This is an optimization exercise on Yosys and OpenROAD, whose aim is small area and a short achievable clock period, not a production implementation.
Where RTL was checked, it was by simulation tests only, not by an equivalence proof against the original.
Not every run is shown, and edits may drop behaviour that the tests do not exercise.
For runs 1 to 4, only the layout was checked, not whether the RTL still works.
Power and IR drop assume default switching activity.

## design.v

```verilog
module iq_comp (
	input clk, RESETn,
	input freeze_iqcomp,
	input [1:0] op_mode,
	input [3:0] Ix, Qx,
	input signed [12:0] Wr_in, Wj_in,
	output reg signed [3:0] Iy, Qy,
	output wire settled,
	output reg signed [12:0] Wr, Wj
);
assign settled = freeze_iqcomp;
wire [3:0] xi = {~Ix[3], Ix[2:0]};
wire [3:0] xq = {~Qx[3], Qx[2:0]};
wire int_w = ~op_mode[1] & op_mode[0];                   
wire sel_c = op_mode[1] ^ op_mode[0];                    
wire upd   = RESETn & int_w & ~freeze_iqcomp;           
wire keep  = RESETn & (op_mode[1] ^ op_mode[0]);        
wire n1; iq_buf4 u_n1 (.a(int_w), .y(n1));
wire n2; iq_buf4 u_n2 (.a(int_w), .y(n2));
wire [12:0] nur, nuj;
iq_mux2i u_nur_0 (.a0(Wr_in[0]), .a1(Wr[0]), .s(n1), .y(nur[0]));
iq_mux2i u_nur_1 (.a0(Wr_in[1]), .a1(Wr[1]), .s(n1), .y(nur[1]));
iq_mux2i u_nur_2 (.a0(Wr_in[2]), .a1(Wr[2]), .s(n1), .y(nur[2]));
iq_mux2i u_nur_3 (.a0(Wr_in[3]), .a1(Wr[3]), .s(n1), .y(nur[3]));
iq_mux2i u_nur_4 (.a0(Wr_in[4]), .a1(Wr[4]), .s(n1), .y(nur[4]));
iq_mux2i u_nur_5 (.a0(Wr_in[5]), .a1(Wr[5]), .s(n1), .y(nur[5]));
iq_mux2i u_nur_6 (.a0(Wr_in[6]), .a1(Wr[6]), .s(n1), .y(nur[6]));
iq_mux2i u_nur_7 (.a0(Wr_in[7]), .a1(Wr[7]), .s(n2), .y(nur[7]));
iq_mux2i u_nur_8 (.a0(Wr_in[8]), .a1(Wr[8]), .s(n2), .y(nur[8]));
iq_mux2i u_nur_9 (.a0(Wr_in[9]), .a1(Wr[9]), .s(n2), .y(nur[9]));
iq_mux2i u_nur_10 (.a0(Wr_in[10]), .a1(Wr[10]), .s(n2), .y(nur[10]));
iq_mux2i u_nur_11 (.a0(Wr_in[11]), .a1(Wr[11]), .s(n2), .y(nur[11]));
iq_mux2i u_nur_12 (.a0(Wr_in[12]), .a1(Wr[12]), .s(n2), .y(nur[12]));
iq_mux2i u_nuj_0 (.a0(Wj_in[0]), .a1(Wj[0]), .s(n1), .y(nuj[0]));
iq_mux2i u_nuj_1 (.a0(Wj_in[1]), .a1(Wj[1]), .s(n1), .y(nuj[1]));
iq_mux2i u_nuj_2 (.a0(Wj_in[2]), .a1(Wj[2]), .s(n1), .y(nuj[2]));
iq_mux2i u_nuj_3 (.a0(Wj_in[3]), .a1(Wj[3]), .s(n1), .y(nuj[3]));
iq_mux2i u_nuj_4 (.a0(Wj_in[4]), .a1(Wj[4]), .s(n1), .y(nuj[4]));
iq_mux2i u_nuj_5 (.a0(Wj_in[5]), .a1(Wj[5]), .s(n1), .y(nuj[5]));
iq_mux2i u_nuj_6 (.a0(Wj_in[6]), .a1(Wj[6]), .s(n1), .y(nuj[6]));
iq_mux2i u_nuj_7 (.a0(Wj_in[7]), .a1(Wj[7]), .s(n2), .y(nuj[7]));
iq_mux2i u_nuj_8 (.a0(Wj_in[8]), .a1(Wj[8]), .s(n2), .y(nuj[8]));
iq_mux2i u_nuj_9 (.a0(Wj_in[9]), .a1(Wj[9]), .s(n2), .y(nuj[9]));
iq_mux2i u_nuj_10 (.a0(Wj_in[10]), .a1(Wj[10]), .s(n2), .y(nuj[10]));
iq_mux2i u_nuj_11 (.a0(Wj_in[11]), .a1(Wj[11]), .s(n2), .y(nuj[11]));
iq_mux2i u_nuj_12 (.a0(Wj_in[12]), .a1(Wj[12]), .s(n2), .y(nuj[12]));
wire [11:0] exi, exq;
iq_benc u_benc_i (.x(xi), .e(exi));
iq_benc u_benc_q (.x(xq), .e(exq));
wire n3; iq_buf4 u_n3 (.a(exi[0]), .y(n3));
wire n4; iq_buf4 u_n4 (.a(exi[1]), .y(n4));
wire n5; iq_buf4 u_n5 (.a(exi[2]), .y(n5));
wire n6; iq_buf4 u_n6 (.a(exi[0]), .y(n6));
wire n7; iq_buf4 u_n7 (.a(exi[1]), .y(n7));
wire n8; iq_buf4 u_n8 (.a(exi[2]), .y(n8));
wire n9; iq_buf4 u_n9 (.a(exq[0]), .y(n9));
wire n10; iq_buf4 u_n10 (.a(exq[1]), .y(n10));
wire n11; iq_buf4 u_n11 (.a(exq[2]), .y(n11));
wire n12; iq_buf4 u_n12 (.a(exq[0]), .y(n12));
wire n13; iq_buf4 u_n13 (.a(exq[1]), .y(n13));
wire n14; iq_buf4 u_n14 (.a(exq[4]), .y(n14));
wire n15; iq_a21oi u_n15 (.a(n3), .b(nur[0]), .c(n4), .y(n15));
wire n16; iq_xor2 u_n16 (.a(n15), .b(n5), .y(n16));
wire n17; iq_a22oi u_n17 (.a(n3), .b(nur[1]), .c(n4), .d(nur[0]), .y(n17));
wire n18; iq_xor2 u_n18 (.a(n17), .b(n5), .y(n18));
wire n19; iq_a22oi u_n19 (.a(n3), .b(nur[2]), .c(n4), .d(nur[1]), .y(n19));
wire n20; iq_xor2 u_n20 (.a(n19), .b(n5), .y(n20));
wire n21; iq_a22oi u_n21 (.a(n3), .b(nur[3]), .c(n4), .d(nur[2]), .y(n21));
wire n22; iq_xor2 u_n22 (.a(n21), .b(n5), .y(n22));
wire n23; iq_a22oi u_n23 (.a(n3), .b(nur[4]), .c(n4), .d(nur[3]), .y(n23));
wire n24; iq_xor2 u_n24 (.a(n23), .b(n5), .y(n24));
wire n25; iq_a22oi u_n25 (.a(n3), .b(nur[5]), .c(n4), .d(nur[4]), .y(n25));
wire n26; iq_xor2 u_n26 (.a(n25), .b(n5), .y(n26));
wire n27; iq_a22oi u_n27 (.a(n3), .b(nur[6]), .c(n4), .d(nur[5]), .y(n27));
wire n28; iq_xor2 u_n28 (.a(n27), .b(n5), .y(n28));
wire n29; iq_a22oi u_n29 (.a(n3), .b(nur[7]), .c(n4), .d(nur[6]), .y(n29));
wire n30; iq_xor2 u_n30 (.a(n29), .b(n5), .y(n30));
wire n31; iq_a22oi u_n31 (.a(n3), .b(nur[8]), .c(n4), .d(nur[7]), .y(n31));
wire n32; iq_xor2 u_n32 (.a(n31), .b(n5), .y(n32));
wire n33; iq_a22oi u_n33 (.a(n3), .b(nur[9]), .c(n4), .d(nur[8]), .y(n33));
wire n34; iq_xor2 u_n34 (.a(n33), .b(n5), .y(n34));
wire n35; iq_a22oi u_n35 (.a(n3), .b(nur[10]), .c(n4), .d(nur[9]), .y(n35));
wire n36; iq_xor2 u_n36 (.a(n35), .b(n5), .y(n36));
wire n37; iq_a22oi u_n37 (.a(n3), .b(nur[11]), .c(n4), .d(nur[10]), .y(n37));
wire n38; iq_xor2 u_n38 (.a(n37), .b(n5), .y(n38));
wire n39; iq_a22oi u_n39 (.a(n3), .b(nur[12]), .c(n4), .d(nur[11]), .y(n39));
wire n40; iq_xor2 u_n40 (.a(n39), .b(n5), .y(n40));
wire n41; iq_a21oi u_n41 (.a(n9), .b(nuj[0]), .c(n10), .y(n41));
wire n42; iq_xor2 u_n42 (.a(n41), .b(n11), .y(n42));
wire n43; iq_a22oi u_n43 (.a(n9), .b(nuj[1]), .c(n10), .d(nuj[0]), .y(n43));
wire n44; iq_xor2 u_n44 (.a(n43), .b(n11), .y(n44));
wire n45; iq_a22oi u_n45 (.a(n9), .b(nuj[2]), .c(n10), .d(nuj[1]), .y(n45));
wire n46; iq_xor2 u_n46 (.a(n45), .b(n11), .y(n46));
wire n47; iq_a22oi u_n47 (.a(n9), .b(nuj[3]), .c(n10), .d(nuj[2]), .y(n47));
wire n48; iq_xor2 u_n48 (.a(n47), .b(n11), .y(n48));
wire n49; iq_a22oi u_n49 (.a(n9), .b(nuj[4]), .c(n10), .d(nuj[3]), .y(n49));
wire n50; iq_xor2 u_n50 (.a(n49), .b(n11), .y(n50));
wire n51; iq_a22oi u_n51 (.a(n9), .b(nuj[5]), .c(n10), .d(nuj[4]), .y(n51));
wire n52; iq_xor2 u_n52 (.a(n51), .b(n11), .y(n52));
wire n53; iq_a22oi u_n53 (.a(n9), .b(nuj[6]), .c(n10), .d(nuj[5]), .y(n53));
wire n54; iq_xor2 u_n54 (.a(n53), .b(n11), .y(n54));
wire n55; iq_a22oi u_n55 (.a(n9), .b(nuj[7]), .c(n10), .d(nuj[6]), .y(n55));
wire n56; iq_xor2 u_n56 (.a(n55), .b(n11), .y(n56));
wire n57; iq_a22oi u_n57 (.a(n9), .b(nuj[8]), .c(n10), .d(nuj[7]), .y(n57));
wire n58; iq_xor2 u_n58 (.a(n57), .b(n11), .y(n58));
wire n59; iq_a22oi u_n59 (.a(n9), .b(nuj[9]), .c(n10), .d(nuj[8]), .y(n59));
wire n60; iq_xor2 u_n60 (.a(n59), .b(n11), .y(n60));
wire n61; iq_a22oi u_n61 (.a(n9), .b(nuj[10]), .c(n10), .d(nuj[9]), .y(n61));
wire n62; iq_xor2 u_n62 (.a(n61), .b(n11), .y(n62));
wire n63; iq_a22oi u_n63 (.a(n9), .b(nuj[11]), .c(n10), .d(nuj[10]), .y(n63));
wire n64; iq_xor2 u_n64 (.a(n63), .b(n11), .y(n64));
wire n65; iq_a22oi u_n65 (.a(n9), .b(nuj[12]), .c(n10), .d(nuj[11]), .y(n65));
wire n66; iq_xor2 u_n66 (.a(n65), .b(n11), .y(n66));
wire n67; iq_a21oi u_n67 (.a(n6), .b(nuj[0]), .c(n7), .y(n67));
wire n68; iq_xor2 u_n68 (.a(n67), .b(n8), .y(n68));
wire n69; iq_a22oi u_n69 (.a(n6), .b(nuj[1]), .c(n7), .d(nuj[0]), .y(n69));
wire n70; iq_xor2 u_n70 (.a(n69), .b(n8), .y(n70));
wire n71; iq_a22oi u_n71 (.a(n6), .b(nuj[2]), .c(n7), .d(nuj[1]), .y(n71));
wire n72; iq_xor2 u_n72 (.a(n71), .b(n8), .y(n72));
wire n73; iq_a22oi u_n73 (.a(n6), .b(nuj[3]), .c(n7), .d(nuj[2]), .y(n73));
wire n74; iq_xor2 u_n74 (.a(n73), .b(n8), .y(n74));
wire n75; iq_a22oi u_n75 (.a(n6), .b(nuj[4]), .c(n7), .d(nuj[3]), .y(n75));
wire n76; iq_xor2 u_n76 (.a(n75), .b(n8), .y(n76));
wire n77; iq_a22oi u_n77 (.a(n6), .b(nuj[5]), .c(n7), .d(nuj[4]), .y(n77));
wire n78; iq_xor2 u_n78 (.a(n77), .b(n8), .y(n78));
wire n79; iq_a22oi u_n79 (.a(n6), .b(nuj[6]), .c(n7), .d(nuj[5]), .y(n79));
wire n80; iq_xor2 u_n80 (.a(n79), .b(n8), .y(n80));
wire n81; iq_a22oi u_n81 (.a(n6), .b(nuj[7]), .c(n7), .d(nuj[6]), .y(n81));
wire n82; iq_xor2 u_n82 (.a(n81), .b(n8), .y(n82));
wire n83; iq_a22oi u_n83 (.a(n6), .b(nuj[8]), .c(n7), .d(nuj[7]), .y(n83));
wire n84; iq_xor2 u_n84 (.a(n83), .b(n8), .y(n84));
wire n85; iq_a22oi u_n85 (.a(n6), .b(nuj[9]), .c(n7), .d(nuj[8]), .y(n85));
wire n86; iq_xor2 u_n86 (.a(n85), .b(n8), .y(n86));
wire n87; iq_a22oi u_n87 (.a(n6), .b(nuj[10]), .c(n7), .d(nuj[9]), .y(n87));
wire n88; iq_xor2 u_n88 (.a(n87), .b(n8), .y(n88));
wire n89; iq_a22oi u_n89 (.a(n6), .b(nuj[11]), .c(n7), .d(nuj[10]), .y(n89));
wire n90; iq_xor2 u_n90 (.a(n89), .b(n8), .y(n90));
wire n91; iq_a22oi u_n91 (.a(n6), .b(nuj[12]), .c(n7), .d(nuj[11]), .y(n91));
wire n92; iq_xor2 u_n92 (.a(n91), .b(n8), .y(n92));
wire n93; iq_a21oi u_n93 (.a(n12), .b(nur[0]), .c(n13), .y(n93));
wire n94; iq_xor2 u_n94 (.a(n93), .b(n14), .y(n94));
wire n95; iq_a22oi u_n95 (.a(n12), .b(nur[1]), .c(n13), .d(nur[0]), .y(n95));
wire n96; iq_xor2 u_n96 (.a(n95), .b(n14), .y(n96));
wire n97; iq_a22oi u_n97 (.a(n12), .b(nur[2]), .c(n13), .d(nur[1]), .y(n97));
wire n98; iq_xor2 u_n98 (.a(n97), .b(n14), .y(n98));
wire n99; iq_a22oi u_n99 (.a(n12), .b(nur[3]), .c(n13), .d(nur[2]), .y(n99));
wire n100; iq_xor2 u_n100 (.a(n99), .b(n14), .y(n100));
wire n101; iq_a22oi u_n101 (.a(n12), .b(nur[4]), .c(n13), .d(nur[3]), .y(n101));
wire n102; iq_xor2 u_n102 (.a(n101), .b(n14), .y(n102));
wire n103; iq_a22oi u_n103 (.a(n12), .b(nur[5]), .c(n13), .d(nur[4]), .y(n103));
wire n104; iq_xor2 u_n104 (.a(n103), .b(n14), .y(n104));
wire n105; iq_a22oi u_n105 (.a(n12), .b(nur[6]), .c(n13), .d(nur[5]), .y(n105));
wire n106; iq_xor2 u_n106 (.a(n105), .b(n14), .y(n106));
wire n107; iq_a22oi u_n107 (.a(n12), .b(nur[7]), .c(n13), .d(nur[6]), .y(n107));
wire n108; iq_xor2 u_n108 (.a(n107), .b(n14), .y(n108));
wire n109; iq_a22oi u_n109 (.a(n12), .b(nur[8]), .c(n13), .d(nur[7]), .y(n109));
wire n110; iq_xor2 u_n110 (.a(n109), .b(n14), .y(n110));
wire n111; iq_a22oi u_n111 (.a(n12), .b(nur[9]), .c(n13), .d(nur[8]), .y(n111));
wire n112; iq_xor2 u_n112 (.a(n111), .b(n14), .y(n112));
wire n113; iq_a22oi u_n113 (.a(n12), .b(nur[10]), .c(n13), .d(nur[9]), .y(n113));
wire n114; iq_xor2 u_n114 (.a(n113), .b(n14), .y(n114));
wire n115; iq_a22oi u_n115 (.a(n12), .b(nur[11]), .c(n13), .d(nur[10]), .y(n115));
wire n116; iq_xor2 u_n116 (.a(n115), .b(n14), .y(n116));
wire n117; iq_a22oi u_n117 (.a(n12), .b(nur[12]), .c(n13), .d(nur[11]), .y(n117));
wire n118; iq_xor2 u_n118 (.a(n117), .b(n14), .y(n118));
wire n119; iq_buf4 u_n119 (.a(exi[6]), .y(n119));
wire n120; iq_buf4 u_n120 (.a(exi[7]), .y(n120));
wire n121; iq_buf4 u_n121 (.a(exi[8]), .y(n121));
wire n122; iq_buf4 u_n122 (.a(exi[6]), .y(n122));
wire n123; iq_buf4 u_n123 (.a(exi[7]), .y(n123));
wire n124; iq_buf4 u_n124 (.a(exi[8]), .y(n124));
wire n125; iq_buf4 u_n125 (.a(exq[6]), .y(n125));
wire n126; iq_buf4 u_n126 (.a(exq[7]), .y(n126));
wire n127; iq_buf4 u_n127 (.a(exq[8]), .y(n127));
wire n128; iq_buf4 u_n128 (.a(exq[6]), .y(n128));
wire n129; iq_buf4 u_n129 (.a(exq[7]), .y(n129));
wire n130; iq_buf4 u_n130 (.a(exq[10]), .y(n130));
wire n131; iq_a21oi u_n131 (.a(n119), .b(nur[0]), .c(n120), .y(n131));
wire n132; iq_xor2 u_n132 (.a(n131), .b(n121), .y(n132));
wire n133; iq_a22oi u_n133 (.a(n119), .b(nur[1]), .c(n120), .d(nur[0]), .y(n133));
wire n134; iq_xor2 u_n134 (.a(n133), .b(n121), .y(n134));
wire n135; iq_a22oi u_n135 (.a(n119), .b(nur[2]), .c(n120), .d(nur[1]), .y(n135));
wire n136; iq_xor2 u_n136 (.a(n135), .b(n121), .y(n136));
wire n137; iq_a22oi u_n137 (.a(n119), .b(nur[3]), .c(n120), .d(nur[2]), .y(n137));
wire n138; iq_xor2 u_n138 (.a(n137), .b(n121), .y(n138));
wire n139; iq_a22oi u_n139 (.a(n119), .b(nur[4]), .c(n120), .d(nur[3]), .y(n139));
wire n140; iq_xor2 u_n140 (.a(n139), .b(n121), .y(n140));
wire n141; iq_a22oi u_n141 (.a(n119), .b(nur[5]), .c(n120), .d(nur[4]), .y(n141));
wire n142; iq_xor2 u_n142 (.a(n141), .b(n121), .y(n142));
wire n143; iq_a22oi u_n143 (.a(n119), .b(nur[6]), .c(n120), .d(nur[5]), .y(n143));
wire n144; iq_xor2 u_n144 (.a(n143), .b(n121), .y(n144));
wire n145; iq_a22oi u_n145 (.a(n119), .b(nur[7]), .c(n120), .d(nur[6]), .y(n145));
wire n146; iq_xor2 u_n146 (.a(n145), .b(n121), .y(n146));
wire n147; iq_a22oi u_n147 (.a(n119), .b(nur[8]), .c(n120), .d(nur[7]), .y(n147));
wire n148; iq_xor2 u_n148 (.a(n147), .b(n121), .y(n148));
wire n149; iq_a22oi u_n149 (.a(n119), .b(nur[9]), .c(n120), .d(nur[8]), .y(n149));
wire n150; iq_xor2 u_n150 (.a(n149), .b(n121), .y(n150));
wire n151; iq_a22oi u_n151 (.a(n119), .b(nur[10]), .c(n120), .d(nur[9]), .y(n151));
wire n152; iq_xor2 u_n152 (.a(n151), .b(n121), .y(n152));
wire n153; iq_a21oi u_n153 (.a(n125), .b(nuj[0]), .c(n126), .y(n153));
wire n154; iq_xor2 u_n154 (.a(n153), .b(n127), .y(n154));
wire n155; iq_a22oi u_n155 (.a(n125), .b(nuj[1]), .c(n126), .d(nuj[0]), .y(n155));
wire n156; iq_xor2 u_n156 (.a(n155), .b(n127), .y(n156));
wire n157; iq_a22oi u_n157 (.a(n125), .b(nuj[2]), .c(n126), .d(nuj[1]), .y(n157));
wire n158; iq_xor2 u_n158 (.a(n157), .b(n127), .y(n158));
wire n159; iq_a22oi u_n159 (.a(n125), .b(nuj[3]), .c(n126), .d(nuj[2]), .y(n159));
wire n160; iq_xor2 u_n160 (.a(n159), .b(n127), .y(n160));
wire n161; iq_a22oi u_n161 (.a(n125), .b(nuj[4]), .c(n126), .d(nuj[3]), .y(n161));
wire n162; iq_xor2 u_n162 (.a(n161), .b(n127), .y(n162));
wire n163; iq_a22oi u_n163 (.a(n125), .b(nuj[5]), .c(n126), .d(nuj[4]), .y(n163));
wire n164; iq_xor2 u_n164 (.a(n163), .b(n127), .y(n164));
wire n165; iq_a22oi u_n165 (.a(n125), .b(nuj[6]), .c(n126), .d(nuj[5]), .y(n165));
wire n166; iq_xor2 u_n166 (.a(n165), .b(n127), .y(n166));
wire n167; iq_a22oi u_n167 (.a(n125), .b(nuj[7]), .c(n126), .d(nuj[6]), .y(n167));
wire n168; iq_xor2 u_n168 (.a(n167), .b(n127), .y(n168));
wire n169; iq_a22oi u_n169 (.a(n125), .b(nuj[8]), .c(n126), .d(nuj[7]), .y(n169));
wire n170; iq_xor2 u_n170 (.a(n169), .b(n127), .y(n170));
wire n171; iq_a22oi u_n171 (.a(n125), .b(nuj[9]), .c(n126), .d(nuj[8]), .y(n171));
wire n172; iq_xor2 u_n172 (.a(n171), .b(n127), .y(n172));
wire n173; iq_a22oi u_n173 (.a(n125), .b(nuj[10]), .c(n126), .d(nuj[9]), .y(n173));
wire n174; iq_xor2 u_n174 (.a(n173), .b(n127), .y(n174));
wire n175; iq_a21oi u_n175 (.a(n122), .b(nuj[0]), .c(n123), .y(n175));
wire n176; iq_xor2 u_n176 (.a(n175), .b(n124), .y(n176));
wire n177; iq_a22oi u_n177 (.a(n122), .b(nuj[1]), .c(n123), .d(nuj[0]), .y(n177));
wire n178; iq_xor2 u_n178 (.a(n177), .b(n124), .y(n178));
wire n179; iq_a22oi u_n179 (.a(n122), .b(nuj[2]), .c(n123), .d(nuj[1]), .y(n179));
wire n180; iq_xor2 u_n180 (.a(n179), .b(n124), .y(n180));
wire n181; iq_a22oi u_n181 (.a(n122), .b(nuj[3]), .c(n123), .d(nuj[2]), .y(n181));
wire n182; iq_xor2 u_n182 (.a(n181), .b(n124), .y(n182));
wire n183; iq_a22oi u_n183 (.a(n122), .b(nuj[4]), .c(n123), .d(nuj[3]), .y(n183));
wire n184; iq_xor2 u_n184 (.a(n183), .b(n124), .y(n184));
wire n185; iq_a22oi u_n185 (.a(n122), .b(nuj[5]), .c(n123), .d(nuj[4]), .y(n185));
wire n186; iq_xor2 u_n186 (.a(n185), .b(n124), .y(n186));
wire n187; iq_a22oi u_n187 (.a(n122), .b(nuj[6]), .c(n123), .d(nuj[5]), .y(n187));
wire n188; iq_xor2 u_n188 (.a(n187), .b(n124), .y(n188));
wire n189; iq_a22oi u_n189 (.a(n122), .b(nuj[7]), .c(n123), .d(nuj[6]), .y(n189));
wire n190; iq_xor2 u_n190 (.a(n189), .b(n124), .y(n190));
wire n191; iq_a22oi u_n191 (.a(n122), .b(nuj[8]), .c(n123), .d(nuj[7]), .y(n191));
wire n192; iq_xor2 u_n192 (.a(n191), .b(n124), .y(n192));
wire n193; iq_a22oi u_n193 (.a(n122), .b(nuj[9]), .c(n123), .d(nuj[8]), .y(n193));
wire n194; iq_xor2 u_n194 (.a(n193), .b(n124), .y(n194));
wire n195; iq_a22oi u_n195 (.a(n122), .b(nuj[10]), .c(n123), .d(nuj[9]), .y(n195));
wire n196; iq_xor2 u_n196 (.a(n195), .b(n124), .y(n196));
wire n197; iq_a21oi u_n197 (.a(n128), .b(nur[0]), .c(n129), .y(n197));
wire n198; iq_xor2 u_n198 (.a(n197), .b(n130), .y(n198));
wire n199; iq_a22oi u_n199 (.a(n128), .b(nur[1]), .c(n129), .d(nur[0]), .y(n199));
wire n200; iq_xor2 u_n200 (.a(n199), .b(n130), .y(n200));
wire n201; iq_a22oi u_n201 (.a(n128), .b(nur[2]), .c(n129), .d(nur[1]), .y(n201));
wire n202; iq_xor2 u_n202 (.a(n201), .b(n130), .y(n202));
wire n203; iq_a22oi u_n203 (.a(n128), .b(nur[3]), .c(n129), .d(nur[2]), .y(n203));
wire n204; iq_xor2 u_n204 (.a(n203), .b(n130), .y(n204));
wire n205; iq_a22oi u_n205 (.a(n128), .b(nur[4]), .c(n129), .d(nur[3]), .y(n205));
wire n206; iq_xor2 u_n206 (.a(n205), .b(n130), .y(n206));
wire n207; iq_a22oi u_n207 (.a(n128), .b(nur[5]), .c(n129), .d(nur[4]), .y(n207));
wire n208; iq_xor2 u_n208 (.a(n207), .b(n130), .y(n208));
wire n209; iq_a22oi u_n209 (.a(n128), .b(nur[6]), .c(n129), .d(nur[5]), .y(n209));
wire n210; iq_xor2 u_n210 (.a(n209), .b(n130), .y(n210));
wire n211; iq_a22oi u_n211 (.a(n128), .b(nur[7]), .c(n129), .d(nur[6]), .y(n211));
wire n212; iq_xor2 u_n212 (.a(n211), .b(n130), .y(n212));
wire n213; iq_a22oi u_n213 (.a(n128), .b(nur[8]), .c(n129), .d(nur[7]), .y(n213));
wire n214; iq_xor2 u_n214 (.a(n213), .b(n130), .y(n214));
wire n215; iq_a22oi u_n215 (.a(n128), .b(nur[9]), .c(n129), .d(nur[8]), .y(n215));
wire n216; iq_xor2 u_n216 (.a(n215), .b(n130), .y(n216));
wire n217; iq_a22oi u_n217 (.a(n128), .b(nur[10]), .c(n129), .d(nur[9]), .y(n217));
wire n218; iq_xor2 u_n218 (.a(n217), .b(n130), .y(n218));
wire ta219, ta220; iq_fa u_ta219 (.a(exi[9]), .b(exq[9]), .c(n20), .s(ta219), .co(ta220));
wire ta221, ta222; iq_ha u_ta221 (.a(n22), .b(n48), .s(ta221), .co(ta222));
wire ta223, ta224; iq_ha u_ta223 (.a(n24), .b(n50), .s(ta223), .co(ta224));
wire ta225, ta226; iq_ha u_ta225 (.a(n26), .b(n52), .s(ta225), .co(ta226));
wire ta227, ta228; iq_ha u_ta227 (.a(n28), .b(n54), .s(ta227), .co(ta228));
wire ta229, ta230; iq_ha u_ta229 (.a(n30), .b(n56), .s(ta229), .co(ta230));
wire ta231, ta232; iq_ha u_ta231 (.a(n32), .b(n58), .s(ta231), .co(ta232));
wire ta233, ta234; iq_ha u_ta233 (.a(n34), .b(n60), .s(ta233), .co(ta234));
wire ta235, ta236; iq_ha u_ta235 (.a(n36), .b(n62), .s(ta235), .co(ta236));
wire ta237, ta238; iq_ha u_ta237 (.a(n38), .b(n64), .s(ta237), .co(ta238));
wire n239; iq_xor2 u_n239 (.a(n40), .b(n66), .y(n239));
wire ta240, ta241; iq_ha u_ta240 (.a(exi[3]), .b(exq[3]), .s(ta240), .co(ta241));
wire ta242, ta243; iq_ha u_ta242 (.a(n46), .b(n132), .s(ta242), .co(ta243));
wire ta244, ta245; iq_fa u_ta244 (.a(n134), .b(n156), .c(ta221), .s(ta244), .co(ta245));
wire ta246, ta247; iq_fa u_ta246 (.a(n136), .b(n158), .c(ta223), .s(ta246), .co(ta247));
wire ta248, ta249; iq_fa u_ta248 (.a(n138), .b(n160), .c(ta225), .s(ta248), .co(ta249));
wire ta250, ta251; iq_fa u_ta250 (.a(n140), .b(n162), .c(ta227), .s(ta250), .co(ta251));
wire ta252, ta253; iq_fa u_ta252 (.a(n142), .b(n164), .c(ta229), .s(ta252), .co(ta253));
wire ta254, ta255; iq_fa u_ta254 (.a(n144), .b(n166), .c(ta231), .s(ta254), .co(ta255));
wire ta256, ta257; iq_fa u_ta256 (.a(n146), .b(n168), .c(ta233), .s(ta256), .co(ta257));
wire ta258, ta259; iq_fa u_ta258 (.a(n148), .b(n170), .c(ta235), .s(ta258), .co(ta259));
wire ta260, ta261; iq_fa u_ta260 (.a(n150), .b(n172), .c(ta237), .s(ta260), .co(ta261));
wire n262; iq_xor2 u_n262 (.a(n152), .b(n174), .y(n262));
wire n263; iq_xor2 u_n263 (.a(n262), .b(n239), .y(n263));
wire ta264, ta265; iq_ha u_ta264 (.a(ta240), .b(n16), .s(ta264), .co(ta265));
wire ta266, ta267; iq_fa u_ta266 (.a(ta241), .b(n18), .c(n44), .s(ta266), .co(ta267));
wire ta268, ta269; iq_fa u_ta268 (.a(n154), .b(ta242), .c(ta219), .s(ta268), .co(ta269));
wire ta270, ta271; iq_fa u_ta270 (.a(ta243), .b(ta220), .c(ta244), .s(ta270), .co(ta271));
wire ta272, ta273; iq_fa u_ta272 (.a(ta222), .b(ta245), .c(ta246), .s(ta272), .co(ta273));
wire ta274, ta275; iq_fa u_ta274 (.a(ta224), .b(ta247), .c(ta248), .s(ta274), .co(ta275));
wire ta276, ta277; iq_fa u_ta276 (.a(ta226), .b(ta249), .c(ta250), .s(ta276), .co(ta277));
wire ta278, ta279; iq_fa u_ta278 (.a(ta228), .b(ta251), .c(ta252), .s(ta278), .co(ta279));
wire ta280, ta281; iq_fa u_ta280 (.a(ta230), .b(ta253), .c(ta254), .s(ta280), .co(ta281));
wire ta282, ta283; iq_fa u_ta282 (.a(ta232), .b(ta255), .c(ta256), .s(ta282), .co(ta283));
wire ta284, ta285; iq_fa u_ta284 (.a(ta234), .b(ta257), .c(ta258), .s(ta284), .co(ta285));
wire ta286, ta287; iq_fa u_ta286 (.a(ta236), .b(ta259), .c(ta260), .s(ta286), .co(ta287));
wire n288; iq_xor2 u_n288 (.a(ta238), .b(n263), .y(n288));
wire n289; iq_xor2 u_n289 (.a(n288), .b(ta261), .y(n289));
wire tb290, tb291; iq_fa u_tb290 (.a(exi[9]), .b(exq[11]), .c(n72), .s(tb290), .co(tb291));
wire tb292, tb293; iq_ha u_tb292 (.a(n74), .b(n100), .s(tb292), .co(tb293));
wire tb294, tb295; iq_ha u_tb294 (.a(n76), .b(n102), .s(tb294), .co(tb295));
wire tb296, tb297; iq_ha u_tb296 (.a(n78), .b(n104), .s(tb296), .co(tb297));
wire tb298, tb299; iq_ha u_tb298 (.a(n80), .b(n106), .s(tb298), .co(tb299));
wire tb300, tb301; iq_ha u_tb300 (.a(n82), .b(n108), .s(tb300), .co(tb301));
wire tb302, tb303; iq_ha u_tb302 (.a(n84), .b(n110), .s(tb302), .co(tb303));
wire tb304, tb305; iq_ha u_tb304 (.a(n86), .b(n112), .s(tb304), .co(tb305));
wire tb306, tb307; iq_ha u_tb306 (.a(n88), .b(n114), .s(tb306), .co(tb307));
wire tb308, tb309; iq_ha u_tb308 (.a(n90), .b(n116), .s(tb308), .co(tb309));
wire n310; iq_xor2 u_n310 (.a(n92), .b(n118), .y(n310));
wire tb311, tb312; iq_ha u_tb311 (.a(exi[3]), .b(exq[5]), .s(tb311), .co(tb312));
wire tb313, tb314; iq_ha u_tb313 (.a(n98), .b(n176), .s(tb313), .co(tb314));
wire tb315, tb316; iq_fa u_tb315 (.a(n178), .b(n200), .c(tb292), .s(tb315), .co(tb316));
wire tb317, tb318; iq_fa u_tb317 (.a(n180), .b(n202), .c(tb294), .s(tb317), .co(tb318));
wire tb319, tb320; iq_fa u_tb319 (.a(n182), .b(n204), .c(tb296), .s(tb319), .co(tb320));
wire tb321, tb322; iq_fa u_tb321 (.a(n184), .b(n206), .c(tb298), .s(tb321), .co(tb322));
wire tb323, tb324; iq_fa u_tb323 (.a(n186), .b(n208), .c(tb300), .s(tb323), .co(tb324));
wire tb325, tb326; iq_fa u_tb325 (.a(n188), .b(n210), .c(tb302), .s(tb325), .co(tb326));
wire tb327, tb328; iq_fa u_tb327 (.a(n190), .b(n212), .c(tb304), .s(tb327), .co(tb328));
wire tb329, tb330; iq_fa u_tb329 (.a(n192), .b(n214), .c(tb306), .s(tb329), .co(tb330));
wire tb331, tb332; iq_fa u_tb331 (.a(n194), .b(n216), .c(tb308), .s(tb331), .co(tb332));
wire n333; iq_xor2 u_n333 (.a(n196), .b(n218), .y(n333));
wire n334; iq_xor2 u_n334 (.a(n333), .b(n310), .y(n334));
wire tb335, tb336; iq_ha u_tb335 (.a(tb311), .b(n68), .s(tb335), .co(tb336));
wire tb337, tb338; iq_fa u_tb337 (.a(tb312), .b(n70), .c(n96), .s(tb337), .co(tb338));
wire tb339, tb340; iq_fa u_tb339 (.a(n198), .b(tb313), .c(tb290), .s(tb339), .co(tb340));
wire tb341, tb342; iq_fa u_tb341 (.a(tb314), .b(tb291), .c(tb315), .s(tb341), .co(tb342));
wire tb343, tb344; iq_fa u_tb343 (.a(tb293), .b(tb316), .c(tb317), .s(tb343), .co(tb344));
wire tb345, tb346; iq_fa u_tb345 (.a(tb295), .b(tb318), .c(tb319), .s(tb345), .co(tb346));
wire tb347, tb348; iq_fa u_tb347 (.a(tb297), .b(tb320), .c(tb321), .s(tb347), .co(tb348));
wire tb349, tb350; iq_fa u_tb349 (.a(tb299), .b(tb322), .c(tb323), .s(tb349), .co(tb350));
wire tb351, tb352; iq_fa u_tb351 (.a(tb301), .b(tb324), .c(tb325), .s(tb351), .co(tb352));
wire tb353, tb354; iq_fa u_tb353 (.a(tb303), .b(tb326), .c(tb327), .s(tb353), .co(tb354));
wire tb355, tb356; iq_fa u_tb355 (.a(tb305), .b(tb328), .c(tb329), .s(tb355), .co(tb356));
wire tb357, tb358; iq_fa u_tb357 (.a(tb307), .b(tb330), .c(tb331), .s(tb357), .co(tb358));
wire n359; iq_xor2 u_n359 (.a(tb309), .b(n334), .y(n359));
wire n360; iq_xor2 u_n360 (.a(n359), .b(tb332), .y(n360));
wire [3:0] Iy_d, Qy_d;
wire selR = sel_c & RESETn;
wire nselR = ~selR;
wire [3:0] Iy_d_s = RESETn ? (sel_c ? {xi[3], {3{~xi[3]}}} : xi) : 4'd0;
wire [3:0] Qy_d_s = RESETn ? (sel_c ? {xq[3], {3{~xq[3]}}} : xq) : 4'd0;
wire n361; iq_nand2 u_n361 (.a(n42), .b(ta264), .y(n361));
wire n362; iq_nor2 u_n362 (.a(n42), .b(ta264), .y(n362));
wire n363; iq_nand2 u_n363 (.a(ta265), .b(ta266), .y(n363));
wire n364; iq_nor2 u_n364 (.a(ta265), .b(ta266), .y(n364));
wire n365; iq_nand2 u_n365 (.a(ta267), .b(ta268), .y(n365));
wire n366; iq_nor2 u_n366 (.a(ta267), .b(ta268), .y(n366));
wire n367; iq_nand2 u_n367 (.a(ta269), .b(ta270), .y(n367));
wire n368; iq_nor2 u_n368 (.a(ta269), .b(ta270), .y(n368));
wire n369; iq_nand2 u_n369 (.a(ta271), .b(ta272), .y(n369));
wire n370; iq_nor2 u_n370 (.a(ta271), .b(ta272), .y(n370));
wire n371; iq_nand2 u_n371 (.a(ta273), .b(ta274), .y(n371));
wire n372; iq_nor2 u_n372 (.a(ta273), .b(ta274), .y(n372));
wire n373; iq_nand2 u_n373 (.a(ta275), .b(ta276), .y(n373));
wire n374; iq_nor2 u_n374 (.a(ta275), .b(ta276), .y(n374));
wire n375; iq_nand2 u_n375 (.a(ta277), .b(ta278), .y(n375));
wire n376; iq_nor2 u_n376 (.a(ta277), .b(ta278), .y(n376));
wire n377; iq_nand2 u_n377 (.a(ta279), .b(ta280), .y(n377));
wire n378; iq_nor2 u_n378 (.a(ta279), .b(ta280), .y(n378));
wire n379; iq_o21ai u_n379 (.a(n364), .b(n361), .c(n363), .y(n379));
wire n380; iq_o21ai u_n380 (.a(n368), .b(n365), .c(n367), .y(n380));
wire n381; iq_nor2 u_n381 (.a(n368), .b(n366), .y(n381));
wire n382; iq_a21oi u_n382 (.a(n381), .b(n379), .c(n380), .y(n382));
wire n383; iq_o21ai u_n383 (.a(n372), .b(n369), .c(n371), .y(n383));
wire n384; iq_nor2 u_n384 (.a(n372), .b(n370), .y(n384));
wire n385; iq_o21ai u_n385 (.a(n378), .b(n375), .c(n377), .y(n385));
wire n386; iq_nor2 u_n386 (.a(n378), .b(n376), .y(n386));
wire n387; iq_inv u_n387 (.a(n373), .y(n387));
wire n388; iq_inv u_n388 (.a(n374), .y(n388));
wire n389; iq_a21oi u_n389 (.a(n386), .b(n387), .c(n385), .y(n389));
wire n390; iq_nand2 u_n390 (.a(n386), .b(n388), .y(n390));
wire n391; iq_inv u_n391 (.a(n383), .y(n391));
wire n392; iq_inv u_n392 (.a(n384), .y(n392));
wire n393; iq_o21ai u_n393 (.a(n390), .b(n391), .c(n389), .y(n393));
wire n394; iq_nor2 u_n394 (.a(n390), .b(n392), .y(n394));
wire n395; iq_inv u_n395 (.a(n382), .y(n395));
wire n396; iq_a21oi u_n396 (.a(n394), .b(n395), .c(n393), .y(n396));
wire n397; iq_inv u_n397 (.a(n396), .y(n397));
wire n398; iq_nand2 u_n398 (.a(ta281), .b(ta282), .y(n398));
wire n399; iq_nor2 u_n399 (.a(ta281), .b(ta282), .y(n399));
wire n400; iq_nand2 u_n400 (.a(ta283), .b(ta284), .y(n400));
wire n401; iq_nor2 u_n401 (.a(ta283), .b(ta284), .y(n401));
wire n402; iq_nand2 u_n402 (.a(ta285), .b(ta286), .y(n402));
wire n403; iq_nor2 u_n403 (.a(ta285), .b(ta286), .y(n403));
wire n404; iq_o21ai u_n404 (.a(n403), .b(n400), .c(n402), .y(n404));
wire n405; iq_nor2 u_n405 (.a(n403), .b(n401), .y(n405));
wire n406; iq_inv u_n406 (.a(n398), .y(n406));
wire n407; iq_inv u_n407 (.a(n399), .y(n407));
wire n408; iq_a21oi u_n408 (.a(n405), .b(n406), .c(n404), .y(n408));
wire n409; iq_nand2 u_n409 (.a(n405), .b(n407), .y(n409));
wire n410; iq_inv u_n410 (.a(n408), .y(n410));
wire n411; iq_inv u_n411 (.a(n409), .y(n411));
wire n412; iq_a21o u_n412 (.a(n411), .b(n397), .c(n410), .y(n412));
wire n413; iq_xor2 u_n413 (.a(n289), .b(ta287), .y(n413));
wire n414; iq_xnor2 u_n414 (.a(xi[3]), .b(n413), .y(n414));
wire n415; iq_xor2 u_n415 (.a(n414), .b(n412), .y(n415));
wire fs416, ft417; iq_fa u_fs416 (.a(xi[0]), .b(ta281), .c(ta282), .s(fs416), .co(ft417));
wire fs418, ft419; iq_fa u_fs418 (.a(xi[1]), .b(ta283), .c(ta284), .s(fs418), .co(ft419));
wire fs420, ft421; iq_fa u_fs420 (.a(xi[2]), .b(ta285), .c(ta286), .s(fs420), .co(ft421));
wire n422; iq_xor2 u_n422 (.a(xi[3]), .b(n413), .y(n422));
wire n423; iq_xor2 u_n423 (.a(fs418), .b(ft417), .y(n423));
wire n424; iq_xor2 u_n424 (.a(fs420), .b(ft419), .y(n424));
wire n425; iq_xor2 u_n425 (.a(n422), .b(ft421), .y(n425));
wire n426; iq_and2 u_n426 (.a(fs418), .b(ft417), .y(n426));
wire n427; iq_or2 u_n427 (.a(fs418), .b(ft417), .y(n427));
wire n428; iq_and2 u_n428 (.a(n427), .b(fs416), .y(n428));
wire n429; iq_and2 u_n429 (.a(fs420), .b(ft419), .y(n429));
wire n430; iq_or2 u_n430 (.a(fs420), .b(ft419), .y(n430));
wire n431; iq_a21o u_n431 (.a(n430), .b(n426), .c(n429), .y(n431));
wire n432; iq_and2 u_n432 (.a(n430), .b(n428), .y(n432));
wire n433; iq_xor2 u_n433 (.a(fs416), .b(n397), .y(n433));
wire n434; iq_and2 u_n434 (.a(fs416), .b(n397), .y(n434));
wire n435; iq_xor2 u_n435 (.a(n423), .b(n434), .y(n435));
wire n436; iq_a21o u_n436 (.a(n428), .b(n397), .c(n426), .y(n436));
wire n437; iq_xor2 u_n437 (.a(n424), .b(n436), .y(n437));
wire n438; iq_a21o u_n438 (.a(n432), .b(n397), .c(n431), .y(n438));
wire n439; iq_xor2 u_n439 (.a(n425), .b(xi[3]), .y(n439));
wire n440; iq_xor2 u_n440 (.a(n439), .b(n438), .y(n440));
wire n441; iq_xor2 u_n441 (.a(n425), .b(n438), .y(n441));
wire n442; iq_a21o u_n442 (.a(n415), .b(n440), .c(nselR), .y(n442));
iq_mux2 u_Iy_d_0 (.a0(n433), .a1(Iy_d_s[0]), .s(n442), .y(Iy_d[0]));
iq_mux2 u_Iy_d_1 (.a0(n435), .a1(Iy_d_s[1]), .s(n442), .y(Iy_d[1]));
iq_mux2 u_Iy_d_2 (.a0(n437), .a1(Iy_d_s[2]), .s(n442), .y(Iy_d[2]));
iq_mux2 u_Iy_d_3 (.a0(n441), .a1(Iy_d_s[3]), .s(n442), .y(Iy_d[3]));
wire n443; iq_nand2 u_n443 (.a(n94), .b(tb335), .y(n443));
wire n444; iq_nor2 u_n444 (.a(n94), .b(tb335), .y(n444));
wire n445; iq_nand2 u_n445 (.a(tb336), .b(tb337), .y(n445));
wire n446; iq_nor2 u_n446 (.a(tb336), .b(tb337), .y(n446));
wire n447; iq_nand2 u_n447 (.a(tb338), .b(tb339), .y(n447));
wire n448; iq_nor2 u_n448 (.a(tb338), .b(tb339), .y(n448));
wire n449; iq_nand2 u_n449 (.a(tb340), .b(tb341), .y(n449));
wire n450; iq_nor2 u_n450 (.a(tb340), .b(tb341), .y(n450));
wire n451; iq_nand2 u_n451 (.a(tb342), .b(tb343), .y(n451));
wire n452; iq_nor2 u_n452 (.a(tb342), .b(tb343), .y(n452));
wire n453; iq_nand2 u_n453 (.a(tb344), .b(tb345), .y(n453));
wire n454; iq_nor2 u_n454 (.a(tb344), .b(tb345), .y(n454));
wire n455; iq_nand2 u_n455 (.a(tb346), .b(tb347), .y(n455));
wire n456; iq_nor2 u_n456 (.a(tb346), .b(tb347), .y(n456));
wire n457; iq_nand2 u_n457 (.a(tb348), .b(tb349), .y(n457));
wire n458; iq_nor2 u_n458 (.a(tb348), .b(tb349), .y(n458));
wire n459; iq_nand2 u_n459 (.a(tb350), .b(tb351), .y(n459));
wire n460; iq_nor2 u_n460 (.a(tb350), .b(tb351), .y(n460));
wire n461; iq_o21ai u_n461 (.a(n446), .b(n443), .c(n445), .y(n461));
wire n462; iq_o21ai u_n462 (.a(n450), .b(n447), .c(n449), .y(n462));
wire n463; iq_nor2 u_n463 (.a(n450), .b(n448), .y(n463));
wire n464; iq_a21oi u_n464 (.a(n463), .b(n461), .c(n462), .y(n464));
wire n465; iq_o21ai u_n465 (.a(n454), .b(n451), .c(n453), .y(n465));
wire n466; iq_nor2 u_n466 (.a(n454), .b(n452), .y(n466));
wire n467; iq_o21ai u_n467 (.a(n460), .b(n457), .c(n459), .y(n467));
wire n468; iq_nor2 u_n468 (.a(n460), .b(n458), .y(n468));
wire n469; iq_inv u_n469 (.a(n455), .y(n469));
wire n470; iq_inv u_n470 (.a(n456), .y(n470));
wire n471; iq_a21oi u_n471 (.a(n468), .b(n469), .c(n467), .y(n471));
wire n472; iq_nand2 u_n472 (.a(n468), .b(n470), .y(n472));
wire n473; iq_inv u_n473 (.a(n465), .y(n473));
wire n474; iq_inv u_n474 (.a(n466), .y(n474));
wire n475; iq_o21ai u_n475 (.a(n472), .b(n473), .c(n471), .y(n475));
wire n476; iq_nor2 u_n476 (.a(n472), .b(n474), .y(n476));
wire n477; iq_inv u_n477 (.a(n464), .y(n477));
wire n478; iq_a21oi u_n478 (.a(n476), .b(n477), .c(n475), .y(n478));
wire n479; iq_inv u_n479 (.a(n478), .y(n479));
wire n480; iq_nand2 u_n480 (.a(tb352), .b(tb353), .y(n480));
wire n481; iq_nor2 u_n481 (.a(tb352), .b(tb353), .y(n481));
wire n482; iq_nand2 u_n482 (.a(tb354), .b(tb355), .y(n482));
wire n483; iq_nor2 u_n483 (.a(tb354), .b(tb355), .y(n483));
wire n484; iq_nand2 u_n484 (.a(tb356), .b(tb357), .y(n484));
wire n485; iq_nor2 u_n485 (.a(tb356), .b(tb357), .y(n485));
wire n486; iq_o21ai u_n486 (.a(n485), .b(n482), .c(n484), .y(n486));
wire n487; iq_nor2 u_n487 (.a(n485), .b(n483), .y(n487));
wire n488; iq_inv u_n488 (.a(n480), .y(n488));
wire n489; iq_inv u_n489 (.a(n481), .y(n489));
wire n490; iq_a21oi u_n490 (.a(n487), .b(n488), .c(n486), .y(n490));
wire n491; iq_nand2 u_n491 (.a(n487), .b(n489), .y(n491));
wire n492; iq_inv u_n492 (.a(n490), .y(n492));
wire n493; iq_inv u_n493 (.a(n491), .y(n493));
wire n494; iq_a21o u_n494 (.a(n493), .b(n479), .c(n492), .y(n494));
wire n495; iq_xor2 u_n495 (.a(n360), .b(tb358), .y(n495));
wire n496; iq_xnor2 u_n496 (.a(xq[3]), .b(n495), .y(n496));
wire n497; iq_xor2 u_n497 (.a(n496), .b(n494), .y(n497));
wire fs498, ft499; iq_fa u_fs498 (.a(xq[0]), .b(tb352), .c(tb353), .s(fs498), .co(ft499));
wire fs500, ft501; iq_fa u_fs500 (.a(xq[1]), .b(tb354), .c(tb355), .s(fs500), .co(ft501));
wire fs502, ft503; iq_fa u_fs502 (.a(xq[2]), .b(tb356), .c(tb357), .s(fs502), .co(ft503));
wire n504; iq_xor2 u_n504 (.a(xq[3]), .b(n495), .y(n504));
wire n505; iq_xor2 u_n505 (.a(fs500), .b(ft499), .y(n505));
wire n506; iq_xor2 u_n506 (.a(fs502), .b(ft501), .y(n506));
wire n507; iq_xor2 u_n507 (.a(n504), .b(ft503), .y(n507));
wire n508; iq_and2 u_n508 (.a(fs500), .b(ft499), .y(n508));
wire n509; iq_or2 u_n509 (.a(fs500), .b(ft499), .y(n509));
wire n510; iq_and2 u_n510 (.a(n509), .b(fs498), .y(n510));
wire n511; iq_and2 u_n511 (.a(fs502), .b(ft501), .y(n511));
wire n512; iq_or2 u_n512 (.a(fs502), .b(ft501), .y(n512));
wire n513; iq_a21o u_n513 (.a(n512), .b(n508), .c(n511), .y(n513));
wire n514; iq_and2 u_n514 (.a(n512), .b(n510), .y(n514));
wire n515; iq_xor2 u_n515 (.a(fs498), .b(n479), .y(n515));
wire n516; iq_and2 u_n516 (.a(fs498), .b(n479), .y(n516));
wire n517; iq_xor2 u_n517 (.a(n505), .b(n516), .y(n517));
wire n518; iq_a21o u_n518 (.a(n510), .b(n479), .c(n508), .y(n518));
wire n519; iq_xor2 u_n519 (.a(n506), .b(n518), .y(n519));
wire n520; iq_a21o u_n520 (.a(n514), .b(n479), .c(n513), .y(n520));
wire n521; iq_xor2 u_n521 (.a(n507), .b(xq[3]), .y(n521));
wire n522; iq_xor2 u_n522 (.a(n521), .b(n520), .y(n522));
wire n523; iq_xor2 u_n523 (.a(n507), .b(n520), .y(n523));
wire n524; iq_a21o u_n524 (.a(n497), .b(n522), .c(nselR), .y(n524));
iq_mux2 u_Qy_d_0 (.a0(n515), .a1(Qy_d_s[0]), .s(n524), .y(Qy_d[0]));
iq_mux2 u_Qy_d_1 (.a0(n517), .a1(Qy_d_s[1]), .s(n524), .y(Qy_d[1]));
iq_mux2 u_Qy_d_2 (.a0(n519), .a1(Qy_d_s[2]), .s(n524), .y(Qy_d[2]));
iq_mux2 u_Qy_d_3 (.a0(n523), .a1(Qy_d_s[3]), .s(n524), .y(Qy_d[3]));
wire nbIy2 = ~Iy[2]; wire nbQy2 = ~Qy[2];
wire n525; iq_and2 u_n525 (.a(Qy[0]), .b(Qy[1]), .y(n525));
wire n526; iq_and2 u_n526 (.a(Qy[0]), .b(Qy[2]), .y(n526));
wire n527; iq_and2 u_n527 (.a(Qy[1]), .b(Qy[2]), .y(n527));
wire n528; iq_nand2 u_n528 (.a(Qy[0]), .b(Qy[3]), .y(n528));
wire n529; iq_nand2 u_n529 (.a(Qy[1]), .b(Qy[3]), .y(n529));
wire n530; iq_and2 u_n530 (.a(Qy[3]), .b(nbQy2), .y(n530));
wire n531; iq_inv u_n531 (.a(Iy[0]), .y(n531));
wire n532; iq_inv u_n532 (.a(Iy[1]), .y(n532));
wire n533; iq_nand2 u_n533 (.a(Iy[0]), .b(Iy[1]), .y(n533));
wire n534; iq_nand2 u_n534 (.a(Iy[0]), .b(Iy[2]), .y(n534));
wire n535; iq_inv u_n535 (.a(Iy[2]), .y(n535));
wire n536; iq_nand2 u_n536 (.a(Iy[1]), .b(Iy[2]), .y(n536));
wire n537; iq_and2 u_n537 (.a(Iy[0]), .b(Iy[3]), .y(n537));
wire n538; iq_and2 u_n538 (.a(Iy[1]), .b(Iy[3]), .y(n538));
wire n539; iq_nand2 u_n539 (.a(Iy[3]), .b(nbIy2), .y(n539));
wire n540; iq_xnor2 u_n540 (.a(Wr[4]), .b(Qy[2]), .y(n540));
wire n541; iq_nor2 u_n541 (.a(Wr[4]), .b(Qy[2]), .y(n541));
wire n542; iq_inv u_n542 (.a(n541), .y(n542));
wire n543; iq_xnor2 u_n543 (.a(Wr[2]), .b(Qy[1]), .y(n543));
wire n544; iq_nor2 u_n544 (.a(Wr[2]), .b(Qy[1]), .y(n544));
wire n545; iq_inv u_n545 (.a(n544), .y(n545));
wire n546; iq_inv u_n546 (.a(Wr[3]), .y(n546));
wire tr547, tr548; iq_fa u_tr547 (.a(n527), .b(n528), .c(n535), .s(tr547), .co(tr548));
wire tr549, tr550; iq_ha u_tr549 (.a(n536), .b(n537), .s(tr549), .co(tr550));
wire tr551, tr552; iq_fa u_tr551 (.a(Wr[5]), .b(n529), .c(n538), .s(tr551), .co(tr552));
wire n553; iq_inv u_n553 (.a(Wr[6]), .y(n553));
wire n554; iq_inv u_n554 (.a(Wr[0]), .y(n554));
wire tr555, tr556; iq_ha u_tr555 (.a(n525), .b(n532), .s(tr555), .co(tr556));
wire tr557, tr558; iq_fa u_tr557 (.a(n546), .b(n526), .c(n534), .s(tr557), .co(tr558));
wire tr559, tr560; iq_fa u_tr559 (.a(Wr[3]), .b(n540), .c(tr549), .s(tr559), .co(tr560));
wire tr561, tr562; iq_fa u_tr561 (.a(n542), .b(tr550), .c(tr548), .s(tr561), .co(tr562));
wire tr563, tr564; iq_fa u_tr563 (.a(n553), .b(n530), .c(n539), .s(tr563), .co(tr564));
wire tr565, tr566; iq_ha u_tr565 (.a(n554), .b(Qy[0]), .s(tr565), .co(tr566));
wire n567; iq_xnor2 u_n567 (.a(Wr[1]), .b(Wr[0]), .y(n567));
wire n568; iq_nor2 u_n568 (.a(Wr[1]), .b(Wr[0]), .y(n568));
wire n569; iq_inv u_n569 (.a(n568), .y(n569));
wire tr570, tr571; iq_fa u_tr570 (.a(n533), .b(n543), .c(tr555), .s(tr570), .co(tr571));
wire tr572, tr573; iq_fa u_tr572 (.a(n545), .b(tr556), .c(tr557), .s(tr572), .co(tr573));
wire tr574, tr575; iq_fa u_tr574 (.a(tr558), .b(tr547), .c(tr559), .s(tr574), .co(tr575));
wire tr576, tr577; iq_fa u_tr576 (.a(tr551), .b(tr560), .c(tr561), .s(tr576), .co(tr577));
wire tr578, tr579; iq_fa u_tr578 (.a(tr552), .b(tr563), .c(tr562), .s(tr578), .co(tr579));
wire tr580, tr581; iq_fa u_tr580 (.a(Wr[7]), .b(Wr[6]), .c(tr564), .s(tr580), .co(tr581));
wire n582; iq_inv u_n582 (.a(Wr[8]), .y(n582));
wire n583; iq_inv u_n583 (.a(Wr[9]), .y(n583));
wire n584; iq_inv u_n584 (.a(Wr[10]), .y(n584));
wire n585; iq_inv u_n585 (.a(Wr[11]), .y(n585));
wire n586; iq_inv u_n586 (.a(Wr[12]), .y(n586));
wire n587; iq_nand2 u_n587 (.a(Iy[0]), .b(Qy[0]), .y(n587));
wire n588; iq_nand2 u_n588 (.a(Iy[0]), .b(Qy[1]), .y(n588));
wire n589; iq_nand2 u_n589 (.a(Iy[0]), .b(Qy[2]), .y(n589));
wire n590; iq_and2 u_n590 (.a(Iy[0]), .b(Qy[3]), .y(n590));
wire n591; iq_nand2 u_n591 (.a(Iy[1]), .b(Qy[0]), .y(n591));
wire n592; iq_nand2 u_n592 (.a(Iy[1]), .b(Qy[1]), .y(n592));
wire n593; iq_nand2 u_n593 (.a(Iy[1]), .b(Qy[2]), .y(n593));
wire n594; iq_and2 u_n594 (.a(Iy[1]), .b(Qy[3]), .y(n594));
wire n595; iq_nand2 u_n595 (.a(Iy[2]), .b(Qy[0]), .y(n595));
wire n596; iq_nand2 u_n596 (.a(Iy[2]), .b(Qy[1]), .y(n596));
wire n597; iq_nand2 u_n597 (.a(Iy[2]), .b(Qy[2]), .y(n597));
wire n598; iq_and2 u_n598 (.a(Iy[2]), .b(Qy[3]), .y(n598));
wire n599; iq_and2 u_n599 (.a(Iy[3]), .b(Qy[0]), .y(n599));
wire n600; iq_and2 u_n600 (.a(Iy[3]), .b(Qy[1]), .y(n600));
wire n601; iq_and2 u_n601 (.a(Iy[3]), .b(Qy[2]), .y(n601));
wire n602; iq_nand2 u_n602 (.a(Iy[3]), .b(Qy[3]), .y(n602));
wire n603; iq_inv u_n603 (.a(Wj[3]), .y(n603));
wire n604; iq_xnor2 u_n604 (.a(Wj[4]), .b(n590), .y(n604));
wire n605; iq_nor2 u_n605 (.a(Wj[4]), .b(n590), .y(n605));
wire n606; iq_inv u_n606 (.a(n605), .y(n606));
wire tj607, tj608; iq_ha u_tj607 (.a(n593), .b(n596), .s(tj607), .co(tj608));
wire tj609, tj610; iq_fa u_tj609 (.a(Wj[5]), .b(n594), .c(n597), .s(tj609), .co(tj610));
wire n611; iq_inv u_n611 (.a(Wj[2]), .y(n611));
wire tj612, tj613; iq_fa u_tj612 (.a(n603), .b(n589), .c(n592), .s(tj612), .co(tj613));
wire tj614, tj615; iq_fa u_tj614 (.a(Wj[3]), .b(n599), .c(n604), .s(tj614), .co(tj615));
wire tj616, tj617; iq_fa u_tj616 (.a(n600), .b(n606), .c(tj608), .s(tj616), .co(tj617));
wire tj618, tj619; iq_fa u_tj618 (.a(Wj[6]), .b(n598), .c(n601), .s(tj618), .co(tj619));
wire n620; iq_inv u_n620 (.a(Wj[1]), .y(n620));
wire tj621, tj622; iq_fa u_tj621 (.a(n611), .b(n588), .c(n591), .s(tj621), .co(tj622));
wire tj623, tj624; iq_fa u_tj623 (.a(Wj[2]), .b(n595), .c(tj612), .s(tj623), .co(tj624));
wire tj625, tj626; iq_fa u_tj625 (.a(tj607), .b(tj613), .c(tj614), .s(tj625), .co(tj626));
wire tj627, tj628; iq_fa u_tj627 (.a(tj609), .b(tj615), .c(tj616), .s(tj627), .co(tj628));
wire tj629, tj630; iq_fa u_tj629 (.a(tj610), .b(tj618), .c(tj617), .s(tj629), .co(tj630));
wire tj631, tj632; iq_fa u_tj631 (.a(Wj[7]), .b(n602), .c(tj619), .s(tj631), .co(tj632));
wire n633; iq_inv u_n633 (.a(Wj[8]), .y(n633));
wire n634; iq_inv u_n634 (.a(Wj[9]), .y(n634));
wire n635; iq_inv u_n635 (.a(Wj[10]), .y(n635));
wire n636; iq_inv u_n636 (.a(Wj[11]), .y(n636));
wire n637; iq_inv u_n637 (.a(Wj[12]), .y(n637));
wire [12:0] Wr_d, Wj_d;
wire nkeep = ~keep;
wire [12:0] hr, hj;
iq_nor2 u_hr_0 (.a(nur[0]), .b(nkeep), .y(hr[0]));
iq_nor2 u_hj_0 (.a(nuj[0]), .b(nkeep), .y(hj[0]));
iq_nor2 u_hr_1 (.a(nur[1]), .b(nkeep), .y(hr[1]));
iq_nor2 u_hj_1 (.a(nuj[1]), .b(nkeep), .y(hj[1]));
iq_nor2 u_hr_2 (.a(nur[2]), .b(nkeep), .y(hr[2]));
iq_nor2 u_hj_2 (.a(nuj[2]), .b(nkeep), .y(hj[2]));
iq_nor2 u_hr_3 (.a(nur[3]), .b(nkeep), .y(hr[3]));
iq_nor2 u_hj_3 (.a(nuj[3]), .b(nkeep), .y(hj[3]));
iq_nor2 u_hr_4 (.a(nur[4]), .b(nkeep), .y(hr[4]));
iq_nor2 u_hj_4 (.a(nuj[4]), .b(nkeep), .y(hj[4]));
iq_nor2 u_hr_5 (.a(nur[5]), .b(nkeep), .y(hr[5]));
iq_nor2 u_hj_5 (.a(nuj[5]), .b(nkeep), .y(hj[5]));
iq_nor2 u_hr_6 (.a(nur[6]), .b(nkeep), .y(hr[6]));
iq_nor2 u_hj_6 (.a(nuj[6]), .b(nkeep), .y(hj[6]));
iq_nor2 u_hr_7 (.a(nur[7]), .b(nkeep), .y(hr[7]));
iq_nor2 u_hj_7 (.a(nuj[7]), .b(nkeep), .y(hj[7]));
iq_nor2 u_hr_8 (.a(nur[8]), .b(nkeep), .y(hr[8]));
iq_nor2 u_hj_8 (.a(nuj[8]), .b(nkeep), .y(hj[8]));
iq_nor2 u_hr_9 (.a(nur[9]), .b(nkeep), .y(hr[9]));
iq_nor2 u_hj_9 (.a(nuj[9]), .b(nkeep), .y(hj[9]));
iq_nor2 u_hr_10 (.a(nur[10]), .b(nkeep), .y(hr[10]));
iq_nor2 u_hj_10 (.a(nuj[10]), .b(nkeep), .y(hj[10]));
iq_nor2 u_hr_11 (.a(nur[11]), .b(nkeep), .y(hr[11]));
iq_nor2 u_hj_11 (.a(nuj[11]), .b(nkeep), .y(hj[11]));
iq_nor2 u_hr_12 (.a(nur[12]), .b(nkeep), .y(hr[12]));
iq_nor2 u_hj_12 (.a(nuj[12]), .b(nkeep), .y(hj[12]));
iq_wfin u_wfin_r (.A({Wr[11], Wr[10], Wr[9], Wr[8], n582, tr580, tr578, tr575, tr573, tr571, n569, n567, n531}), .B({n586, n585, n584, n583, tr581, tr579, tr577, tr576, tr574, tr572, tr570, tr566, tr565}), .h(hr), .upd(upd), .d(Wr_d));
iq_wfin u_wfin_j (.A({Wj[11], Wj[10], Wj[9], Wj[8], n633, tj631, tj629, tj626, tj624, tj622, Wj[1], n620, Wj[0]}), .B({n637, n636, n635, n634, tj632, tj630, tj628, tj627, tj625, tj623, tj621, n587, 1'b0}), .h(hj), .upd(upd), .d(Wj_d));
always @(posedge clk) begin
	Iy <= Iy_d;
	Qy <= Qy_d;
	Wr <= Wr_d;
	Wj <= Wj_d;
end
endmodule
module iq_a21o (input a, b, c, output y);
assign y = (a & b) | c;
endmodule
module iq_a21oi (input a, b, c, output y);
assign y = ~((a & b) | c);
endmodule
module iq_a22oi (input a, b, c, d, output y);
assign y = ~((a & b) | (c & d));
endmodule
module iq_and2 (input a, b, output y);
assign y = a & b;
endmodule
module iq_buf4 (input a, output y);
assign y = a;
endmodule
module iq_fa (input a, b, c, output s, co);
assign {co, s} = a + b + c;
endmodule
module iq_ha (input a, b, output s, co);
assign {co, s} = a + b;
endmodule
module iq_inv (input a, output y);
assign y = ~a;
endmodule
module iq_mux2 (input a0, a1, s, output y);
assign y = s ? a1 : a0;
endmodule
module iq_mux2i (input a0, a1, s, output y);
assign y = ~(s ? a1 : a0);
endmodule
module iq_nand2 (input a, b, output y);
assign y = ~(a & b);
endmodule
module iq_nor2 (input a, b, output y);
assign y = ~(a | b);
endmodule
module iq_o21ai (input a, b, c, output y);
assign y = ~((a | b) & c);
endmodule
module iq_or2 (input a, b, output y);
assign y = a | b;
endmodule
module iq_xnor2 (input a, b, output y);
assign y = ~(a ^ b);
endmodule
module iq_xor2 (input a, b, output y);
assign y = a ^ b;
endmodule
module iq_benc (input [3:0] x, output [11:0] e);
assign e[0]  = x[0];
assign e[1]  = x[1] & ~x[0];
assign e[2]  = x[1];
assign e[3]  = x[1] | ~x[0];
assign e[4]  = ~x[1] & x[0];
assign e[5]  = ~x[1];
assign e[6]  = x[1] ^ x[2];
assign e[7]  = (x[3] & ~x[2] & ~x[1]) | (~x[3] & x[2] & x[1]);
assign e[8]  = x[3] & ~(x[2] & x[1]);
assign e[9]  = x[3] | (~x[2] & ~x[1]);
assign e[10] = ~x[3] & (x[2] | x[1]);
assign e[11] = ~x[3] | (x[2] & x[1]);
endmodule
module iq_wfin (input [12:0] A, B, h, input upd, output [12:0] d);
assign d = upd ? A + B : h;
endmodule
```

## flow/run.sh

```bash
#!/bin/bash
# Layout flow: the standard flow, with two changes:
#  - synthesis maps the RTL's leaf modules to the cells given in
#    flow/cells_map.v (via ORFS's SYNTH_CANONICALIZE_TCL hook);
#  - port buffers are buf_2 cells.
set -euo pipefail
here=$(pwd)
export SYNTH_CANONICALIZE_TCL="$here/flow/canon.tcl"
export BUFFER_PORTS_ARGS="-buffer_cell sky130_fd_sc_hd__buf_2"
bash standard.sh > "$here/standard.log" 2>&1
```

## flow/canon.tcl

```tcl
# Sourced by ORFS's synthesis canonicalize step (SYNTH_CANONICALIZE_TCL):
# replaces the leaf modules of the RTL by their cell-level views in
# cells_map.v (same functions, as sky130 cells).
set here [file dirname [file normalize [info script]]]
set f [open [file join $here leaf_modules.txt] r]
set leaves [string trim [read $f]]
close $f
foreach m $leaves {
  delete =$m
}
read_verilog [file join $here cells_map.v]
hierarchy -check -top $::env(DESIGN_NAME)
```

## flow/cells_map.v

```verilog
// Generated by gen/gen5.py: cell-level views of the leaf modules of rtl/iq_comp.v

module iq_a21o (input a, b, c, output y);
sky130_fd_sc_hd__a21o_1 g (.A1(a), .A2(b), .B1(c), .X(y));
endmodule

module iq_a21oi (input a, b, c, output y);
sky130_fd_sc_hd__a21oi_1 g (.A1(a), .A2(b), .B1(c), .Y(y));
endmodule

module iq_a22oi (input a, b, c, d, output y);
sky130_fd_sc_hd__a22oi_1 g (.A1(a), .A2(b), .B1(c), .B2(d), .Y(y));
endmodule

module iq_and2 (input a, b, output y);
sky130_fd_sc_hd__and2_1 g (.A(a), .B(b), .X(y));
endmodule

module iq_buf4 (input a, output y);
sky130_fd_sc_hd__buf_4 g (.A(a), .X(y));
endmodule

module iq_fa (input a, b, c, output s, co);
sky130_fd_sc_hd__fa_1 g (.A(a), .B(b), .CIN(c), .SUM(s), .COUT(co));
endmodule

module iq_ha (input a, b, output s, co);
sky130_fd_sc_hd__ha_1 g (.A(a), .B(b), .SUM(s), .COUT(co));
endmodule

module iq_inv (input a, output y);
sky130_fd_sc_hd__inv_1 g (.A(a), .Y(y));
endmodule

module iq_mux2 (input a0, a1, s, output y);
sky130_fd_sc_hd__mux2_1 g (.A0(a0), .A1(a1), .S(s), .X(y));
endmodule

module iq_mux2i (input a0, a1, s, output y);
sky130_fd_sc_hd__mux2i_1 g (.A0(a0), .A1(a1), .S(s), .Y(y));
endmodule

module iq_nand2 (input a, b, output y);
sky130_fd_sc_hd__nand2_1 g (.A(a), .B(b), .Y(y));
endmodule

module iq_nor2 (input a, b, output y);
sky130_fd_sc_hd__nor2_1 g (.A(a), .B(b), .Y(y));
endmodule

module iq_o21ai (input a, b, c, output y);
sky130_fd_sc_hd__o21ai_0 g (.A1(a), .A2(b), .B1(c), .Y(y));
endmodule

module iq_or2 (input a, b, output y);
sky130_fd_sc_hd__or2_1 g (.A(a), .B(b), .X(y));
endmodule

module iq_xnor2 (input a, b, output y);
sky130_fd_sc_hd__xnor2_1 g (.A(a), .B(b), .Y(y));
endmodule

module iq_xor2 (input a, b, output y);
sky130_fd_sc_hd__xor2_1 g (.A(a), .B(b), .X(y));
endmodule



module iq_benc(x, e);
  input [3:0] x;
  wire [3:0] x;
  output [11:0] e;
  wire [11:0] e;
  wire _00_;
  wire _01_;
  wire _02_;
  sky130_fd_sc_hd__clkinv_1 _03_ (
    .A(x[1]),
    .Y(e[5])
  );
  sky130_fd_sc_hd__nand2_1 _04_ (
    .A(x[1]),
    .B(x[2]),
    .Y(_00_)
  );
  sky130_fd_sc_hd__and2_0 _05_ (
    .A(x[3]),
    .B(_00_),
    .X(e[8])
  );
  sky130_fd_sc_hd__nand2_1 _06_ (
    .A(x[3]),
    .B(_00_),
    .Y(e[11])
  );
  sky130_fd_sc_hd__or2_0 _07_ (
    .A(x[1]),
    .B(x[2]),
    .X(_01_)
  );
  sky130_fd_sc_hd__a21oi_1 _08_ (
    .A1(x[1]),
    .A2(x[2]),
    .B1(x[3]),
    .Y(_02_)
  );
  sky130_fd_sc_hd__a21oi_1 _09_ (
    .A1(x[3]),
    .A2(_01_),
    .B1(_02_),
    .Y(e[7])
  );
  sky130_fd_sc_hd__nor2b_1 _10_ (
    .A(x[3]),
    .B_N(_01_),
    .Y(e[10])
  );
  sky130_fd_sc_hd__nand2b_1 _11_ (
    .A_N(x[3]),
    .B(_01_),
    .Y(e[9])
  );
  sky130_fd_sc_hd__and2_0 _12_ (
    .A(_00_),
    .B(_01_),
    .X(e[6])
  );
  sky130_fd_sc_hd__nor2b_1 _13_ (
    .A(x[1]),
    .B_N(x[0]),
    .Y(e[4])
  );
  sky130_fd_sc_hd__clkinv_1 _14_ (
    .A(e[4]),
    .Y(e[3])
  );
  sky130_fd_sc_hd__nor2_1 _15_ (
    .A(e[5]),
    .B(x[0]),
    .Y(e[1])
  );
  assign { e[2], e[0] } = x[1:0];
endmodule



module iq_wfin(A, B, h, upd, d);
  input [12:0] A;
  wire [12:0] A;
  input [12:0] B;
  wire [12:0] B;
  input [12:0] h;
  wire [12:0] h;
  input upd;
  wire upd;
  output [12:0] d;
  wire [12:0] d;
  wire _000_;
  wire _001_;
  wire _002_;
  wire _003_;
  wire _004_;
  wire _005_;
  wire _006_;
  wire _007_;
  wire _008_;
  wire _009_;
  wire _010_;
  wire _011_;
  wire _012_;
  wire _013_;
  wire _014_;
  wire _015_;
  wire _016_;
  wire _017_;
  wire _018_;
  wire _019_;
  wire _020_;
  wire _021_;
  wire _022_;
  wire _023_;
  wire _024_;
  wire _025_;
  wire _026_;
  wire _027_;
  wire _028_;
  wire _029_;
  wire _030_;
  wire _031_;
  wire _032_;
  wire _033_;
  wire _034_;
  wire _035_;
  wire _036_;
  wire _037_;
  wire _038_;
  wire _039_;
  wire _040_;
  wire _041_;
  wire _042_;
  wire _043_;
  wire _044_;
  wire _045_;
  wire _046_;
  wire _047_;
  wire _048_;
  wire _049_;
  wire _050_;
  wire _051_;
  wire _052_;
  wire _053_;
  wire _054_;
  wire _055_;
  wire _056_;
  wire _057_;
  wire _058_;
  wire _059_;
  wire _060_;
  wire _061_;
  wire _062_;
  sky130_fd_sc_hd__nor2_1 _063_ (
    .A(h[11]),
    .B(upd),
    .Y(_021_)
  );
  sky130_fd_sc_hd__nand2_1 _064_ (
    .A(A[10]),
    .B(B[10]),
    .Y(_022_)
  );
  sky130_fd_sc_hd__clkinv_1 _065_ (
    .A(_022_),
    .Y(_023_)
  );
  sky130_fd_sc_hd__nor2_1 _066_ (
    .A(A[10]),
    .B(B[10]),
    .Y(_024_)
  );
  sky130_fd_sc_hd__nor2_1 _067_ (
    .A(_023_),
    .B(_024_),
    .Y(_025_)
  );
  sky130_fd_sc_hd__and2_0 _068_ (
    .A(A[9]),
    .B(B[9]),
    .X(_026_)
  );
  sky130_fd_sc_hd__nor2_1 _069_ (
    .A(A[9]),
    .B(B[9]),
    .Y(_027_)
  );
  sky130_fd_sc_hd__and2_0 _070_ (
    .A(A[8]),
    .B(B[8]),
    .X(_028_)
  );
  sky130_fd_sc_hd__nor2_1 _071_ (
    .A(A[8]),
    .B(B[8]),
    .Y(_029_)
  );
  sky130_fd_sc_hd__nor2_1 _072_ (
    .A(_028_),
    .B(_029_),
    .Y(_030_)
  );
  sky130_fd_sc_hd__nand2_1 _073_ (
    .A(A[1]),
    .B(B[1]),
    .Y(_031_)
  );
  sky130_fd_sc_hd__nand2_1 _074_ (
    .A(A[0]),
    .B(B[0]),
    .Y(_032_)
  );
  sky130_fd_sc_hd__xnor2_1 _075_ (
    .A(A[1]),
    .B(B[1]),
    .Y(_033_)
  );
  sky130_fd_sc_hd__o21ai_0 _076_ (
    .A1(_032_),
    .A2(_033_),
    .B1(_031_),
    .Y(_034_)
  );
  sky130_fd_sc_hd__xor2_1 _077_ (
    .A(A[2]),
    .B(B[2]),
    .X(_035_)
  );
  sky130_fd_sc_hd__maj3_1 _078_ (
    .A(A[2]),
    .B(B[2]),
    .C(_034_),
    .X(_036_)
  );
  sky130_fd_sc_hd__xor2_1 _079_ (
    .A(A[3]),
    .B(B[3]),
    .X(_037_)
  );
  sky130_fd_sc_hd__maj3_1 _080_ (
    .A(A[3]),
    .B(B[3]),
    .C(_036_),
    .X(_038_)
  );
  sky130_fd_sc_hd__xor2_1 _081_ (
    .A(A[4]),
    .B(B[4]),
    .X(_039_)
  );
  sky130_fd_sc_hd__maj3_1 _082_ (
    .A(A[4]),
    .B(B[4]),
    .C(_038_),
    .X(_040_)
  );
  sky130_fd_sc_hd__xor2_1 _083_ (
    .A(A[5]),
    .B(B[5]),
    .X(_041_)
  );
  sky130_fd_sc_hd__maj3_1 _084_ (
    .A(A[5]),
    .B(B[5]),
    .C(_040_),
    .X(_042_)
  );
  sky130_fd_sc_hd__xor2_1 _085_ (
    .A(A[6]),
    .B(B[6]),
    .X(_043_)
  );
  sky130_fd_sc_hd__maj3_1 _086_ (
    .A(A[6]),
    .B(B[6]),
    .C(_042_),
    .X(_044_)
  );
  sky130_fd_sc_hd__xor2_1 _087_ (
    .A(A[7]),
    .B(B[7]),
    .X(_045_)
  );
  sky130_fd_sc_hd__maj3_1 _088_ (
    .A(A[7]),
    .B(B[7]),
    .C(_044_),
    .X(_046_)
  );
  sky130_fd_sc_hd__a21oi_1 _089_ (
    .A1(_030_),
    .A2(_046_),
    .B1(_028_),
    .Y(_047_)
  );
  sky130_fd_sc_hd__a211oi_1 _090_ (
    .A1(_030_),
    .A2(_046_),
    .B1(_026_),
    .C1(_028_),
    .Y(_048_)
  );
  sky130_fd_sc_hd__nor2_1 _091_ (
    .A(_027_),
    .B(_048_),
    .Y(_049_)
  );
  sky130_fd_sc_hd__o31ai_1 _092_ (
    .A1(_024_),
    .A2(_027_),
    .A3(_048_),
    .B1(_022_),
    .Y(_050_)
  );
  sky130_fd_sc_hd__nand2_1 _093_ (
    .A(A[11]),
    .B(B[11]),
    .Y(_051_)
  );
  sky130_fd_sc_hd__nor2_1 _094_ (
    .A(A[11]),
    .B(B[11]),
    .Y(_052_)
  );
  sky130_fd_sc_hd__clkinv_1 _095_ (
    .A(_052_),
    .Y(_053_)
  );
  sky130_fd_sc_hd__nand2_1 _096_ (
    .A(_051_),
    .B(_053_),
    .Y(_054_)
  );
  sky130_fd_sc_hd__xor2_1 _097_ (
    .A(_050_),
    .B(_054_),
    .X(_055_)
  );
  sky130_fd_sc_hd__a21oi_1 _098_ (
    .A1(upd),
    .A2(_055_),
    .B1(_021_),
    .Y(d[11])
  );
  sky130_fd_sc_hd__xnor2_1 _099_ (
    .A(_025_),
    .B(_049_),
    .Y(_056_)
  );
  sky130_fd_sc_hd__nor2_1 _100_ (
    .A(upd),
    .B(h[10]),
    .Y(_057_)
  );
  sky130_fd_sc_hd__a21oi_1 _101_ (
    .A1(upd),
    .A2(_056_),
    .B1(_057_),
    .Y(d[10])
  );
  sky130_fd_sc_hd__nor2_1 _102_ (
    .A(_026_),
    .B(_027_),
    .Y(_058_)
  );
  sky130_fd_sc_hd__xor2_1 _103_ (
    .A(_047_),
    .B(_058_),
    .X(_059_)
  );
  sky130_fd_sc_hd__nor2_1 _104_ (
    .A(upd),
    .B(h[9]),
    .Y(_060_)
  );
  sky130_fd_sc_hd__a21oi_1 _105_ (
    .A1(upd),
    .A2(_059_),
    .B1(_060_),
    .Y(d[9])
  );
  sky130_fd_sc_hd__xnor2_1 _106_ (
    .A(_030_),
    .B(_046_),
    .Y(_061_)
  );
  sky130_fd_sc_hd__nor2_1 _107_ (
    .A(upd),
    .B(h[8]),
    .Y(_062_)
  );
  sky130_fd_sc_hd__a21oi_1 _108_ (
    .A1(upd),
    .A2(_061_),
    .B1(_062_),
    .Y(d[8])
  );
  sky130_fd_sc_hd__xnor2_1 _109_ (
    .A(_044_),
    .B(_045_),
    .Y(_000_)
  );
  sky130_fd_sc_hd__nor2_1 _110_ (
    .A(upd),
    .B(h[7]),
    .Y(_001_)
  );
  sky130_fd_sc_hd__a21oi_1 _111_ (
    .A1(upd),
    .A2(_000_),
    .B1(_001_),
    .Y(d[7])
  );
  sky130_fd_sc_hd__xnor2_1 _112_ (
    .A(_042_),
    .B(_043_),
    .Y(_002_)
  );
  sky130_fd_sc_hd__nor2_1 _113_ (
    .A(upd),
    .B(h[6]),
    .Y(_003_)
  );
  sky130_fd_sc_hd__a21oi_1 _114_ (
    .A1(upd),
    .A2(_002_),
    .B1(_003_),
    .Y(d[6])
  );
  sky130_fd_sc_hd__xnor2_1 _115_ (
    .A(_040_),
    .B(_041_),
    .Y(_004_)
  );
  sky130_fd_sc_hd__nor2_1 _116_ (
    .A(upd),
    .B(h[5]),
    .Y(_005_)
  );
  sky130_fd_sc_hd__a21oi_1 _117_ (
    .A1(upd),
    .A2(_004_),
    .B1(_005_),
    .Y(d[5])
  );
  sky130_fd_sc_hd__xnor2_1 _118_ (
    .A(_038_),
    .B(_039_),
    .Y(_006_)
  );
  sky130_fd_sc_hd__nor2_1 _119_ (
    .A(upd),
    .B(h[4]),
    .Y(_007_)
  );
  sky130_fd_sc_hd__a21oi_1 _120_ (
    .A1(upd),
    .A2(_006_),
    .B1(_007_),
    .Y(d[4])
  );
  sky130_fd_sc_hd__xnor2_1 _121_ (
    .A(_036_),
    .B(_037_),
    .Y(_008_)
  );
  sky130_fd_sc_hd__nor2_1 _122_ (
    .A(upd),
    .B(h[3]),
    .Y(_009_)
  );
  sky130_fd_sc_hd__a21oi_1 _123_ (
    .A1(upd),
    .A2(_008_),
    .B1(_009_),
    .Y(d[3])
  );
  sky130_fd_sc_hd__xnor2_1 _124_ (
    .A(_034_),
    .B(_035_),
    .Y(_010_)
  );
  sky130_fd_sc_hd__nor2_1 _125_ (
    .A(upd),
    .B(h[2]),
    .Y(_011_)
  );
  sky130_fd_sc_hd__a21oi_1 _126_ (
    .A1(upd),
    .A2(_010_),
    .B1(_011_),
    .Y(d[2])
  );
  sky130_fd_sc_hd__xnor2_1 _127_ (
    .A(_032_),
    .B(_033_),
    .Y(_012_)
  );
  sky130_fd_sc_hd__nor2_1 _128_ (
    .A(upd),
    .B(h[1]),
    .Y(_013_)
  );
  sky130_fd_sc_hd__a21oi_1 _129_ (
    .A1(upd),
    .A2(_012_),
    .B1(_013_),
    .Y(d[1])
  );
  sky130_fd_sc_hd__xnor2_1 _130_ (
    .A(A[0]),
    .B(B[0]),
    .Y(_014_)
  );
  sky130_fd_sc_hd__nor2_1 _131_ (
    .A(upd),
    .B(h[0]),
    .Y(_015_)
  );
  sky130_fd_sc_hd__a21oi_1 _132_ (
    .A1(upd),
    .A2(_014_),
    .B1(_015_),
    .Y(d[0])
  );
  sky130_fd_sc_hd__o311a_1 _133_ (
    .A1(_024_),
    .A2(_027_),
    .A3(_048_),
    .B1(_051_),
    .C1(_022_),
    .X(_016_)
  );
  sky130_fd_sc_hd__xor2_1 _134_ (
    .A(A[12]),
    .B(B[12]),
    .X(_017_)
  );
  sky130_fd_sc_hd__o21ai_0 _135_ (
    .A1(_052_),
    .A2(_016_),
    .B1(_017_),
    .Y(_018_)
  );
  sky130_fd_sc_hd__or3_1 _136_ (
    .A(_052_),
    .B(_016_),
    .C(_017_),
    .X(_019_)
  );
  sky130_fd_sc_hd__nor2_1 _137_ (
    .A(upd),
    .B(h[12]),
    .Y(_020_)
  );
  sky130_fd_sc_hd__a31oi_1 _138_ (
    .A1(upd),
    .A2(_018_),
    .A3(_019_),
    .B1(_020_),
    .Y(d[12])
  );
endmodule
```

## flow/leaf_modules.txt

```
iq_a21o iq_a21oi iq_a22oi iq_and2 iq_buf4 iq_fa iq_ha iq_inv iq_mux2 iq_mux2i iq_nand2 iq_nor2 iq_o21ai iq_or2 iq_xnor2 iq_xor2 iq_benc iq_wfin
```

## standard.sh

```bash
#!/bin/bash
# synth_recipe.tcl (not shown) runs the flow's synth.tcl, then flattens the netlist and writes it again
# the make line also repeats each setting of config.mk as NAME=value (left out here)
make -C /OpenROAD-flow-scripts/flow DESIGN_CONFIG=/design/flow/config.mk WORK_HOME=/design/flow/orfs CLKGATE_MAP_FILE= SYNTH_SCRIPT=/design/flow/synth_recipe.tcl "${@:-finish}"
```

## config.mk

```make
export PLATFORM = sky130hd
export DESIGN_NAME = iq_comp
export DESIGN_NICKNAME = iq_comp
export VERILOG_FILES = /design/flow/design.v
export SDC_FILE = /design/flow/constraint.sdc
export NUM_CORES = 4
export LEC_CHECK = 0
export CAP_MARGIN = 20
export CORE_MARGIN = 2
export CORE_UTILIZATION = 40
export SLEW_MARGIN = 20
export SYNTH_HIERARCHICAL = 1
export SYNTH_MINIMUM_KEEP_SIZE = 0
```

## constraint.sdc

```tcl
create_clock -name core_clock -period 8.0 [get_ports {clk}]
set_input_delay 1.6000 -clock core_clock [delete_from_list [all_inputs] [get_ports {clk}]]
set_output_delay 1.6000 -clock core_clock [all_outputs]
set_load 0.01 [all_outputs]
```

==> results.toml, run 1 <==
[floorplan]
core_area_um2 = 17300
die-area_um2 = 18750
rows = 48
start_util_pct = 40.86
die_w_um = 136.9
n_tap_cell = 225
io_pins = 74
die_h_um = 136.9

[place]
port_buffers = 73
placed_area_um2 = 7657
place_congestion = 0.8009
dp_hpwl_mm = 13.56

[grt]
overflow = 0
grt_pass1_wl_mm = 29.28
grt_max_degree = 53
busiest_layer = "met2"
grt_use_total_pct = 19.51
grt_pass1_vias = 5697
met2_usage_pct = 31.73
use_met1_pct = 28.33

[critical_path]
rr_worst_depth = 13
crit_slowest_cell = "mux2i_1"
setup.worst_path.end = "Qy[3]"
worstPathCellList = "buf_2 -> inv_1 -> ha_2 -> buf_4 -> mux2i_1 -> a22oi_1 -> xor2_1 -> ha_1 -> fa_1 -> fa_1 -> fa_1 -> or2_1 -> and2_1 -> and2_1 -> a21o_1 -> xor2_1 -> a21o_1 -> mux2_1"
reg2reg_slack_ns = 3.01
crit_top_cell = "fa_1"
cp.required_ns = 8.16
crit_type = "in -> reg"
startpoint_type = "primary input"
reg2reg_to = "Wr[12]"
cpLargestDelayFamily = "adder cells"
worstSetupEndpointType = "flop"
crit_start = "op_mode[1]"

[power]
ir_worst_vdd_v = 0.0002484
pwr-share-comb_pct = 84.5
switching_share_pct = 49.41
internal_power_mw = 1.586
p_total_mw = 3.135
clkPwrFrac_pct = 6.5
power.switching_mw = 1.549
power_density_nw_per_um2 = 400.6
p_leak_nw = 3.483

[logic_synthesis]
synth.yosys.warnings = 7
syn_area_um2 = 7068
synth_cells = 838
syn_area_per_cell_um2 = 8.434

[finish]
stdcell_count = 1137
seq-cell-share_pct = 8.697
seq_cell_count = 34
buffer_area_share_pct = 7.130
syn2layout_area_growth_pct = 10.73
seq_area_um2 = 680.7
clk_share_pct = 1.886
final_layout_size_suffix_gt1_share_pct = 12.61
final_cell_mix = "xor2_1, nor2_1, a22oi_1, buf_2, fa_1"
multi_input_area_share_pct = 76.00
reg.largest.list = "Wj x13, Wr x13"
final_area_um2 = 7826
dominant-cell-class = "multi-input gates"
n_fill_cell = 1743
multiInputGateArea_um2 = 5948
nMultiInputCombCells = 717
final_core_util_pct = 45.25

[clocking]
cts_setup_buffers = 0
cts_tree = "done"
cts_resized = 0
cts-root-buf = "clkbuf_16"
cts.sinks = 34

[drt]
postRouteAntennaNets = 0
drt_first_pass_iters = 5
totalWireLength_mm = 18.09
wl_per_cell_um = 15.91
vias = 5897
drc = 0
routed.top_layer = "met4"
viasPerCell = 5.186
drt-initial-drc-count = 296

[run]
drv_cap = 0

[sta]
finalSetupViolations = 0
holdWs_ns = 0.6282
slew_headroom_pct = 31.69
hold_violations = 0
rsz0062_at_grt = "false"
worstMarginPinSlew_ns = 0.9961
min_period_ns = 6.647
drv_slew = 0
min_period_over_period_pct = 83.09

[status]
status = "timing/DRC/antenna clean"

[min_path]
hold_class = "reg -> reg"
run_1/port_nets.png
(3 px per µm)
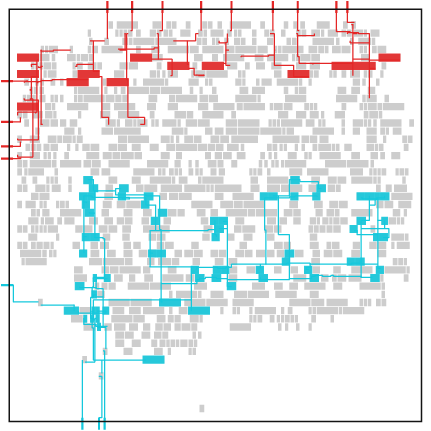
legend:
  Wr:
    colour: red
    direction: output
    end_cells: 13
    buffers: 13
    wire: 555 µm
  Ix:
    colour: cyan
    direction: input
    end_cells: 67
    buffers: 5
    wire: 870 µm

run_1/final_clocks.png
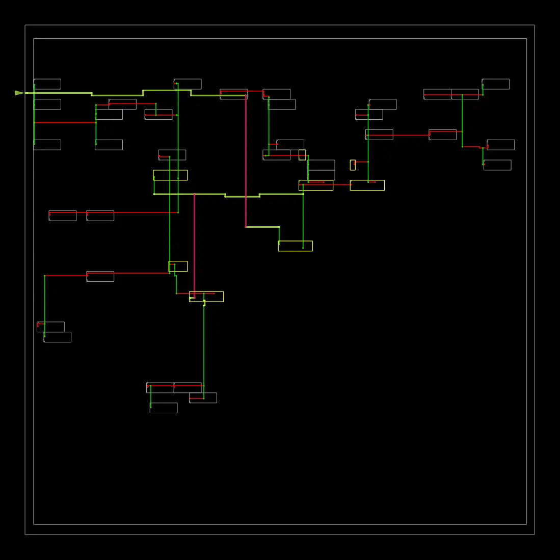
CTS buffer count: 5
Layout clock buffers: 7
Worst Clk Skew: 0.01481 ns
P_clk: 0.203 mW
Worst-Skew Late Latency: 0.29 ns

run_1/met2.png
(4 px per µm)
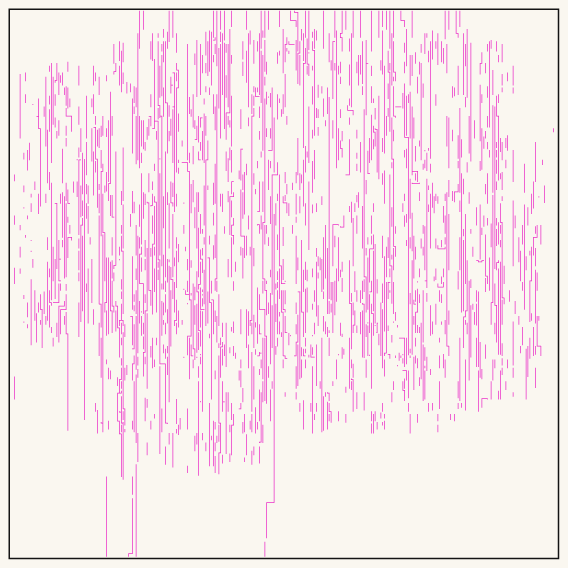
share of all routed wire: 48%
longest straight run: 72.0 µm
nets with wire on the layer: 857
wire length on this layer: 8600 µm

run_1/gate_families.png
(3 px per µm)
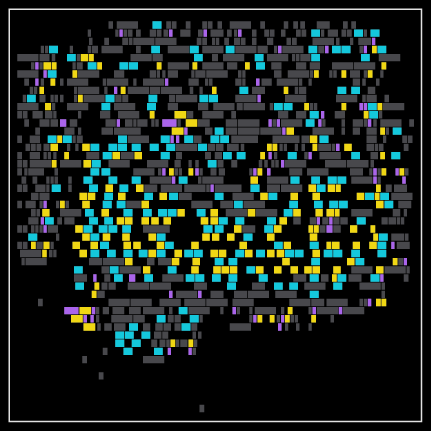

==> run 2: a larger rewrite; changed files in full <==
==> design.v <==
module iq_comp (
	input clk, RESETn,
	input freeze_iqcomp,
	input [1:0] op_mode,
	input [3:0] Ix, Qx,
	input signed [12:0] Wr_in, Wj_in,
	output reg signed [3:0] Iy, Qy,
	output wire settled,
	output reg signed [12:0] Wr, Wj
);
assign settled = freeze_iqcomp;
wire [3:0] xi = {~Ix[3], Ix[2:0]};
wire [3:0] xq = {~Qx[3], Qx[2:0]};
wire int_w = ~op_mode[1] & op_mode[0];                   
wire sel_c = op_mode[1] ^ op_mode[0];                    
wire upd   = RESETn & int_w & ~freeze_iqcomp;           
wire keep  = RESETn & (op_mode[1] ^ op_mode[0]);        
wire [12:0] ur, uj;
wire n1; iq_inv u_n1 (.a(op_mode[0]), .y(n1));
iq_a22ox2 u_ur_0 (.a(Wr[0]), .b(op_mode[0]), .c(Wr_in[0]), .d(n1), .y(ur[0]));
iq_a22ox2 u_ur_1 (.a(Wr[1]), .b(op_mode[0]), .c(Wr_in[1]), .d(n1), .y(ur[1]));
iq_a22ox2 u_ur_2 (.a(Wr[2]), .b(op_mode[0]), .c(Wr_in[2]), .d(n1), .y(ur[2]));
iq_a22ox2 u_ur_3 (.a(Wr[3]), .b(op_mode[0]), .c(Wr_in[3]), .d(n1), .y(ur[3]));
iq_a22ox2 u_ur_4 (.a(Wr[4]), .b(op_mode[0]), .c(Wr_in[4]), .d(n1), .y(ur[4]));
iq_a22ox2 u_ur_5 (.a(Wr[5]), .b(op_mode[0]), .c(Wr_in[5]), .d(n1), .y(ur[5]));
iq_a22ox2 u_ur_6 (.a(Wr[6]), .b(op_mode[0]), .c(Wr_in[6]), .d(n1), .y(ur[6]));
iq_a22ox2 u_ur_7 (.a(Wr[7]), .b(op_mode[0]), .c(Wr_in[7]), .d(n1), .y(ur[7]));
iq_a22ox2 u_ur_8 (.a(Wr[8]), .b(op_mode[0]), .c(Wr_in[8]), .d(n1), .y(ur[8]));
iq_a22ox2 u_ur_9 (.a(Wr[9]), .b(op_mode[0]), .c(Wr_in[9]), .d(n1), .y(ur[9]));
iq_a22ox2 u_ur_10 (.a(Wr[10]), .b(op_mode[0]), .c(Wr_in[10]), .d(n1), .y(ur[10]));
iq_a22ox2 u_ur_11 (.a(Wr[11]), .b(op_mode[0]), .c(Wr_in[11]), .d(n1), .y(ur[11]));
iq_a22ox2 u_ur_12 (.a(Wr[12]), .b(op_mode[0]), .c(Wr_in[12]), .d(n1), .y(ur[12]));
iq_a22ox2 u_uj_0 (.a(Wj[0]), .b(op_mode[0]), .c(Wj_in[0]), .d(n1), .y(uj[0]));
iq_a22ox2 u_uj_1 (.a(Wj[1]), .b(op_mode[0]), .c(Wj_in[1]), .d(n1), .y(uj[1]));
iq_a22ox2 u_uj_2 (.a(Wj[2]), .b(op_mode[0]), .c(Wj_in[2]), .d(n1), .y(uj[2]));
iq_a22ox2 u_uj_3 (.a(Wj[3]), .b(op_mode[0]), .c(Wj_in[3]), .d(n1), .y(uj[3]));
iq_a22ox2 u_uj_4 (.a(Wj[4]), .b(op_mode[0]), .c(Wj_in[4]), .d(n1), .y(uj[4]));
iq_a22ox2 u_uj_5 (.a(Wj[5]), .b(op_mode[0]), .c(Wj_in[5]), .d(n1), .y(uj[5]));
iq_a22ox2 u_uj_6 (.a(Wj[6]), .b(op_mode[0]), .c(Wj_in[6]), .d(n1), .y(uj[6]));
iq_a22ox2 u_uj_7 (.a(Wj[7]), .b(op_mode[0]), .c(Wj_in[7]), .d(n1), .y(uj[7]));
iq_a22ox2 u_uj_8 (.a(Wj[8]), .b(op_mode[0]), .c(Wj_in[8]), .d(n1), .y(uj[8]));
iq_a22ox2 u_uj_9 (.a(Wj[9]), .b(op_mode[0]), .c(Wj_in[9]), .d(n1), .y(uj[9]));
iq_a22ox2 u_uj_10 (.a(Wj[10]), .b(op_mode[0]), .c(Wj_in[10]), .d(n1), .y(uj[10]));
iq_a22ox2 u_uj_11 (.a(Wj[11]), .b(op_mode[0]), .c(Wj_in[11]), .d(n1), .y(uj[11]));
iq_a22ox2 u_uj_12 (.a(Wj[12]), .b(op_mode[0]), .c(Wj_in[12]), .d(n1), .y(uj[12]));
wire [5:0] e_ia, e_ib, e_qa, e_qb;
iq_benc u_benc_ia (.I(Ix), .e(e_ia));
iq_benc u_benc_ib (.I(Ix), .e(e_ib));
iq_benc u_benc_qa (.I(Qx), .e(e_qa));
iq_bencn u_benc_qb (.I(Qx), .e(e_qb));
wire n2; iq_nand2 u_n2 (.a(e_ia[0]), .b(ur[0]), .y(n2));
wire n3; iq_xnor2 u_n3 (.a(n2), .b(e_ia[2]), .y(n3));
wire n4; iq_a22oi u_n4 (.a(e_ia[0]), .b(ur[1]), .c(e_ia[1]), .d(ur[0]), .y(n4));
wire n5; iq_xnor2 u_n5 (.a(n4), .b(e_ia[2]), .y(n5));
wire n6; iq_a22oi u_n6 (.a(e_ia[0]), .b(ur[2]), .c(e_ia[1]), .d(ur[1]), .y(n6));
wire n7; iq_xnor2 u_n7 (.a(n6), .b(e_ia[2]), .y(n7));
wire n8; iq_a22oi u_n8 (.a(e_ia[0]), .b(ur[3]), .c(e_ia[1]), .d(ur[2]), .y(n8));
wire n9; iq_xnor2 u_n9 (.a(n8), .b(e_ia[2]), .y(n9));
wire n10; iq_a22oi u_n10 (.a(e_ia[0]), .b(ur[4]), .c(e_ia[1]), .d(ur[3]), .y(n10));
wire n11; iq_xnor2 u_n11 (.a(n10), .b(e_ia[2]), .y(n11));
wire n12; iq_a22oi u_n12 (.a(e_ia[0]), .b(ur[5]), .c(e_ia[1]), .d(ur[4]), .y(n12));
wire n13; iq_xnor2 u_n13 (.a(n12), .b(e_ia[2]), .y(n13));
wire n14; iq_a22oi u_n14 (.a(e_ia[0]), .b(ur[6]), .c(e_ia[1]), .d(ur[5]), .y(n14));
wire n15; iq_xnor2 u_n15 (.a(n14), .b(e_ia[2]), .y(n15));
wire n16; iq_a22oi u_n16 (.a(e_ia[0]), .b(ur[7]), .c(e_ia[1]), .d(ur[6]), .y(n16));
wire n17; iq_xnor2 u_n17 (.a(n16), .b(e_ia[2]), .y(n17));
wire n18; iq_a22oi u_n18 (.a(e_ia[0]), .b(ur[8]), .c(e_ia[1]), .d(ur[7]), .y(n18));
wire n19; iq_xnor2 u_n19 (.a(n18), .b(e_ia[2]), .y(n19));
wire n20; iq_a22oi u_n20 (.a(e_ia[0]), .b(ur[9]), .c(e_ia[1]), .d(ur[8]), .y(n20));
wire n21; iq_xnor2 u_n21 (.a(n20), .b(e_ia[2]), .y(n21));
wire n22; iq_a22oi u_n22 (.a(e_ia[0]), .b(ur[10]), .c(e_ia[1]), .d(ur[9]), .y(n22));
wire n23; iq_xnor2 u_n23 (.a(n22), .b(e_ia[2]), .y(n23));
wire n24; iq_a22oi u_n24 (.a(e_ia[0]), .b(ur[11]), .c(e_ia[1]), .d(ur[10]), .y(n24));
wire n25; iq_xnor2 u_n25 (.a(n24), .b(e_ia[2]), .y(n25));
wire n26; iq_a22oi u_n26 (.a(e_ia[0]), .b(ur[12]), .c(e_ia[1]), .d(ur[11]), .y(n26));
wire n27; iq_xnor2 u_n27 (.a(n26), .b(e_ia[2]), .y(n27));
wire n28; iq_nand2 u_n28 (.a(e_qa[0]), .b(uj[0]), .y(n28));
wire n29; iq_xnor2 u_n29 (.a(n28), .b(e_qa[2]), .y(n29));
wire n30; iq_a22oi u_n30 (.a(e_qa[0]), .b(uj[1]), .c(e_qa[1]), .d(uj[0]), .y(n30));
wire n31; iq_xnor2 u_n31 (.a(n30), .b(e_qa[2]), .y(n31));
wire n32; iq_a22oi u_n32 (.a(e_qa[0]), .b(uj[2]), .c(e_qa[1]), .d(uj[1]), .y(n32));
wire n33; iq_xnor2 u_n33 (.a(n32), .b(e_qa[2]), .y(n33));
wire n34; iq_a22oi u_n34 (.a(e_qa[0]), .b(uj[3]), .c(e_qa[1]), .d(uj[2]), .y(n34));
wire n35; iq_xnor2 u_n35 (.a(n34), .b(e_qa[2]), .y(n35));
wire n36; iq_a22oi u_n36 (.a(e_qa[0]), .b(uj[4]), .c(e_qa[1]), .d(uj[3]), .y(n36));
wire n37; iq_xnor2 u_n37 (.a(n36), .b(e_qa[2]), .y(n37));
wire n38; iq_a22oi u_n38 (.a(e_qa[0]), .b(uj[5]), .c(e_qa[1]), .d(uj[4]), .y(n38));
wire n39; iq_xnor2 u_n39 (.a(n38), .b(e_qa[2]), .y(n39));
wire n40; iq_a22oi u_n40 (.a(e_qa[0]), .b(uj[6]), .c(e_qa[1]), .d(uj[5]), .y(n40));
wire n41; iq_xnor2 u_n41 (.a(n40), .b(e_qa[2]), .y(n41));
wire n42; iq_a22oi u_n42 (.a(e_qa[0]), .b(uj[7]), .c(e_qa[1]), .d(uj[6]), .y(n42));
wire n43; iq_xnor2 u_n43 (.a(n42), .b(e_qa[2]), .y(n43));
wire n44; iq_a22oi u_n44 (.a(e_qa[0]), .b(uj[8]), .c(e_qa[1]), .d(uj[7]), .y(n44));
wire n45; iq_xnor2 u_n45 (.a(n44), .b(e_qa[2]), .y(n45));
wire n46; iq_a22oi u_n46 (.a(e_qa[0]), .b(uj[9]), .c(e_qa[1]), .d(uj[8]), .y(n46));
wire n47; iq_xnor2 u_n47 (.a(n46), .b(e_qa[2]), .y(n47));
wire n48; iq_a22oi u_n48 (.a(e_qa[0]), .b(uj[10]), .c(e_qa[1]), .d(uj[9]), .y(n48));
wire n49; iq_xnor2 u_n49 (.a(n48), .b(e_qa[2]), .y(n49));
wire n50; iq_a22oi u_n50 (.a(e_qa[0]), .b(uj[11]), .c(e_qa[1]), .d(uj[10]), .y(n50));
wire n51; iq_xnor2 u_n51 (.a(n50), .b(e_qa[2]), .y(n51));
wire n52; iq_a22oi u_n52 (.a(e_qa[0]), .b(uj[12]), .c(e_qa[1]), .d(uj[11]), .y(n52));
wire n53; iq_xnor2 u_n53 (.a(n52), .b(e_qa[2]), .y(n53));
wire n54; iq_nand2 u_n54 (.a(e_ib[0]), .b(uj[0]), .y(n54));
wire n55; iq_xnor2 u_n55 (.a(n54), .b(e_ib[2]), .y(n55));
wire n56; iq_a22oi u_n56 (.a(e_ib[0]), .b(uj[1]), .c(e_ib[1]), .d(uj[0]), .y(n56));
wire n57; iq_xnor2 u_n57 (.a(n56), .b(e_ib[2]), .y(n57));
wire n58; iq_a22oi u_n58 (.a(e_ib[0]), .b(uj[2]), .c(e_ib[1]), .d(uj[1]), .y(n58));
wire n59; iq_xnor2 u_n59 (.a(n58), .b(e_ib[2]), .y(n59));
wire n60; iq_a22oi u_n60 (.a(e_ib[0]), .b(uj[3]), .c(e_ib[1]), .d(uj[2]), .y(n60));
wire n61; iq_xnor2 u_n61 (.a(n60), .b(e_ib[2]), .y(n61));
wire n62; iq_a22oi u_n62 (.a(e_ib[0]), .b(uj[4]), .c(e_ib[1]), .d(uj[3]), .y(n62));
wire n63; iq_xnor2 u_n63 (.a(n62), .b(e_ib[2]), .y(n63));
wire n64; iq_a22oi u_n64 (.a(e_ib[0]), .b(uj[5]), .c(e_ib[1]), .d(uj[4]), .y(n64));
wire n65; iq_xnor2 u_n65 (.a(n64), .b(e_ib[2]), .y(n65));
wire n66; iq_a22oi u_n66 (.a(e_ib[0]), .b(uj[6]), .c(e_ib[1]), .d(uj[5]), .y(n66));
wire n67; iq_xnor2 u_n67 (.a(n66), .b(e_ib[2]), .y(n67));
wire n68; iq_a22oi u_n68 (.a(e_ib[0]), .b(uj[7]), .c(e_ib[1]), .d(uj[6]), .y(n68));
wire n69; iq_xnor2 u_n69 (.a(n68), .b(e_ib[2]), .y(n69));
wire n70; iq_a22oi u_n70 (.a(e_ib[0]), .b(uj[8]), .c(e_ib[1]), .d(uj[7]), .y(n70));
wire n71; iq_xnor2 u_n71 (.a(n70), .b(e_ib[2]), .y(n71));
wire n72; iq_a22oi u_n72 (.a(e_ib[0]), .b(uj[9]), .c(e_ib[1]), .d(uj[8]), .y(n72));
wire n73; iq_xnor2 u_n73 (.a(n72), .b(e_ib[2]), .y(n73));
wire n74; iq_a22oi u_n74 (.a(e_ib[0]), .b(uj[10]), .c(e_ib[1]), .d(uj[9]), .y(n74));
wire n75; iq_xnor2 u_n75 (.a(n74), .b(e_ib[2]), .y(n75));
wire n76; iq_a22oi u_n76 (.a(e_ib[0]), .b(uj[11]), .c(e_ib[1]), .d(uj[10]), .y(n76));
wire n77; iq_xnor2 u_n77 (.a(n76), .b(e_ib[2]), .y(n77));
wire n78; iq_a22oi u_n78 (.a(e_ib[0]), .b(uj[12]), .c(e_ib[1]), .d(uj[11]), .y(n78));
wire n79; iq_xnor2 u_n79 (.a(n78), .b(e_ib[2]), .y(n79));
wire n80; iq_nand2 u_n80 (.a(e_qb[0]), .b(ur[0]), .y(n80));
wire n81; iq_xnor2 u_n81 (.a(n80), .b(e_qb[2]), .y(n81));
wire n82; iq_a22oi u_n82 (.a(e_qb[0]), .b(ur[1]), .c(e_qb[1]), .d(ur[0]), .y(n82));
wire n83; iq_xnor2 u_n83 (.a(n82), .b(e_qb[2]), .y(n83));
wire n84; iq_a22oi u_n84 (.a(e_qb[0]), .b(ur[2]), .c(e_qb[1]), .d(ur[1]), .y(n84));
wire n85; iq_xnor2 u_n85 (.a(n84), .b(e_qb[2]), .y(n85));
wire n86; iq_a22oi u_n86 (.a(e_qb[0]), .b(ur[3]), .c(e_qb[1]), .d(ur[2]), .y(n86));
wire n87; iq_xnor2 u_n87 (.a(n86), .b(e_qb[2]), .y(n87));
wire n88; iq_a22oi u_n88 (.a(e_qb[0]), .b(ur[4]), .c(e_qb[1]), .d(ur[3]), .y(n88));
wire n89; iq_xnor2 u_n89 (.a(n88), .b(e_qb[2]), .y(n89));
wire n90; iq_a22oi u_n90 (.a(e_qb[0]), .b(ur[5]), .c(e_qb[1]), .d(ur[4]), .y(n90));
wire n91; iq_xnor2 u_n91 (.a(n90), .b(e_qb[2]), .y(n91));
wire n92; iq_a22oi u_n92 (.a(e_qb[0]), .b(ur[6]), .c(e_qb[1]), .d(ur[5]), .y(n92));
wire n93; iq_xnor2 u_n93 (.a(n92), .b(e_qb[2]), .y(n93));
wire n94; iq_a22oi u_n94 (.a(e_qb[0]), .b(ur[7]), .c(e_qb[1]), .d(ur[6]), .y(n94));
wire n95; iq_xnor2 u_n95 (.a(n94), .b(e_qb[2]), .y(n95));
wire n96; iq_a22oi u_n96 (.a(e_qb[0]), .b(ur[8]), .c(e_qb[1]), .d(ur[7]), .y(n96));
wire n97; iq_xnor2 u_n97 (.a(n96), .b(e_qb[2]), .y(n97));
wire n98; iq_a22oi u_n98 (.a(e_qb[0]), .b(ur[9]), .c(e_qb[1]), .d(ur[8]), .y(n98));
wire n99; iq_xnor2 u_n99 (.a(n98), .b(e_qb[2]), .y(n99));
wire n100; iq_a22oi u_n100 (.a(e_qb[0]), .b(ur[10]), .c(e_qb[1]), .d(ur[9]), .y(n100));
wire n101; iq_xnor2 u_n101 (.a(n100), .b(e_qb[2]), .y(n101));
wire n102; iq_a22oi u_n102 (.a(e_qb[0]), .b(ur[11]), .c(e_qb[1]), .d(ur[10]), .y(n102));
wire n103; iq_xnor2 u_n103 (.a(n102), .b(e_qb[2]), .y(n103));
wire n104; iq_a22oi u_n104 (.a(e_qb[0]), .b(ur[12]), .c(e_qb[1]), .d(ur[11]), .y(n104));
wire n105; iq_xnor2 u_n105 (.a(n104), .b(e_qb[2]), .y(n105));
wire n106; iq_nand2 u_n106 (.a(e_ia[3]), .b(ur[0]), .y(n106));
wire n107; iq_xnor2 u_n107 (.a(n106), .b(e_ia[5]), .y(n107));
wire n108; iq_a22oi u_n108 (.a(e_ia[3]), .b(ur[1]), .c(e_ia[4]), .d(ur[0]), .y(n108));
wire n109; iq_xnor2 u_n109 (.a(n108), .b(e_ia[5]), .y(n109));
wire n110; iq_a22oi u_n110 (.a(e_ia[3]), .b(ur[2]), .c(e_ia[4]), .d(ur[1]), .y(n110));
wire n111; iq_xnor2 u_n111 (.a(n110), .b(e_ia[5]), .y(n111));
wire n112; iq_a22oi u_n112 (.a(e_ia[3]), .b(ur[3]), .c(e_ia[4]), .d(ur[2]), .y(n112));
wire n113; iq_xnor2 u_n113 (.a(n112), .b(e_ia[5]), .y(n113));
wire n114; iq_a22oi u_n114 (.a(e_ia[3]), .b(ur[4]), .c(e_ia[4]), .d(ur[3]), .y(n114));
wire n115; iq_xnor2 u_n115 (.a(n114), .b(e_ia[5]), .y(n115));
wire n116; iq_a22oi u_n116 (.a(e_ia[3]), .b(ur[5]), .c(e_ia[4]), .d(ur[4]), .y(n116));
wire n117; iq_xnor2 u_n117 (.a(n116), .b(e_ia[5]), .y(n117));
wire n118; iq_a22oi u_n118 (.a(e_ia[3]), .b(ur[6]), .c(e_ia[4]), .d(ur[5]), .y(n118));
wire n119; iq_xnor2 u_n119 (.a(n118), .b(e_ia[5]), .y(n119));
wire n120; iq_a22oi u_n120 (.a(e_ia[3]), .b(ur[7]), .c(e_ia[4]), .d(ur[6]), .y(n120));
wire n121; iq_xnor2 u_n121 (.a(n120), .b(e_ia[5]), .y(n121));
wire n122; iq_a22oi u_n122 (.a(e_ia[3]), .b(ur[8]), .c(e_ia[4]), .d(ur[7]), .y(n122));
wire n123; iq_xnor2 u_n123 (.a(n122), .b(e_ia[5]), .y(n123));
wire n124; iq_a22oi u_n124 (.a(e_ia[3]), .b(ur[9]), .c(e_ia[4]), .d(ur[8]), .y(n124));
wire n125; iq_xnor2 u_n125 (.a(n124), .b(e_ia[5]), .y(n125));
wire n126; iq_a22oi u_n126 (.a(e_ia[3]), .b(ur[10]), .c(e_ia[4]), .d(ur[9]), .y(n126));
wire n127; iq_xnor2 u_n127 (.a(n126), .b(e_ia[5]), .y(n127));
wire n128; iq_nand2 u_n128 (.a(e_qa[3]), .b(uj[0]), .y(n128));
wire n129; iq_xnor2 u_n129 (.a(n128), .b(e_qa[5]), .y(n129));
wire n130; iq_a22oi u_n130 (.a(e_qa[3]), .b(uj[1]), .c(e_qa[4]), .d(uj[0]), .y(n130));
wire n131; iq_xnor2 u_n131 (.a(n130), .b(e_qa[5]), .y(n131));
wire n132; iq_a22oi u_n132 (.a(e_qa[3]), .b(uj[2]), .c(e_qa[4]), .d(uj[1]), .y(n132));
wire n133; iq_xnor2 u_n133 (.a(n132), .b(e_qa[5]), .y(n133));
wire n134; iq_a22oi u_n134 (.a(e_qa[3]), .b(uj[3]), .c(e_qa[4]), .d(uj[2]), .y(n134));
wire n135; iq_xnor2 u_n135 (.a(n134), .b(e_qa[5]), .y(n135));
wire n136; iq_a22oi u_n136 (.a(e_qa[3]), .b(uj[4]), .c(e_qa[4]), .d(uj[3]), .y(n136));
wire n137; iq_xnor2 u_n137 (.a(n136), .b(e_qa[5]), .y(n137));
wire n138; iq_a22oi u_n138 (.a(e_qa[3]), .b(uj[5]), .c(e_qa[4]), .d(uj[4]), .y(n138));
wire n139; iq_xnor2 u_n139 (.a(n138), .b(e_qa[5]), .y(n139));
wire n140; iq_a22oi u_n140 (.a(e_qa[3]), .b(uj[6]), .c(e_qa[4]), .d(uj[5]), .y(n140));
wire n141; iq_xnor2 u_n141 (.a(n140), .b(e_qa[5]), .y(n141));
wire n142; iq_a22oi u_n142 (.a(e_qa[3]), .b(uj[7]), .c(e_qa[4]), .d(uj[6]), .y(n142));
wire n143; iq_xnor2 u_n143 (.a(n142), .b(e_qa[5]), .y(n143));
wire n144; iq_a22oi u_n144 (.a(e_qa[3]), .b(uj[8]), .c(e_qa[4]), .d(uj[7]), .y(n144));
wire n145; iq_xnor2 u_n145 (.a(n144), .b(e_qa[5]), .y(n145));
wire n146; iq_a22oi u_n146 (.a(e_qa[3]), .b(uj[9]), .c(e_qa[4]), .d(uj[8]), .y(n146));
wire n147; iq_xnor2 u_n147 (.a(n146), .b(e_qa[5]), .y(n147));
wire n148; iq_a22oi u_n148 (.a(e_qa[3]), .b(uj[10]), .c(e_qa[4]), .d(uj[9]), .y(n148));
wire n149; iq_xnor2 u_n149 (.a(n148), .b(e_qa[5]), .y(n149));
wire n150; iq_nand2 u_n150 (.a(e_ib[3]), .b(uj[0]), .y(n150));
wire n151; iq_xnor2 u_n151 (.a(n150), .b(e_ib[5]), .y(n151));
wire n152; iq_a22oi u_n152 (.a(e_ib[3]), .b(uj[1]), .c(e_ib[4]), .d(uj[0]), .y(n152));
wire n153; iq_xnor2 u_n153 (.a(n152), .b(e_ib[5]), .y(n153));
wire n154; iq_a22oi u_n154 (.a(e_ib[3]), .b(uj[2]), .c(e_ib[4]), .d(uj[1]), .y(n154));
wire n155; iq_xnor2 u_n155 (.a(n154), .b(e_ib[5]), .y(n155));
wire n156; iq_a22oi u_n156 (.a(e_ib[3]), .b(uj[3]), .c(e_ib[4]), .d(uj[2]), .y(n156));
wire n157; iq_xnor2 u_n157 (.a(n156), .b(e_ib[5]), .y(n157));
wire n158; iq_a22oi u_n158 (.a(e_ib[3]), .b(uj[4]), .c(e_ib[4]), .d(uj[3]), .y(n158));
wire n159; iq_xnor2 u_n159 (.a(n158), .b(e_ib[5]), .y(n159));
wire n160; iq_a22oi u_n160 (.a(e_ib[3]), .b(uj[5]), .c(e_ib[4]), .d(uj[4]), .y(n160));
wire n161; iq_xnor2 u_n161 (.a(n160), .b(e_ib[5]), .y(n161));
wire n162; iq_a22oi u_n162 (.a(e_ib[3]), .b(uj[6]), .c(e_ib[4]), .d(uj[5]), .y(n162));
wire n163; iq_xnor2 u_n163 (.a(n162), .b(e_ib[5]), .y(n163));
wire n164; iq_a22oi u_n164 (.a(e_ib[3]), .b(uj[7]), .c(e_ib[4]), .d(uj[6]), .y(n164));
wire n165; iq_xnor2 u_n165 (.a(n164), .b(e_ib[5]), .y(n165));
wire n166; iq_a22oi u_n166 (.a(e_ib[3]), .b(uj[8]), .c(e_ib[4]), .d(uj[7]), .y(n166));
wire n167; iq_xnor2 u_n167 (.a(n166), .b(e_ib[5]), .y(n167));
wire n168; iq_a22oi u_n168 (.a(e_ib[3]), .b(uj[9]), .c(e_ib[4]), .d(uj[8]), .y(n168));
wire n169; iq_xnor2 u_n169 (.a(n168), .b(e_ib[5]), .y(n169));
wire n170; iq_a22oi u_n170 (.a(e_ib[3]), .b(uj[10]), .c(e_ib[4]), .d(uj[9]), .y(n170));
wire n171; iq_xnor2 u_n171 (.a(n170), .b(e_ib[5]), .y(n171));
wire n172; iq_nand2 u_n172 (.a(e_qb[3]), .b(ur[0]), .y(n172));
wire n173; iq_xnor2 u_n173 (.a(n172), .b(e_qb[5]), .y(n173));
wire n174; iq_a22oi u_n174 (.a(e_qb[3]), .b(ur[1]), .c(e_qb[4]), .d(ur[0]), .y(n174));
wire n175; iq_xnor2 u_n175 (.a(n174), .b(e_qb[5]), .y(n175));
wire n176; iq_a22oi u_n176 (.a(e_qb[3]), .b(ur[2]), .c(e_qb[4]), .d(ur[1]), .y(n176));
wire n177; iq_xnor2 u_n177 (.a(n176), .b(e_qb[5]), .y(n177));
wire n178; iq_a22oi u_n178 (.a(e_qb[3]), .b(ur[3]), .c(e_qb[4]), .d(ur[2]), .y(n178));
wire n179; iq_xnor2 u_n179 (.a(n178), .b(e_qb[5]), .y(n179));
wire n180; iq_a22oi u_n180 (.a(e_qb[3]), .b(ur[4]), .c(e_qb[4]), .d(ur[3]), .y(n180));
wire n181; iq_xnor2 u_n181 (.a(n180), .b(e_qb[5]), .y(n181));
wire n182; iq_a22oi u_n182 (.a(e_qb[3]), .b(ur[5]), .c(e_qb[4]), .d(ur[4]), .y(n182));
wire n183; iq_xnor2 u_n183 (.a(n182), .b(e_qb[5]), .y(n183));
wire n184; iq_a22oi u_n184 (.a(e_qb[3]), .b(ur[6]), .c(e_qb[4]), .d(ur[5]), .y(n184));
wire n185; iq_xnor2 u_n185 (.a(n184), .b(e_qb[5]), .y(n185));
wire n186; iq_a22oi u_n186 (.a(e_qb[3]), .b(ur[7]), .c(e_qb[4]), .d(ur[6]), .y(n186));
wire n187; iq_xnor2 u_n187 (.a(n186), .b(e_qb[5]), .y(n187));
wire n188; iq_a22oi u_n188 (.a(e_qb[3]), .b(ur[8]), .c(e_qb[4]), .d(ur[7]), .y(n188));
wire n189; iq_xnor2 u_n189 (.a(n188), .b(e_qb[5]), .y(n189));
wire n190; iq_a22oi u_n190 (.a(e_qb[3]), .b(ur[9]), .c(e_qb[4]), .d(ur[8]), .y(n190));
wire n191; iq_xnor2 u_n191 (.a(n190), .b(e_qb[5]), .y(n191));
wire n192; iq_a22oi u_n192 (.a(e_qb[3]), .b(ur[10]), .c(e_qb[4]), .d(ur[9]), .y(n192));
wire n193; iq_xnor2 u_n193 (.a(n192), .b(e_qb[5]), .y(n193));
wire ta194, ta195; iq_fa u_ta194 (.a(e_ia[5]), .b(e_qa[5]), .c(n7), .s(ta194), .co(ta195));
wire ta196, ta197; iq_ha u_ta196 (.a(n9), .b(n35), .s(ta196), .co(ta197));
wire ta198, ta199; iq_ha u_ta198 (.a(n11), .b(n37), .s(ta198), .co(ta199));
wire ta200, ta201; iq_ha u_ta200 (.a(n13), .b(n39), .s(ta200), .co(ta201));
wire ta202, ta203; iq_ha u_ta202 (.a(n15), .b(n41), .s(ta202), .co(ta203));
wire ta204, ta205; iq_ha u_ta204 (.a(n17), .b(n43), .s(ta204), .co(ta205));
wire ta206, ta207; iq_ha u_ta206 (.a(n19), .b(n45), .s(ta206), .co(ta207));
wire ta208, ta209; iq_ha u_ta208 (.a(n21), .b(n47), .s(ta208), .co(ta209));
wire ta210, ta211; iq_ha u_ta210 (.a(n23), .b(n49), .s(ta210), .co(ta211));
wire ta212, ta213; iq_ha u_ta212 (.a(n25), .b(n51), .s(ta212), .co(ta213));
wire n214; iq_xor2 u_n214 (.a(n27), .b(n53), .y(n214));
wire ta215, ta216; iq_ha u_ta215 (.a(e_ia[2]), .b(e_qa[2]), .s(ta215), .co(ta216));
wire ta217, ta218; iq_ha u_ta217 (.a(n33), .b(n107), .s(ta217), .co(ta218));
wire ta219, ta220; iq_fa u_ta219 (.a(n109), .b(n131), .c(ta196), .s(ta219), .co(ta220));
wire ta221, ta222; iq_fa u_ta221 (.a(n111), .b(n133), .c(ta198), .s(ta221), .co(ta222));
wire ta223, ta224; iq_fa u_ta223 (.a(n113), .b(n135), .c(ta200), .s(ta223), .co(ta224));
wire ta225, ta226; iq_fa u_ta225 (.a(n115), .b(n137), .c(ta202), .s(ta225), .co(ta226));
wire ta227, ta228; iq_fa u_ta227 (.a(n117), .b(n139), .c(ta204), .s(ta227), .co(ta228));
wire ta229, ta230; iq_fa u_ta229 (.a(n119), .b(n141), .c(ta206), .s(ta229), .co(ta230));
wire ta231, ta232; iq_fa u_ta231 (.a(n121), .b(n143), .c(ta208), .s(ta231), .co(ta232));
wire ta233, ta234; iq_fa u_ta233 (.a(n123), .b(n145), .c(ta210), .s(ta233), .co(ta234));
wire ta235, ta236; iq_fa u_ta235 (.a(n125), .b(n147), .c(ta212), .s(ta235), .co(ta236));
wire n237; iq_xor2 u_n237 (.a(n127), .b(n149), .y(n237));
wire n238; iq_xor2 u_n238 (.a(n237), .b(n214), .y(n238));
wire ta239, ta240; iq_ha u_ta239 (.a(ta215), .b(n3), .s(ta239), .co(ta240));
wire ta241, ta242; iq_fa u_ta241 (.a(ta216), .b(n5), .c(n31), .s(ta241), .co(ta242));
wire ta243, ta244; iq_fa u_ta243 (.a(n129), .b(ta217), .c(ta194), .s(ta243), .co(ta244));
wire ta245, ta246; iq_fa u_ta245 (.a(ta218), .b(ta195), .c(ta219), .s(ta245), .co(ta246));
wire ta247, ta248; iq_fa u_ta247 (.a(ta197), .b(ta220), .c(ta221), .s(ta247), .co(ta248));
wire ta249, ta250; iq_fa u_ta249 (.a(ta199), .b(ta222), .c(ta223), .s(ta249), .co(ta250));
wire ta251, ta252; iq_fa u_ta251 (.a(ta201), .b(ta224), .c(ta225), .s(ta251), .co(ta252));
wire ta253, ta254; iq_fa u_ta253 (.a(ta203), .b(ta226), .c(ta227), .s(ta253), .co(ta254));
wire ta255, ta256; iq_fa u_ta255 (.a(ta205), .b(ta228), .c(ta229), .s(ta255), .co(ta256));
wire ta257, ta258; iq_fa u_ta257 (.a(ta207), .b(ta230), .c(ta231), .s(ta257), .co(ta258));
wire ta259, ta260; iq_fa u_ta259 (.a(ta209), .b(ta232), .c(ta233), .s(ta259), .co(ta260));
wire ta261, ta262; iq_fa u_ta261 (.a(ta211), .b(ta234), .c(ta235), .s(ta261), .co(ta262));
wire n263; iq_xor2 u_n263 (.a(ta213), .b(n238), .y(n263));
wire n264; iq_xor2 u_n264 (.a(n263), .b(ta236), .y(n264));
wire tb265, tb266; iq_fa u_tb265 (.a(e_ib[5]), .b(e_qb[5]), .c(n59), .s(tb265), .co(tb266));
wire tb267, tb268; iq_ha u_tb267 (.a(n61), .b(n87), .s(tb267), .co(tb268));
wire tb269, tb270; iq_ha u_tb269 (.a(n63), .b(n89), .s(tb269), .co(tb270));
wire tb271, tb272; iq_ha u_tb271 (.a(n65), .b(n91), .s(tb271), .co(tb272));
wire tb273, tb274; iq_ha u_tb273 (.a(n67), .b(n93), .s(tb273), .co(tb274));
wire tb275, tb276; iq_ha u_tb275 (.a(n69), .b(n95), .s(tb275), .co(tb276));
wire tb277, tb278; iq_ha u_tb277 (.a(n71), .b(n97), .s(tb277), .co(tb278));
wire tb279, tb280; iq_ha u_tb279 (.a(n73), .b(n99), .s(tb279), .co(tb280));
wire tb281, tb282; iq_ha u_tb281 (.a(n75), .b(n101), .s(tb281), .co(tb282));
wire tb283, tb284; iq_ha u_tb283 (.a(n77), .b(n103), .s(tb283), .co(tb284));
wire n285; iq_xor2 u_n285 (.a(n79), .b(n105), .y(n285));
wire tb286, tb287; iq_ha u_tb286 (.a(e_ib[2]), .b(e_qb[2]), .s(tb286), .co(tb287));
wire tb288, tb289; iq_ha u_tb288 (.a(n85), .b(n151), .s(tb288), .co(tb289));
wire tb290, tb291; iq_fa u_tb290 (.a(n153), .b(n175), .c(tb267), .s(tb290), .co(tb291));
wire tb292, tb293; iq_fa u_tb292 (.a(n155), .b(n177), .c(tb269), .s(tb292), .co(tb293));
wire tb294, tb295; iq_fa u_tb294 (.a(n157), .b(n179), .c(tb271), .s(tb294), .co(tb295));
wire tb296, tb297; iq_fa u_tb296 (.a(n159), .b(n181), .c(tb273), .s(tb296), .co(tb297));
wire tb298, tb299; iq_fa u_tb298 (.a(n161), .b(n183), .c(tb275), .s(tb298), .co(tb299));
wire tb300, tb301; iq_fa u_tb300 (.a(n163), .b(n185), .c(tb277), .s(tb300), .co(tb301));
wire tb302, tb303; iq_fa u_tb302 (.a(n165), .b(n187), .c(tb279), .s(tb302), .co(tb303));
wire tb304, tb305; iq_fa u_tb304 (.a(n167), .b(n189), .c(tb281), .s(tb304), .co(tb305));
wire tb306, tb307; iq_fa u_tb306 (.a(n169), .b(n191), .c(tb283), .s(tb306), .co(tb307));
wire n308; iq_xor2 u_n308 (.a(n171), .b(n193), .y(n308));
wire n309; iq_xor2 u_n309 (.a(n308), .b(n285), .y(n309));
wire tb310, tb311; iq_ha u_tb310 (.a(tb286), .b(n55), .s(tb310), .co(tb311));
wire tb312, tb313; iq_fa u_tb312 (.a(tb287), .b(n57), .c(n83), .s(tb312), .co(tb313));
wire tb314, tb315; iq_fa u_tb314 (.a(n173), .b(tb288), .c(tb265), .s(tb314), .co(tb315));
wire tb316, tb317; iq_fa u_tb316 (.a(tb289), .b(tb266), .c(tb290), .s(tb316), .co(tb317));
wire tb318, tb319; iq_fa u_tb318 (.a(tb268), .b(tb291), .c(tb292), .s(tb318), .co(tb319));
wire tb320, tb321; iq_fa u_tb320 (.a(tb270), .b(tb293), .c(tb294), .s(tb320), .co(tb321));
wire tb322, tb323; iq_fa u_tb322 (.a(tb272), .b(tb295), .c(tb296), .s(tb322), .co(tb323));
wire tb324, tb325; iq_fa u_tb324 (.a(tb274), .b(tb297), .c(tb298), .s(tb324), .co(tb325));
wire tb326, tb327; iq_fa u_tb326 (.a(tb276), .b(tb299), .c(tb300), .s(tb326), .co(tb327));
wire tb328, tb329; iq_fa u_tb328 (.a(tb278), .b(tb301), .c(tb302), .s(tb328), .co(tb329));
wire tb330, tb331; iq_fa u_tb330 (.a(tb280), .b(tb303), .c(tb304), .s(tb330), .co(tb331));
wire tb332, tb333; iq_fa u_tb332 (.a(tb282), .b(tb305), .c(tb306), .s(tb332), .co(tb333));
wire n334; iq_xor2 u_n334 (.a(tb284), .b(n309), .y(n334));
wire n335; iq_xor2 u_n335 (.a(n334), .b(tb307), .y(n335));
wire [3:0] Iy_d, Qy_d;
wire selR = sel_c & RESETn;
wire nselR = ~selR;
wire [3:0] Iy_d_ns = ~(RESETn ? (sel_c ? {xi[3], {3{~xi[3]}}} : xi) : 4'd0);
wire [3:0] Qy_d_ns = ~(RESETn ? (sel_c ? {xq[3], {3{~xq[3]}}} : xq) : 4'd0);
wire n336; iq_nor2 u_n336 (.a(ta254), .b(ta255), .y(n336));
wire n337; iq_nor2 u_n337 (.a(ta252), .b(ta253), .y(n337));
wire n338; iq_nor2 u_n338 (.a(n336), .b(n337), .y(n338));
wire n339; iq_nor2 u_n339 (.a(ta250), .b(ta251), .y(n339));
wire n340; iq_inv u_n340 (.a(n339), .y(n340));
wire n341; iq_nand2 u_n341 (.a(n338), .b(n340), .y(n341));
wire n342; iq_nor2 u_n342 (.a(ta248), .b(ta249), .y(n342));
wire n343; iq_nor2 u_n343 (.a(ta246), .b(ta247), .y(n343));
wire n344; iq_nor2 u_n344 (.a(n342), .b(n343), .y(n344));
wire n345; iq_inv u_n345 (.a(n344), .y(n345));
wire n346; iq_nor2 u_n346 (.a(n341), .b(n345), .y(n346));
wire n347; iq_nor2 u_n347 (.a(ta244), .b(ta245), .y(n347));
wire n348; iq_nor2 u_n348 (.a(ta242), .b(ta243), .y(n348));
wire n349; iq_nor2 u_n349 (.a(n347), .b(n348), .y(n349));
wire n350; iq_nor2 u_n350 (.a(ta240), .b(ta241), .y(n350));
wire n351; iq_nand2 u_n351 (.a(n29), .b(ta239), .y(n351));
wire n352; iq_nand2 u_n352 (.a(ta240), .b(ta241), .y(n352));
wire n353; iq_o21ai u_n353 (.a(n350), .b(n351), .c(n352), .y(n353));
wire n354; iq_nand2 u_n354 (.a(ta242), .b(ta243), .y(n354));
wire n355; iq_nand2 u_n355 (.a(ta244), .b(ta245), .y(n355));
wire n356; iq_o21ai u_n356 (.a(n347), .b(n354), .c(n355), .y(n356));
wire n357; iq_a21oi u_n357 (.a(n349), .b(n353), .c(n356), .y(n357));
wire n358; iq_inv u_n358 (.a(n357), .y(n358));
wire n359; iq_nand2 u_n359 (.a(ta246), .b(ta247), .y(n359));
wire n360; iq_nand2 u_n360 (.a(ta248), .b(ta249), .y(n360));
wire n361; iq_o21ai u_n361 (.a(n342), .b(n359), .c(n360), .y(n361));
wire n362; iq_inv u_n362 (.a(n361), .y(n362));
wire n363; iq_nand2 u_n363 (.a(ta250), .b(ta251), .y(n363));
wire n364; iq_inv u_n364 (.a(n363), .y(n364));
wire n365; iq_nand2 u_n365 (.a(ta252), .b(ta253), .y(n365));
wire n366; iq_nand2 u_n366 (.a(ta254), .b(ta255), .y(n366));
wire n367; iq_o21ai u_n367 (.a(n336), .b(n365), .c(n366), .y(n367));
wire n368; iq_a21oi u_n368 (.a(n338), .b(n364), .c(n367), .y(n368));
wire n369; iq_o21ai u_n369 (.a(n341), .b(n362), .c(n368), .y(n369));
wire n370; iq_a21oi u_n370 (.a(n346), .b(n358), .c(n369), .y(n370));
wire n371; iq_inv u_n371 (.a(n370), .y(n371));
wire n372; iq_nor2 u_n372 (.a(ta260), .b(ta261), .y(n372));
wire n373; iq_nor2 u_n373 (.a(ta258), .b(ta259), .y(n373));
wire n374; iq_nor2 u_n374 (.a(n372), .b(n373), .y(n374));
wire n375; iq_nand2 u_n375 (.a(ta256), .b(ta257), .y(n375));
wire n376; iq_inv u_n376 (.a(n375), .y(n376));
wire n377; iq_nand2 u_n377 (.a(ta258), .b(ta259), .y(n377));
wire n378; iq_nand2 u_n378 (.a(ta260), .b(ta261), .y(n378));
wire n379; iq_o21ai u_n379 (.a(n372), .b(n377), .c(n378), .y(n379));
wire n380; iq_a21oi u_n380 (.a(n374), .b(n376), .c(n379), .y(n380));
wire n381; iq_nor2 u_n381 (.a(ta256), .b(ta257), .y(n381));
wire n382; iq_inv u_n382 (.a(n381), .y(n382));
wire n383; iq_nand2 u_n383 (.a(n374), .b(n382), .y(n383));
wire n384; iq_inv u_n384 (.a(n380), .y(n384));
wire n385; iq_inv u_n385 (.a(n383), .y(n385));
wire n386; iq_a21o u_n386 (.a(n385), .b(n371), .c(n384), .y(n386));
wire n387; iq_xor2 u_n387 (.a(n264), .b(ta262), .y(n387));
wire n388; iq_xnor2 u_n388 (.a(xi[3]), .b(n387), .y(n388));
wire n389; iq_xor2 u_n389 (.a(n388), .b(n386), .y(n389));
wire n390; iq_xor3 u_n390 (.a(ta256), .b(ta257), .c(xi[0]), .y(n390));
wire n391; iq_maj3 u_n391 (.a(ta256), .b(ta257), .c(xi[0]), .y(n391));
wire n392; iq_xor3 u_n392 (.a(ta258), .b(ta259), .c(xi[1]), .y(n392));
wire n393; iq_maj3 u_n393 (.a(ta258), .b(ta259), .c(xi[1]), .y(n393));
wire n394; iq_xor3 u_n394 (.a(ta260), .b(ta261), .c(xi[2]), .y(n394));
wire n395; iq_maj3 u_n395 (.a(ta260), .b(ta261), .c(xi[2]), .y(n395));
wire n396; iq_xor2 u_n396 (.a(xi[3]), .b(n387), .y(n396));
wire n397; iq_xor2 u_n397 (.a(n392), .b(n391), .y(n397));
wire n398; iq_xor2 u_n398 (.a(n394), .b(n393), .y(n398));
wire n399; iq_xor2 u_n399 (.a(n396), .b(n395), .y(n399));
wire n400; iq_nand2 u_n400 (.a(n392), .b(n391), .y(n400));
wire n401; iq_nor2 u_n401 (.a(n392), .b(n391), .y(n401));
wire n402; iq_nand2 u_n402 (.a(n394), .b(n393), .y(n402));
wire n403; iq_nor2 u_n403 (.a(n394), .b(n393), .y(n403));
wire n404; iq_inv u_n404 (.a(n390), .y(n404));
wire n405; iq_inv u_n405 (.a(n400), .y(n405));
wire n406; iq_nor2 u_n406 (.a(n401), .b(n404), .y(n406));
wire n407; iq_o21ai u_n407 (.a(n403), .b(n400), .c(n402), .y(n407));
wire n408; iq_nor3 u_n408 (.a(n403), .b(n401), .c(n404), .y(n408));
wire n409; iq_xnor2 u_n409 (.a(n390), .b(n371), .y(n409));
wire n410; iq_and2 u_n410 (.a(n390), .b(n371), .y(n410));
wire n411; iq_xnor2 u_n411 (.a(n397), .b(n410), .y(n411));
wire n412; iq_a21o u_n412 (.a(n406), .b(n371), .c(n405), .y(n412));
wire n413; iq_xnor2 u_n413 (.a(n398), .b(n412), .y(n413));
wire n414; iq_a21o u_n414 (.a(n408), .b(n371), .c(n407), .y(n414));
wire n415; iq_xor2 u_n415 (.a(n399), .b(xi[3]), .y(n415));
wire n416; iq_xor2 u_n416 (.a(n415), .b(n414), .y(n416));
wire n417; iq_xnor2 u_n417 (.a(n399), .b(n414), .y(n417));
wire n418; iq_a21o u_n418 (.a(n389), .b(n416), .c(nselR), .y(n418));
iq_mux2i u_Iy_d_0 (.a0(n409), .a1(Iy_d_ns[0]), .s(n418), .y(Iy_d[0]));
iq_mux2i u_Iy_d_1 (.a0(n411), .a1(Iy_d_ns[1]), .s(n418), .y(Iy_d[1]));
iq_mux2i u_Iy_d_2 (.a0(n413), .a1(Iy_d_ns[2]), .s(n418), .y(Iy_d[2]));
iq_mux2i u_Iy_d_3 (.a0(n417), .a1(Iy_d_ns[3]), .s(n418), .y(Iy_d[3]));
wire n419; iq_nor2 u_n419 (.a(tb325), .b(tb326), .y(n419));
wire n420; iq_nor2 u_n420 (.a(tb323), .b(tb324), .y(n420));
wire n421; iq_nor2 u_n421 (.a(n419), .b(n420), .y(n421));
wire n422; iq_nor2 u_n422 (.a(tb321), .b(tb322), .y(n422));
wire n423; iq_inv u_n423 (.a(n422), .y(n423));
wire n424; iq_nand2 u_n424 (.a(n421), .b(n423), .y(n424));
wire n425; iq_nor2 u_n425 (.a(tb319), .b(tb320), .y(n425));
wire n426; iq_nor2 u_n426 (.a(tb317), .b(tb318), .y(n426));
wire n427; iq_nor2 u_n427 (.a(n425), .b(n426), .y(n427));
wire n428; iq_inv u_n428 (.a(n427), .y(n428));
wire n429; iq_nor2 u_n429 (.a(n424), .b(n428), .y(n429));
wire n430; iq_nor2 u_n430 (.a(tb315), .b(tb316), .y(n430));
wire n431; iq_nor2 u_n431 (.a(tb313), .b(tb314), .y(n431));
wire n432; iq_nor2 u_n432 (.a(n430), .b(n431), .y(n432));
wire n433; iq_nor2 u_n433 (.a(tb311), .b(tb312), .y(n433));
wire n434; iq_nand2 u_n434 (.a(n81), .b(tb310), .y(n434));
wire n435; iq_nand2 u_n435 (.a(tb311), .b(tb312), .y(n435));
wire n436; iq_o21ai u_n436 (.a(n433), .b(n434), .c(n435), .y(n436));
wire n437; iq_nand2 u_n437 (.a(tb313), .b(tb314), .y(n437));
wire n438; iq_nand2 u_n438 (.a(tb315), .b(tb316), .y(n438));
wire n439; iq_o21ai u_n439 (.a(n430), .b(n437), .c(n438), .y(n439));
wire n440; iq_a21oi u_n440 (.a(n432), .b(n436), .c(n439), .y(n440));
wire n441; iq_inv u_n441 (.a(n440), .y(n441));
wire n442; iq_nand2 u_n442 (.a(tb317), .b(tb318), .y(n442));
wire n443; iq_nand2 u_n443 (.a(tb319), .b(tb320), .y(n443));
wire n444; iq_o21ai u_n444 (.a(n425), .b(n442), .c(n443), .y(n444));
wire n445; iq_inv u_n445 (.a(n444), .y(n445));
wire n446; iq_nand2 u_n446 (.a(tb321), .b(tb322), .y(n446));
wire n447; iq_inv u_n447 (.a(n446), .y(n447));
wire n448; iq_nand2 u_n448 (.a(tb323), .b(tb324), .y(n448));
wire n449; iq_nand2 u_n449 (.a(tb325), .b(tb326), .y(n449));
wire n450; iq_o21ai u_n450 (.a(n419), .b(n448), .c(n449), .y(n450));
wire n451; iq_a21oi u_n451 (.a(n421), .b(n447), .c(n450), .y(n451));
wire n452; iq_o21ai u_n452 (.a(n424), .b(n445), .c(n451), .y(n452));
wire n453; iq_a21oi u_n453 (.a(n429), .b(n441), .c(n452), .y(n453));
wire n454; iq_inv u_n454 (.a(n453), .y(n454));
wire n455; iq_nor2 u_n455 (.a(tb331), .b(tb332), .y(n455));
wire n456; iq_nor2 u_n456 (.a(tb329), .b(tb330), .y(n456));
wire n457; iq_nor2 u_n457 (.a(n455), .b(n456), .y(n457));
wire n458; iq_nand2 u_n458 (.a(tb327), .b(tb328), .y(n458));
wire n459; iq_inv u_n459 (.a(n458), .y(n459));
wire n460; iq_nand2 u_n460 (.a(tb329), .b(tb330), .y(n460));
wire n461; iq_nand2 u_n461 (.a(tb331), .b(tb332), .y(n461));
wire n462; iq_o21ai u_n462 (.a(n455), .b(n460), .c(n461), .y(n462));
wire n463; iq_a21oi u_n463 (.a(n457), .b(n459), .c(n462), .y(n463));
wire n464; iq_nor2 u_n464 (.a(tb327), .b(tb328), .y(n464));
wire n465; iq_inv u_n465 (.a(n464), .y(n465));
wire n466; iq_nand2 u_n466 (.a(n457), .b(n465), .y(n466));
wire n467; iq_inv u_n467 (.a(n463), .y(n467));
wire n468; iq_inv u_n468 (.a(n466), .y(n468));
wire n469; iq_a21o u_n469 (.a(n468), .b(n454), .c(n467), .y(n469));
wire n470; iq_xor2 u_n470 (.a(n335), .b(tb333), .y(n470));
wire n471; iq_xnor2 u_n471 (.a(xq[3]), .b(n470), .y(n471));
wire n472; iq_xor2 u_n472 (.a(n471), .b(n469), .y(n472));
wire n473; iq_xor3 u_n473 (.a(tb327), .b(tb328), .c(xq[0]), .y(n473));
wire n474; iq_maj3 u_n474 (.a(tb327), .b(tb328), .c(xq[0]), .y(n474));
wire n475; iq_xor3 u_n475 (.a(tb329), .b(tb330), .c(xq[1]), .y(n475));
wire n476; iq_maj3 u_n476 (.a(tb329), .b(tb330), .c(xq[1]), .y(n476));
wire n477; iq_xor3 u_n477 (.a(tb331), .b(tb332), .c(xq[2]), .y(n477));
wire n478; iq_maj3 u_n478 (.a(tb331), .b(tb332), .c(xq[2]), .y(n478));
wire n479; iq_xor2 u_n479 (.a(xq[3]), .b(n470), .y(n479));
wire n480; iq_xor2 u_n480 (.a(n475), .b(n474), .y(n480));
wire n481; iq_xor2 u_n481 (.a(n477), .b(n476), .y(n481));
wire n482; iq_xor2 u_n482 (.a(n479), .b(n478), .y(n482));
wire n483; iq_nand2 u_n483 (.a(n475), .b(n474), .y(n483));
wire n484; iq_nor2 u_n484 (.a(n475), .b(n474), .y(n484));
wire n485; iq_nand2 u_n485 (.a(n477), .b(n476), .y(n485));
wire n486; iq_nor2 u_n486 (.a(n477), .b(n476), .y(n486));
wire n487; iq_inv u_n487 (.a(n473), .y(n487));
wire n488; iq_inv u_n488 (.a(n483), .y(n488));
wire n489; iq_nor2 u_n489 (.a(n484), .b(n487), .y(n489));
wire n490; iq_o21ai u_n490 (.a(n486), .b(n483), .c(n485), .y(n490));
wire n491; iq_nor3 u_n491 (.a(n486), .b(n484), .c(n487), .y(n491));
wire n492; iq_xnor2 u_n492 (.a(n473), .b(n454), .y(n492));
wire n493; iq_and2 u_n493 (.a(n473), .b(n454), .y(n493));
wire n494; iq_xnor2 u_n494 (.a(n480), .b(n493), .y(n494));
wire n495; iq_a21o u_n495 (.a(n489), .b(n454), .c(n488), .y(n495));
wire n496; iq_xnor2 u_n496 (.a(n481), .b(n495), .y(n496));
wire n497; iq_a21o u_n497 (.a(n491), .b(n454), .c(n490), .y(n497));
wire n498; iq_xor2 u_n498 (.a(n482), .b(xq[3]), .y(n498));
wire n499; iq_xor2 u_n499 (.a(n498), .b(n497), .y(n499));
wire n500; iq_xnor2 u_n500 (.a(n482), .b(n497), .y(n500));
wire n501; iq_a21o u_n501 (.a(n472), .b(n499), .c(nselR), .y(n501));
iq_mux2i u_Qy_d_0 (.a0(n492), .a1(Qy_d_ns[0]), .s(n501), .y(Qy_d[0]));
iq_mux2i u_Qy_d_1 (.a0(n494), .a1(Qy_d_ns[1]), .s(n501), .y(Qy_d[1]));
iq_mux2i u_Qy_d_2 (.a0(n496), .a1(Qy_d_ns[2]), .s(n501), .y(Qy_d[2]));
iq_mux2i u_Qy_d_3 (.a0(n500), .a1(Qy_d_ns[3]), .s(n501), .y(Qy_d[3]));
wire nbIy2 = ~Iy[2]; wire nbQy2 = ~Qy[2];
wire n502; iq_and2 u_n502 (.a(Qy[0]), .b(Qy[1]), .y(n502));
wire n503; iq_and2 u_n503 (.a(Qy[0]), .b(Qy[2]), .y(n503));
wire n504; iq_and2 u_n504 (.a(Qy[1]), .b(Qy[2]), .y(n504));
wire n505; iq_nand2 u_n505 (.a(Qy[0]), .b(Qy[3]), .y(n505));
wire n506; iq_nand2 u_n506 (.a(Qy[1]), .b(Qy[3]), .y(n506));
wire n507; iq_and2 u_n507 (.a(Qy[3]), .b(nbQy2), .y(n507));
wire n508; iq_inv u_n508 (.a(Iy[0]), .y(n508));
wire n509; iq_inv u_n509 (.a(Iy[1]), .y(n509));
wire n510; iq_nand2 u_n510 (.a(Iy[0]), .b(Iy[1]), .y(n510));
wire n511; iq_nand2 u_n511 (.a(Iy[0]), .b(Iy[2]), .y(n511));
wire n512; iq_inv u_n512 (.a(Iy[2]), .y(n512));
wire n513; iq_nand2 u_n513 (.a(Iy[1]), .b(Iy[2]), .y(n513));
wire n514; iq_and2 u_n514 (.a(Iy[0]), .b(Iy[3]), .y(n514));
wire n515; iq_and2 u_n515 (.a(Iy[1]), .b(Iy[3]), .y(n515));
wire n516; iq_nand2 u_n516 (.a(Iy[3]), .b(nbIy2), .y(n516));
wire n517; iq_xnor2 u_n517 (.a(Wr[4]), .b(Qy[2]), .y(n517));
wire n518; iq_nor2 u_n518 (.a(Wr[4]), .b(Qy[2]), .y(n518));
wire n519; iq_inv u_n519 (.a(n518), .y(n519));
wire n520; iq_xnor2 u_n520 (.a(Wr[2]), .b(Qy[1]), .y(n520));
wire n521; iq_nor2 u_n521 (.a(Wr[2]), .b(Qy[1]), .y(n521));
wire n522; iq_inv u_n522 (.a(n521), .y(n522));
wire n523; iq_inv u_n523 (.a(Wr[3]), .y(n523));
wire tr524, tr525; iq_fa u_tr524 (.a(n504), .b(n505), .c(n512), .s(tr524), .co(tr525));
wire tr526, tr527; iq_ha u_tr526 (.a(n513), .b(n514), .s(tr526), .co(tr527));
wire tr528, tr529; iq_fa u_tr528 (.a(Wr[5]), .b(n506), .c(n515), .s(tr528), .co(tr529));
wire n530; iq_inv u_n530 (.a(Wr[6]), .y(n530));
wire n531; iq_inv u_n531 (.a(Wr[0]), .y(n531));
wire tr532, tr533; iq_ha u_tr532 (.a(n502), .b(n509), .s(tr532), .co(tr533));
wire tr534, tr535; iq_fa u_tr534 (.a(n523), .b(n503), .c(n511), .s(tr534), .co(tr535));
wire tr536, tr537; iq_fa u_tr536 (.a(Wr[3]), .b(n517), .c(tr526), .s(tr536), .co(tr537));
wire tr538, tr539; iq_fa u_tr538 (.a(n519), .b(tr527), .c(tr525), .s(tr538), .co(tr539));
wire tr540, tr541; iq_fa u_tr540 (.a(n530), .b(n507), .c(n516), .s(tr540), .co(tr541));
wire tr542, tr543; iq_ha u_tr542 (.a(n531), .b(Qy[0]), .s(tr542), .co(tr543));
wire n544; iq_xnor2 u_n544 (.a(Wr[1]), .b(Wr[0]), .y(n544));
wire n545; iq_nor2 u_n545 (.a(Wr[1]), .b(Wr[0]), .y(n545));
wire n546; iq_inv u_n546 (.a(n545), .y(n546));
wire tr547, tr548; iq_fa u_tr547 (.a(n510), .b(n520), .c(tr532), .s(tr547), .co(tr548));
wire tr549, tr550; iq_fa u_tr549 (.a(n522), .b(tr533), .c(tr534), .s(tr549), .co(tr550));
wire tr551, tr552; iq_fa u_tr551 (.a(tr535), .b(tr524), .c(tr536), .s(tr551), .co(tr552));
wire tr553, tr554; iq_fa u_tr553 (.a(tr528), .b(tr537), .c(tr538), .s(tr553), .co(tr554));
wire tr555, tr556; iq_fa u_tr555 (.a(tr529), .b(tr540), .c(tr539), .s(tr555), .co(tr556));
wire tr557, tr558; iq_fa u_tr557 (.a(Wr[7]), .b(Wr[6]), .c(tr541), .s(tr557), .co(tr558));
wire n559; iq_inv u_n559 (.a(Wr[8]), .y(n559));
wire n560; iq_inv u_n560 (.a(Wr[9]), .y(n560));
wire n561; iq_inv u_n561 (.a(Wr[10]), .y(n561));
wire n562; iq_inv u_n562 (.a(Wr[11]), .y(n562));
wire n563; iq_inv u_n563 (.a(Wr[12]), .y(n563));
wire n564; iq_nand2 u_n564 (.a(Iy[0]), .b(Qy[0]), .y(n564));
wire n565; iq_nand2 u_n565 (.a(Iy[0]), .b(Qy[1]), .y(n565));
wire n566; iq_nand2 u_n566 (.a(Iy[0]), .b(Qy[2]), .y(n566));
wire n567; iq_and2 u_n567 (.a(Iy[0]), .b(Qy[3]), .y(n567));
wire n568; iq_nand2 u_n568 (.a(Iy[1]), .b(Qy[0]), .y(n568));
wire n569; iq_nand2 u_n569 (.a(Iy[1]), .b(Qy[1]), .y(n569));
wire n570; iq_nand2 u_n570 (.a(Iy[1]), .b(Qy[2]), .y(n570));
wire n571; iq_and2 u_n571 (.a(Iy[1]), .b(Qy[3]), .y(n571));
wire n572; iq_nand2 u_n572 (.a(Iy[2]), .b(Qy[0]), .y(n572));
wire n573; iq_nand2 u_n573 (.a(Iy[2]), .b(Qy[1]), .y(n573));
wire n574; iq_nand2 u_n574 (.a(Iy[2]), .b(Qy[2]), .y(n574));
wire n575; iq_and2 u_n575 (.a(Iy[2]), .b(Qy[3]), .y(n575));
wire n576; iq_and2 u_n576 (.a(Iy[3]), .b(Qy[0]), .y(n576));
wire n577; iq_and2 u_n577 (.a(Iy[3]), .b(Qy[1]), .y(n577));
wire n578; iq_and2 u_n578 (.a(Iy[3]), .b(Qy[2]), .y(n578));
wire n579; iq_nand2 u_n579 (.a(Iy[3]), .b(Qy[3]), .y(n579));
wire n580; iq_inv u_n580 (.a(Wj[3]), .y(n580));
wire n581; iq_xnor2 u_n581 (.a(Wj[4]), .b(n567), .y(n581));
wire n582; iq_nor2 u_n582 (.a(Wj[4]), .b(n567), .y(n582));
wire n583; iq_inv u_n583 (.a(n582), .y(n583));
wire tj584, tj585; iq_ha u_tj584 (.a(n570), .b(n573), .s(tj584), .co(tj585));
wire tj586, tj587; iq_fa u_tj586 (.a(Wj[5]), .b(n571), .c(n574), .s(tj586), .co(tj587));
wire n588; iq_inv u_n588 (.a(Wj[2]), .y(n588));
wire tj589, tj590; iq_fa u_tj589 (.a(n580), .b(n566), .c(n569), .s(tj589), .co(tj590));
wire tj591, tj592; iq_fa u_tj591 (.a(Wj[3]), .b(n576), .c(n581), .s(tj591), .co(tj592));
wire tj593, tj594; iq_fa u_tj593 (.a(n577), .b(n583), .c(tj585), .s(tj593), .co(tj594));
wire tj595, tj596; iq_fa u_tj595 (.a(Wj[6]), .b(n575), .c(n578), .s(tj595), .co(tj596));
wire n597; iq_inv u_n597 (.a(Wj[1]), .y(n597));
wire tj598, tj599; iq_fa u_tj598 (.a(n588), .b(n565), .c(n568), .s(tj598), .co(tj599));
wire tj600, tj601; iq_fa u_tj600 (.a(Wj[2]), .b(n572), .c(tj589), .s(tj600), .co(tj601));
wire tj602, tj603; iq_fa u_tj602 (.a(tj584), .b(tj590), .c(tj591), .s(tj602), .co(tj603));
wire tj604, tj605; iq_fa u_tj604 (.a(tj586), .b(tj592), .c(tj593), .s(tj604), .co(tj605));
wire tj606, tj607; iq_fa u_tj606 (.a(tj587), .b(tj595), .c(tj594), .s(tj606), .co(tj607));
wire tj608, tj609; iq_fa u_tj608 (.a(Wj[7]), .b(n579), .c(tj596), .s(tj608), .co(tj609));
wire n610; iq_inv u_n610 (.a(Wj[8]), .y(n610));
wire n611; iq_inv u_n611 (.a(Wj[9]), .y(n611));
wire n612; iq_inv u_n612 (.a(Wj[10]), .y(n612));
wire n613; iq_inv u_n613 (.a(Wj[11]), .y(n613));
wire n614; iq_inv u_n614 (.a(Wj[12]), .y(n614));
wire [12:0] Wr_d, Wj_d;
wire kn = keep & ~upd;
wire [12:0] Sr, Sj;
iq_add13 u_add_r (.A({Wr[11], Wr[10], Wr[9], Wr[8], n559, tr557, tr555, tr552, tr550, tr548, n546, n544, n508}), .B({n563, n562, n561, n560, tr558, tr556, tr554, tr553, tr551, tr549, tr547, tr543, tr542}), .s(Sr));
iq_add13 u_add_j (.A({Wj[11], Wj[10], Wj[9], Wj[8], n610, tj608, tj606, tj603, tj601, tj599, Wj[1], n597, Wj[0]}), .B({n614, n613, n612, n611, tj609, tj607, tj605, tj604, tj602, tj600, tj598, n564, 1'b0}), .s(Sj));
iq_a22o u_Wr_d_0 (.a(upd), .b(Sr[0]), .c(kn), .d(ur[0]), .y(Wr_d[0]));
iq_a22o u_Wj_d_0 (.a(upd), .b(Sj[0]), .c(kn), .d(uj[0]), .y(Wj_d[0]));
iq_a22o u_Wr_d_1 (.a(upd), .b(Sr[1]), .c(kn), .d(ur[1]), .y(Wr_d[1]));
iq_a22o u_Wj_d_1 (.a(upd), .b(Sj[1]), .c(kn), .d(uj[1]), .y(Wj_d[1]));
iq_a22o u_Wr_d_2 (.a(upd), .b(Sr[2]), .c(kn), .d(ur[2]), .y(Wr_d[2]));
iq_a22o u_Wj_d_2 (.a(upd), .b(Sj[2]), .c(kn), .d(uj[2]), .y(Wj_d[2]));
iq_a22o u_Wr_d_3 (.a(upd), .b(Sr[3]), .c(kn), .d(ur[3]), .y(Wr_d[3]));
iq_a22o u_Wj_d_3 (.a(upd), .b(Sj[3]), .c(kn), .d(uj[3]), .y(Wj_d[3]));
iq_a22o u_Wr_d_4 (.a(upd), .b(Sr[4]), .c(kn), .d(ur[4]), .y(Wr_d[4]));
iq_a22o u_Wj_d_4 (.a(upd), .b(Sj[4]), .c(kn), .d(uj[4]), .y(Wj_d[4]));
iq_a22o u_Wr_d_5 (.a(upd), .b(Sr[5]), .c(kn), .d(ur[5]), .y(Wr_d[5]));
iq_a22o u_Wj_d_5 (.a(upd), .b(Sj[5]), .c(kn), .d(uj[5]), .y(Wj_d[5]));
iq_a22o u_Wr_d_6 (.a(upd), .b(Sr[6]), .c(kn), .d(ur[6]), .y(Wr_d[6]));
iq_a22o u_Wj_d_6 (.a(upd), .b(Sj[6]), .c(kn), .d(uj[6]), .y(Wj_d[6]));
iq_a22o u_Wr_d_7 (.a(upd), .b(Sr[7]), .c(kn), .d(ur[7]), .y(Wr_d[7]));
iq_a22o u_Wj_d_7 (.a(upd), .b(Sj[7]), .c(kn), .d(uj[7]), .y(Wj_d[7]));
iq_a22o u_Wr_d_8 (.a(upd), .b(Sr[8]), .c(kn), .d(ur[8]), .y(Wr_d[8]));
iq_a22o u_Wj_d_8 (.a(upd), .b(Sj[8]), .c(kn), .d(uj[8]), .y(Wj_d[8]));
iq_a22o u_Wr_d_9 (.a(upd), .b(Sr[9]), .c(kn), .d(ur[9]), .y(Wr_d[9]));
iq_a22o u_Wj_d_9 (.a(upd), .b(Sj[9]), .c(kn), .d(uj[9]), .y(Wj_d[9]));
iq_a22o u_Wr_d_10 (.a(upd), .b(Sr[10]), .c(kn), .d(ur[10]), .y(Wr_d[10]));
iq_a22o u_Wj_d_10 (.a(upd), .b(Sj[10]), .c(kn), .d(uj[10]), .y(Wj_d[10]));
iq_a22o u_Wr_d_11 (.a(upd), .b(Sr[11]), .c(kn), .d(ur[11]), .y(Wr_d[11]));
iq_a22o u_Wj_d_11 (.a(upd), .b(Sj[11]), .c(kn), .d(uj[11]), .y(Wj_d[11]));
iq_a22o u_Wr_d_12 (.a(upd), .b(Sr[12]), .c(kn), .d(ur[12]), .y(Wr_d[12]));
iq_a22o u_Wj_d_12 (.a(upd), .b(Sj[12]), .c(kn), .d(uj[12]), .y(Wj_d[12]));
always @(posedge clk) begin
	Iy <= Iy_d;
	Qy <= Qy_d;
	Wr <= Wr_d;
	Wj <= Wj_d;
end
endmodule
module iq_a21o (input a, b, c, output y);
assign y = (a & b) | c;
endmodule
module iq_a21oi (input a, b, c, output y);
assign y = ~((a & b) | c);
endmodule
module iq_a22o (input a, b, c, d, output y);
assign y = (a & b) | (c & d);
endmodule
module iq_a22oi (input a, b, c, d, output y);
assign y = ~((a & b) | (c & d));
endmodule
module iq_a22ox2 (input a, b, c, d, output y);
assign y = (a & b) | (c & d);
endmodule
module iq_and2 (input a, b, output y);
assign y = a & b;
endmodule
module iq_fa (input a, b, c, output s, co);
assign {co, s} = a + b + c;
endmodule
module iq_ha (input a, b, output s, co);
assign {co, s} = a + b;
endmodule
module iq_inv (input a, output y);
assign y = ~a;
endmodule
module iq_maj3 (input a, b, c, output y);
assign y = (a & b) | (a & c) | (b & c);
endmodule
module iq_mux2i (input a0, a1, s, output y);
assign y = ~(s ? a1 : a0);
endmodule
module iq_nand2 (input a, b, output y);
assign y = ~(a & b);
endmodule
module iq_nor2 (input a, b, output y);
assign y = ~(a | b);
endmodule
module iq_nor3 (input a, b, c, output y);
assign y = ~(a | b | c);
endmodule
module iq_o21ai (input a, b, c, output y);
assign y = ~((a | b) & c);
endmodule
module iq_xnor2 (input a, b, output y);
assign y = ~(a ^ b);
endmodule
module iq_xor2 (input a, b, output y);
assign y = a ^ b;
endmodule
module iq_xor3 (input a, b, c, output y);
assign y = a ^ b ^ c;
endmodule
module iq_benc (input [3:0] I, output [5:0] e);
wire [3:0] x = {~I[3], I[2:0]};
assign e[0] = x[0];
assign e[1] = x[1] & ~x[0];
assign e[2] = x[1];
assign e[3] = x[1] ^ x[2];
assign e[4] = (x[3] & ~x[2] & ~x[1]) | (~x[3] & x[2] & x[1]);
assign e[5] = x[3];
endmodule
module iq_bencn (input [3:0] I, output [5:0] e);
wire [3:0] x = {~I[3], I[2:0]};
assign e[0] = x[0];
assign e[1] = x[1] & ~x[0];
assign e[2] = ~x[1];
assign e[3] = x[1] ^ x[2];
assign e[4] = (x[3] & ~x[2] & ~x[1]) | (~x[3] & x[2] & x[1]);
assign e[5] = ~x[3];
endmodule
module iq_add13 (input [12:0] A, B, output [12:0] s);
assign s = A + B;
endmodule
==> flow/run.sh <==
#!/bin/bash
# Layout flow: the standard flow, with two changes:
#  - synthesis maps the RTL's leaf modules to the cells given in
#    flow/cells_map.v (via ORFS's SYNTH_CANONICALIZE_TCL hook);
#  - port buffers are buf_1 cells.
set -euo pipefail
here=$(pwd)
export SYNTH_CANONICALIZE_TCL="$here/flow/canon.tcl"
export BUFFER_PORTS_ARGS="-buffer_cell sky130_fd_sc_hd__buf_1"
bash standard.sh > "$here/standard.log" 2>&1
==> flow/cells_map.v <==
// Generated by gen/gen16.py: cell-level views of the leaf modules of rtl/iq_comp.v

module iq_a21o (input a, b, c, output y);
sky130_fd_sc_hd__a21o_1 g (.A1(a), .A2(b), .B1(c), .X(y));
endmodule

module iq_a21oi (input a, b, c, output y);
sky130_fd_sc_hd__a21oi_1 g (.A1(a), .A2(b), .B1(c), .Y(y));
endmodule

module iq_a22o (input a, b, c, d, output y);
sky130_fd_sc_hd__a22o_1 g (.A1(a), .A2(b), .B1(c), .B2(d), .X(y));
endmodule

module iq_a22oi (input a, b, c, d, output y);
sky130_fd_sc_hd__a22oi_1 g (.A1(a), .A2(b), .B1(c), .B2(d), .Y(y));
endmodule

module iq_a22ox2 (input a, b, c, d, output y);
sky130_fd_sc_hd__a22o_2 g (.A1(a), .A2(b), .B1(c), .B2(d), .X(y));
endmodule

module iq_and2 (input a, b, output y);
sky130_fd_sc_hd__and2_1 g (.A(a), .B(b), .X(y));
endmodule

module iq_fa (input a, b, c, output s, co);
sky130_fd_sc_hd__fa_1 g (.A(a), .B(b), .CIN(c), .SUM(s), .COUT(co));
endmodule

module iq_ha (input a, b, output s, co);
sky130_fd_sc_hd__ha_1 g (.A(a), .B(b), .SUM(s), .COUT(co));
endmodule

module iq_inv (input a, output y);
sky130_fd_sc_hd__inv_1 g (.A(a), .Y(y));
endmodule

module iq_maj3 (input a, b, c, output y);
sky130_fd_sc_hd__maj3_1 g (.A(a), .B(b), .C(c), .X(y));
endmodule

module iq_mux2i (input a0, a1, s, output y);
sky130_fd_sc_hd__mux2i_1 g (.A0(a0), .A1(a1), .S(s), .Y(y));
endmodule

module iq_nand2 (input a, b, output y);
sky130_fd_sc_hd__nand2_1 g (.A(a), .B(b), .Y(y));
endmodule

module iq_nor2 (input a, b, output y);
sky130_fd_sc_hd__nor2_1 g (.A(a), .B(b), .Y(y));
endmodule

module iq_nor3 (input a, b, c, output y);
sky130_fd_sc_hd__nor3_1 g (.A(a), .B(b), .C(c), .Y(y));
endmodule

module iq_o21ai (input a, b, c, output y);
sky130_fd_sc_hd__o21ai_0 g (.A1(a), .A2(b), .B1(c), .Y(y));
endmodule

module iq_xnor2 (input a, b, output y);
sky130_fd_sc_hd__xnor2_1 g (.A(a), .B(b), .Y(y));
endmodule

module iq_xor2 (input a, b, output y);
sky130_fd_sc_hd__xor2_1 g (.A(a), .B(b), .X(y));
endmodule

module iq_xor3 (input a, b, c, output y);
sky130_fd_sc_hd__xor3_1 g (.A(a), .B(b), .C(c), .X(y));
endmodule

module iq_benc (input [3:0] I, output [5:0] e);
wire nI0, nI1, e1n, f;
sky130_fd_sc_hd__inv_1 g0 (.A(I[0]), .Y(nI0));
sky130_fd_sc_hd__inv_4 g1 (.A(nI0), .Y(e[0]));
sky130_fd_sc_hd__inv_1 g2 (.A(I[1]), .Y(nI1));
sky130_fd_sc_hd__and2b_4 g3 (.A_N(I[0]), .B(I[1]), .X(e[1]));
sky130_fd_sc_hd__inv_4 g4 (.A(nI1), .Y(e[2]));
sky130_fd_sc_hd__xnor2_1 g5 (.A(I[1]), .B(I[2]), .Y(e1n));
sky130_fd_sc_hd__inv_4 g6 (.A(e1n), .Y(e[3]));
sky130_fd_sc_hd__xor2_1 g7 (.A(I[3]), .B(I[2]), .X(f));
sky130_fd_sc_hd__nor2b_4 g8 (.A(f), .B_N(e1n), .Y(e[4]));
sky130_fd_sc_hd__inv_4 g9 (.A(I[3]), .Y(e[5]));
endmodule

module iq_bencn (input [3:0] I, output [5:0] e);
wire nI0, nI3, e1n, f;
sky130_fd_sc_hd__inv_1 g0 (.A(I[0]), .Y(nI0));
sky130_fd_sc_hd__inv_4 g1 (.A(nI0), .Y(e[0]));
sky130_fd_sc_hd__and2b_4 g3 (.A_N(I[0]), .B(I[1]), .X(e[1]));
sky130_fd_sc_hd__inv_4 g4 (.A(I[1]), .Y(e[2]));
sky130_fd_sc_hd__xnor2_1 g5 (.A(I[1]), .B(I[2]), .Y(e1n));
sky130_fd_sc_hd__inv_4 g6 (.A(e1n), .Y(e[3]));
sky130_fd_sc_hd__xor2_1 g7 (.A(I[3]), .B(I[2]), .X(f));
sky130_fd_sc_hd__nor2b_4 g8 (.A(f), .B_N(e1n), .Y(e[4]));
sky130_fd_sc_hd__inv_1 g9 (.A(I[3]), .Y(nI3));
sky130_fd_sc_hd__inv_4 g10 (.A(nI3), .Y(e[5]));
endmodule



module iq_add13(A, B, s);
  input [12:0] A;
  wire [12:0] A;
  input [12:0] B;
  wire [12:0] B;
  output [12:0] s;
  wire [12:0] s;
  wire _00_;
  wire _01_;
  wire _02_;
  wire _03_;
  wire _04_;
  wire _05_;
  wire _06_;
  wire _07_;
  wire _08_;
  wire _09_;
  wire _10_;
  wire _11_;
  wire _12_;
  wire _13_;
  wire _14_;
  wire _15_;
  wire _16_;
  wire _17_;
  wire _18_;
  wire _19_;
  wire _20_;
  wire _21_;
  wire _22_;
  wire _23_;
  wire _24_;
  wire _25_;
  wire _26_;
  wire _27_;
  wire _28_;
  wire _29_;
  wire _30_;
  wire _31_;
  wire _32_;
  wire _33_;
  wire _34_;
  wire _35_;
  wire _36_;
  wire _37_;
  wire _38_;
  sky130_fd_sc_hd__nand2_1 _39_ (
    .A(A[0]),
    .B(B[0]),
    .Y(_00_)
  );
  sky130_fd_sc_hd__xor2_1 _40_ (
    .A(A[0]),
    .B(B[0]),
    .X(s[0])
  );
  sky130_fd_sc_hd__nor2_1 _41_ (
    .A(A[11]),
    .B(B[11]),
    .Y(_01_)
  );
  sky130_fd_sc_hd__nand2_1 _42_ (
    .A(A[11]),
    .B(B[11]),
    .Y(_02_)
  );
  sky130_fd_sc_hd__and2_0 _43_ (
    .A(A[10]),
    .B(B[10]),
    .X(_03_)
  );
  sky130_fd_sc_hd__nor2_1 _44_ (
    .A(A[10]),
    .B(B[10]),
    .Y(_04_)
  );
  sky130_fd_sc_hd__nor2_1 _45_ (
    .A(_03_),
    .B(_04_),
    .Y(_05_)
  );
  sky130_fd_sc_hd__nand2_1 _46_ (
    .A(A[9]),
    .B(B[9]),
    .Y(_06_)
  );
  sky130_fd_sc_hd__or2_0 _47_ (
    .A(A[9]),
    .B(B[9]),
    .X(_07_)
  );
  sky130_fd_sc_hd__nand2_1 _48_ (
    .A(A[8]),
    .B(B[8]),
    .Y(_08_)
  );
  sky130_fd_sc_hd__xnor2_1 _49_ (
    .A(A[8]),
    .B(B[8]),
    .Y(_09_)
  );
  sky130_fd_sc_hd__and2_0 _50_ (
    .A(A[7]),
    .B(B[7]),
    .X(_10_)
  );
  sky130_fd_sc_hd__nor2_1 _51_ (
    .A(A[7]),
    .B(B[7]),
    .Y(_11_)
  );
  sky130_fd_sc_hd__and2_0 _52_ (
    .A(A[6]),
    .B(B[6]),
    .X(_12_)
  );
  sky130_fd_sc_hd__nor2_1 _53_ (
    .A(A[6]),
    .B(B[6]),
    .Y(_13_)
  );
  sky130_fd_sc_hd__nor2_1 _54_ (
    .A(_12_),
    .B(_13_),
    .Y(_14_)
  );
  sky130_fd_sc_hd__nand2_1 _55_ (
    .A(A[1]),
    .B(B[1]),
    .Y(_15_)
  );
  sky130_fd_sc_hd__nor2_1 _56_ (
    .A(A[1]),
    .B(B[1]),
    .Y(_16_)
  );
  sky130_fd_sc_hd__xor2_1 _57_ (
    .A(A[1]),
    .B(B[1]),
    .X(_17_)
  );
  sky130_fd_sc_hd__o21ai_0 _58_ (
    .A1(_00_),
    .A2(_16_),
    .B1(_15_),
    .Y(_18_)
  );
  sky130_fd_sc_hd__xnor2_1 _59_ (
    .A(A[2]),
    .B(B[2]),
    .Y(_19_)
  );
  sky130_fd_sc_hd__maj3_1 _60_ (
    .A(A[2]),
    .B(B[2]),
    .C(_18_),
    .X(_20_)
  );
  sky130_fd_sc_hd__xnor2_1 _61_ (
    .A(A[3]),
    .B(B[3]),
    .Y(_21_)
  );
  sky130_fd_sc_hd__maj3_1 _62_ (
    .A(A[3]),
    .B(B[3]),
    .C(_20_),
    .X(_22_)
  );
  sky130_fd_sc_hd__xnor2_1 _63_ (
    .A(A[4]),
    .B(B[4]),
    .Y(_23_)
  );
  sky130_fd_sc_hd__maj3_1 _64_ (
    .A(A[4]),
    .B(B[4]),
    .C(_22_),
    .X(_24_)
  );
  sky130_fd_sc_hd__xnor2_1 _65_ (
    .A(A[5]),
    .B(B[5]),
    .Y(_25_)
  );
  sky130_fd_sc_hd__maj3_1 _66_ (
    .A(A[5]),
    .B(B[5]),
    .C(_24_),
    .X(_26_)
  );
  sky130_fd_sc_hd__a21o_1 _67_ (
    .A1(_14_),
    .A2(_26_),
    .B1(_12_),
    .X(_27_)
  );
  sky130_fd_sc_hd__a211oi_1 _68_ (
    .A1(_14_),
    .A2(_26_),
    .B1(_10_),
    .C1(_12_),
    .Y(_28_)
  );
  sky130_fd_sc_hd__nor2_1 _69_ (
    .A(_11_),
    .B(_28_),
    .Y(_29_)
  );
  sky130_fd_sc_hd__o31ai_1 _70_ (
    .A1(_09_),
    .A2(_11_),
    .A3(_28_),
    .B1(_08_),
    .Y(_30_)
  );
  sky130_fd_sc_hd__o311ai_0 _71_ (
    .A1(_09_),
    .A2(_11_),
    .A3(_28_),
    .B1(_08_),
    .C1(_06_),
    .Y(_31_)
  );
  sky130_fd_sc_hd__nand2_1 _72_ (
    .A(_07_),
    .B(_31_),
    .Y(_32_)
  );
  sky130_fd_sc_hd__a31oi_1 _73_ (
    .A1(_05_),
    .A2(_07_),
    .A3(_31_),
    .B1(_03_),
    .Y(_33_)
  );
  sky130_fd_sc_hd__o21ai_0 _74_ (
    .A1(_01_),
    .A2(_33_),
    .B1(_02_),
    .Y(_34_)
  );
  sky130_fd_sc_hd__xnor2_1 _75_ (
    .A(A[12]),
    .B(B[12]),
    .Y(_35_)
  );
  sky130_fd_sc_hd__xnor2_1 _76_ (
    .A(_34_),
    .B(_35_),
    .Y(s[12])
  );
  sky130_fd_sc_hd__nor2b_1 _77_ (
    .A(_01_),
    .B_N(_02_),
    .Y(_36_)
  );
  sky130_fd_sc_hd__xnor2_1 _78_ (
    .A(_33_),
    .B(_36_),
    .Y(s[11])
  );
  sky130_fd_sc_hd__xnor2_1 _79_ (
    .A(_05_),
    .B(_32_),
    .Y(s[10])
  );
  sky130_fd_sc_hd__nand2_1 _80_ (
    .A(_06_),
    .B(_07_),
    .Y(_37_)
  );
  sky130_fd_sc_hd__xnor2_1 _81_ (
    .A(_30_),
    .B(_37_),
    .Y(s[9])
  );
  sky130_fd_sc_hd__xnor2_1 _82_ (
    .A(_09_),
    .B(_29_),
    .Y(s[8])
  );
  sky130_fd_sc_hd__or2_0 _83_ (
    .A(_10_),
    .B(_11_),
    .X(_38_)
  );
  sky130_fd_sc_hd__xnor2_1 _84_ (
    .A(_27_),
    .B(_38_),
    .Y(s[7])
  );
  sky130_fd_sc_hd__xor2_1 _85_ (
    .A(_14_),
    .B(_26_),
    .X(s[6])
  );
  sky130_fd_sc_hd__xnor2_1 _86_ (
    .A(_24_),
    .B(_25_),
    .Y(s[5])
  );
  sky130_fd_sc_hd__xnor2_1 _87_ (
    .A(_22_),
    .B(_23_),
    .Y(s[4])
  );
  sky130_fd_sc_hd__xnor2_1 _88_ (
    .A(_20_),
    .B(_21_),
    .Y(s[3])
  );
  sky130_fd_sc_hd__xnor2_1 _89_ (
    .A(_18_),
    .B(_19_),
    .Y(s[2])
  );
  sky130_fd_sc_hd__xnor2_1 _90_ (
    .A(_00_),
    .B(_17_),
    .Y(s[1])
  );
endmodule
==> flow/leaf_modules.txt <==
iq_a21o iq_a21oi iq_a22o iq_a22oi iq_a22ox2 iq_and2 iq_fa iq_ha iq_inv iq_maj3 iq_mux2i iq_nand2 iq_nor2 iq_nor3 iq_o21ai iq_xnor2 iq_xor2 iq_xor3 iq_benc iq_bencn iq_add13
==> config.mk <==
export PLATFORM = sky130hd
export DESIGN_NAME = iq_comp
export DESIGN_NICKNAME = iq_comp
export VERILOG_FILES = /design/flow/design.v
export SDC_FILE = /design/flow/constraint.sdc
export NUM_CORES = 4
export LEC_CHECK = 0
export CAP_MARGIN = 20
export CORE_MARGIN = 2
export CORE_UTILIZATION = 40
export CTS_BUF_LIST = sky130_fd_sc_hd__clkbuf_8
export SETUP_SLACK_MARGIN = 2.5
export SLEW_MARGIN = 20
export SYNTH_HIERARCHICAL = 1
export SYNTH_MINIMUM_KEEP_SIZE = 0
run_2/gate_families.png
(3 px per µm)
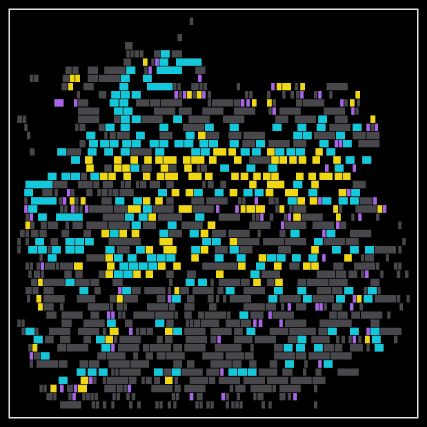
legend:
  NAND gates:
    colour: purple
    cells: 73
    most_used: nand2_1
    where: all over the die
  XOR/XNOR gates:
    colour: cyan
    cells: 190
    most_used: xnor2_1
  inverting AOI/OAI gates:
    colour: yellow
    cells: 129
    most_used: a22oi_1

run_2/pins.png
(3 px per µm) Pins as bars across the die edge, other pins in grey.
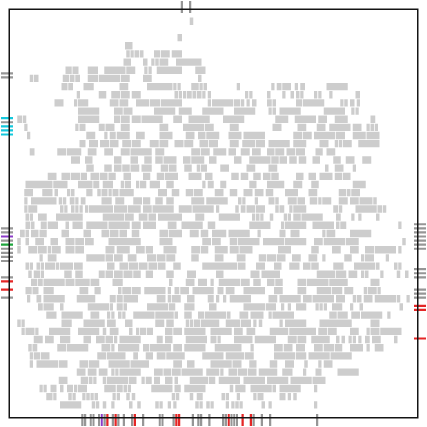
legend:
  op_mode:
    colour: purple
    pins: 2
    direction: input
    edge: 1 south, 1 west
  Wr:
    colour: red
    pins: 13
    direction: output
    edge: 8 south, 3 east, 2 west
  freeze_iqcomp:
    colour: green
    pins: 1
    direction: input
    edge: west
  Ix:
    colour: cyan
    pins: 4
    direction: input
    edge: west
all pins by edge: 36 south, 20 west, 16 east, 2 north
Die Span X: 135.7 µm
Port Buffers: 73

run_2/met2.png
(4 px per µm)
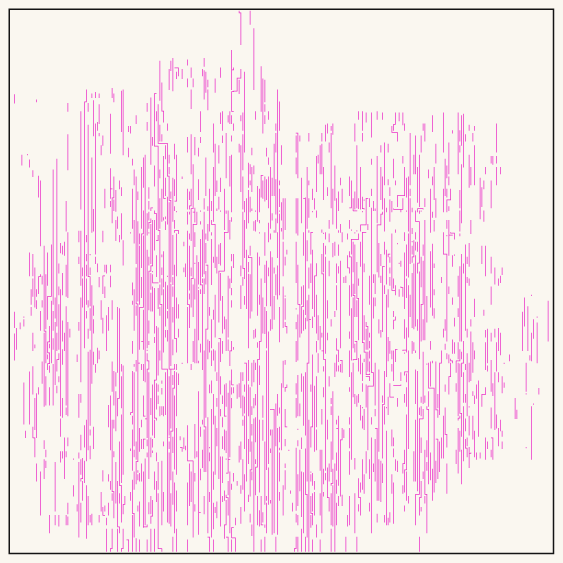
longest straight run: 61.5 µm
share of all routed wire: 46%

==> run 2 against run 1 <==
  * First-iteration DRC count increased by 6.8%
  * Combinational power increased by 44%
  * Die area decreased by 1.8%
  * Critical path depth decreased by 1
  * Total power increased by 40%
  * Global-route usage increased by 2.9 points
  * Critical path type unchanged
  * Critical endpoint is now Iy[1]
==> results.toml, run 2 <==
[run]
drv_cap = 0

[critical_path]
cpLargestDelayFamily = "adder cells"
setup.worst_path.end = "Iy[1]"
crit_slowest_cell = "fa_2"
rr_worst_depth = 13
worstSetupEndpointType = "flop"
worstPathCellList = "buf_6 -> buf_12 -> buf_4 -> clkinvlp_4 -> a22o_4 -> a22oi_1 -> xnor2_1 -> ha_1 -> fa_1 -> fa_2 -> xor3_1 -> nor2_1 -> nor3_1 -> a21o_1 -> xor2_1 -> a21o_1 -> mux2i_1"
crit_start = "op_mode[0]"
crit_type = "in -> reg"

[status]
status = "timing/DRC/antenna clean"

[sta]
finalSetupViolations = 0
drv_slew = 0
holdWs_ns = 0.7363

[drt]
drt-initial-drc-count = 316
routed.top_layer = "met4"
totalWireLength_mm = 20.23
viasPerCell = 5.529
drt_first_pass_iters = 5

[grt]
use_met1_pct = 33.09
grt_pass1_vias = 6048
grt_max_degree = 27
met2_usage_pct = 35.52
grt_use_total_pct = 22.42

[clocking]
cts_resized = 7
clk_latency_ns = 0.32
cts.sinks = 34
cts-root-buf = "clkbuf_8"

[finish]
reg.largest.list = "Wj x13, Wr x13"
nMultiInputCombCells = 675
final_layout_size_suffix_gt1_share_pct = 13.42
dominant-cell-class = "multi-input gates"
final_core_util_pct = 47.57
n_fill_cell = 1705
final_area_um2 = 8142
seq_area_um2 = 680.7
seq_cell_count = 34
clkbuf_count = 5
stdcell_count = 1119
multiInputGateArea_um2 = 6141
multi_input_area_share_pct = 75.43

[power]
internal_power_mw = 2.188
switching_share_pct = 50.17
ir_worst_vdd_v = 0.0005632
pwr-share-comb_pct = 87.0

[floorplan]
n_tap_cell = 225
io_pins = 74
start_util_pct = 40.53
rows = 48

[logic_synthesis]
syn_area_um2 = 6937
synth_cells = 787
synth.yosys.warnings = 7

[place]
placed_area_um2 = 7503
run_2/cts_layout.png
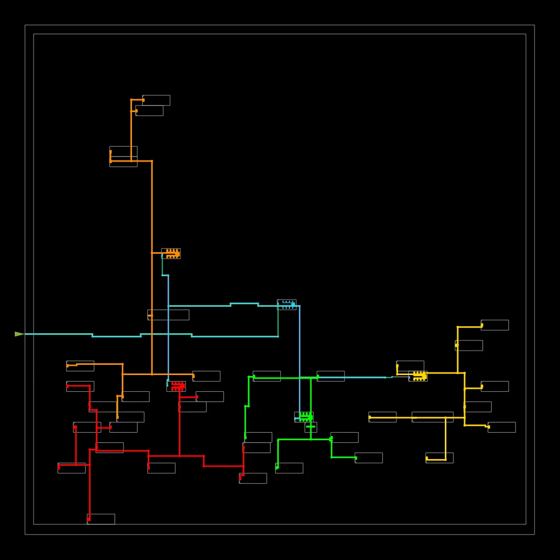

## Run 3: large edit since run 2, in outline
design.v: 697 -> 689 lines; modules unchanged: 15
  iq_comp: edited, 622 -> 619 lines
  iq_mux2: new, 3 lines
  iq_mux2x2: new, 3 lines
  iq_nor2b2: new, 3 lines
  iq_benc: edited, 9 -> 8 lines
  iq_bencn: edited, 9 -> 8 lines
  removed: iq_a22ox2, iq_maj3, iq_mux2i, iq_xor3
==> module iq_bencn as of run 3 <==
module iq_bencn (input [3:0] x, output [5:0] e);
assign e[0] = x[0];
assign e[1] = x[1] & ~x[0];
assign e[2] = ~x[1];
assign e[3] = x[1] ^ x[2];
assign e[4] = (x[3] & ~x[2] & ~x[1]) | (~x[3] & x[2] & x[1]);
assign e[5] = ~x[3];
endmodule
==> module iq_nor2b2 as of run 3 <==
module iq_nor2b2 (input a, bn, output y);
assign y = ~a & bn;
endmodule
==> module iq_mux2x2 as of run 3 <==
module iq_mux2x2 (input a0, a1, s, output y);
assign y = s ? a1 : a0;
endmodule
==> module iq_benc as of run 3 <==
module iq_benc (input [3:0] x, output [5:0] e);
assign e[0] = x[0];
assign e[1] = x[1] & ~x[0];
assign e[2] = x[1];
assign e[3] = x[1] ^ x[2];
assign e[4] = (x[3] & ~x[2] & ~x[1]) | (~x[3] & x[2] & x[1]);
assign e[5] = x[3];
endmodule
==> module iq_mux2 as of run 3 <==
module iq_mux2 (input a0, a1, s, output y);
assign y = s ? a1 : a0;
endmodule
==> flow/run.sh (replaced) <==
#!/bin/bash
# Layout flow: the standard flow, with two changes:
#  - synthesis maps the RTL's leaf modules to the cells given in
#    flow/cells_map.v (via ORFS's SYNTH_CANONICALIZE_TCL hook);
#  - port buffers are buf_2 cells.
set -euo pipefail
here=$(pwd)
export SYNTH_CANONICALIZE_TCL="$here/flow/canon.tcl"
export BUFFER_PORTS_ARGS="-buffer_cell sky130_fd_sc_hd__buf_2"
bash standard.sh > "$here/standard.log" 2>&1
--- a/flow/cells_map.v
+++ b/flow/cells_map.v
@@ -1,3 +1,3 @@
-// Generated by gen/gen16.py: cell-level views of the leaf modules of rtl/iq_comp.v
+// Generated by gen/gen6.py: cell-level views of the leaf modules of rtl/iq_comp.v
 
 module iq_a21o (input a, b, c, output y);
@@ -17,8 +17,4 @@
 endmodule
 
-module iq_a22ox2 (input a, b, c, d, output y);
-sky130_fd_sc_hd__a22o_2 g (.A1(a), .A2(b), .B1(c), .B2(d), .X(y));
-endmodule
-
 module iq_and2 (input a, b, output y);
 sky130_fd_sc_hd__and2_1 g (.A(a), .B(b), .X(y));
@@ -37,10 +33,10 @@
 endmodule
 
-module iq_maj3 (input a, b, c, output y);
-sky130_fd_sc_hd__maj3_1 g (.A(a), .B(b), .C(c), .X(y));
+module iq_mux2 (input a0, a1, s, output y);
+sky130_fd_sc_hd__mux2_1 g (.A0(a0), .A1(a1), .S(s), .X(y));
 endmodule
 
-module iq_mux2i (input a0, a1, s, output y);
-sky130_fd_sc_hd__mux2i_1 g (.A0(a0), .A1(a1), .S(s), .Y(y));
+module iq_mux2x2 (input a0, a1, s, output y);
+sky130_fd_sc_hd__mux2_2 g (.A0(a0), .A1(a1), .S(s), .X(y));
 endmodule
 
@@ -53,4 +49,8 @@
 endmodule
 
+module iq_nor2b2 (input a, bn, output y);
+sky130_fd_sc_hd__nor2b_2 g (.A(a), .B_N(bn), .Y(y));
+endmodule
+
 module iq_nor3 (input a, b, c, output y);
 sky130_fd_sc_hd__nor3_1 g (.A(a), .B(b), .C(c), .Y(y));
@@ -69,34 +69,88 @@
 endmodule
 
-module iq_xor3 (input a, b, c, output y);
-sky130_fd_sc_hd__xor3_1 g (.A(a), .B(b), .C(c), .X(y));
-endmodule
 
-module iq_benc (input [3:0] I, output [5:0] e);
-wire nI0, nI1, e1n, f;
-sky130_fd_sc_hd__inv_1 g0 (.A(I[0]), .Y(nI0));
-sky130_fd_sc_hd__inv_4 g1 (.A(nI0), .Y(e[0]));
-sky130_fd_sc_hd__inv_1 g2 (.A(I[1]), .Y(nI1));
-sky130_fd_sc_hd__and2b_4 g3 (.A_N(I[0]), .B(I[1]), .X(e[1]));
-sky130_fd_sc_hd__inv_4 g4 (.A(nI1), .Y(e[2]));
-sky130_fd_sc_hd__xnor2_1 g5 (.A(I[1]), .B(I[2]), .Y(e1n));
-sky130_fd_sc_hd__inv_4 g6 (.A(e1n), .Y(e[3]));
-sky130_fd_sc_hd__xor2_1 g7 (.A(I[3]), .B(I[2]), .X(f));
-sky130_fd_sc_hd__nor2b_4 g8 (.A(f), .B_N(e1n), .Y(e[4]));
-sky130_fd_sc_hd__inv_4 g9 (.A(I[3]), .Y(e[5]));
-endmodule
-
-module iq_bencn (input [3:0] I, output [5:0] e);
-wire nI0, nI3, e1n, f;
-sky130_fd_sc_hd__inv_1 g0 (.A(I[0]), .Y(nI0));
-sky130_fd_sc_hd__inv_4 g1 (.A(nI0), .Y(e[0]));
-sky130_fd_sc_hd__and2b_4 g3 (.A_N(I[0]), .B(I[1]), .X(e[1]));
-sky130_fd_sc_hd__inv_4 g4 (.A(I[1]), .Y(e[2]));
-sky130_fd_sc_hd__xnor2_1 g5 (.A(I[1]), .B(I[2]), .Y(e1n));
-sky130_fd_sc_hd__inv_4 g6 (.A(e1n), .Y(e[3]));
-sky130_fd_sc_hd__xor2_1 g7 (.A(I[3]), .B(I[2]), .X(f));
-sky130_fd_sc_hd__nor2b_4 g8 (.A(f), .B_N(e1n), .Y(e[4]));
-sky130_fd_sc_hd__inv_1 g9 (.A(I[3]), .Y(nI3));
-sky130_fd_sc_hd__inv_4 g10 (.A(nI3), .Y(e[5]));
+
+module iq_benc(x, e);
+  input [3:0] x;
+  wire [3:0] x;
+  output [5:0] e;
+  wire [5:0] e;
+  wire _0_;
+  wire _1_;
+  sky130_fd_sc_hd__o21a_1 _2_ (
+    .A1(x[1]),
+    .A2(x[2]),
+    .B1(x[3]),
+    .X(_1_)
+  );
+  sky130_fd_sc_hd__nor2_1 _3_ (
+    .A(_0_),
+    .B(_1_),
+    .Y(e[4])
+  );
+  sky130_fd_sc_hd__xor2_1 _4_ (
+    .A(x[1]),
+    .B(x[2]),
+    .X(e[3])
+  );
+  sky130_fd_sc_hd__nor2b_1 _5_ (
+    .A(x[0]),
+    .B_N(x[1]),
+    .Y(e[1])
+  );
+  sky130_fd_sc_hd__a21oi_1 _6_ (
+    .A1(x[1]),
+    .A2(x[2]),
+    .B1(x[3]),
+    .Y(_0_)
+  );
+  assign { e[5], e[2], e[0] } = { x[3], x[1:0] };
+endmodule
+
+
+
+module iq_bencn(x, e);
+  input [3:0] x;
+  wire [3:0] x;
+  output [5:0] e;
+  wire [5:0] e;
+  wire _0_;
+  wire _1_;
+  sky130_fd_sc_hd__clkinv_1 _2_ (
+    .A(x[1]),
+    .Y(e[2])
+  );
+  sky130_fd_sc_hd__clkinv_1 _3_ (
+    .A(x[3]),
+    .Y(e[5])
+  );
+  sky130_fd_sc_hd__xor2_1 _4_ (
+    .A(x[1]),
+    .B(x[2]),
+    .X(e[3])
+  );
+  sky130_fd_sc_hd__a21oi_1 _5_ (
+    .A1(x[1]),
+    .A2(x[2]),
+    .B1(x[3]),
+    .Y(_0_)
+  );
+  sky130_fd_sc_hd__o21a_1 _6_ (
+    .A1(x[1]),
+    .A2(x[2]),
+    .B1(x[3]),
+    .X(_1_)
+  );
+  sky130_fd_sc_hd__nor2_1 _7_ (
+    .A(_0_),
+    .B(_1_),
+    .Y(e[4])
+  );
+  sky130_fd_sc_hd__nor2_1 _8_ (
+    .A(e[2]),
+    .B(x[0]),
+    .Y(e[1])
+  );
+  assign e[0] = x[0];
 endmodule
 
==> flow/leaf_modules.txt (replaced) <==
iq_a21o iq_a21oi iq_a22o iq_a22oi iq_and2 iq_fa iq_ha iq_inv iq_mux2 iq_mux2x2 iq_nand2 iq_nor2 iq_nor2b2 iq_nor3 iq_o21ai iq_xnor2 iq_xor2 iq_benc iq_bencn iq_add13
--- a/config.mk
+++ b/config.mk
@@ -9,6 +9,5 @@
 export CORE_MARGIN = 2
 export CORE_UTILIZATION = 40
-export CTS_BUF_LIST = sky130_fd_sc_hd__clkbuf_8
-export SETUP_SLACK_MARGIN = 2.5
+export SETUP_SLACK_MARGIN = 2.0
 export SLEW_MARGIN = 20
 export SYNTH_HIERARCHICAL = 1
run_3/cts_layout.png
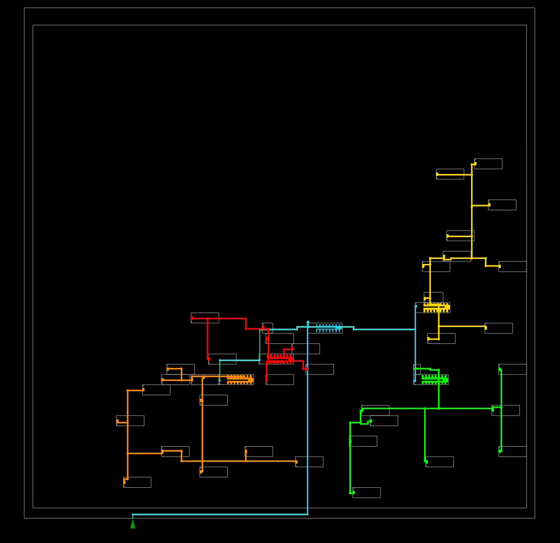
clock root cell: clkbuf_16
num sequential: 34
# H-tree levels: 2
count of clock tree sinks: 34

run_3/pins.png
(3 px per µm) Pins as bars across the die edge, other pins in grey.
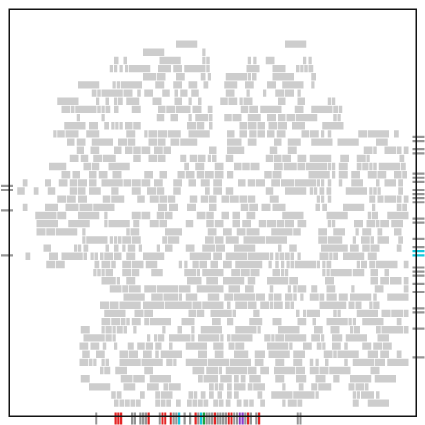
legend:
  freeze_iqcomp:
    colour: green
    pins: 1
    direction: input
    edge: south
  Ix:
    colour: cyan
    pins: 4
    direction: input
    edge: 2 east, 2 south
  op_mode:
    colour: purple
    pins: 2
    direction: input
    edge: south
  Wr:
    colour: red
    pins: 13
    direction: output
    edge: south
all pins by edge: 44 south, 26 east, 4 west

==> run 3 against run 2 <==
  * Register-to-register slack improved by 0.27 ns
  * Largest cell class unchanged
  * Core utilization decreased by 1.1 points
  * Cell area decreased by 4.7%
  * Global-route usage decreased by 1.8 points
  * First-iteration DRC count decreased by 12%
  * Still clean on timing, DRC and antenna
  * Area after synthesis decreased by 0.83%
  * Final cell count decreased by 4.0%
  * Synthesized cell count decreased by 1.5%
  * Sequential power decreased by 11%
  * Total power decreased by 12%
  * Die area decreased by 0.80%
  * Clock-buffer cell count increased by 1
==> results.toml, run 3 <==
[status]
status = "timing/DRC/antenna clean"

[critical_path]
crit_start = "Ix[1]"
worstPathCellList = "buf_4 -> a21oi_1 -> nor2_1 -> a22oi_1 -> xnor2_1 -> fa_1 -> fa_1 -> fa_1 -> nor2_1 -> nor3_1 -> a21o_1 -> xor2_1 -> a21o_1 -> mux2_1"
setup.worst_path.end = "Iy[1]"
crit_slowest_cell = "fa_1"
crit_type = "in -> reg"
worstSetupEndpointType = "flop"
crit_cells = 14
rr_worst_depth = 13

[power]
switching_share_pct = 50.72
ir_worst_vdd_v = 0.0002561
pwr-share-comb_pct = 86.5
internal_power_mw = 1.906
power_density_nw_per_um2 = 498.7
seqPwrFrac_pct = 8.3

[floorplan]
n_tap_cell = 220
die_w_um = 135.1
start_util_pct = 41.19
rows = 47
io_pins = 74

[finish]
final_layout_size_suffix_gt1_share_pct = 16.51
stdcell_count = 1074
seq_area_um2 = 680.7
dominant-cell-class = "multi-input gates"
final_core_util_pct = 46.45
nMultiInputCombCells = 675
multi_input_area_share_pct = 77.06
n_fill_cell = 1670
reg.largest.list = "Wj x13, Wr x13"
multiInputGateArea_um2 = 5978
nets = 992

[drt]
viasPerCell = 5.383
drt-initial-drc-count = 277
drt_first_pass_iters = 5
wl_met2_mm = 8.768
totalWireLength_mm = 18.50
routed.top_layer = "met4"

[place]
placed_area_um2 = 7460
port_buffers = 73

[logic_synthesis]
synth.yosys.warnings = 7
synth_edf_count = 0
ys_ff_latch = 34
syn_area_um2 = 6879
synth_cells = 775
synth.area.top_cells = "fa_1, xnor2_1, dfxtp_1, a22oi_1, xor2_1"

[grt]
grt_pass1_wl_mm = 29.52
use_met3_pct = 1.945
grt_use_total_pct = 20.62
met2_usage_pct = 34.29
use_met1_pct = 29.27
grt_pass1_vias = 5610
grt_max_degree = 39

[sta]
finalSetupViolations = 0
drv_slew = 0
holdWs_ns = 0.7163

[clocking]
cts_buffers = 5
cts_resized = 8
run_3/final_clocks.png
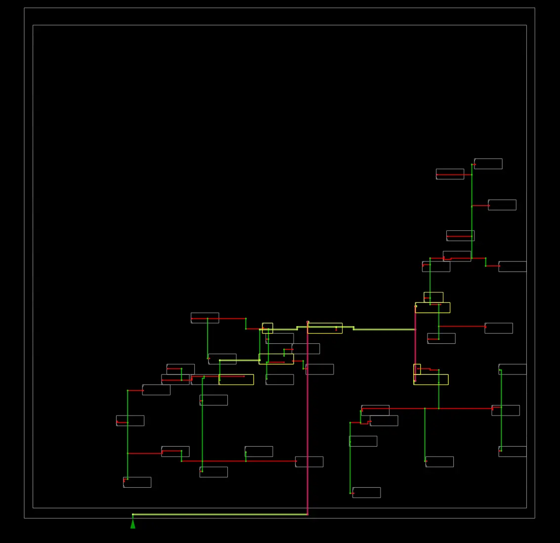
P_clk: 0.202 mW
Layout clock buffers: 6
Worst Clk Skew: 0.01025 ns
Worst-Skew Late Latency: 0.28 ns

run_3/gate_families.png
(3 px per µm)
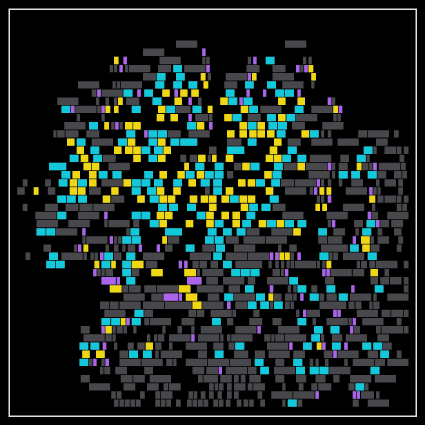

==> run 3 -> run 4 <==
--- a/config.mk
+++ b/config.mk
@@ -8,7 +8,6 @@
 export CAP_MARGIN = 20
 export CORE_MARGIN = 2
 export CORE_UTILIZATION = 40
-export SETUP_SLACK_MARGIN = 2.0
 export SLEW_MARGIN = 20
 export SYNTH_HIERARCHICAL = 1
 export SYNTH_MINIMUM_KEEP_SIZE = 0
run_4/gate_families.png
(3 px per µm)
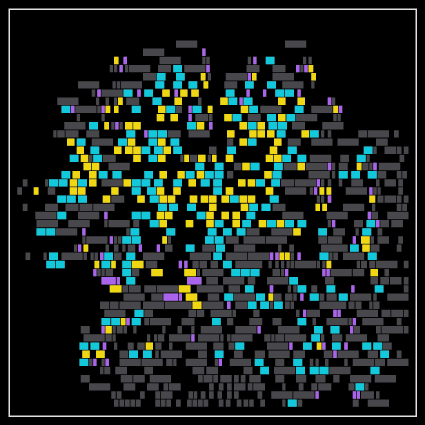
legend:
  inverting AOI/OAI gates:
    colour: yellow
    cells: 133
    most_used: a22oi_1
  NAND gates:
    colour: purple
    cells: 79
    most_used: nand2_1
    where: all over the die
  XOR/XNOR gates:
    colour: cyan
    cells: 180
    most_used: xnor2_1

run_4/final_clocks.png
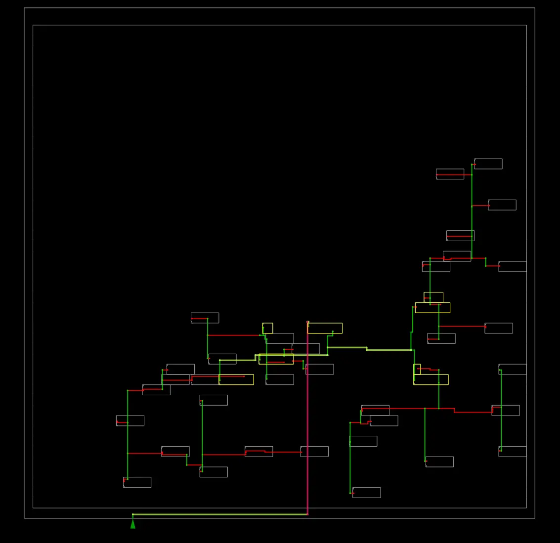
Worst Clk Skew: 0.01129 ns

run_4/cts_layout.png
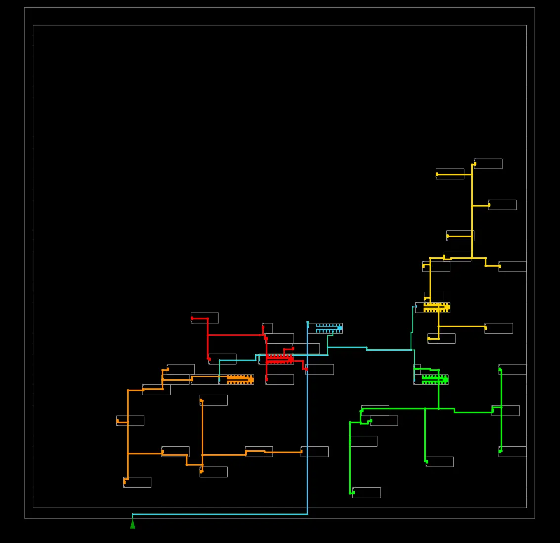

==> run 4 against run 3 <==
  * Still clean
  * Clock-buffer cell count unchanged
  * Non-clock buffer count decreased by 4
  * Global-route usage decreased by 0.18 points
  * Total power decreased by 0.35%
  * Register-to-register slack about the same
  * Maximum frequency decreased by 11%
  * Area after synthesis unchanged
  * Sequential power about the same
  * Combinational power about the same
  * Hold slack got worse by 0.0011 ns
==> results.toml, run 4 <==
[status]
status = "timing/DRC/antenna clean"

[logic_synthesis]
synth_edf_count = 0
syn_area_um2 = 6879
ys_ff_latch = 34
synth.area.top_cells = "fa_1, xnor2_1, dfxtp_1, a22oi_1, xor2_1"

[clocking]
cts-root-buf = "clkbuf_16"
cts_buffers = 5
h-tree-depth = 2
cts.sinks = 34

[floorplan]
rows = 47
io_pins = 74
n_tap_cell = 220
start_util_pct = 41.19
die_w_um = 135.1

[power]
switching_share_pct = 50.69
internal_power_mw = 1.901
power_density_nw_per_um2 = 506.4
ir_worst_vdd_v = 0.0002569
clk-power_mw = 0.202

[finish]
seq_area_um2 = 680.7
n_fill_cell = 1679
multi_input_area_share_pct = 77.55
final_layout_size_suffix_gt1_share_pct = 14.61
dominant-cell-class = "multi-input gates"
seq_cell_count = 34
nMultiInputCombCells = 675

[critical_path]
rr_worst_depth = 13
crit_slowest_cell = "nor2b_1"
setup.worst_path.end = "Qy[1]"
worstSetupEndpointType = "flop"

[drt]
drt_first_pass_iters = 6
routed.top_layer = "met5"
wl_met2_mm = 8.616
viasPerCell = 5.343
totalWireLength_mm = 18.29

[grt]
grt_use_total_pct = 20.44
grt_pass1_wl_mm = 29.31
use_met1_pct = 29.03
grt_max_degree = 39
use_met3_pct = 1.908

[sta]
finalSetupViolations = 0
drv_slew = 0

[place]
port_buffers = 73
run_4/pins.png
(3 px per µm) Pins as bars across the die edge, other pins in grey.
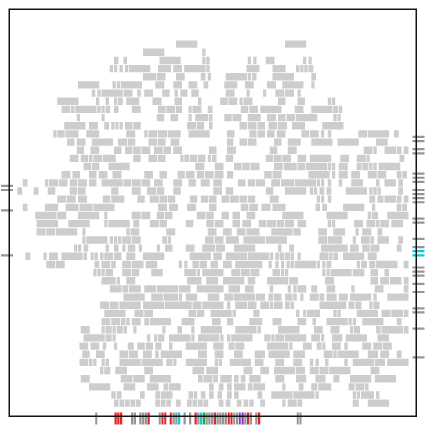

==> run 4 -> run 5 <==
--- a/design.v
+++ b/design.v
@@ -45,10 +45,10 @@
 iq_mux2x2 u_uj_11 (.a0(Wj_in[11]), .a1(Wj[11]), .s(n2), .y(uj[11]));
 iq_mux2x2 u_uj_12 (.a0(Wj_in[12]), .a1(Wj[12]), .s(n2), .y(uj[12]));
 wire [5:0] e_ia, e_ib, e_qa, e_qb;
-iq_benc u_benc_ia (.x(xi), .e(e_ia));
-iq_benc u_benc_ib (.x(xi), .e(e_ib));
-iq_benc u_benc_qa (.x(xq), .e(e_qa));
-iq_bencn u_benc_qb (.x(xq), .e(e_qb));
+iq_benc u_benc_ia (.I(Ix), .e(e_ia));
+iq_benc u_benc_ib (.I(Ix), .e(e_ib));
+iq_benc u_benc_qa (.I(Qx), .e(e_qa));
+iq_bencn u_benc_qb (.I(Qx), .e(e_qb));
 wire n3; iq_nand2 u_n3 (.a(e_ia[0]), .b(ur[0]), .y(n3));
 wire n4; iq_xnor2 u_n4 (.a(n3), .b(e_ia[2]), .y(n4));
 wire n5; iq_a22oi u_n5 (.a(e_ia[0]), .b(ur[1]), .c(e_ia[1]), .d(ur[0]), .y(n5));
@@ -668,7 +668,8 @@
 module iq_xor2 (input a, b, output y);
 assign y = a ^ b;
 endmodule
-module iq_benc (input [3:0] x, output [5:0] e);
+module iq_benc (input [3:0] I, output [5:0] e);
+wire [3:0] x = {~I[3], I[2:0]};
 assign e[0] = x[0];
 assign e[1] = x[1] & ~x[0];
 assign e[2] = x[1];
@@ -676,7 +677,8 @@
 assign e[4] = (x[3] & ~x[2] & ~x[1]) | (~x[3] & x[2] & x[1]);
 assign e[5] = x[3];
 endmodule
-module iq_bencn (input [3:0] x, output [5:0] e);
+module iq_bencn (input [3:0] I, output [5:0] e);
+wire [3:0] x = {~I[3], I[2:0]};
 assign e[0] = x[0];
 assign e[1] = x[1] & ~x[0];
 assign e[2] = ~x[1];
--- a/flow/cells_map.v
+++ b/flow/cells_map.v
@@ -1,4 +1,4 @@
-// Generated by gen/gen6.py: cell-level views of the leaf modules of rtl/iq_comp.v
+// Generated by gen/gen7.py: cell-level views of the leaf modules of rtl/iq_comp.v
 
 module iq_a21o (input a, b, c, output y);
 sky130_fd_sc_hd__a21o_1 g (.A1(a), .A2(b), .B1(c), .X(y));
@@ -68,90 +68,33 @@
 sky130_fd_sc_hd__xor2_1 g (.A(a), .B(b), .X(y));
 endmodule
 
-
-
-module iq_benc(x, e);
-  input [3:0] x;
-  wire [3:0] x;
-  output [5:0] e;
-  wire [5:0] e;
-  wire _0_;
-  wire _1_;
-  sky130_fd_sc_hd__o21a_1 _2_ (
-    .A1(x[1]),
-    .A2(x[2]),
-    .B1(x[3]),
-    .X(_1_)
-  );
-  sky130_fd_sc_hd__nor2_1 _3_ (
-    .A(_0_),
-    .B(_1_),
-    .Y(e[4])
-  );
-  sky130_fd_sc_hd__xor2_1 _4_ (
-    .A(x[1]),
-    .B(x[2]),
-    .X(e[3])
-  );
-  sky130_fd_sc_hd__nor2b_1 _5_ (
-    .A(x[0]),
-    .B_N(x[1]),
-    .Y(e[1])
-  );
-  sky130_fd_sc_hd__a21oi_1 _6_ (
-    .A1(x[1]),
-    .A2(x[2]),
-    .B1(x[3]),
-    .Y(_0_)
-  );
-  assign { e[5], e[2], e[0] } = { x[3], x[1:0] };
-endmodule
-
-
-
-module iq_bencn(x, e);
-  input [3:0] x;
-  wire [3:0] x;
-  output [5:0] e;
-  wire [5:0] e;
-  wire _0_;
-  wire _1_;
-  sky130_fd_sc_hd__clkinv_1 _2_ (
-    .A(x[1]),
-    .Y(e[2])
-  );
-  sky130_fd_sc_hd__clkinv_1 _3_ (
-    .A(x[3]),
-    .Y(e[5])
-  );
-  sky130_fd_sc_hd__xor2_1 _4_ (
-    .A(x[1]),
-    .B(x[2]),
-    .X(e[3])
-  );
-  sky130_fd_sc_hd__a21oi_1 _5_ (
-    .A1(x[1]),
-    .A2(x[2]),
-    .B1(x[3]),
-    .Y(_0_)
-  );
-  sky130_fd_sc_hd__o21a_1 _6_ (
-    .A1(x[1]),
-    .A2(x[2]),
-    .B1(x[3]),
-    .X(_1_)
-  );
-  sky130_fd_sc_hd__nor2_1 _7_ (
-    .A(_0_),
-    .B(_1_),
-    .Y(e[4])
-  );
-  sky130_fd_sc_hd__nor2_1 _8_ (
-    .A(e[2]),
-    .B(x[0]),
-    .Y(e[1])
-  );
-  assign e[0] = x[0];
+module iq_benc (input [3:0] I, output [5:0] e);
+wire nI0, nI1, e1n, f;
+sky130_fd_sc_hd__inv_1 g0 (.A(I[0]), .Y(nI0));
+sky130_fd_sc_hd__inv_2 g1 (.A(nI0), .Y(e[0]));
+sky130_fd_sc_hd__inv_1 g2 (.A(I[1]), .Y(nI1));
+sky130_fd_sc_hd__nor2_2 g3 (.A(nI1), .B(I[0]), .Y(e[1]));
+sky130_fd_sc_hd__inv_2 g4 (.A(nI1), .Y(e[2]));
+sky130_fd_sc_hd__xnor2_1 g5 (.A(I[1]), .B(I[2]), .Y(e1n));
+sky130_fd_sc_hd__inv_2 g6 (.A(e1n), .Y(e[3]));
+sky130_fd_sc_hd__xor2_1 g7 (.A(I[3]), .B(I[2]), .X(f));
+sky130_fd_sc_hd__nor2b_2 g8 (.A(f), .B_N(e1n), .Y(e[4]));
+sky130_fd_sc_hd__inv_2 g9 (.A(I[3]), .Y(e[5]));
+endmodule
+
+module iq_bencn (input [3:0] I, output [5:0] e);
+wire nI0, nI1, nI3, e1n, f;
+sky130_fd_sc_hd__inv_1 g0 (.A(I[0]), .Y(nI0));
+sky130_fd_sc_hd__inv_2 g1 (.A(nI0), .Y(e[0]));
+sky130_fd_sc_hd__inv_1 g2 (.A(I[1]), .Y(nI1));
+sky130_fd_sc_hd__nor2_2 g3 (.A(nI1), .B(I[0]), .Y(e[1]));
+sky130_fd_sc_hd__inv_2 g4 (.A(I[1]), .Y(e[2]));
+sky130_fd_sc_hd__xnor2_1 g5 (.A(I[1]), .B(I[2]), .Y(e1n));
+sky130_fd_sc_hd__inv_2 g6 (.A(e1n), .Y(e[3]));
+sky130_fd_sc_hd__xor2_1 g7 (.A(I[3]), .B(I[2]), .X(f));
+sky130_fd_sc_hd__nor2b_2 g8 (.A(f), .B_N(e1n), .Y(e[4]));
+sky130_fd_sc_hd__inv_1 g9 (.A(I[3]), .Y(nI3));
+sky130_fd_sc_hd__inv_2 g10 (.A(nI3), .Y(e[5]));
 endmodule
 
 
--- a/config.mk
+++ b/config.mk
@@ -8,6 +8,7 @@
 export CAP_MARGIN = 20
 export CORE_MARGIN = 2
 export CORE_UTILIZATION = 40
+export SETUP_SLACK_MARGIN = 2.0
 export SLEW_MARGIN = 20
 export SYNTH_HIERARCHICAL = 1
 export SYNTH_MINIMUM_KEEP_SIZE = 0
run_5/pins.png
(3 px per µm) Pins as bars across the die edge, other pins in grey.
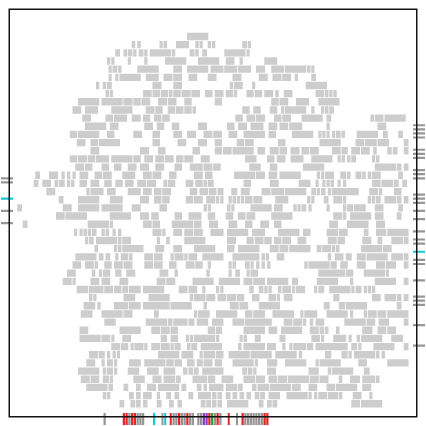
legend:
  op_mode:
    colour: purple
    pins: 2
    direction: input
    edge: south
  Ix:
    colour: cyan
    pins: 4
    direction: input
    edge: 2 south, 1 east, 1 west
  Wr:
    colour: red
    pins: 13
    direction: output
    edge: south
  freeze_iqcomp:
    colour: green
    pins: 1
    direction: input
    edge: south
all pins by edge: 42 south, 27 east, 5 west

run_5/cts_layout.png
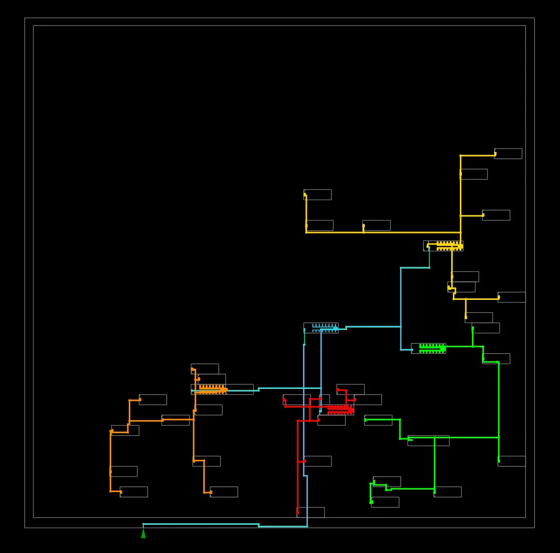

==> run 5 against run 4 <==
  * Still clean
  * Clock skew decreased by 0.0013 ns
  * Critical path depth increased by 2
  * Clock power increased by 13%
  * Area after synthesis increased by 0.27%
  * Sequential power about the same
  * Clock-buffer cell count unchanged
  * Worst setup slack improved by 0.73 ns
  * Final cell count increased by 2.7%
  * Synthesized cell count increased by 1.2%
  * Core utilization increased by 0.070 points
  * Critical endpoint is now Iy[1]
==> results.toml, run 5 <==
[drt]
wl_per_cell_um = 17.17
viasPerCell = 5.323
drt_first_pass_iters = 5
wl_met2_mm = 8.633
routed.top_layer = "met4"
drt-initial-drc-count = 421

[sta]
drv_slew = 0
finClkSkew_ns = 0.009963
finalSetupViolations = 0
hold_violations = 0

[finish]
seq_cell_count = 34
dominant-cell-class = "multi-input gates"
final_layout_size_suffix_gt1_share_pct = 17.30
reg.largest.list = "Wj x13, Wr x13"
buffer_area_share_pct = 5.721
final_area_um2 = 7786
nMultiInputCombCells = 671
n_fill_cell = 1711
multi_input_area_share_pct = 76.02
seq_area_um2 = 680.7
final_cell_mix = "xnor2_1, a22oi_1, nand2_1, buf_2, fa_1"
n_antenna_cell = 0
inv_count = 78

[grt]
use_met3_pct = 3.030
grt_pass1_wl_mm = 30.19
grt_max_degree = 20
grt_use_total_pct = 21.02
use_met1_pct = 29.72

[logic_synthesis]
synth_xor_area_share_pct = 23.36
muxShareOfSynthArea_pct = 5.551
syn_area_um2 = 6898
ys_ff_latch = 34
synth-compound-area-share_pct = 17.83
synth_edf_count = 0
synth.distinct_cells = 35
synth.area.top_cells = "fa_1, xnor2_1, dfxtp_1, a22oi_1, xor2_1"
ys_async_sr_fraction_pct = 0

[clocking]
clockBufferDepth = 2
cts-root-buf = "clkbuf_16"
cts.sinks = 34
clk_latency_ns = 0.29
cts_setup_buffers = 0
h-tree-depth = 2
cts_buffers = 5

[place]
port_buffers = 73
place_congestion = 0.8596

[power]
internal_power_mw = 1.927
clk-power_mw = 0.228
p_total_mw = 3.912
ir_worst_vdd_v = 0.0002567
switching_share_pct = 50.73
power_density_nw_per_um2 = 502.4
pwr-share-comb_pct = 85.9
power.switching_mw = 1.984

[floorplan]
start_util_pct = 40.44
io_pins = 74
n_tap_cell = 225
die_w_um = 135.3
rows = 48

[critical_path]
worstSetupEndpointType = "flop"
setup.worst_path.end = "Iy[1]"
crit_slowest_cell = "fa_1"
crit_buf_inv = 2
rr_worst_depth = 13

[status]
status = "timing/DRC/antenna clean"
run_5/met2.png
(4 px per µm)
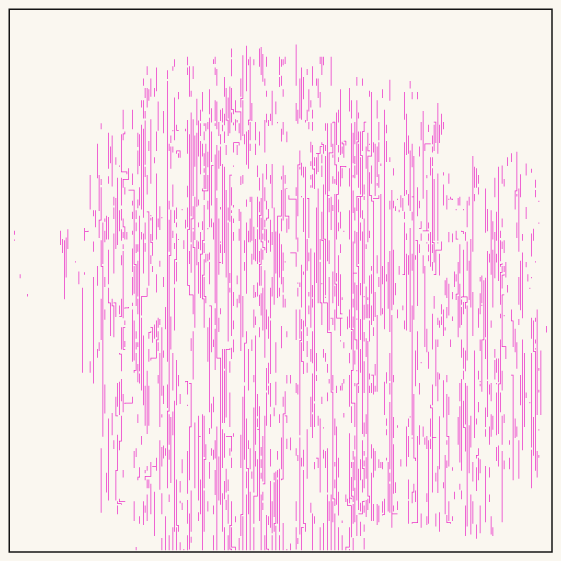
share of all routed wire: 46%
nets with wire on the layer: 821
longest straight run: 70.0 µm
wire length on this layer: 8630 µm
DR vias: 5845
drt total wl: 18.86 mm

run_5/final_clocks.png
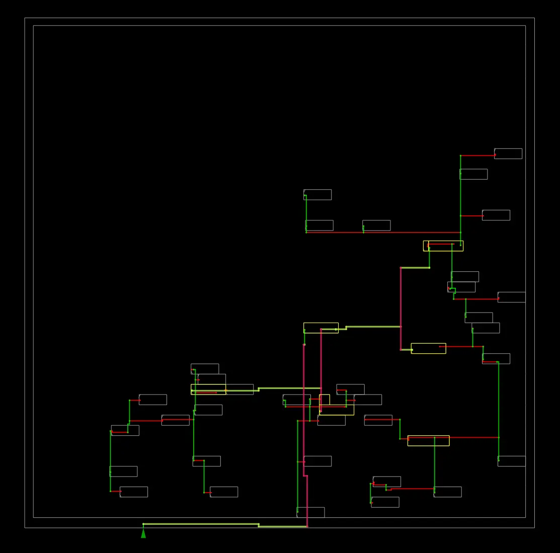

==> run 5 -> run 6 <==
--- a/flow/run.sh
+++ b/flow/run.sh
@@ -6,5 +6,5 @@
 set -euo pipefail
 here=$(pwd)
 export SYNTH_CANONICALIZE_TCL="$here/flow/canon.tcl"
-export BUFFER_PORTS_ARGS="-buffer_cell sky130_fd_sc_hd__buf_2"
+export BUFFER_PORTS_ARGS="-buffer_cell sky130_fd_sc_hd__buf_1"
 bash standard.sh > "$here/standard.log" 2>&1
--- a/config.mk
+++ b/config.mk
@@ -8,6 +8,7 @@
 export CAP_MARGIN = 20
 export CORE_MARGIN = 2
 export CORE_UTILIZATION = 40
+export CTS_BUF_LIST = sky130_fd_sc_hd__clkbuf_8
 export SETUP_SLACK_MARGIN = 2.0
 export SLEW_MARGIN = 20
 export SYNTH_HIERARCHICAL = 1
run_6/final_clocks.png
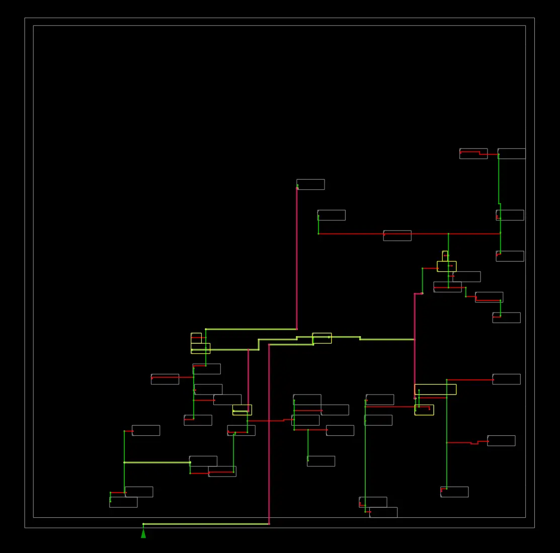
Worst-Skew Late Latency: 0.31 ns
Layout clock buffers: 5
P_clk: 0.172 mW
Worst Clk Skew: 0.006356 ns

run_6/pins.png
(3 px per µm) Pins as bars across the die edge, other pins in grey.
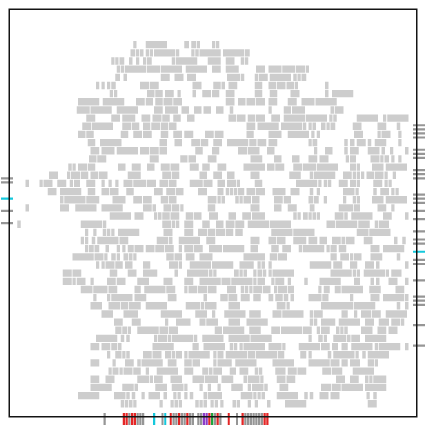
Die Span X: 135.3 µm
die height: 135.3 µm

run_6/port_nets.png
(3 px per µm)
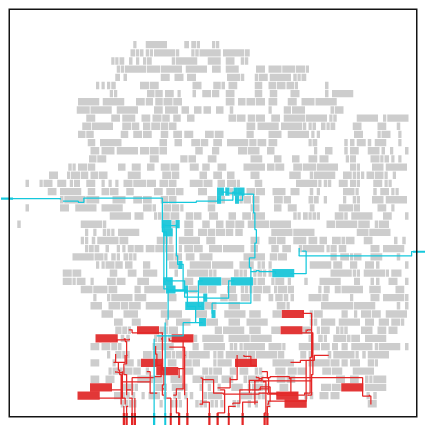
legend:
  Wr:
    colour: red
    direction: output
    end_cells: 13
    buffers: 13
    wire: 621 µm
  Ix:
    colour: cyan
    direction: input
    end_cells: 21
    buffers: 4
    wire: 460 µm

==> run 6 against run 5 <==
  * Area after synthesis unchanged
  * Critical endpoint unchanged
  * Worst setup slack worse by 0.10 ns
  * Total power down 1.8%
  * Final cell count down 0.27%
  * Non-clock buffer count down 3
  * Combinational power about the same
  * Maximum frequency down 1.7%
  * Synthesized cell count unchanged
  * Cell area down 2.0%
  * Highest routed layer unchanged
==> results.toml, run 6 <==
[logic_synthesis]
muxShareOfSynthArea_pct = 5.551
synth_xor_area_share_pct = 23.36
synth_common_cells = "xnor2_1, a22oi_1, nand2_1"
seq_area_frac_synth_pct = 9.868
synth.distinct_cells = 35
synth_top_area_share_pct = 20.61
synth-compound-area-share_pct = 17.83
synth_top_cell_by_area = "fa_1"
synth.area.top_cells = "fa_1, xnor2_1, dfxtp_1, a22oi_1, xor2_1"
yosys.area_share.adder_pct = 27.03
synth_edf_count = 0
ys_async_sr_fraction_pct = 0
synth_top_family_by_area = "adder cells"
synth.yosys.warnings = 7
ys_ff_latch = 34
syn_area_um2 = 6898
synth-simple-area-share_pct = 11.79
synth.most_common_cell = "xnor2_1"

[grt]
use_met3_pct = 2.357
met2_usage_pct = 34.21
use_met1_pct = 30.56
grt_pass1_vias = 5601
grt_pass1_wl_mm = 30.30
grt_use_total_pct = 21.21
antenna_found_initial = 0
grt_max_degree = 20

[power]
p_leak_nw = 3.010
switching_share_pct = 51.79
internal_power_mw = 1.852
seq-power_mw = 0.328
pwr-share-comb_pct = 87.0
seqPwrFrac_pct = 8.5
power.switching_mw = 1.990
p_total_mw = 3.842
ir_worst_vdd_v = 0.0002929
power_density_nw_per_um2 = 503.4

[min_path]
hold_class = "reg -> reg"
holdPathStages = 2

[finish]
reg.largest.list = "Wj x13, Wr x13"
buffers_excl_clock = 79
seq_area_um2 = 680.7
inv_count = 78
clk_share_pct = 1.442
final_area_um2 = 7634
buffer_area_share_pct = 4.507
seq_cell_count = 34
nMultiInputCombCells = 671
final_cell_mix = "xnor2_1, a22oi_1, nand2_1, buf_1, fa_1"
multi_input_area_share_pct = 77.61
n_fill_cell = 1693
final_layout_size_suffix_gt1_share_pct = 8.621
n_antenna_cell = 0
dominant-cell-class = "multi-input gates"

[critical_path]
crit_start = "Ix[1]"
worstSetupEndpointType = "flop"
cpLargestDelayFamily = "adder cells"
crit_buf_inv = 2
rr_worst_depth = 13
cp_max_fo = 12
reg2reg_to = "Wr[12]"
setup.worst_path.end = "Iy[1]"
slowest_delay_ns = 0.56
crit_type = "in -> reg"
crit_slowest_cell = "fa_1"

[sta]
slew_headroom_pct = 61.36
tns_ns = 0
drv_slew = 0
min_period_over_period_pct = 72.79
rsz0062_at_grt = "false"
hold_violations = 0
layout_setup_ws_ns = 2.176
holdWs_ns = 0.7188
finalSetupViolations = 0

[clocking]
cts_resized = 1
clockBufferDepth = 2
h-tree-depth = 2
cts.sinks = 34
cts_tree = "done"
cts_hold_buf = 0
cts_buffers = 5
cts-root-buf = "clkbuf_8"
cts_setup_buffers = 0

[floorplan]
io_pins = 74
start_util_pct = 40.44
n_tap_cell = 225
rows = 48
die-area_um2 = 18310

[drt]
wl_met2_mm = 8.834
viasPerCell = 5.338
routed.top_layer = "met4"
totalWireLength_mm = 19.09
drt_first_pass_iters = 5
drt-initial-drc-count = 376
drt-met1-wl_mm = 8.861
vias = 5845
drc = 0
wl_per_cell_um = 17.43

[place]
port_buffers = 73
placed_area_um2 = 7453
place_congestion = 0.8656
dp_hpwl_mm = 14.90

[status]
status = "timing/DRC/antenna clean"

[run]
drv_cap = 0
run_6/met2.png
(4 px per µm)
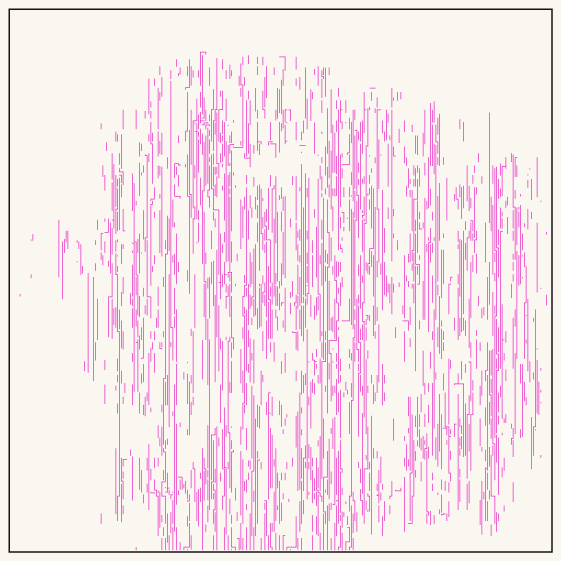

==> run 6 -> run 7 <==
--- a/config.mk
+++ b/config.mk
@@ -9,7 +9,7 @@
 export CORE_MARGIN = 2
 export CORE_UTILIZATION = 40
 export CTS_BUF_LIST = sky130_fd_sc_hd__clkbuf_8
-export SETUP_SLACK_MARGIN = 2.0
+export SETUP_SLACK_MARGIN = 2.5
 export SLEW_MARGIN = 20
 export SYNTH_HIERARCHICAL = 1
 export SYNTH_MINIMUM_KEEP_SIZE = 0
run_7/met2.png
(4 px per µm)
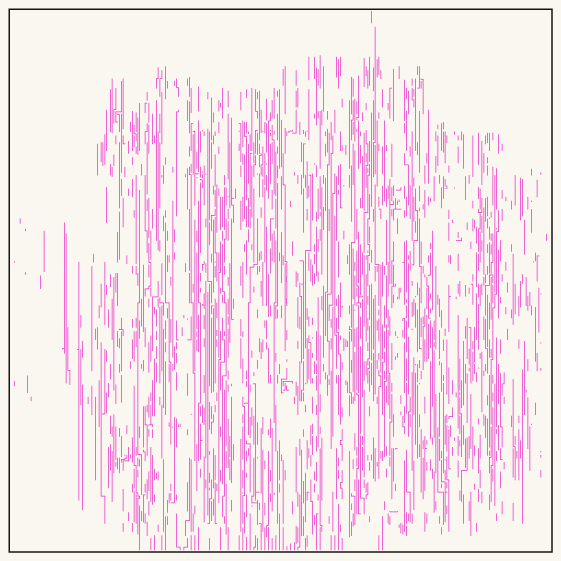
drt total wl: 20.69 mm
met2 GRT Util: 37.45%
DR vias: 6070

run_7/final_clocks.png
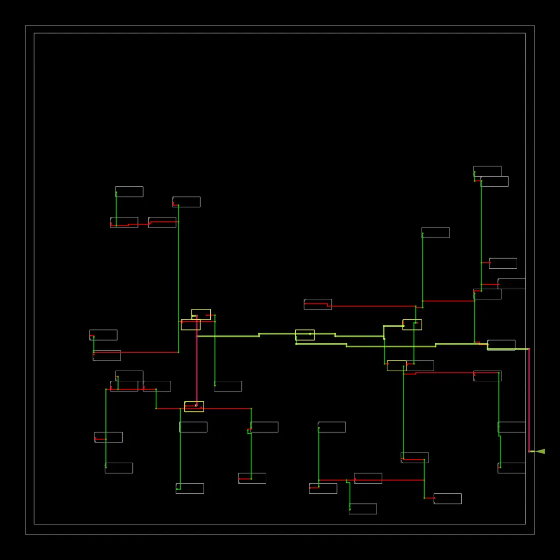
P_clk: 0.143 mW
Layout clock buffers: 6
Worst Clk Skew: 0.01030 ns
Worst-Skew Late Latency: 0.30 ns

run_7/port_nets.png
(3 px per µm)
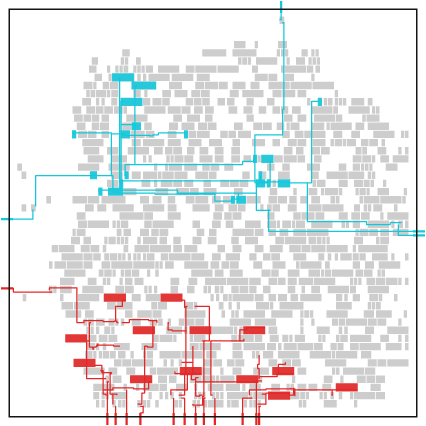
IO Count: 74

==> run 7 against run 6 <==
  * Still clean
  * Critical path depth rose by 5
  * Total power rose by 12%
  * Maximum frequency rose by 5.3%
  * Critical path type unchanged
==> results.toml, run 7 <==
[floorplan]
start_util_pct = 40.44
n_tap_cell = 225
die_w_um = 135.3
die-area_um2 = 18310

[finish]
final_cell_mix = "xnor2_1, nand2_1, a22oi_1, fa_1, buf_1"
clk_share_pct = 1.003
n_fill_cell = 1669
reg.largest.list = "Wj x13, Wr x13"
buffer_area_share_pct = 7.551
inv_count = 78

[sta]
drv_slew = 0
rsz0062_at_grt = "true"
hold_violations = 0
min_period_over_period_pct = 69.10
finalSetupViolations = 0
tns_ns = 0
layout_setup_ws_ns = 2.472

[logic_synthesis]
synth.yosys.warnings = 7
synth_top_family_by_area = "adder cells"
seq_area_frac_synth_pct = 9.868
synth_top_cell_by_area = "fa_1"
syn_area_um2 = 6898
synth_edf_count = 0
ys_async_sr_fraction_pct = 0
synth_top_area_share_pct = 20.61
ys_ff_latch = 34

[place]
dp_hpwl_mm = 14.74
placed_area_um2 = 7521
place_congestion = 0.8414
port_buffers = 73

[critical_path]
setup.worst_path.end = "Iy[0]"
crit_type = "in -> reg"
crit_slowest_cell = "fa_1"
rr_worst_depth = 13
slowest_delay_ns = 0.51
cp_max_fo = 8
reg2reg_to = "Wr[12]"
worstSetupEndpointType = "flop"
crit_start = "op_mode[1]"

[drt]
wl_met2_mm = 9.901
drc = 0
drt_first_pass_iters = 5
routed.top_layer = "met4"
viasPerCell = 5.391

[clocking]
cts_resized = 51
clockBufferDepth = 2
cts_hold_buf = 0
cts_setup_buffers = 21
cts_buffers = 5
cts.sinks = 34

[min_path]
holdPathStages = 2
hold_class = "reg -> reg"

[power]
switching_share_pct = 49.60
power.switching_mw = 2.134
p_total_mw = 4.303
p_leak_nw = 3.318
seqPwrFrac_pct = 8.0
ir_worst_vdd_v = 0.0002128
pwr-share-comb_pct = 88.7

[status]
status = "timing/DRC/antenna clean"

[grt]
use_met1_pct = 31.12
antenna_found_initial = 1
use_met3_pct = 3.816
grt_pass1_vias = 5921

[run]
drv_cap = 0
run_7/cts_layout.png
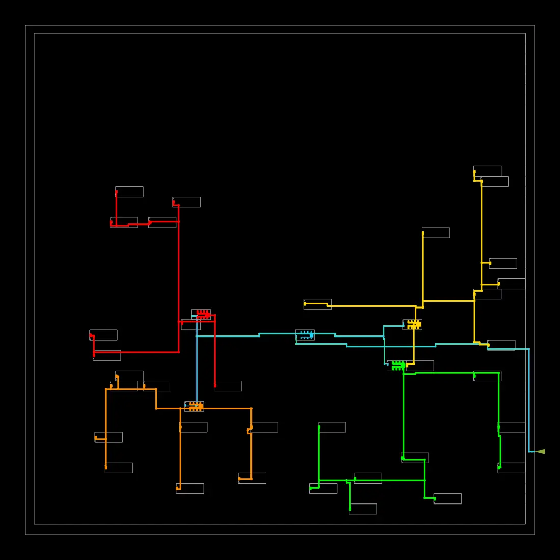

==> run 8: too many edits to list; what changed since run 7 <==
design.v: 691 -> 706 lines; modules unchanged: 20
  iq_comp: edited, 619 -> 631 lines
  iq_maj3: new, 3 lines
==> module iq_maj3 as of run 8 <==
module iq_maj3 (input a, b, c, output y);
assign y = (a & b) | (a & c) | (b & c);
endmodule
--- a/flow/cells_map.v
+++ b/flow/cells_map.v
@@ -1,3 +1,3 @@
-// Generated by gen/gen7.py: cell-level views of the leaf modules of rtl/iq_comp.v
+// Generated by gen/gen8.py: cell-level views of the leaf modules of rtl/iq_comp.v
 
 module iq_a21o (input a, b, c, output y);
@@ -33,4 +33,8 @@
 endmodule
 
+module iq_maj3 (input a, b, c, output y);
+sky130_fd_sc_hd__maj3_1 g (.A(a), .B(b), .C(c), .X(y));
+endmodule
+
 module iq_mux2 (input a0, a1, s, output y);
 sky130_fd_sc_hd__mux2_1 g (.A0(a0), .A1(a1), .S(s), .X(y));
@@ -72,13 +76,13 @@
 wire nI0, nI1, e1n, f;
 sky130_fd_sc_hd__inv_1 g0 (.A(I[0]), .Y(nI0));
-sky130_fd_sc_hd__inv_2 g1 (.A(nI0), .Y(e[0]));
+sky130_fd_sc_hd__inv_4 g1 (.A(nI0), .Y(e[0]));
 sky130_fd_sc_hd__inv_1 g2 (.A(I[1]), .Y(nI1));
-sky130_fd_sc_hd__nor2_2 g3 (.A(nI1), .B(I[0]), .Y(e[1]));
-sky130_fd_sc_hd__inv_2 g4 (.A(nI1), .Y(e[2]));
+sky130_fd_sc_hd__nor2_4 g3 (.A(nI1), .B(I[0]), .Y(e[1]));
+sky130_fd_sc_hd__inv_4 g4 (.A(nI1), .Y(e[2]));
 sky130_fd_sc_hd__xnor2_1 g5 (.A(I[1]), .B(I[2]), .Y(e1n));
-sky130_fd_sc_hd__inv_2 g6 (.A(e1n), .Y(e[3]));
+sky130_fd_sc_hd__inv_4 g6 (.A(e1n), .Y(e[3]));
 sky130_fd_sc_hd__xor2_1 g7 (.A(I[3]), .B(I[2]), .X(f));
-sky130_fd_sc_hd__nor2b_2 g8 (.A(f), .B_N(e1n), .Y(e[4]));
-sky130_fd_sc_hd__inv_2 g9 (.A(I[3]), .Y(e[5]));
+sky130_fd_sc_hd__nor2b_4 g8 (.A(f), .B_N(e1n), .Y(e[4]));
+sky130_fd_sc_hd__inv_4 g9 (.A(I[3]), .Y(e[5]));
 endmodule
 
@@ -86,14 +90,14 @@
 wire nI0, nI1, nI3, e1n, f;
 sky130_fd_sc_hd__inv_1 g0 (.A(I[0]), .Y(nI0));
-sky130_fd_sc_hd__inv_2 g1 (.A(nI0), .Y(e[0]));
+sky130_fd_sc_hd__inv_4 g1 (.A(nI0), .Y(e[0]));
 sky130_fd_sc_hd__inv_1 g2 (.A(I[1]), .Y(nI1));
-sky130_fd_sc_hd__nor2_2 g3 (.A(nI1), .B(I[0]), .Y(e[1]));
-sky130_fd_sc_hd__inv_2 g4 (.A(I[1]), .Y(e[2]));
+sky130_fd_sc_hd__nor2_4 g3 (.A(nI1), .B(I[0]), .Y(e[1]));
+sky130_fd_sc_hd__inv_4 g4 (.A(I[1]), .Y(e[2]));
 sky130_fd_sc_hd__xnor2_1 g5 (.A(I[1]), .B(I[2]), .Y(e1n));
-sky130_fd_sc_hd__inv_2 g6 (.A(e1n), .Y(e[3]));
+sky130_fd_sc_hd__inv_4 g6 (.A(e1n), .Y(e[3]));
 sky130_fd_sc_hd__xor2_1 g7 (.A(I[3]), .B(I[2]), .X(f));
-sky130_fd_sc_hd__nor2b_2 g8 (.A(f), .B_N(e1n), .Y(e[4]));
+sky130_fd_sc_hd__nor2b_4 g8 (.A(f), .B_N(e1n), .Y(e[4]));
 sky130_fd_sc_hd__inv_1 g9 (.A(I[3]), .Y(nI3));
-sky130_fd_sc_hd__inv_2 g10 (.A(nI3), .Y(e[5]));
+sky130_fd_sc_hd__inv_4 g10 (.A(nI3), .Y(e[5]));
 endmodule
 
==> flow/leaf_modules.txt (replaced) <==
iq_a21o iq_a21oi iq_a22o iq_a22oi iq_and2 iq_fa iq_ha iq_inv iq_maj3 iq_mux2 iq_mux2x2 iq_nand2 iq_nor2 iq_nor2b2 iq_nor3 iq_o21ai iq_xnor2 iq_xor2 iq_benc iq_bencn iq_add13
--- a/config.mk
+++ b/config.mk
@@ -8,7 +8,7 @@
 export CAP_MARGIN = 20
 export CORE_MARGIN = 2
-export CORE_UTILIZATION = 40
+export CORE_UTILIZATION = 65
 export CTS_BUF_LIST = sky130_fd_sc_hd__clkbuf_8
-export SETUP_SLACK_MARGIN = 2.5
+export SETUP_SLACK_MARGIN = 2.0
 export SLEW_MARGIN = 20
 export SYNTH_HIERARCHICAL = 1
run_8/cts_layout.png
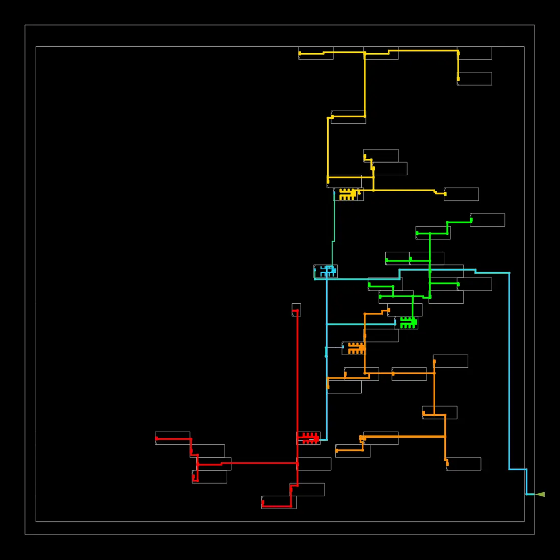
clock root cell: clkbuf_8

run_8/pins.png
(4 px per µm) Pins as bars across the die edge, other pins in grey.
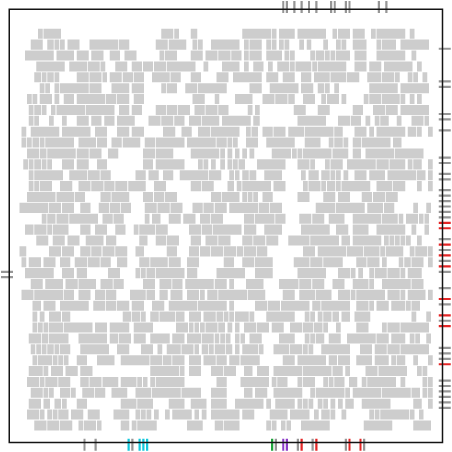
legend:
  Ix:
    colour: cyan
    pins: 4
    direction: input
    edge: south
  op_mode:
    colour: purple
    pins: 2
    direction: input
    edge: south
  freeze_iqcomp:
    colour: green
    pins: 1
    direction: input
    edge: south
  Wr:
    colour: red
    pins: 13
    direction: output
    edge: 9 east, 4 south
all pins by edge: 41 east, 19 south, 12 north, 2 west

run_8/met2.png
(6 px per µm)
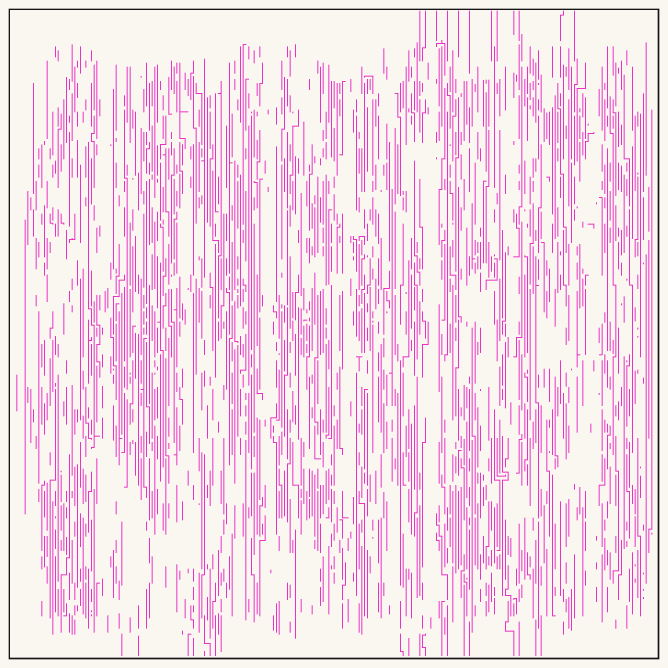
longest straight run: 69.9 µm
share of all routed wire: 50%
main direction: vertical
DR vias: 6169
met2 GRT Util: 60.51%
drt total wl: 19.19 mm

==> run 8 against run 7 <==
  * Still clean
  * Global-route usage increased by 11 points
  * Clock power fell by 6%
  * Via count is 1.6% higher
  * Sequential share of layout area grew 0.59 points
  * Clock-buffer cell count did not move
  * Combinational power decreased by 7.3%
  * Die area decreased by 36%
  * Critical path depth decreased by 3
  * Worst setup slack got worse by 0.27 ns
  * Maximum frequency fell by 4.6%
  * Hold slack got worse by 0.025 ns
  * Largest cell class unchanged
  * Highest routed layer unchanged
==> results.toml, run 8 <==
[critical_path]
crit_slowest_cell = "fa_1"
crit_start = "op_mode[0]"
arrival_ns = 5.97
setup.worst_path.end = "Iy[1]"
slowest_delay_ns = 0.58
crit_type = "in -> reg"
rr_worst_depth = 13

[logic_synthesis]
muxShareOfSynthArea_pct = 5.452
seq_area_frac_synth_pct = 9.692
synth_top_family_by_area = "adder cells"
ys_ff_latch = 34
synth_top_cell_by_area = "fa_1"
synth_top_area_share_pct = 18.53
syn_area_um2 = 7023
synth_edf_count = 0
synth.yosys.warnings = 7
synth.most_common_cell = "xnor2_1"
ys_async_sr_fraction_pct = 0

[floorplan]
n_tap_cell = 136
start_util_pct = 67.42
die-area_um2 = 11650
die_w_um = 107.9

[finish]
n_fill_cell = 832
inv_count = 78
reg.largest.list = "Wj x13, Wr x13"
multi_input_area_share_pct = 78.62
clkbuf_count = 6
clk_share_pct = 1.189
final_cell_mix = "xnor2_1, a22oi_1, nand2_1, buf_1, fa_1"

[sta]
finalSetupViolations = 0
hold_violations = 0
finClkSkew_ns = 0.01124
drv_slew = 0
tns_ns = 0
rsz0062_at_grt = "false"

[grt]
grt_pass1_vias = 6391
use_met3_pct = 4.400
use_met1_pct = 41.85
antenna_found_initial = 0

[clocking]
clk_latency_ns = 0.29
clockBufferDepth = 2
cts.sinks = 34
cts_resized = 2
cts_buffers = 5
cts_setup_buffers = 0
cts_hold_buf = 0

[min_path]
hold_class = "reg -> reg"
holdPathStages = 2

[power]
power.switching_mw = 2.129
p_total_mw = 4.019
p_leak_nw = 3.074
clk-power_mw = 0.135
pwr-share-comb_pct = 88.2
ir_worst_vdd_v = 0.0005857
switching_share_pct = 52.98
seqPwrFrac_pct = 8.5

[drt]
routed.top_layer = "met4"
drt_first_pass_iters = 5
viasPerCell = 6.042
drc = 0

[place]
place_congestion = 0.9279
port_buffers = 73
placed_area_um2 = 7460
dp_hpwl_mm = 15.16

[status]
status = "timing/DRC/antenna clean"

[run]
drv_cap = 0
run_8/port_nets.png
(4 px per µm)
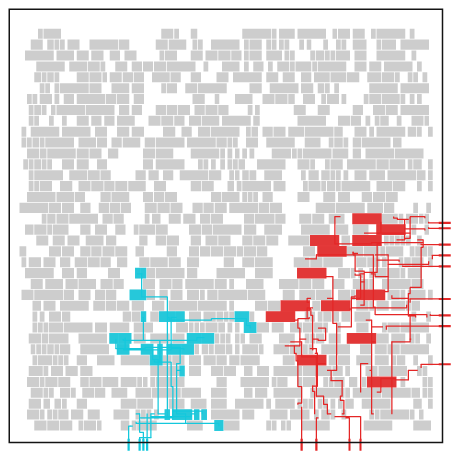

==> run 8 -> run 9 <==
--- a/config.mk
+++ b/config.mk
@@ -7,9 +7,10 @@
 export LEC_CHECK = 0
 export CAP_MARGIN = 20
 export CORE_MARGIN = 2
-export CORE_UTILIZATION = 65
+export CORE_UTILIZATION = 40
 export CTS_BUF_LIST = sky130_fd_sc_hd__clkbuf_8
 export SETUP_SLACK_MARGIN = 2.0
 export SLEW_MARGIN = 20
 export SYNTH_HIERARCHICAL = 1
 export SYNTH_MINIMUM_KEEP_SIZE = 0
+export TNS_END_PERCENT = 0
run_9/port_nets.png
(3 px per µm)
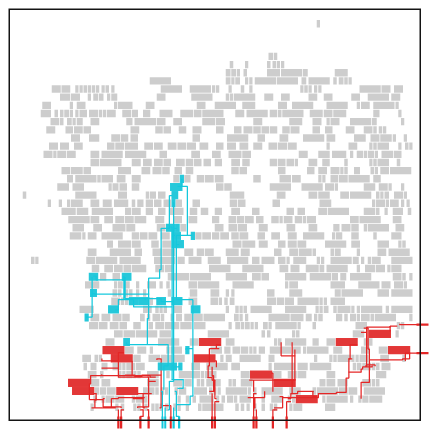
legend:
  Ix:
    colour: cyan
    direction: input
    end_cells: 24
    buffers: 4
    wire: 453 µm
  Wr:
    colour: red
    direction: output
    end_cells: 13
    buffers: 13
    wire: 507 µm

run_9/cts_layout.png
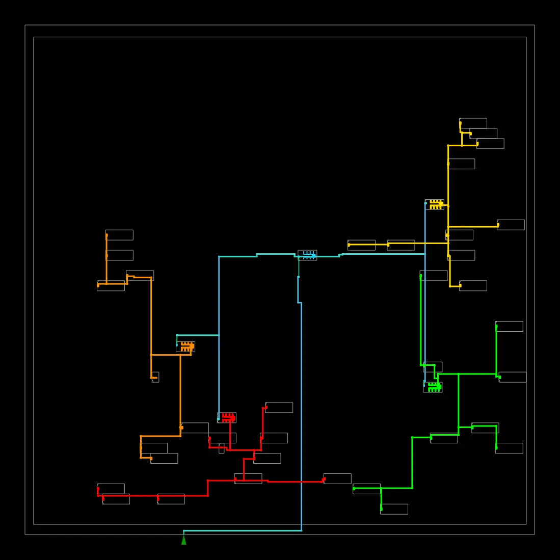

==> run 9 against run 8 <==
  * Cell area is 0.59% higher
  * Clock power grew 9%
  * Clock-buffer cell count unchanged
  * Total power is 3.9% lower
  * Critical path depth unchanged
  * Register-to-register slack worse by 0.17 ns
  * Hold slack gained 0.033 ns
  * Die area rose by 60%
  * Clock skew down 0.0017 ns
  * Area after synthesis unchanged
  * Sequential power is 2% lower
  * Maximum frequency up 1.9%
  * Critical path type unchanged
  * Largest power group unchanged
==> results.toml, run 9 <==
[critical_path]
crit_type = "in -> reg"
crit_slowest_cell = "fa_1"
setup.worst_path.end = "Qy[1]"
slowest_delay_ns = 0.64
rr_worst_depth = 13
crit_start = "op_mode[0]"
cp_max_fo = 10

[logic_synthesis]
ys_async_sr_fraction_pct = 0
synth.most_common_cell = "xnor2_1"
synth.yosys.warnings = 7
synth_top_cell_by_area = "fa_1"
ys_ff_latch = 34
synth-compound-area-share_pct = 17.51
seq_area_frac_synth_pct = 9.692
muxShareOfSynthArea_pct = 5.452
synth_top_area_share_pct = 18.53
syn_area_um2 = 7023
yosys.area_share.adder_pct = 25.69
synth_edf_count = 0
synth_top_family_by_area = "adder cells"

[floorplan]
start_util_pct = 40.74
die_w_um = 136.5
n_tap_cell = 225
die-area_um2 = 18630

[power]
ir_worst_vdd_v = 0.0003043
pwr-share-comb_pct = 87.5
seqPwrFrac_pct = 8.7
power.switching_mw = 2.016
switching_share_pct = 52.22
p_total_mw = 3.860
p_leak_nw = 3.045
clk-power_mw = 0.147

[place]
placed_area_um2 = 7571
port_buffers = 73
place_congestion = 0.8412
pre_cts_ws_ns = 1.570
dp_hpwl_mm = 14.86

[drt]
routed.top_layer = "met4"
viasPerCell = 5.301
drc = 0
drt_first_pass_iters = 5

[grt]
use_met1_pct = 28.75
use_met3_pct = 2.296
antenna_found_initial = 0
grt_pass1_vias = 5778
grt_pass1_wl_mm = 30.00

[finish]
reg.largest.list = "Wj x13, Wr x13"
n_fill_cell = 1700
inv_count = 78
multi_input_area_share_pct = 77.71
clkbuf_count = 6
final_cell_mix = "xnor2_1, a22oi_1, nand2_1, buf_1, fa_1"
clk_share_pct = 1.182
final_layout_size_suffix_gt1_share_pct = 8.513

[clocking]
cts.sinks = 34
clk_latency_ns = 0.32
cts_resized = 2
cts-root-buf = "clkbuf_8"
clockBufferDepth = 2
cts_hold_buf = 0
cts_setup_buffers = 0

[min_path]
holdPathStages = 2
hold_class = "reg -> reg"

[status]
status = "timing/DRC/antenna clean"

[sta]
hold_violations = 0
rsz0062_at_grt = "false"
finalSetupViolations = 0
drv_slew = 0

[run]
drv_cap = 0
run_9/met2.png
(4 px per µm)
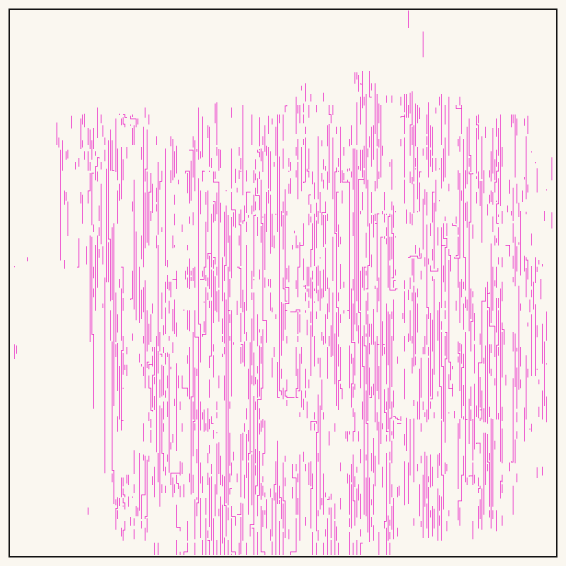
main direction: vertical
share of all routed wire: 47%
nets with wire on the layer: 825
DR vias: 5863
met2 GRT Util: 33.58%
drt total wl: 18.41 mm

==> run 9 -> run 10 <==
--- a/config.mk
+++ b/config.mk
@@ -13,4 +13,4 @@
 export SLEW_MARGIN = 20
 export SYNTH_HIERARCHICAL = 1
 export SYNTH_MINIMUM_KEEP_SIZE = 0
-export TNS_END_PERCENT = 0
+export TNS_END_PERCENT = 25
run_10/final_clocks.png
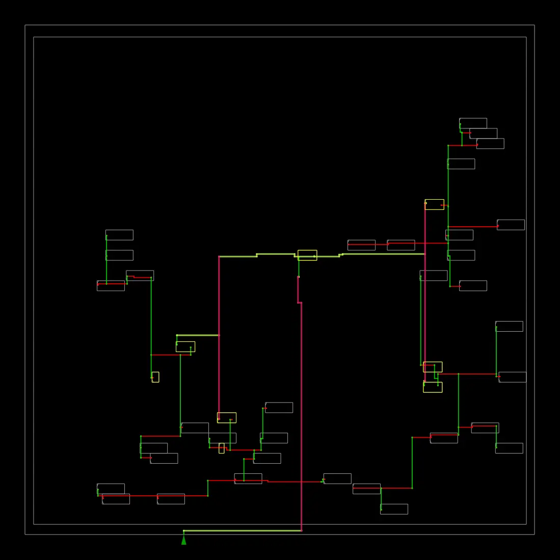
Worst-Skew Late Latency: 0.32 ns
Worst Clk Skew: 0.009491 ns
P_clk: 0.147 mW

run_10/gate_families.png
(3 px per µm)
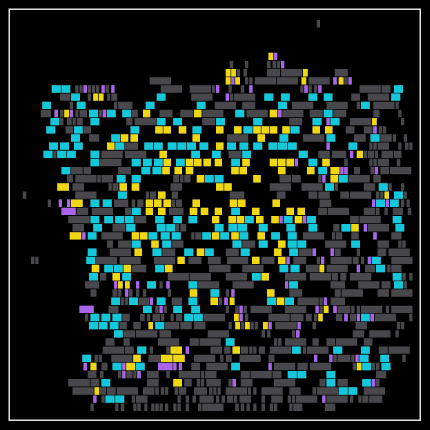
fraction of area in multi-input gates: 77.71%
most common cell after layout, fill and taps aside: xnor2_1
fin cells: 1106

run_10/pins.png
(3 px per µm) Pins as bars across the die edge, other pins in grey.
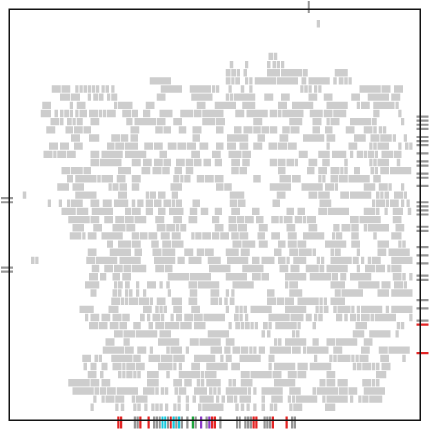
legend:
  Wr:
    colour: red
    pins: 13
    direction: output
    edge: 11 south, 2 east
  op_mode:
    colour: purple
    pins: 2
    direction: input
    edge: south
  Ix:
    colour: cyan
    pins: 4
    direction: input
    edge: south
  freeze_iqcomp:
    colour: green
    pins: 1
    direction: input
    edge: south
all pins by edge: 40 south, 29 east, 4 west, 1 north

==> run 10 against run 9 <==
  * Core utilization unchanged
  * First-iteration DRC count unchanged
  * Final cell count unchanged
  * Total power unchanged
==> results.toml, run 10 <==
[logic_synthesis]
synth_top_family_by_area = "adder cells"
ys_ff_latch = 34
syn_area_um2 = 7023
synth_top_area_share_pct = 18.53
yosys.area_share.adder_pct = 25.69
synth-compound-area-share_pct = 17.51
synth.yosys.warnings = 7
synth_edf_count = 0
synth.most_common_cell = "xnor2_1"
ys_async_sr_fraction_pct = 0
synth_top_cell_by_area = "fa_1"
muxShareOfSynthArea_pct = 5.452

[floorplan]
die_w_um = 136.5
start_util_pct = 40.74
n_tap_cell = 225
die-area_um2 = 18630

[clocking]
cts_resized = 2
cts_setup_buffers = 0
cts-root-buf = "clkbuf_8"
cts_hold_buf = 0
cts.sinks = 34

[min_path]
hold_class = "reg -> reg"
holdPathStages = 2
worstHoldEndpoint = "Wr[12]"

[power]
power.switching_mw = 2.016
pg_comb_mw = 3.38
switching_share_pct = 52.22
ir_worst_vdd_v = 0.0003043
power_density_nw_per_um2 = 499.4
seqPwrFrac_pct = 8.7
seq-power_mw = 0.335
pwr-share-comb_pct = 87.5
p_leak_nw = 3.045
p_total_mw = 3.860

[grt]
use_met1_pct = 28.75
antenna_found_initial = 0
grt_pass1_vias = 5778
use_met3_pct = 2.296

[finish]
reg.largest.list = "Wj x13, Wr x13"
n_fill_cell = 1700
final_layout_size_suffix_gt1_share_pct = 8.513
clk_share_pct = 1.182
clkbuf_count = 6

[drt]
drt_first_pass_iters = 5
vias = 5863
viasPerCell = 5.301
totalWireLength_mm = 18.41
drc = 0
drt-initial-drc-count = 315
routed.top_layer = "met4"

[place]
dp_hpwl_mm = 14.86
port_buffers = 73
place_congestion = 0.8412
placed_area_um2 = 7571
pre_cts_ws_ns = 1.570

[sta]
hold_violations = 0
finalSetupViolations = 0
rsz0062_at_grt = "false"
min_period_ns = 5.687
holdWs_ns = 0.7353
drv_slew = 0

[critical_path]
crit_type = "in -> reg"
crit_slowest_cell = "fa_1"
crit_cells = 17
rr_worst_depth = 13
cp_max_fo = 10
setup.worst_path.end = "Qy[1]"
slowest_delay_ns = 0.64
crit_start = "op_mode[0]"

[run]
drv_cap = 0

[status]
status = "timing/DRC/antenna clean"
==> run 10 -> run 11 <==
--- a/flow/run.sh
+++ b/flow/run.sh
@@ -7,4 +7,5 @@
 here=$(pwd)
 export SYNTH_CANONICALIZE_TCL="$here/flow/canon.tcl"
 export BUFFER_PORTS_ARGS="-buffer_cell sky130_fd_sc_hd__buf_1"
+export RECOVER_POWER=100
 bash standard.sh > "$here/standard.log" 2>&1
--- a/config.mk
+++ b/config.mk
@@ -13,4 +13,3 @@
 export SLEW_MARGIN = 20
 export SYNTH_HIERARCHICAL = 1
 export SYNTH_MINIMUM_KEEP_SIZE = 0
-export TNS_END_PERCENT = 25
run_11/pins.png
(3 px per µm) Pins as bars across the die edge, other pins in grey.
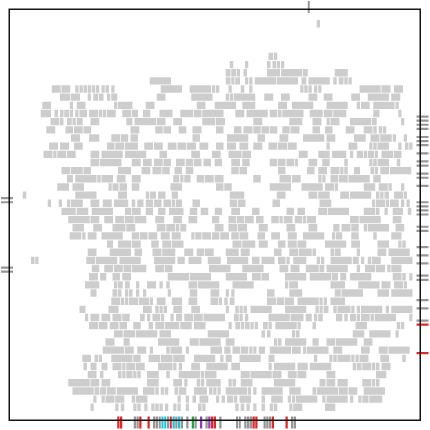
legend:
  op_mode:
    colour: purple
    pins: 2
    direction: input
    edge: south
  Wr:
    colour: red
    pins: 13
    direction: output
    edge: 11 south, 2 east
  freeze_iqcomp:
    colour: green
    pins: 1
    direction: input
    edge: south
  Ix:
    colour: cyan
    pins: 4
    direction: input
    edge: south

run_11/met2.png
(4 px per µm)
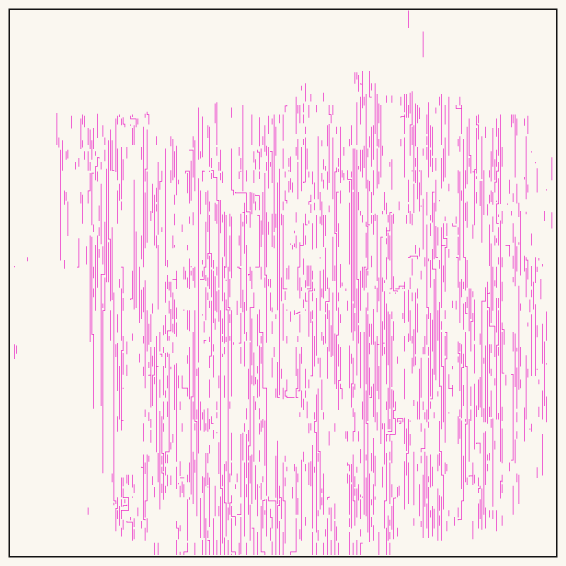
longest straight run: 60.2 µm
share of all routed wire: 47%

==> run 11 against run 10 <==
  * Worst setup slack worse by 0.50 ns
  * Combinational power hardly changed
  * First-iteration DRC count is 4.8% higher
  * Clock-buffer cell count stayed put
  * Wire length is 0.13% lower
  * Area after synthesis stayed put
==> results.toml, run 11 <==
[critical_path]
startpoint_type = "primary input"
worstPathCellList = "buf_1 -> nor2b_2 -> clkbuf_1 -> mux2_1 -> a22oi_1 -> xnor2_1 -> ha_1 -> fa_1 -> fa_1 -> xor2_1 -> xor2_1 -> nor2_1 -> nor3_1 -> a21o_1 -> xor2_1 -> a21o_1 -> mux2_1"
worstReg2RegStart = "Qy[1]"
crit_start = "op_mode[0]"
slowest_delay_ns = 0.61
cp_max_fo = 13
crit_type = "in -> reg"
rr_worst_depth = 13
crit_buf_inv = 2
crit_cells = 17
crit_slowest_cell = "fa_1"
setup.worst_path.end = "Qy[1]"

[power]
seqPwrFrac_pct = 8.7
power_density_nw_per_um2 = 501.0
p_leak_nw = 3.023
p_total_mw = 3.856
seq-power_mw = 0.334
power.switching_mw = 2.013
switching_share_pct = 52.21
ir_worst_vdd_v = 0.0003036
power_leader = "combinational cells"
pwr-share-comb_pct = 87.5
pg_comb_mw = 3.37

[sta]
hold_violations = 0
drv_slew = 0
min_period_over_period_pct = 77.39
holdWs_ns = 0.7388
finalSetupViolations = 0
min_period_ns = 6.191
rsz0062_at_grt = "false"

[drt]
drt-met1-wl_mm = 8.480
met3_length_um = 985
drt_first_pass_iters = 7
totalWireLength_mm = 18.38
routed.top_layer = "met4"
drt-initial-drc-count = 330
drc = 0
viasPerCell = 5.298
wl_per_cell_um = 16.62
vias = 5860

[finish]
seq_cell_count = 34
stdcell_count = 1106
clkbuf_count = 6
inv_count = 78
clk_share_pct = 1.187
syn2layout_area_growth_pct = 9.585
multi_input_area_share_pct = 77.87
n_fill_cell = 1704
reg.largest.list = "Wj x13, Wr x13"
final_layout_size_suffix_gt1_share_pct = 8.059
dominant-cell-class = "multi-input gates"
final_common_cell = "xnor2_1"

[logic_synthesis]
synth_top_family_by_area = "adder cells"
synth-compound-area-share_pct = 17.51
seq_area_frac_synth_pct = 9.692
syn_area_um2 = 7023
synth.most_common_cell = "xnor2_1"
synth_top_cell_by_area = "fa_1"
syn_area_per_cell_um2 = 8.823
muxShareOfSynthArea_pct = 5.452
ys_ff_latch = 34
synth_top_area_share_pct = 18.53
yosys.area_share.adder_pct = 25.69
synth_edf_count = 0
synth.yosys.warnings = 7
ys_async_sr_fraction_pct = 0
synth-simple-area-share_pct = 12.15

[floorplan]
die-area_um2 = 18630
start_util_pct = 40.74
die_w_um = 136.5
n_tap_cell = 225

[clocking]
cts_hold_buf = 0
cts_setup_buffers = 0
cts.sinks = 34
cts_resized = 2
cts-root-buf = "clkbuf_8"
clk_pin_slew_ns = 0.08

[grt]
use_met1_pct = 28.75
grt_pass1_vias = 5778
grt_max_degree = 27
use_met3_pct = 2.296
antenna_found_initial = 0
overflow = 0

[min_path]
holdPathStages = 2
min_from = "Wr[12]"
worstHoldEndpoint = "Wr[12]"
hold_class = "reg -> reg"

[place]
dp_hpwl_mm = 14.86
pre_cts_ws_ns = 1.570
place_congestion = 0.8412
placed_area_um2 = 7571
port_buffers = 73

[run]
drv_cap = 0

[status]
status = "timing/DRC/antenna clean"
run_11/final_clocks.png
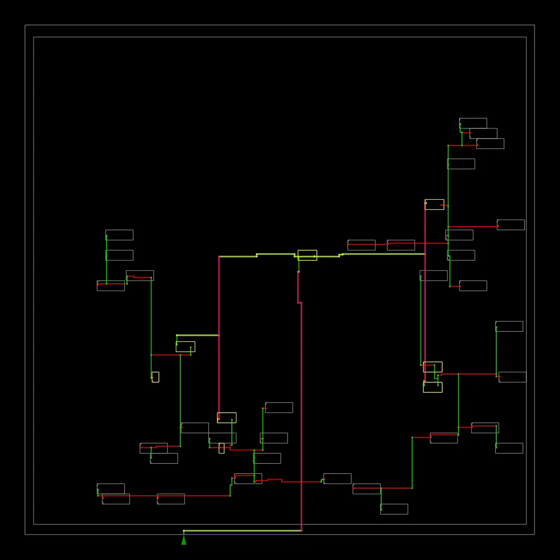
Worst Clk Skew: 0.009406 ns
P_clk: 0.148 mW
Worst-Skew Late Latency: 0.33 ns

run_11/cts_layout.png
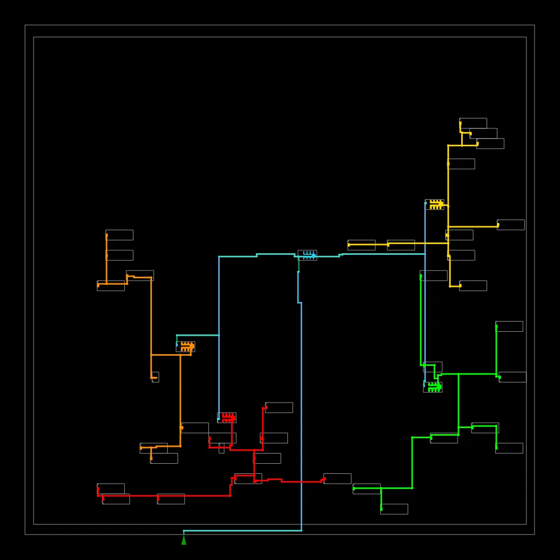

==> run 11 -> run 12 <==
--- a/flow/run.sh
+++ b/flow/run.sh
@@ -7,5 +7,4 @@
 here=$(pwd)
 export SYNTH_CANONICALIZE_TCL="$here/flow/canon.tcl"
 export BUFFER_PORTS_ARGS="-buffer_cell sky130_fd_sc_hd__buf_1"
-export RECOVER_POWER=100
 bash standard.sh > "$here/standard.log" 2>&1
--- a/config.mk
+++ b/config.mk
@@ -9,7 +9,7 @@
 export CORE_MARGIN = 2
 export CORE_UTILIZATION = 40
 export CTS_BUF_LIST = sky130_fd_sc_hd__clkbuf_8
-export SETUP_SLACK_MARGIN = 2.0
+export SETUP_SLACK_MARGIN = 2.25
 export SLEW_MARGIN = 20
 export SYNTH_HIERARCHICAL = 1
 export SYNTH_MINIMUM_KEEP_SIZE = 0
run_12/cts_layout.png
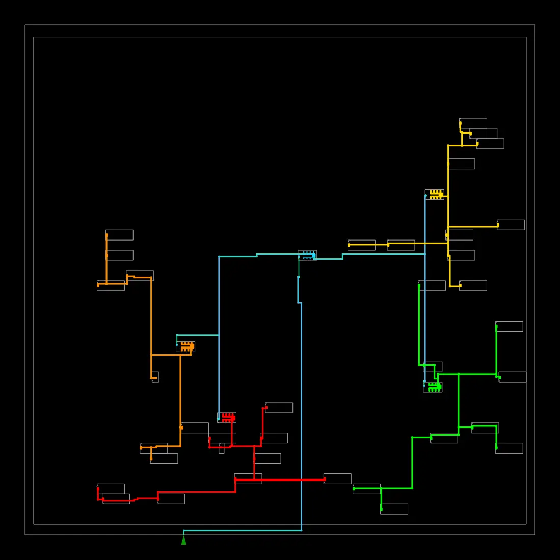

run_12/pins.png
(3 px per µm) Pins as bars across the die edge, other pins in grey.
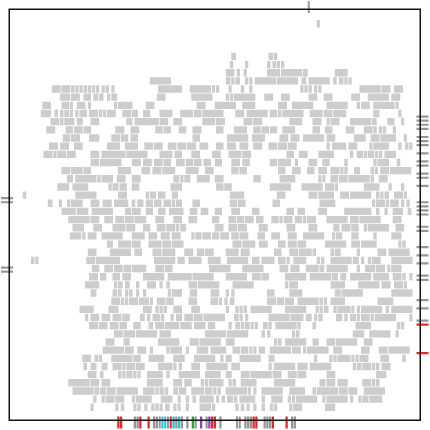
legend:
  Ix:
    colour: cyan
    pins: 4
    direction: input
    edge: south
  op_mode:
    colour: purple
    pins: 2
    direction: input
    edge: south
  Wr:
    colour: red
    pins: 13
    direction: output
    edge: 11 south, 2 east
  freeze_iqcomp:
    colour: green
    pins: 1
    direction: input
    edge: south

run_12/final_clocks.png
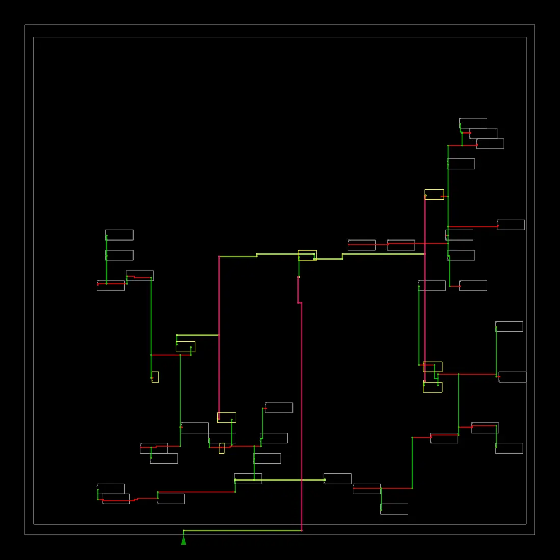
Worst Clk Skew: 0.01048 ns
P_clk: 0.147 mW
Worst-Skew Late Latency: 0.32 ns

==> run 12 against run 11 <==
  * Register-to-register slack improved by 0.04 ns
  * Total power grew 4.3%
  * Cell area increased by 3.5%
  * Worst setup slack better by 0.60 ns
  * Via count increased by 1.0%
  * Still clean
  * Largest cell class unchanged
  * Die area is the same
  * Synthesized cell count did not move
  * Clock skew increased by 0.0011 ns
  * Flip-flop and latch count stayed put
  * Wire length up 2.8%
  * Largest power group unchanged
  * Non-clock buffer count is 6 higher
  * Maximum frequency grew 11%
==> results.toml, run 12 <==
[clocking]
cts.sinks = 34
cts-root-buf = "clkbuf_8"
h-tree-depth = 2
cts_hold_buf = 0
clk_pin_slew_ns = 0.08
cts_resized = 2
cts_setup_buffers = 4
cts_tree = "done"
clockBufferDepth = 2

[power]
seq-power_mw = 0.336
power.switching_mw = 2.065
pg_comb_mw = 3.54
power_density_nw_per_um2 = 504.6
ir_worst_vdd_v = 0.0003224
pwr-share-comb_pct = 88.0
switching_share_pct = 51.36
power_leader = "combinational cells"
p_leak_nw = 3.177
p_total_mw = 4.020
clkPwrFrac_pct = 3.7
internal_power_mw = 1.955
seqPwrFrac_pct = 8.4

[min_path]
min_from = "Wr[12]"
holdPathStages = 4
worstHoldEndpoint = "Wr[12]"
hold_class = "reg -> reg"

[finish]
n_fill_cell = 1686
clkbuf_count = 6
clk_share_pct = 1.147
buffer_area_share_pct = 5.262
reg.largest.list = "Wj x13, Wr x13"
dominant-cell-class = "multi-input gates"
inv_count = 78
final_common_cell = "xnor2_1"
final_area_um2 = 7966
final_cell_mix = "xnor2_1, a22oi_1, nand2_1, buf_1, inv_1"
multi_input_area_share_pct = 77.34
final_layout_size_suffix_gt1_share_pct = 12.06
seq_cell_count = 34
stdcell_count = 1112
syn2layout_area_growth_pct = 13.43

[logic_synthesis]
ys_async_sr_fraction_pct = 0
yosys.area_share.adder_pct = 25.69
muxShareOfSynthArea_pct = 5.452
synth-compound-area-share_pct = 17.51
synth_edf_count = 0
synth.most_common_cell = "xnor2_1"
synth.yosys.warnings = 7
seq_area_frac_synth_pct = 9.692
synth_top_cell_by_area = "fa_1"
synth_top_family_by_area = "adder cells"
synth-simple-area-share_pct = 12.15
synth_top_area_share_pct = 18.53
ys_ff_latch = 34
syn_area_per_cell_um2 = 8.823
syn_area_um2 = 7023

[drt]
vias = 5921
wl_per_cell_um = 17.00
drt_first_pass_iters = 5
routed.top_layer = "met4"
drc = 0
totalWireLength_mm = 18.90
met3_length_um = 935
drt-met1-wl_mm = 8.755
drt-initial-drc-count = 346
viasPerCell = 5.325

[floorplan]
die_w_um = 136.5
die_h_um = 136.5
die-area_um2 = 18630
rows = 48
n_tap_cell = 225
start_util_pct = 40.74

[place]
dp_hpwl_mm = 14.86
port_buffers = 73
place_congestion = 0.8412
placed_area_um2 = 7571
pre_cts_ws_ns = 1.570

[critical_path]
cp_max_fo = 6
crit_slowest_cell = "fa_2"
slowest_delay_ns = 0.59
rr_worst_depth = 13
startpoint_type = "primary input"
crit_cells = 17
worstPathCellList = "buf_6 -> nor2b_4 -> buf_12 -> mux2_4 -> a22oi_1 -> xnor2_1 -> ha_1 -> fa_1 -> fa_2 -> xor2_1 -> xor2_1 -> nor2_1 -> nor3_1 -> a21o_1 -> xor2_1 -> a21o_1 -> mux2_1"
crit_type = "in -> reg"
worstReg2RegStart = "Qy[1]"
crit_start = "op_mode[1]"
arrival_ns = 5.80
crit_buf_inv = 2
setup.worst_path.end = "Iy[1]"

[status]
status = "timing/DRC/antenna clean"

[grt]
antenna_found_initial = 0
use_met1_pct = 28.77
grt_max_degree = 27
use_met3_pct = 2.296
overflow = 0
grt_pass1_vias = 5800

[sta]
finalSetupViolations = 0
holdWs_ns = 0.7410
min_period_ns = 5.594
rsz0062_at_grt = "true"
min_period_over_period_pct = 69.93
drv_slew = 0
hold_violations = 0

[run]
drv_cap = 0
run_12/gate_families.png
(3 px per µm)
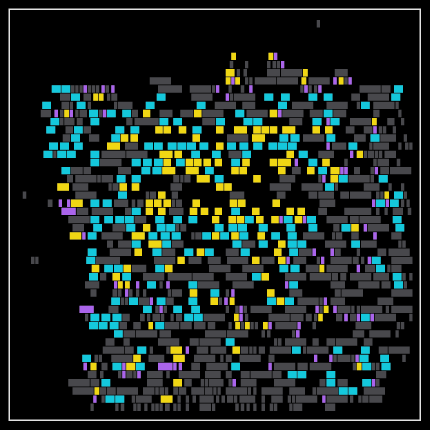

==> run 12 -> run 13 <==
--- a/config.mk
+++ b/config.mk
@@ -9,7 +9,7 @@
 export CORE_MARGIN = 2
 export CORE_UTILIZATION = 40
 export CTS_BUF_LIST = sky130_fd_sc_hd__clkbuf_8
-export SETUP_SLACK_MARGIN = 2.25
+export SETUP_SLACK_MARGIN = 1.75
 export SLEW_MARGIN = 20
 export SYNTH_HIERARCHICAL = 1
 export SYNTH_MINIMUM_KEEP_SIZE = 0
run_13/gate_families.png
(3 px per µm)
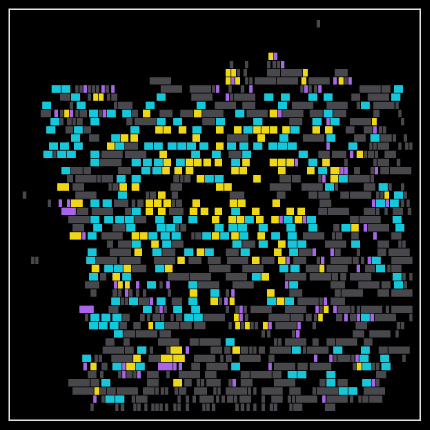
legend:
  inverting AOI/OAI gates:
    colour: yellow
    cells: 129
    most_used: a22oi_1
  NAND gates:
    colour: purple
    cells: 79
    most_used: nand2_1
    where: all over the die
  XOR/XNOR gates:
    colour: cyan
    cells: 196
    most_used: xnor2_1

run_13/port_nets.png
(3 px per µm)
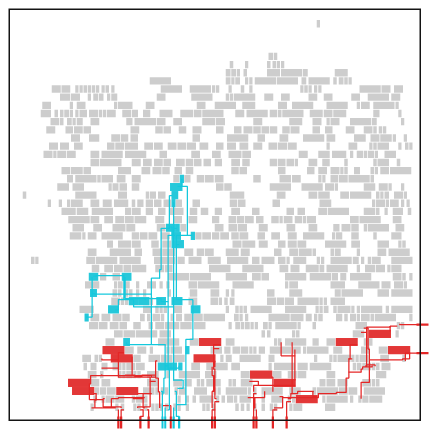
legend:
  Wr:
    colour: red
    direction: output
    end_cells: 13
    buffers: 13
    wire: 502 µm
  Ix:
    colour: cyan
    direction: input
    end_cells: 24
    buffers: 4
    wire: 450 µm

run_13/final_clocks.png
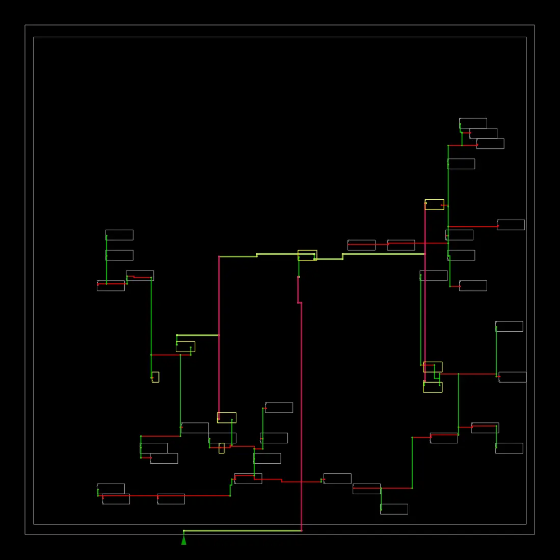
Worst Clk Skew: 0.01114 ns
P_clk: 0.148 mW

==> run 13 against run 12 <==
  * Maximum frequency fell by 5.0%
  * Hold slack worse by 0.0040 ns
  * Sequential power hardly changed
  * Area after synthesis is the same
==> results.toml, run 13 <==
[status]
status = "timing/DRC/antenna clean"

[sta]
rsz0062_at_grt = "false"
min_period_ns = 5.886
finalSetupViolations = 0
hold_violations = 0
min_period_over_period_pct = 73.57
drv_slew = 0
holdWs_ns = 0.7370

[floorplan]
die_h_um = 136.5
rows = 48
die-area_um2 = 18630
n_tap_cell = 225
start_util_pct = 40.74

[power]
p_total_mw = 3.857
internal_power_mw = 1.842
clkPwrFrac_pct = 3.8
power_leader = "combinational cells"
switching_share_pct = 52.24
pg_comb_mw = 3.37
power_density_nw_per_um2 = 502.7
seq-power_mw = 0.336
p_leak_nw = 3.017

[critical_path]
startpoint_type = "primary input"
crit_type = "in -> reg"
cp_max_fo = 13
crit_slowest_cell = "fa_1"
rr_worst_depth = 13
slowest_delay_ns = 0.64
setup.worst_path.end = "Qy[1]"
crit_start = "op_mode[0]"
arrival_ns = 6.09
worstReg2RegStart = "Qy[1]"

[logic_synthesis]
synth_top_area_share_pct = 18.53
synth-simple-area-share_pct = 12.15
syn_area_um2 = 7023
synth_top_family_by_area = "adder cells"
synth_top_cell_by_area = "fa_1"
synth-compound-area-share_pct = 17.51
seq_area_frac_synth_pct = 9.692
yosys.area_share.adder_pct = 25.69
ys_async_sr_fraction_pct = 0
muxShareOfSynthArea_pct = 5.452
synth.yosys.warnings = 7
ys_ff_latch = 34
syn_area_per_cell_um2 = 8.823

[drt]
wl_per_cell_um = 16.65
viasPerCell = 5.304
drt-initial-drc-count = 286
routed.top_layer = "met4"
met3_length_um = 902
vias = 5845
drt-met1-wl_mm = 8.566
drc = 0
drt_first_pass_iters = 9

[clocking]
cts_setup_buffers = 0
h-tree-depth = 2
cts_resized = 0
cts-root-buf = "clkbuf_8"
cts_hold_buf = 0
cts.sinks = 34
clk_pin_slew_ns = 0.08
clk_latency_ns = 0.32
cts_tree = "done"

[grt]
antenna_found_initial = 0
use_met1_pct = 28.73
grt_max_degree = 27
overflow = 0
use_met3_pct = 2.296

[finish]
clk_share_pct = 1.190
final_cell_mix = "xnor2_1, a22oi_1, nand2_1, buf_1, fa_1"
final_common_cell = "xnor2_1"
buffers_excl_clock = 74
syn2layout_area_growth_pct = 9.264
seq_cell_count = 34
stdcell_count = 1102
multi_input_area_share_pct = 78.27
clkbuf_count = 6
final_area_um2 = 7674
buffer_area_share_pct = 3.669
inv_count = 78
n_fill_cell = 1704
reg.largest.list = "Wj x13, Wr x13"
dominant-cell-class = "multi-input gates"

[min_path]
min_from = "Wr[12]"
hold_class = "reg -> reg"
worstHoldEndpoint = "Wr[12]"

[run]
drv_cap = 0

[place]
placed_area_um2 = 7571
port_buffers = 73
place_congestion = 0.8412
pre_cts_ws_ns = 1.570

-- port drivers added, routing unchanged --
No port has a modelled driver above. Below, the same layouts with a new extraction and two added sets of constraints. Step 1, drivers: a clkbuf_16 drives clk and a buf_2 each remaining input, both assumed. Step 2 moves the port delays by t, midway between the first and last clock arrival at a register: inputs arrive t later, outputs are due t later. That takes back most of the time a late clock gives input paths. a / b / c = ideal ports / drivers / drivers and shift; a / b = the first two.
| run | t, ns | setup slack, ns | latest minus earliest clock arrival (ns) | worst data-port slew with drivers (ns) |
|---|---|---|---|---|
| run 1 | 0.323 | 1.353 / 1.375 / 1.052 | 0.015 / 0.015 | 0.04 |
| run 2 | 0.346 | 2.683 / 2.672 / 2.326 | 0.014 / 0.014 | 0.05 |
| run 3 | 0.318 | 2.237 / 2.217 / 1.899 | 0.010 / 0.011 | 0.06 |
| run 4 | 0.318 | 1.546 / 1.523 / 1.205 | 0.011 / 0.011 | 0.06 |
| run 5 | 0.320 | 2.276 / 2.290 / 1.970 | 0.010 / 0.010 | 0.04 |
| run 6 | 0.340 | 2.176 / 2.178 / 1.838 | 0.007 / 0.007 | 0.05 |
| run 7 | 0.332 | 2.472 / 2.461 / 2.129 | 0.011 / 0.010 | 0.07 |
| run 8 | 0.324 | 2.204 / 2.219 / 1.896 | 0.011 / 0.011 | 0.04 |
| run 9 | 0.353 | 2.313 / 2.319 / 1.966 | 0.010 / 0.010 | 0.04 |
| run 10 | 0.353 | 2.313 / 2.319 / 1.966 | 0.010 / 0.010 | 0.04 |
| run 11 | 0.356 | 1.809 / 1.816 / 1.459 | 0.009 / 0.009 | 0.04 |
| run 12 | 0.354 | 2.406 / 2.393 / 2.038 | 0.011 / 0.011 | 0.05 |
| run 13 | 0.353 | 2.114 / 2.121 / 1.767 | 0.011 / 0.011 | 0.04 |
After both steps every run listed still meets setup and hold. For run 12, which loses most, drivers alone change the setup slack by -0.013 ns; drivers and shift together by -0.368 ns.
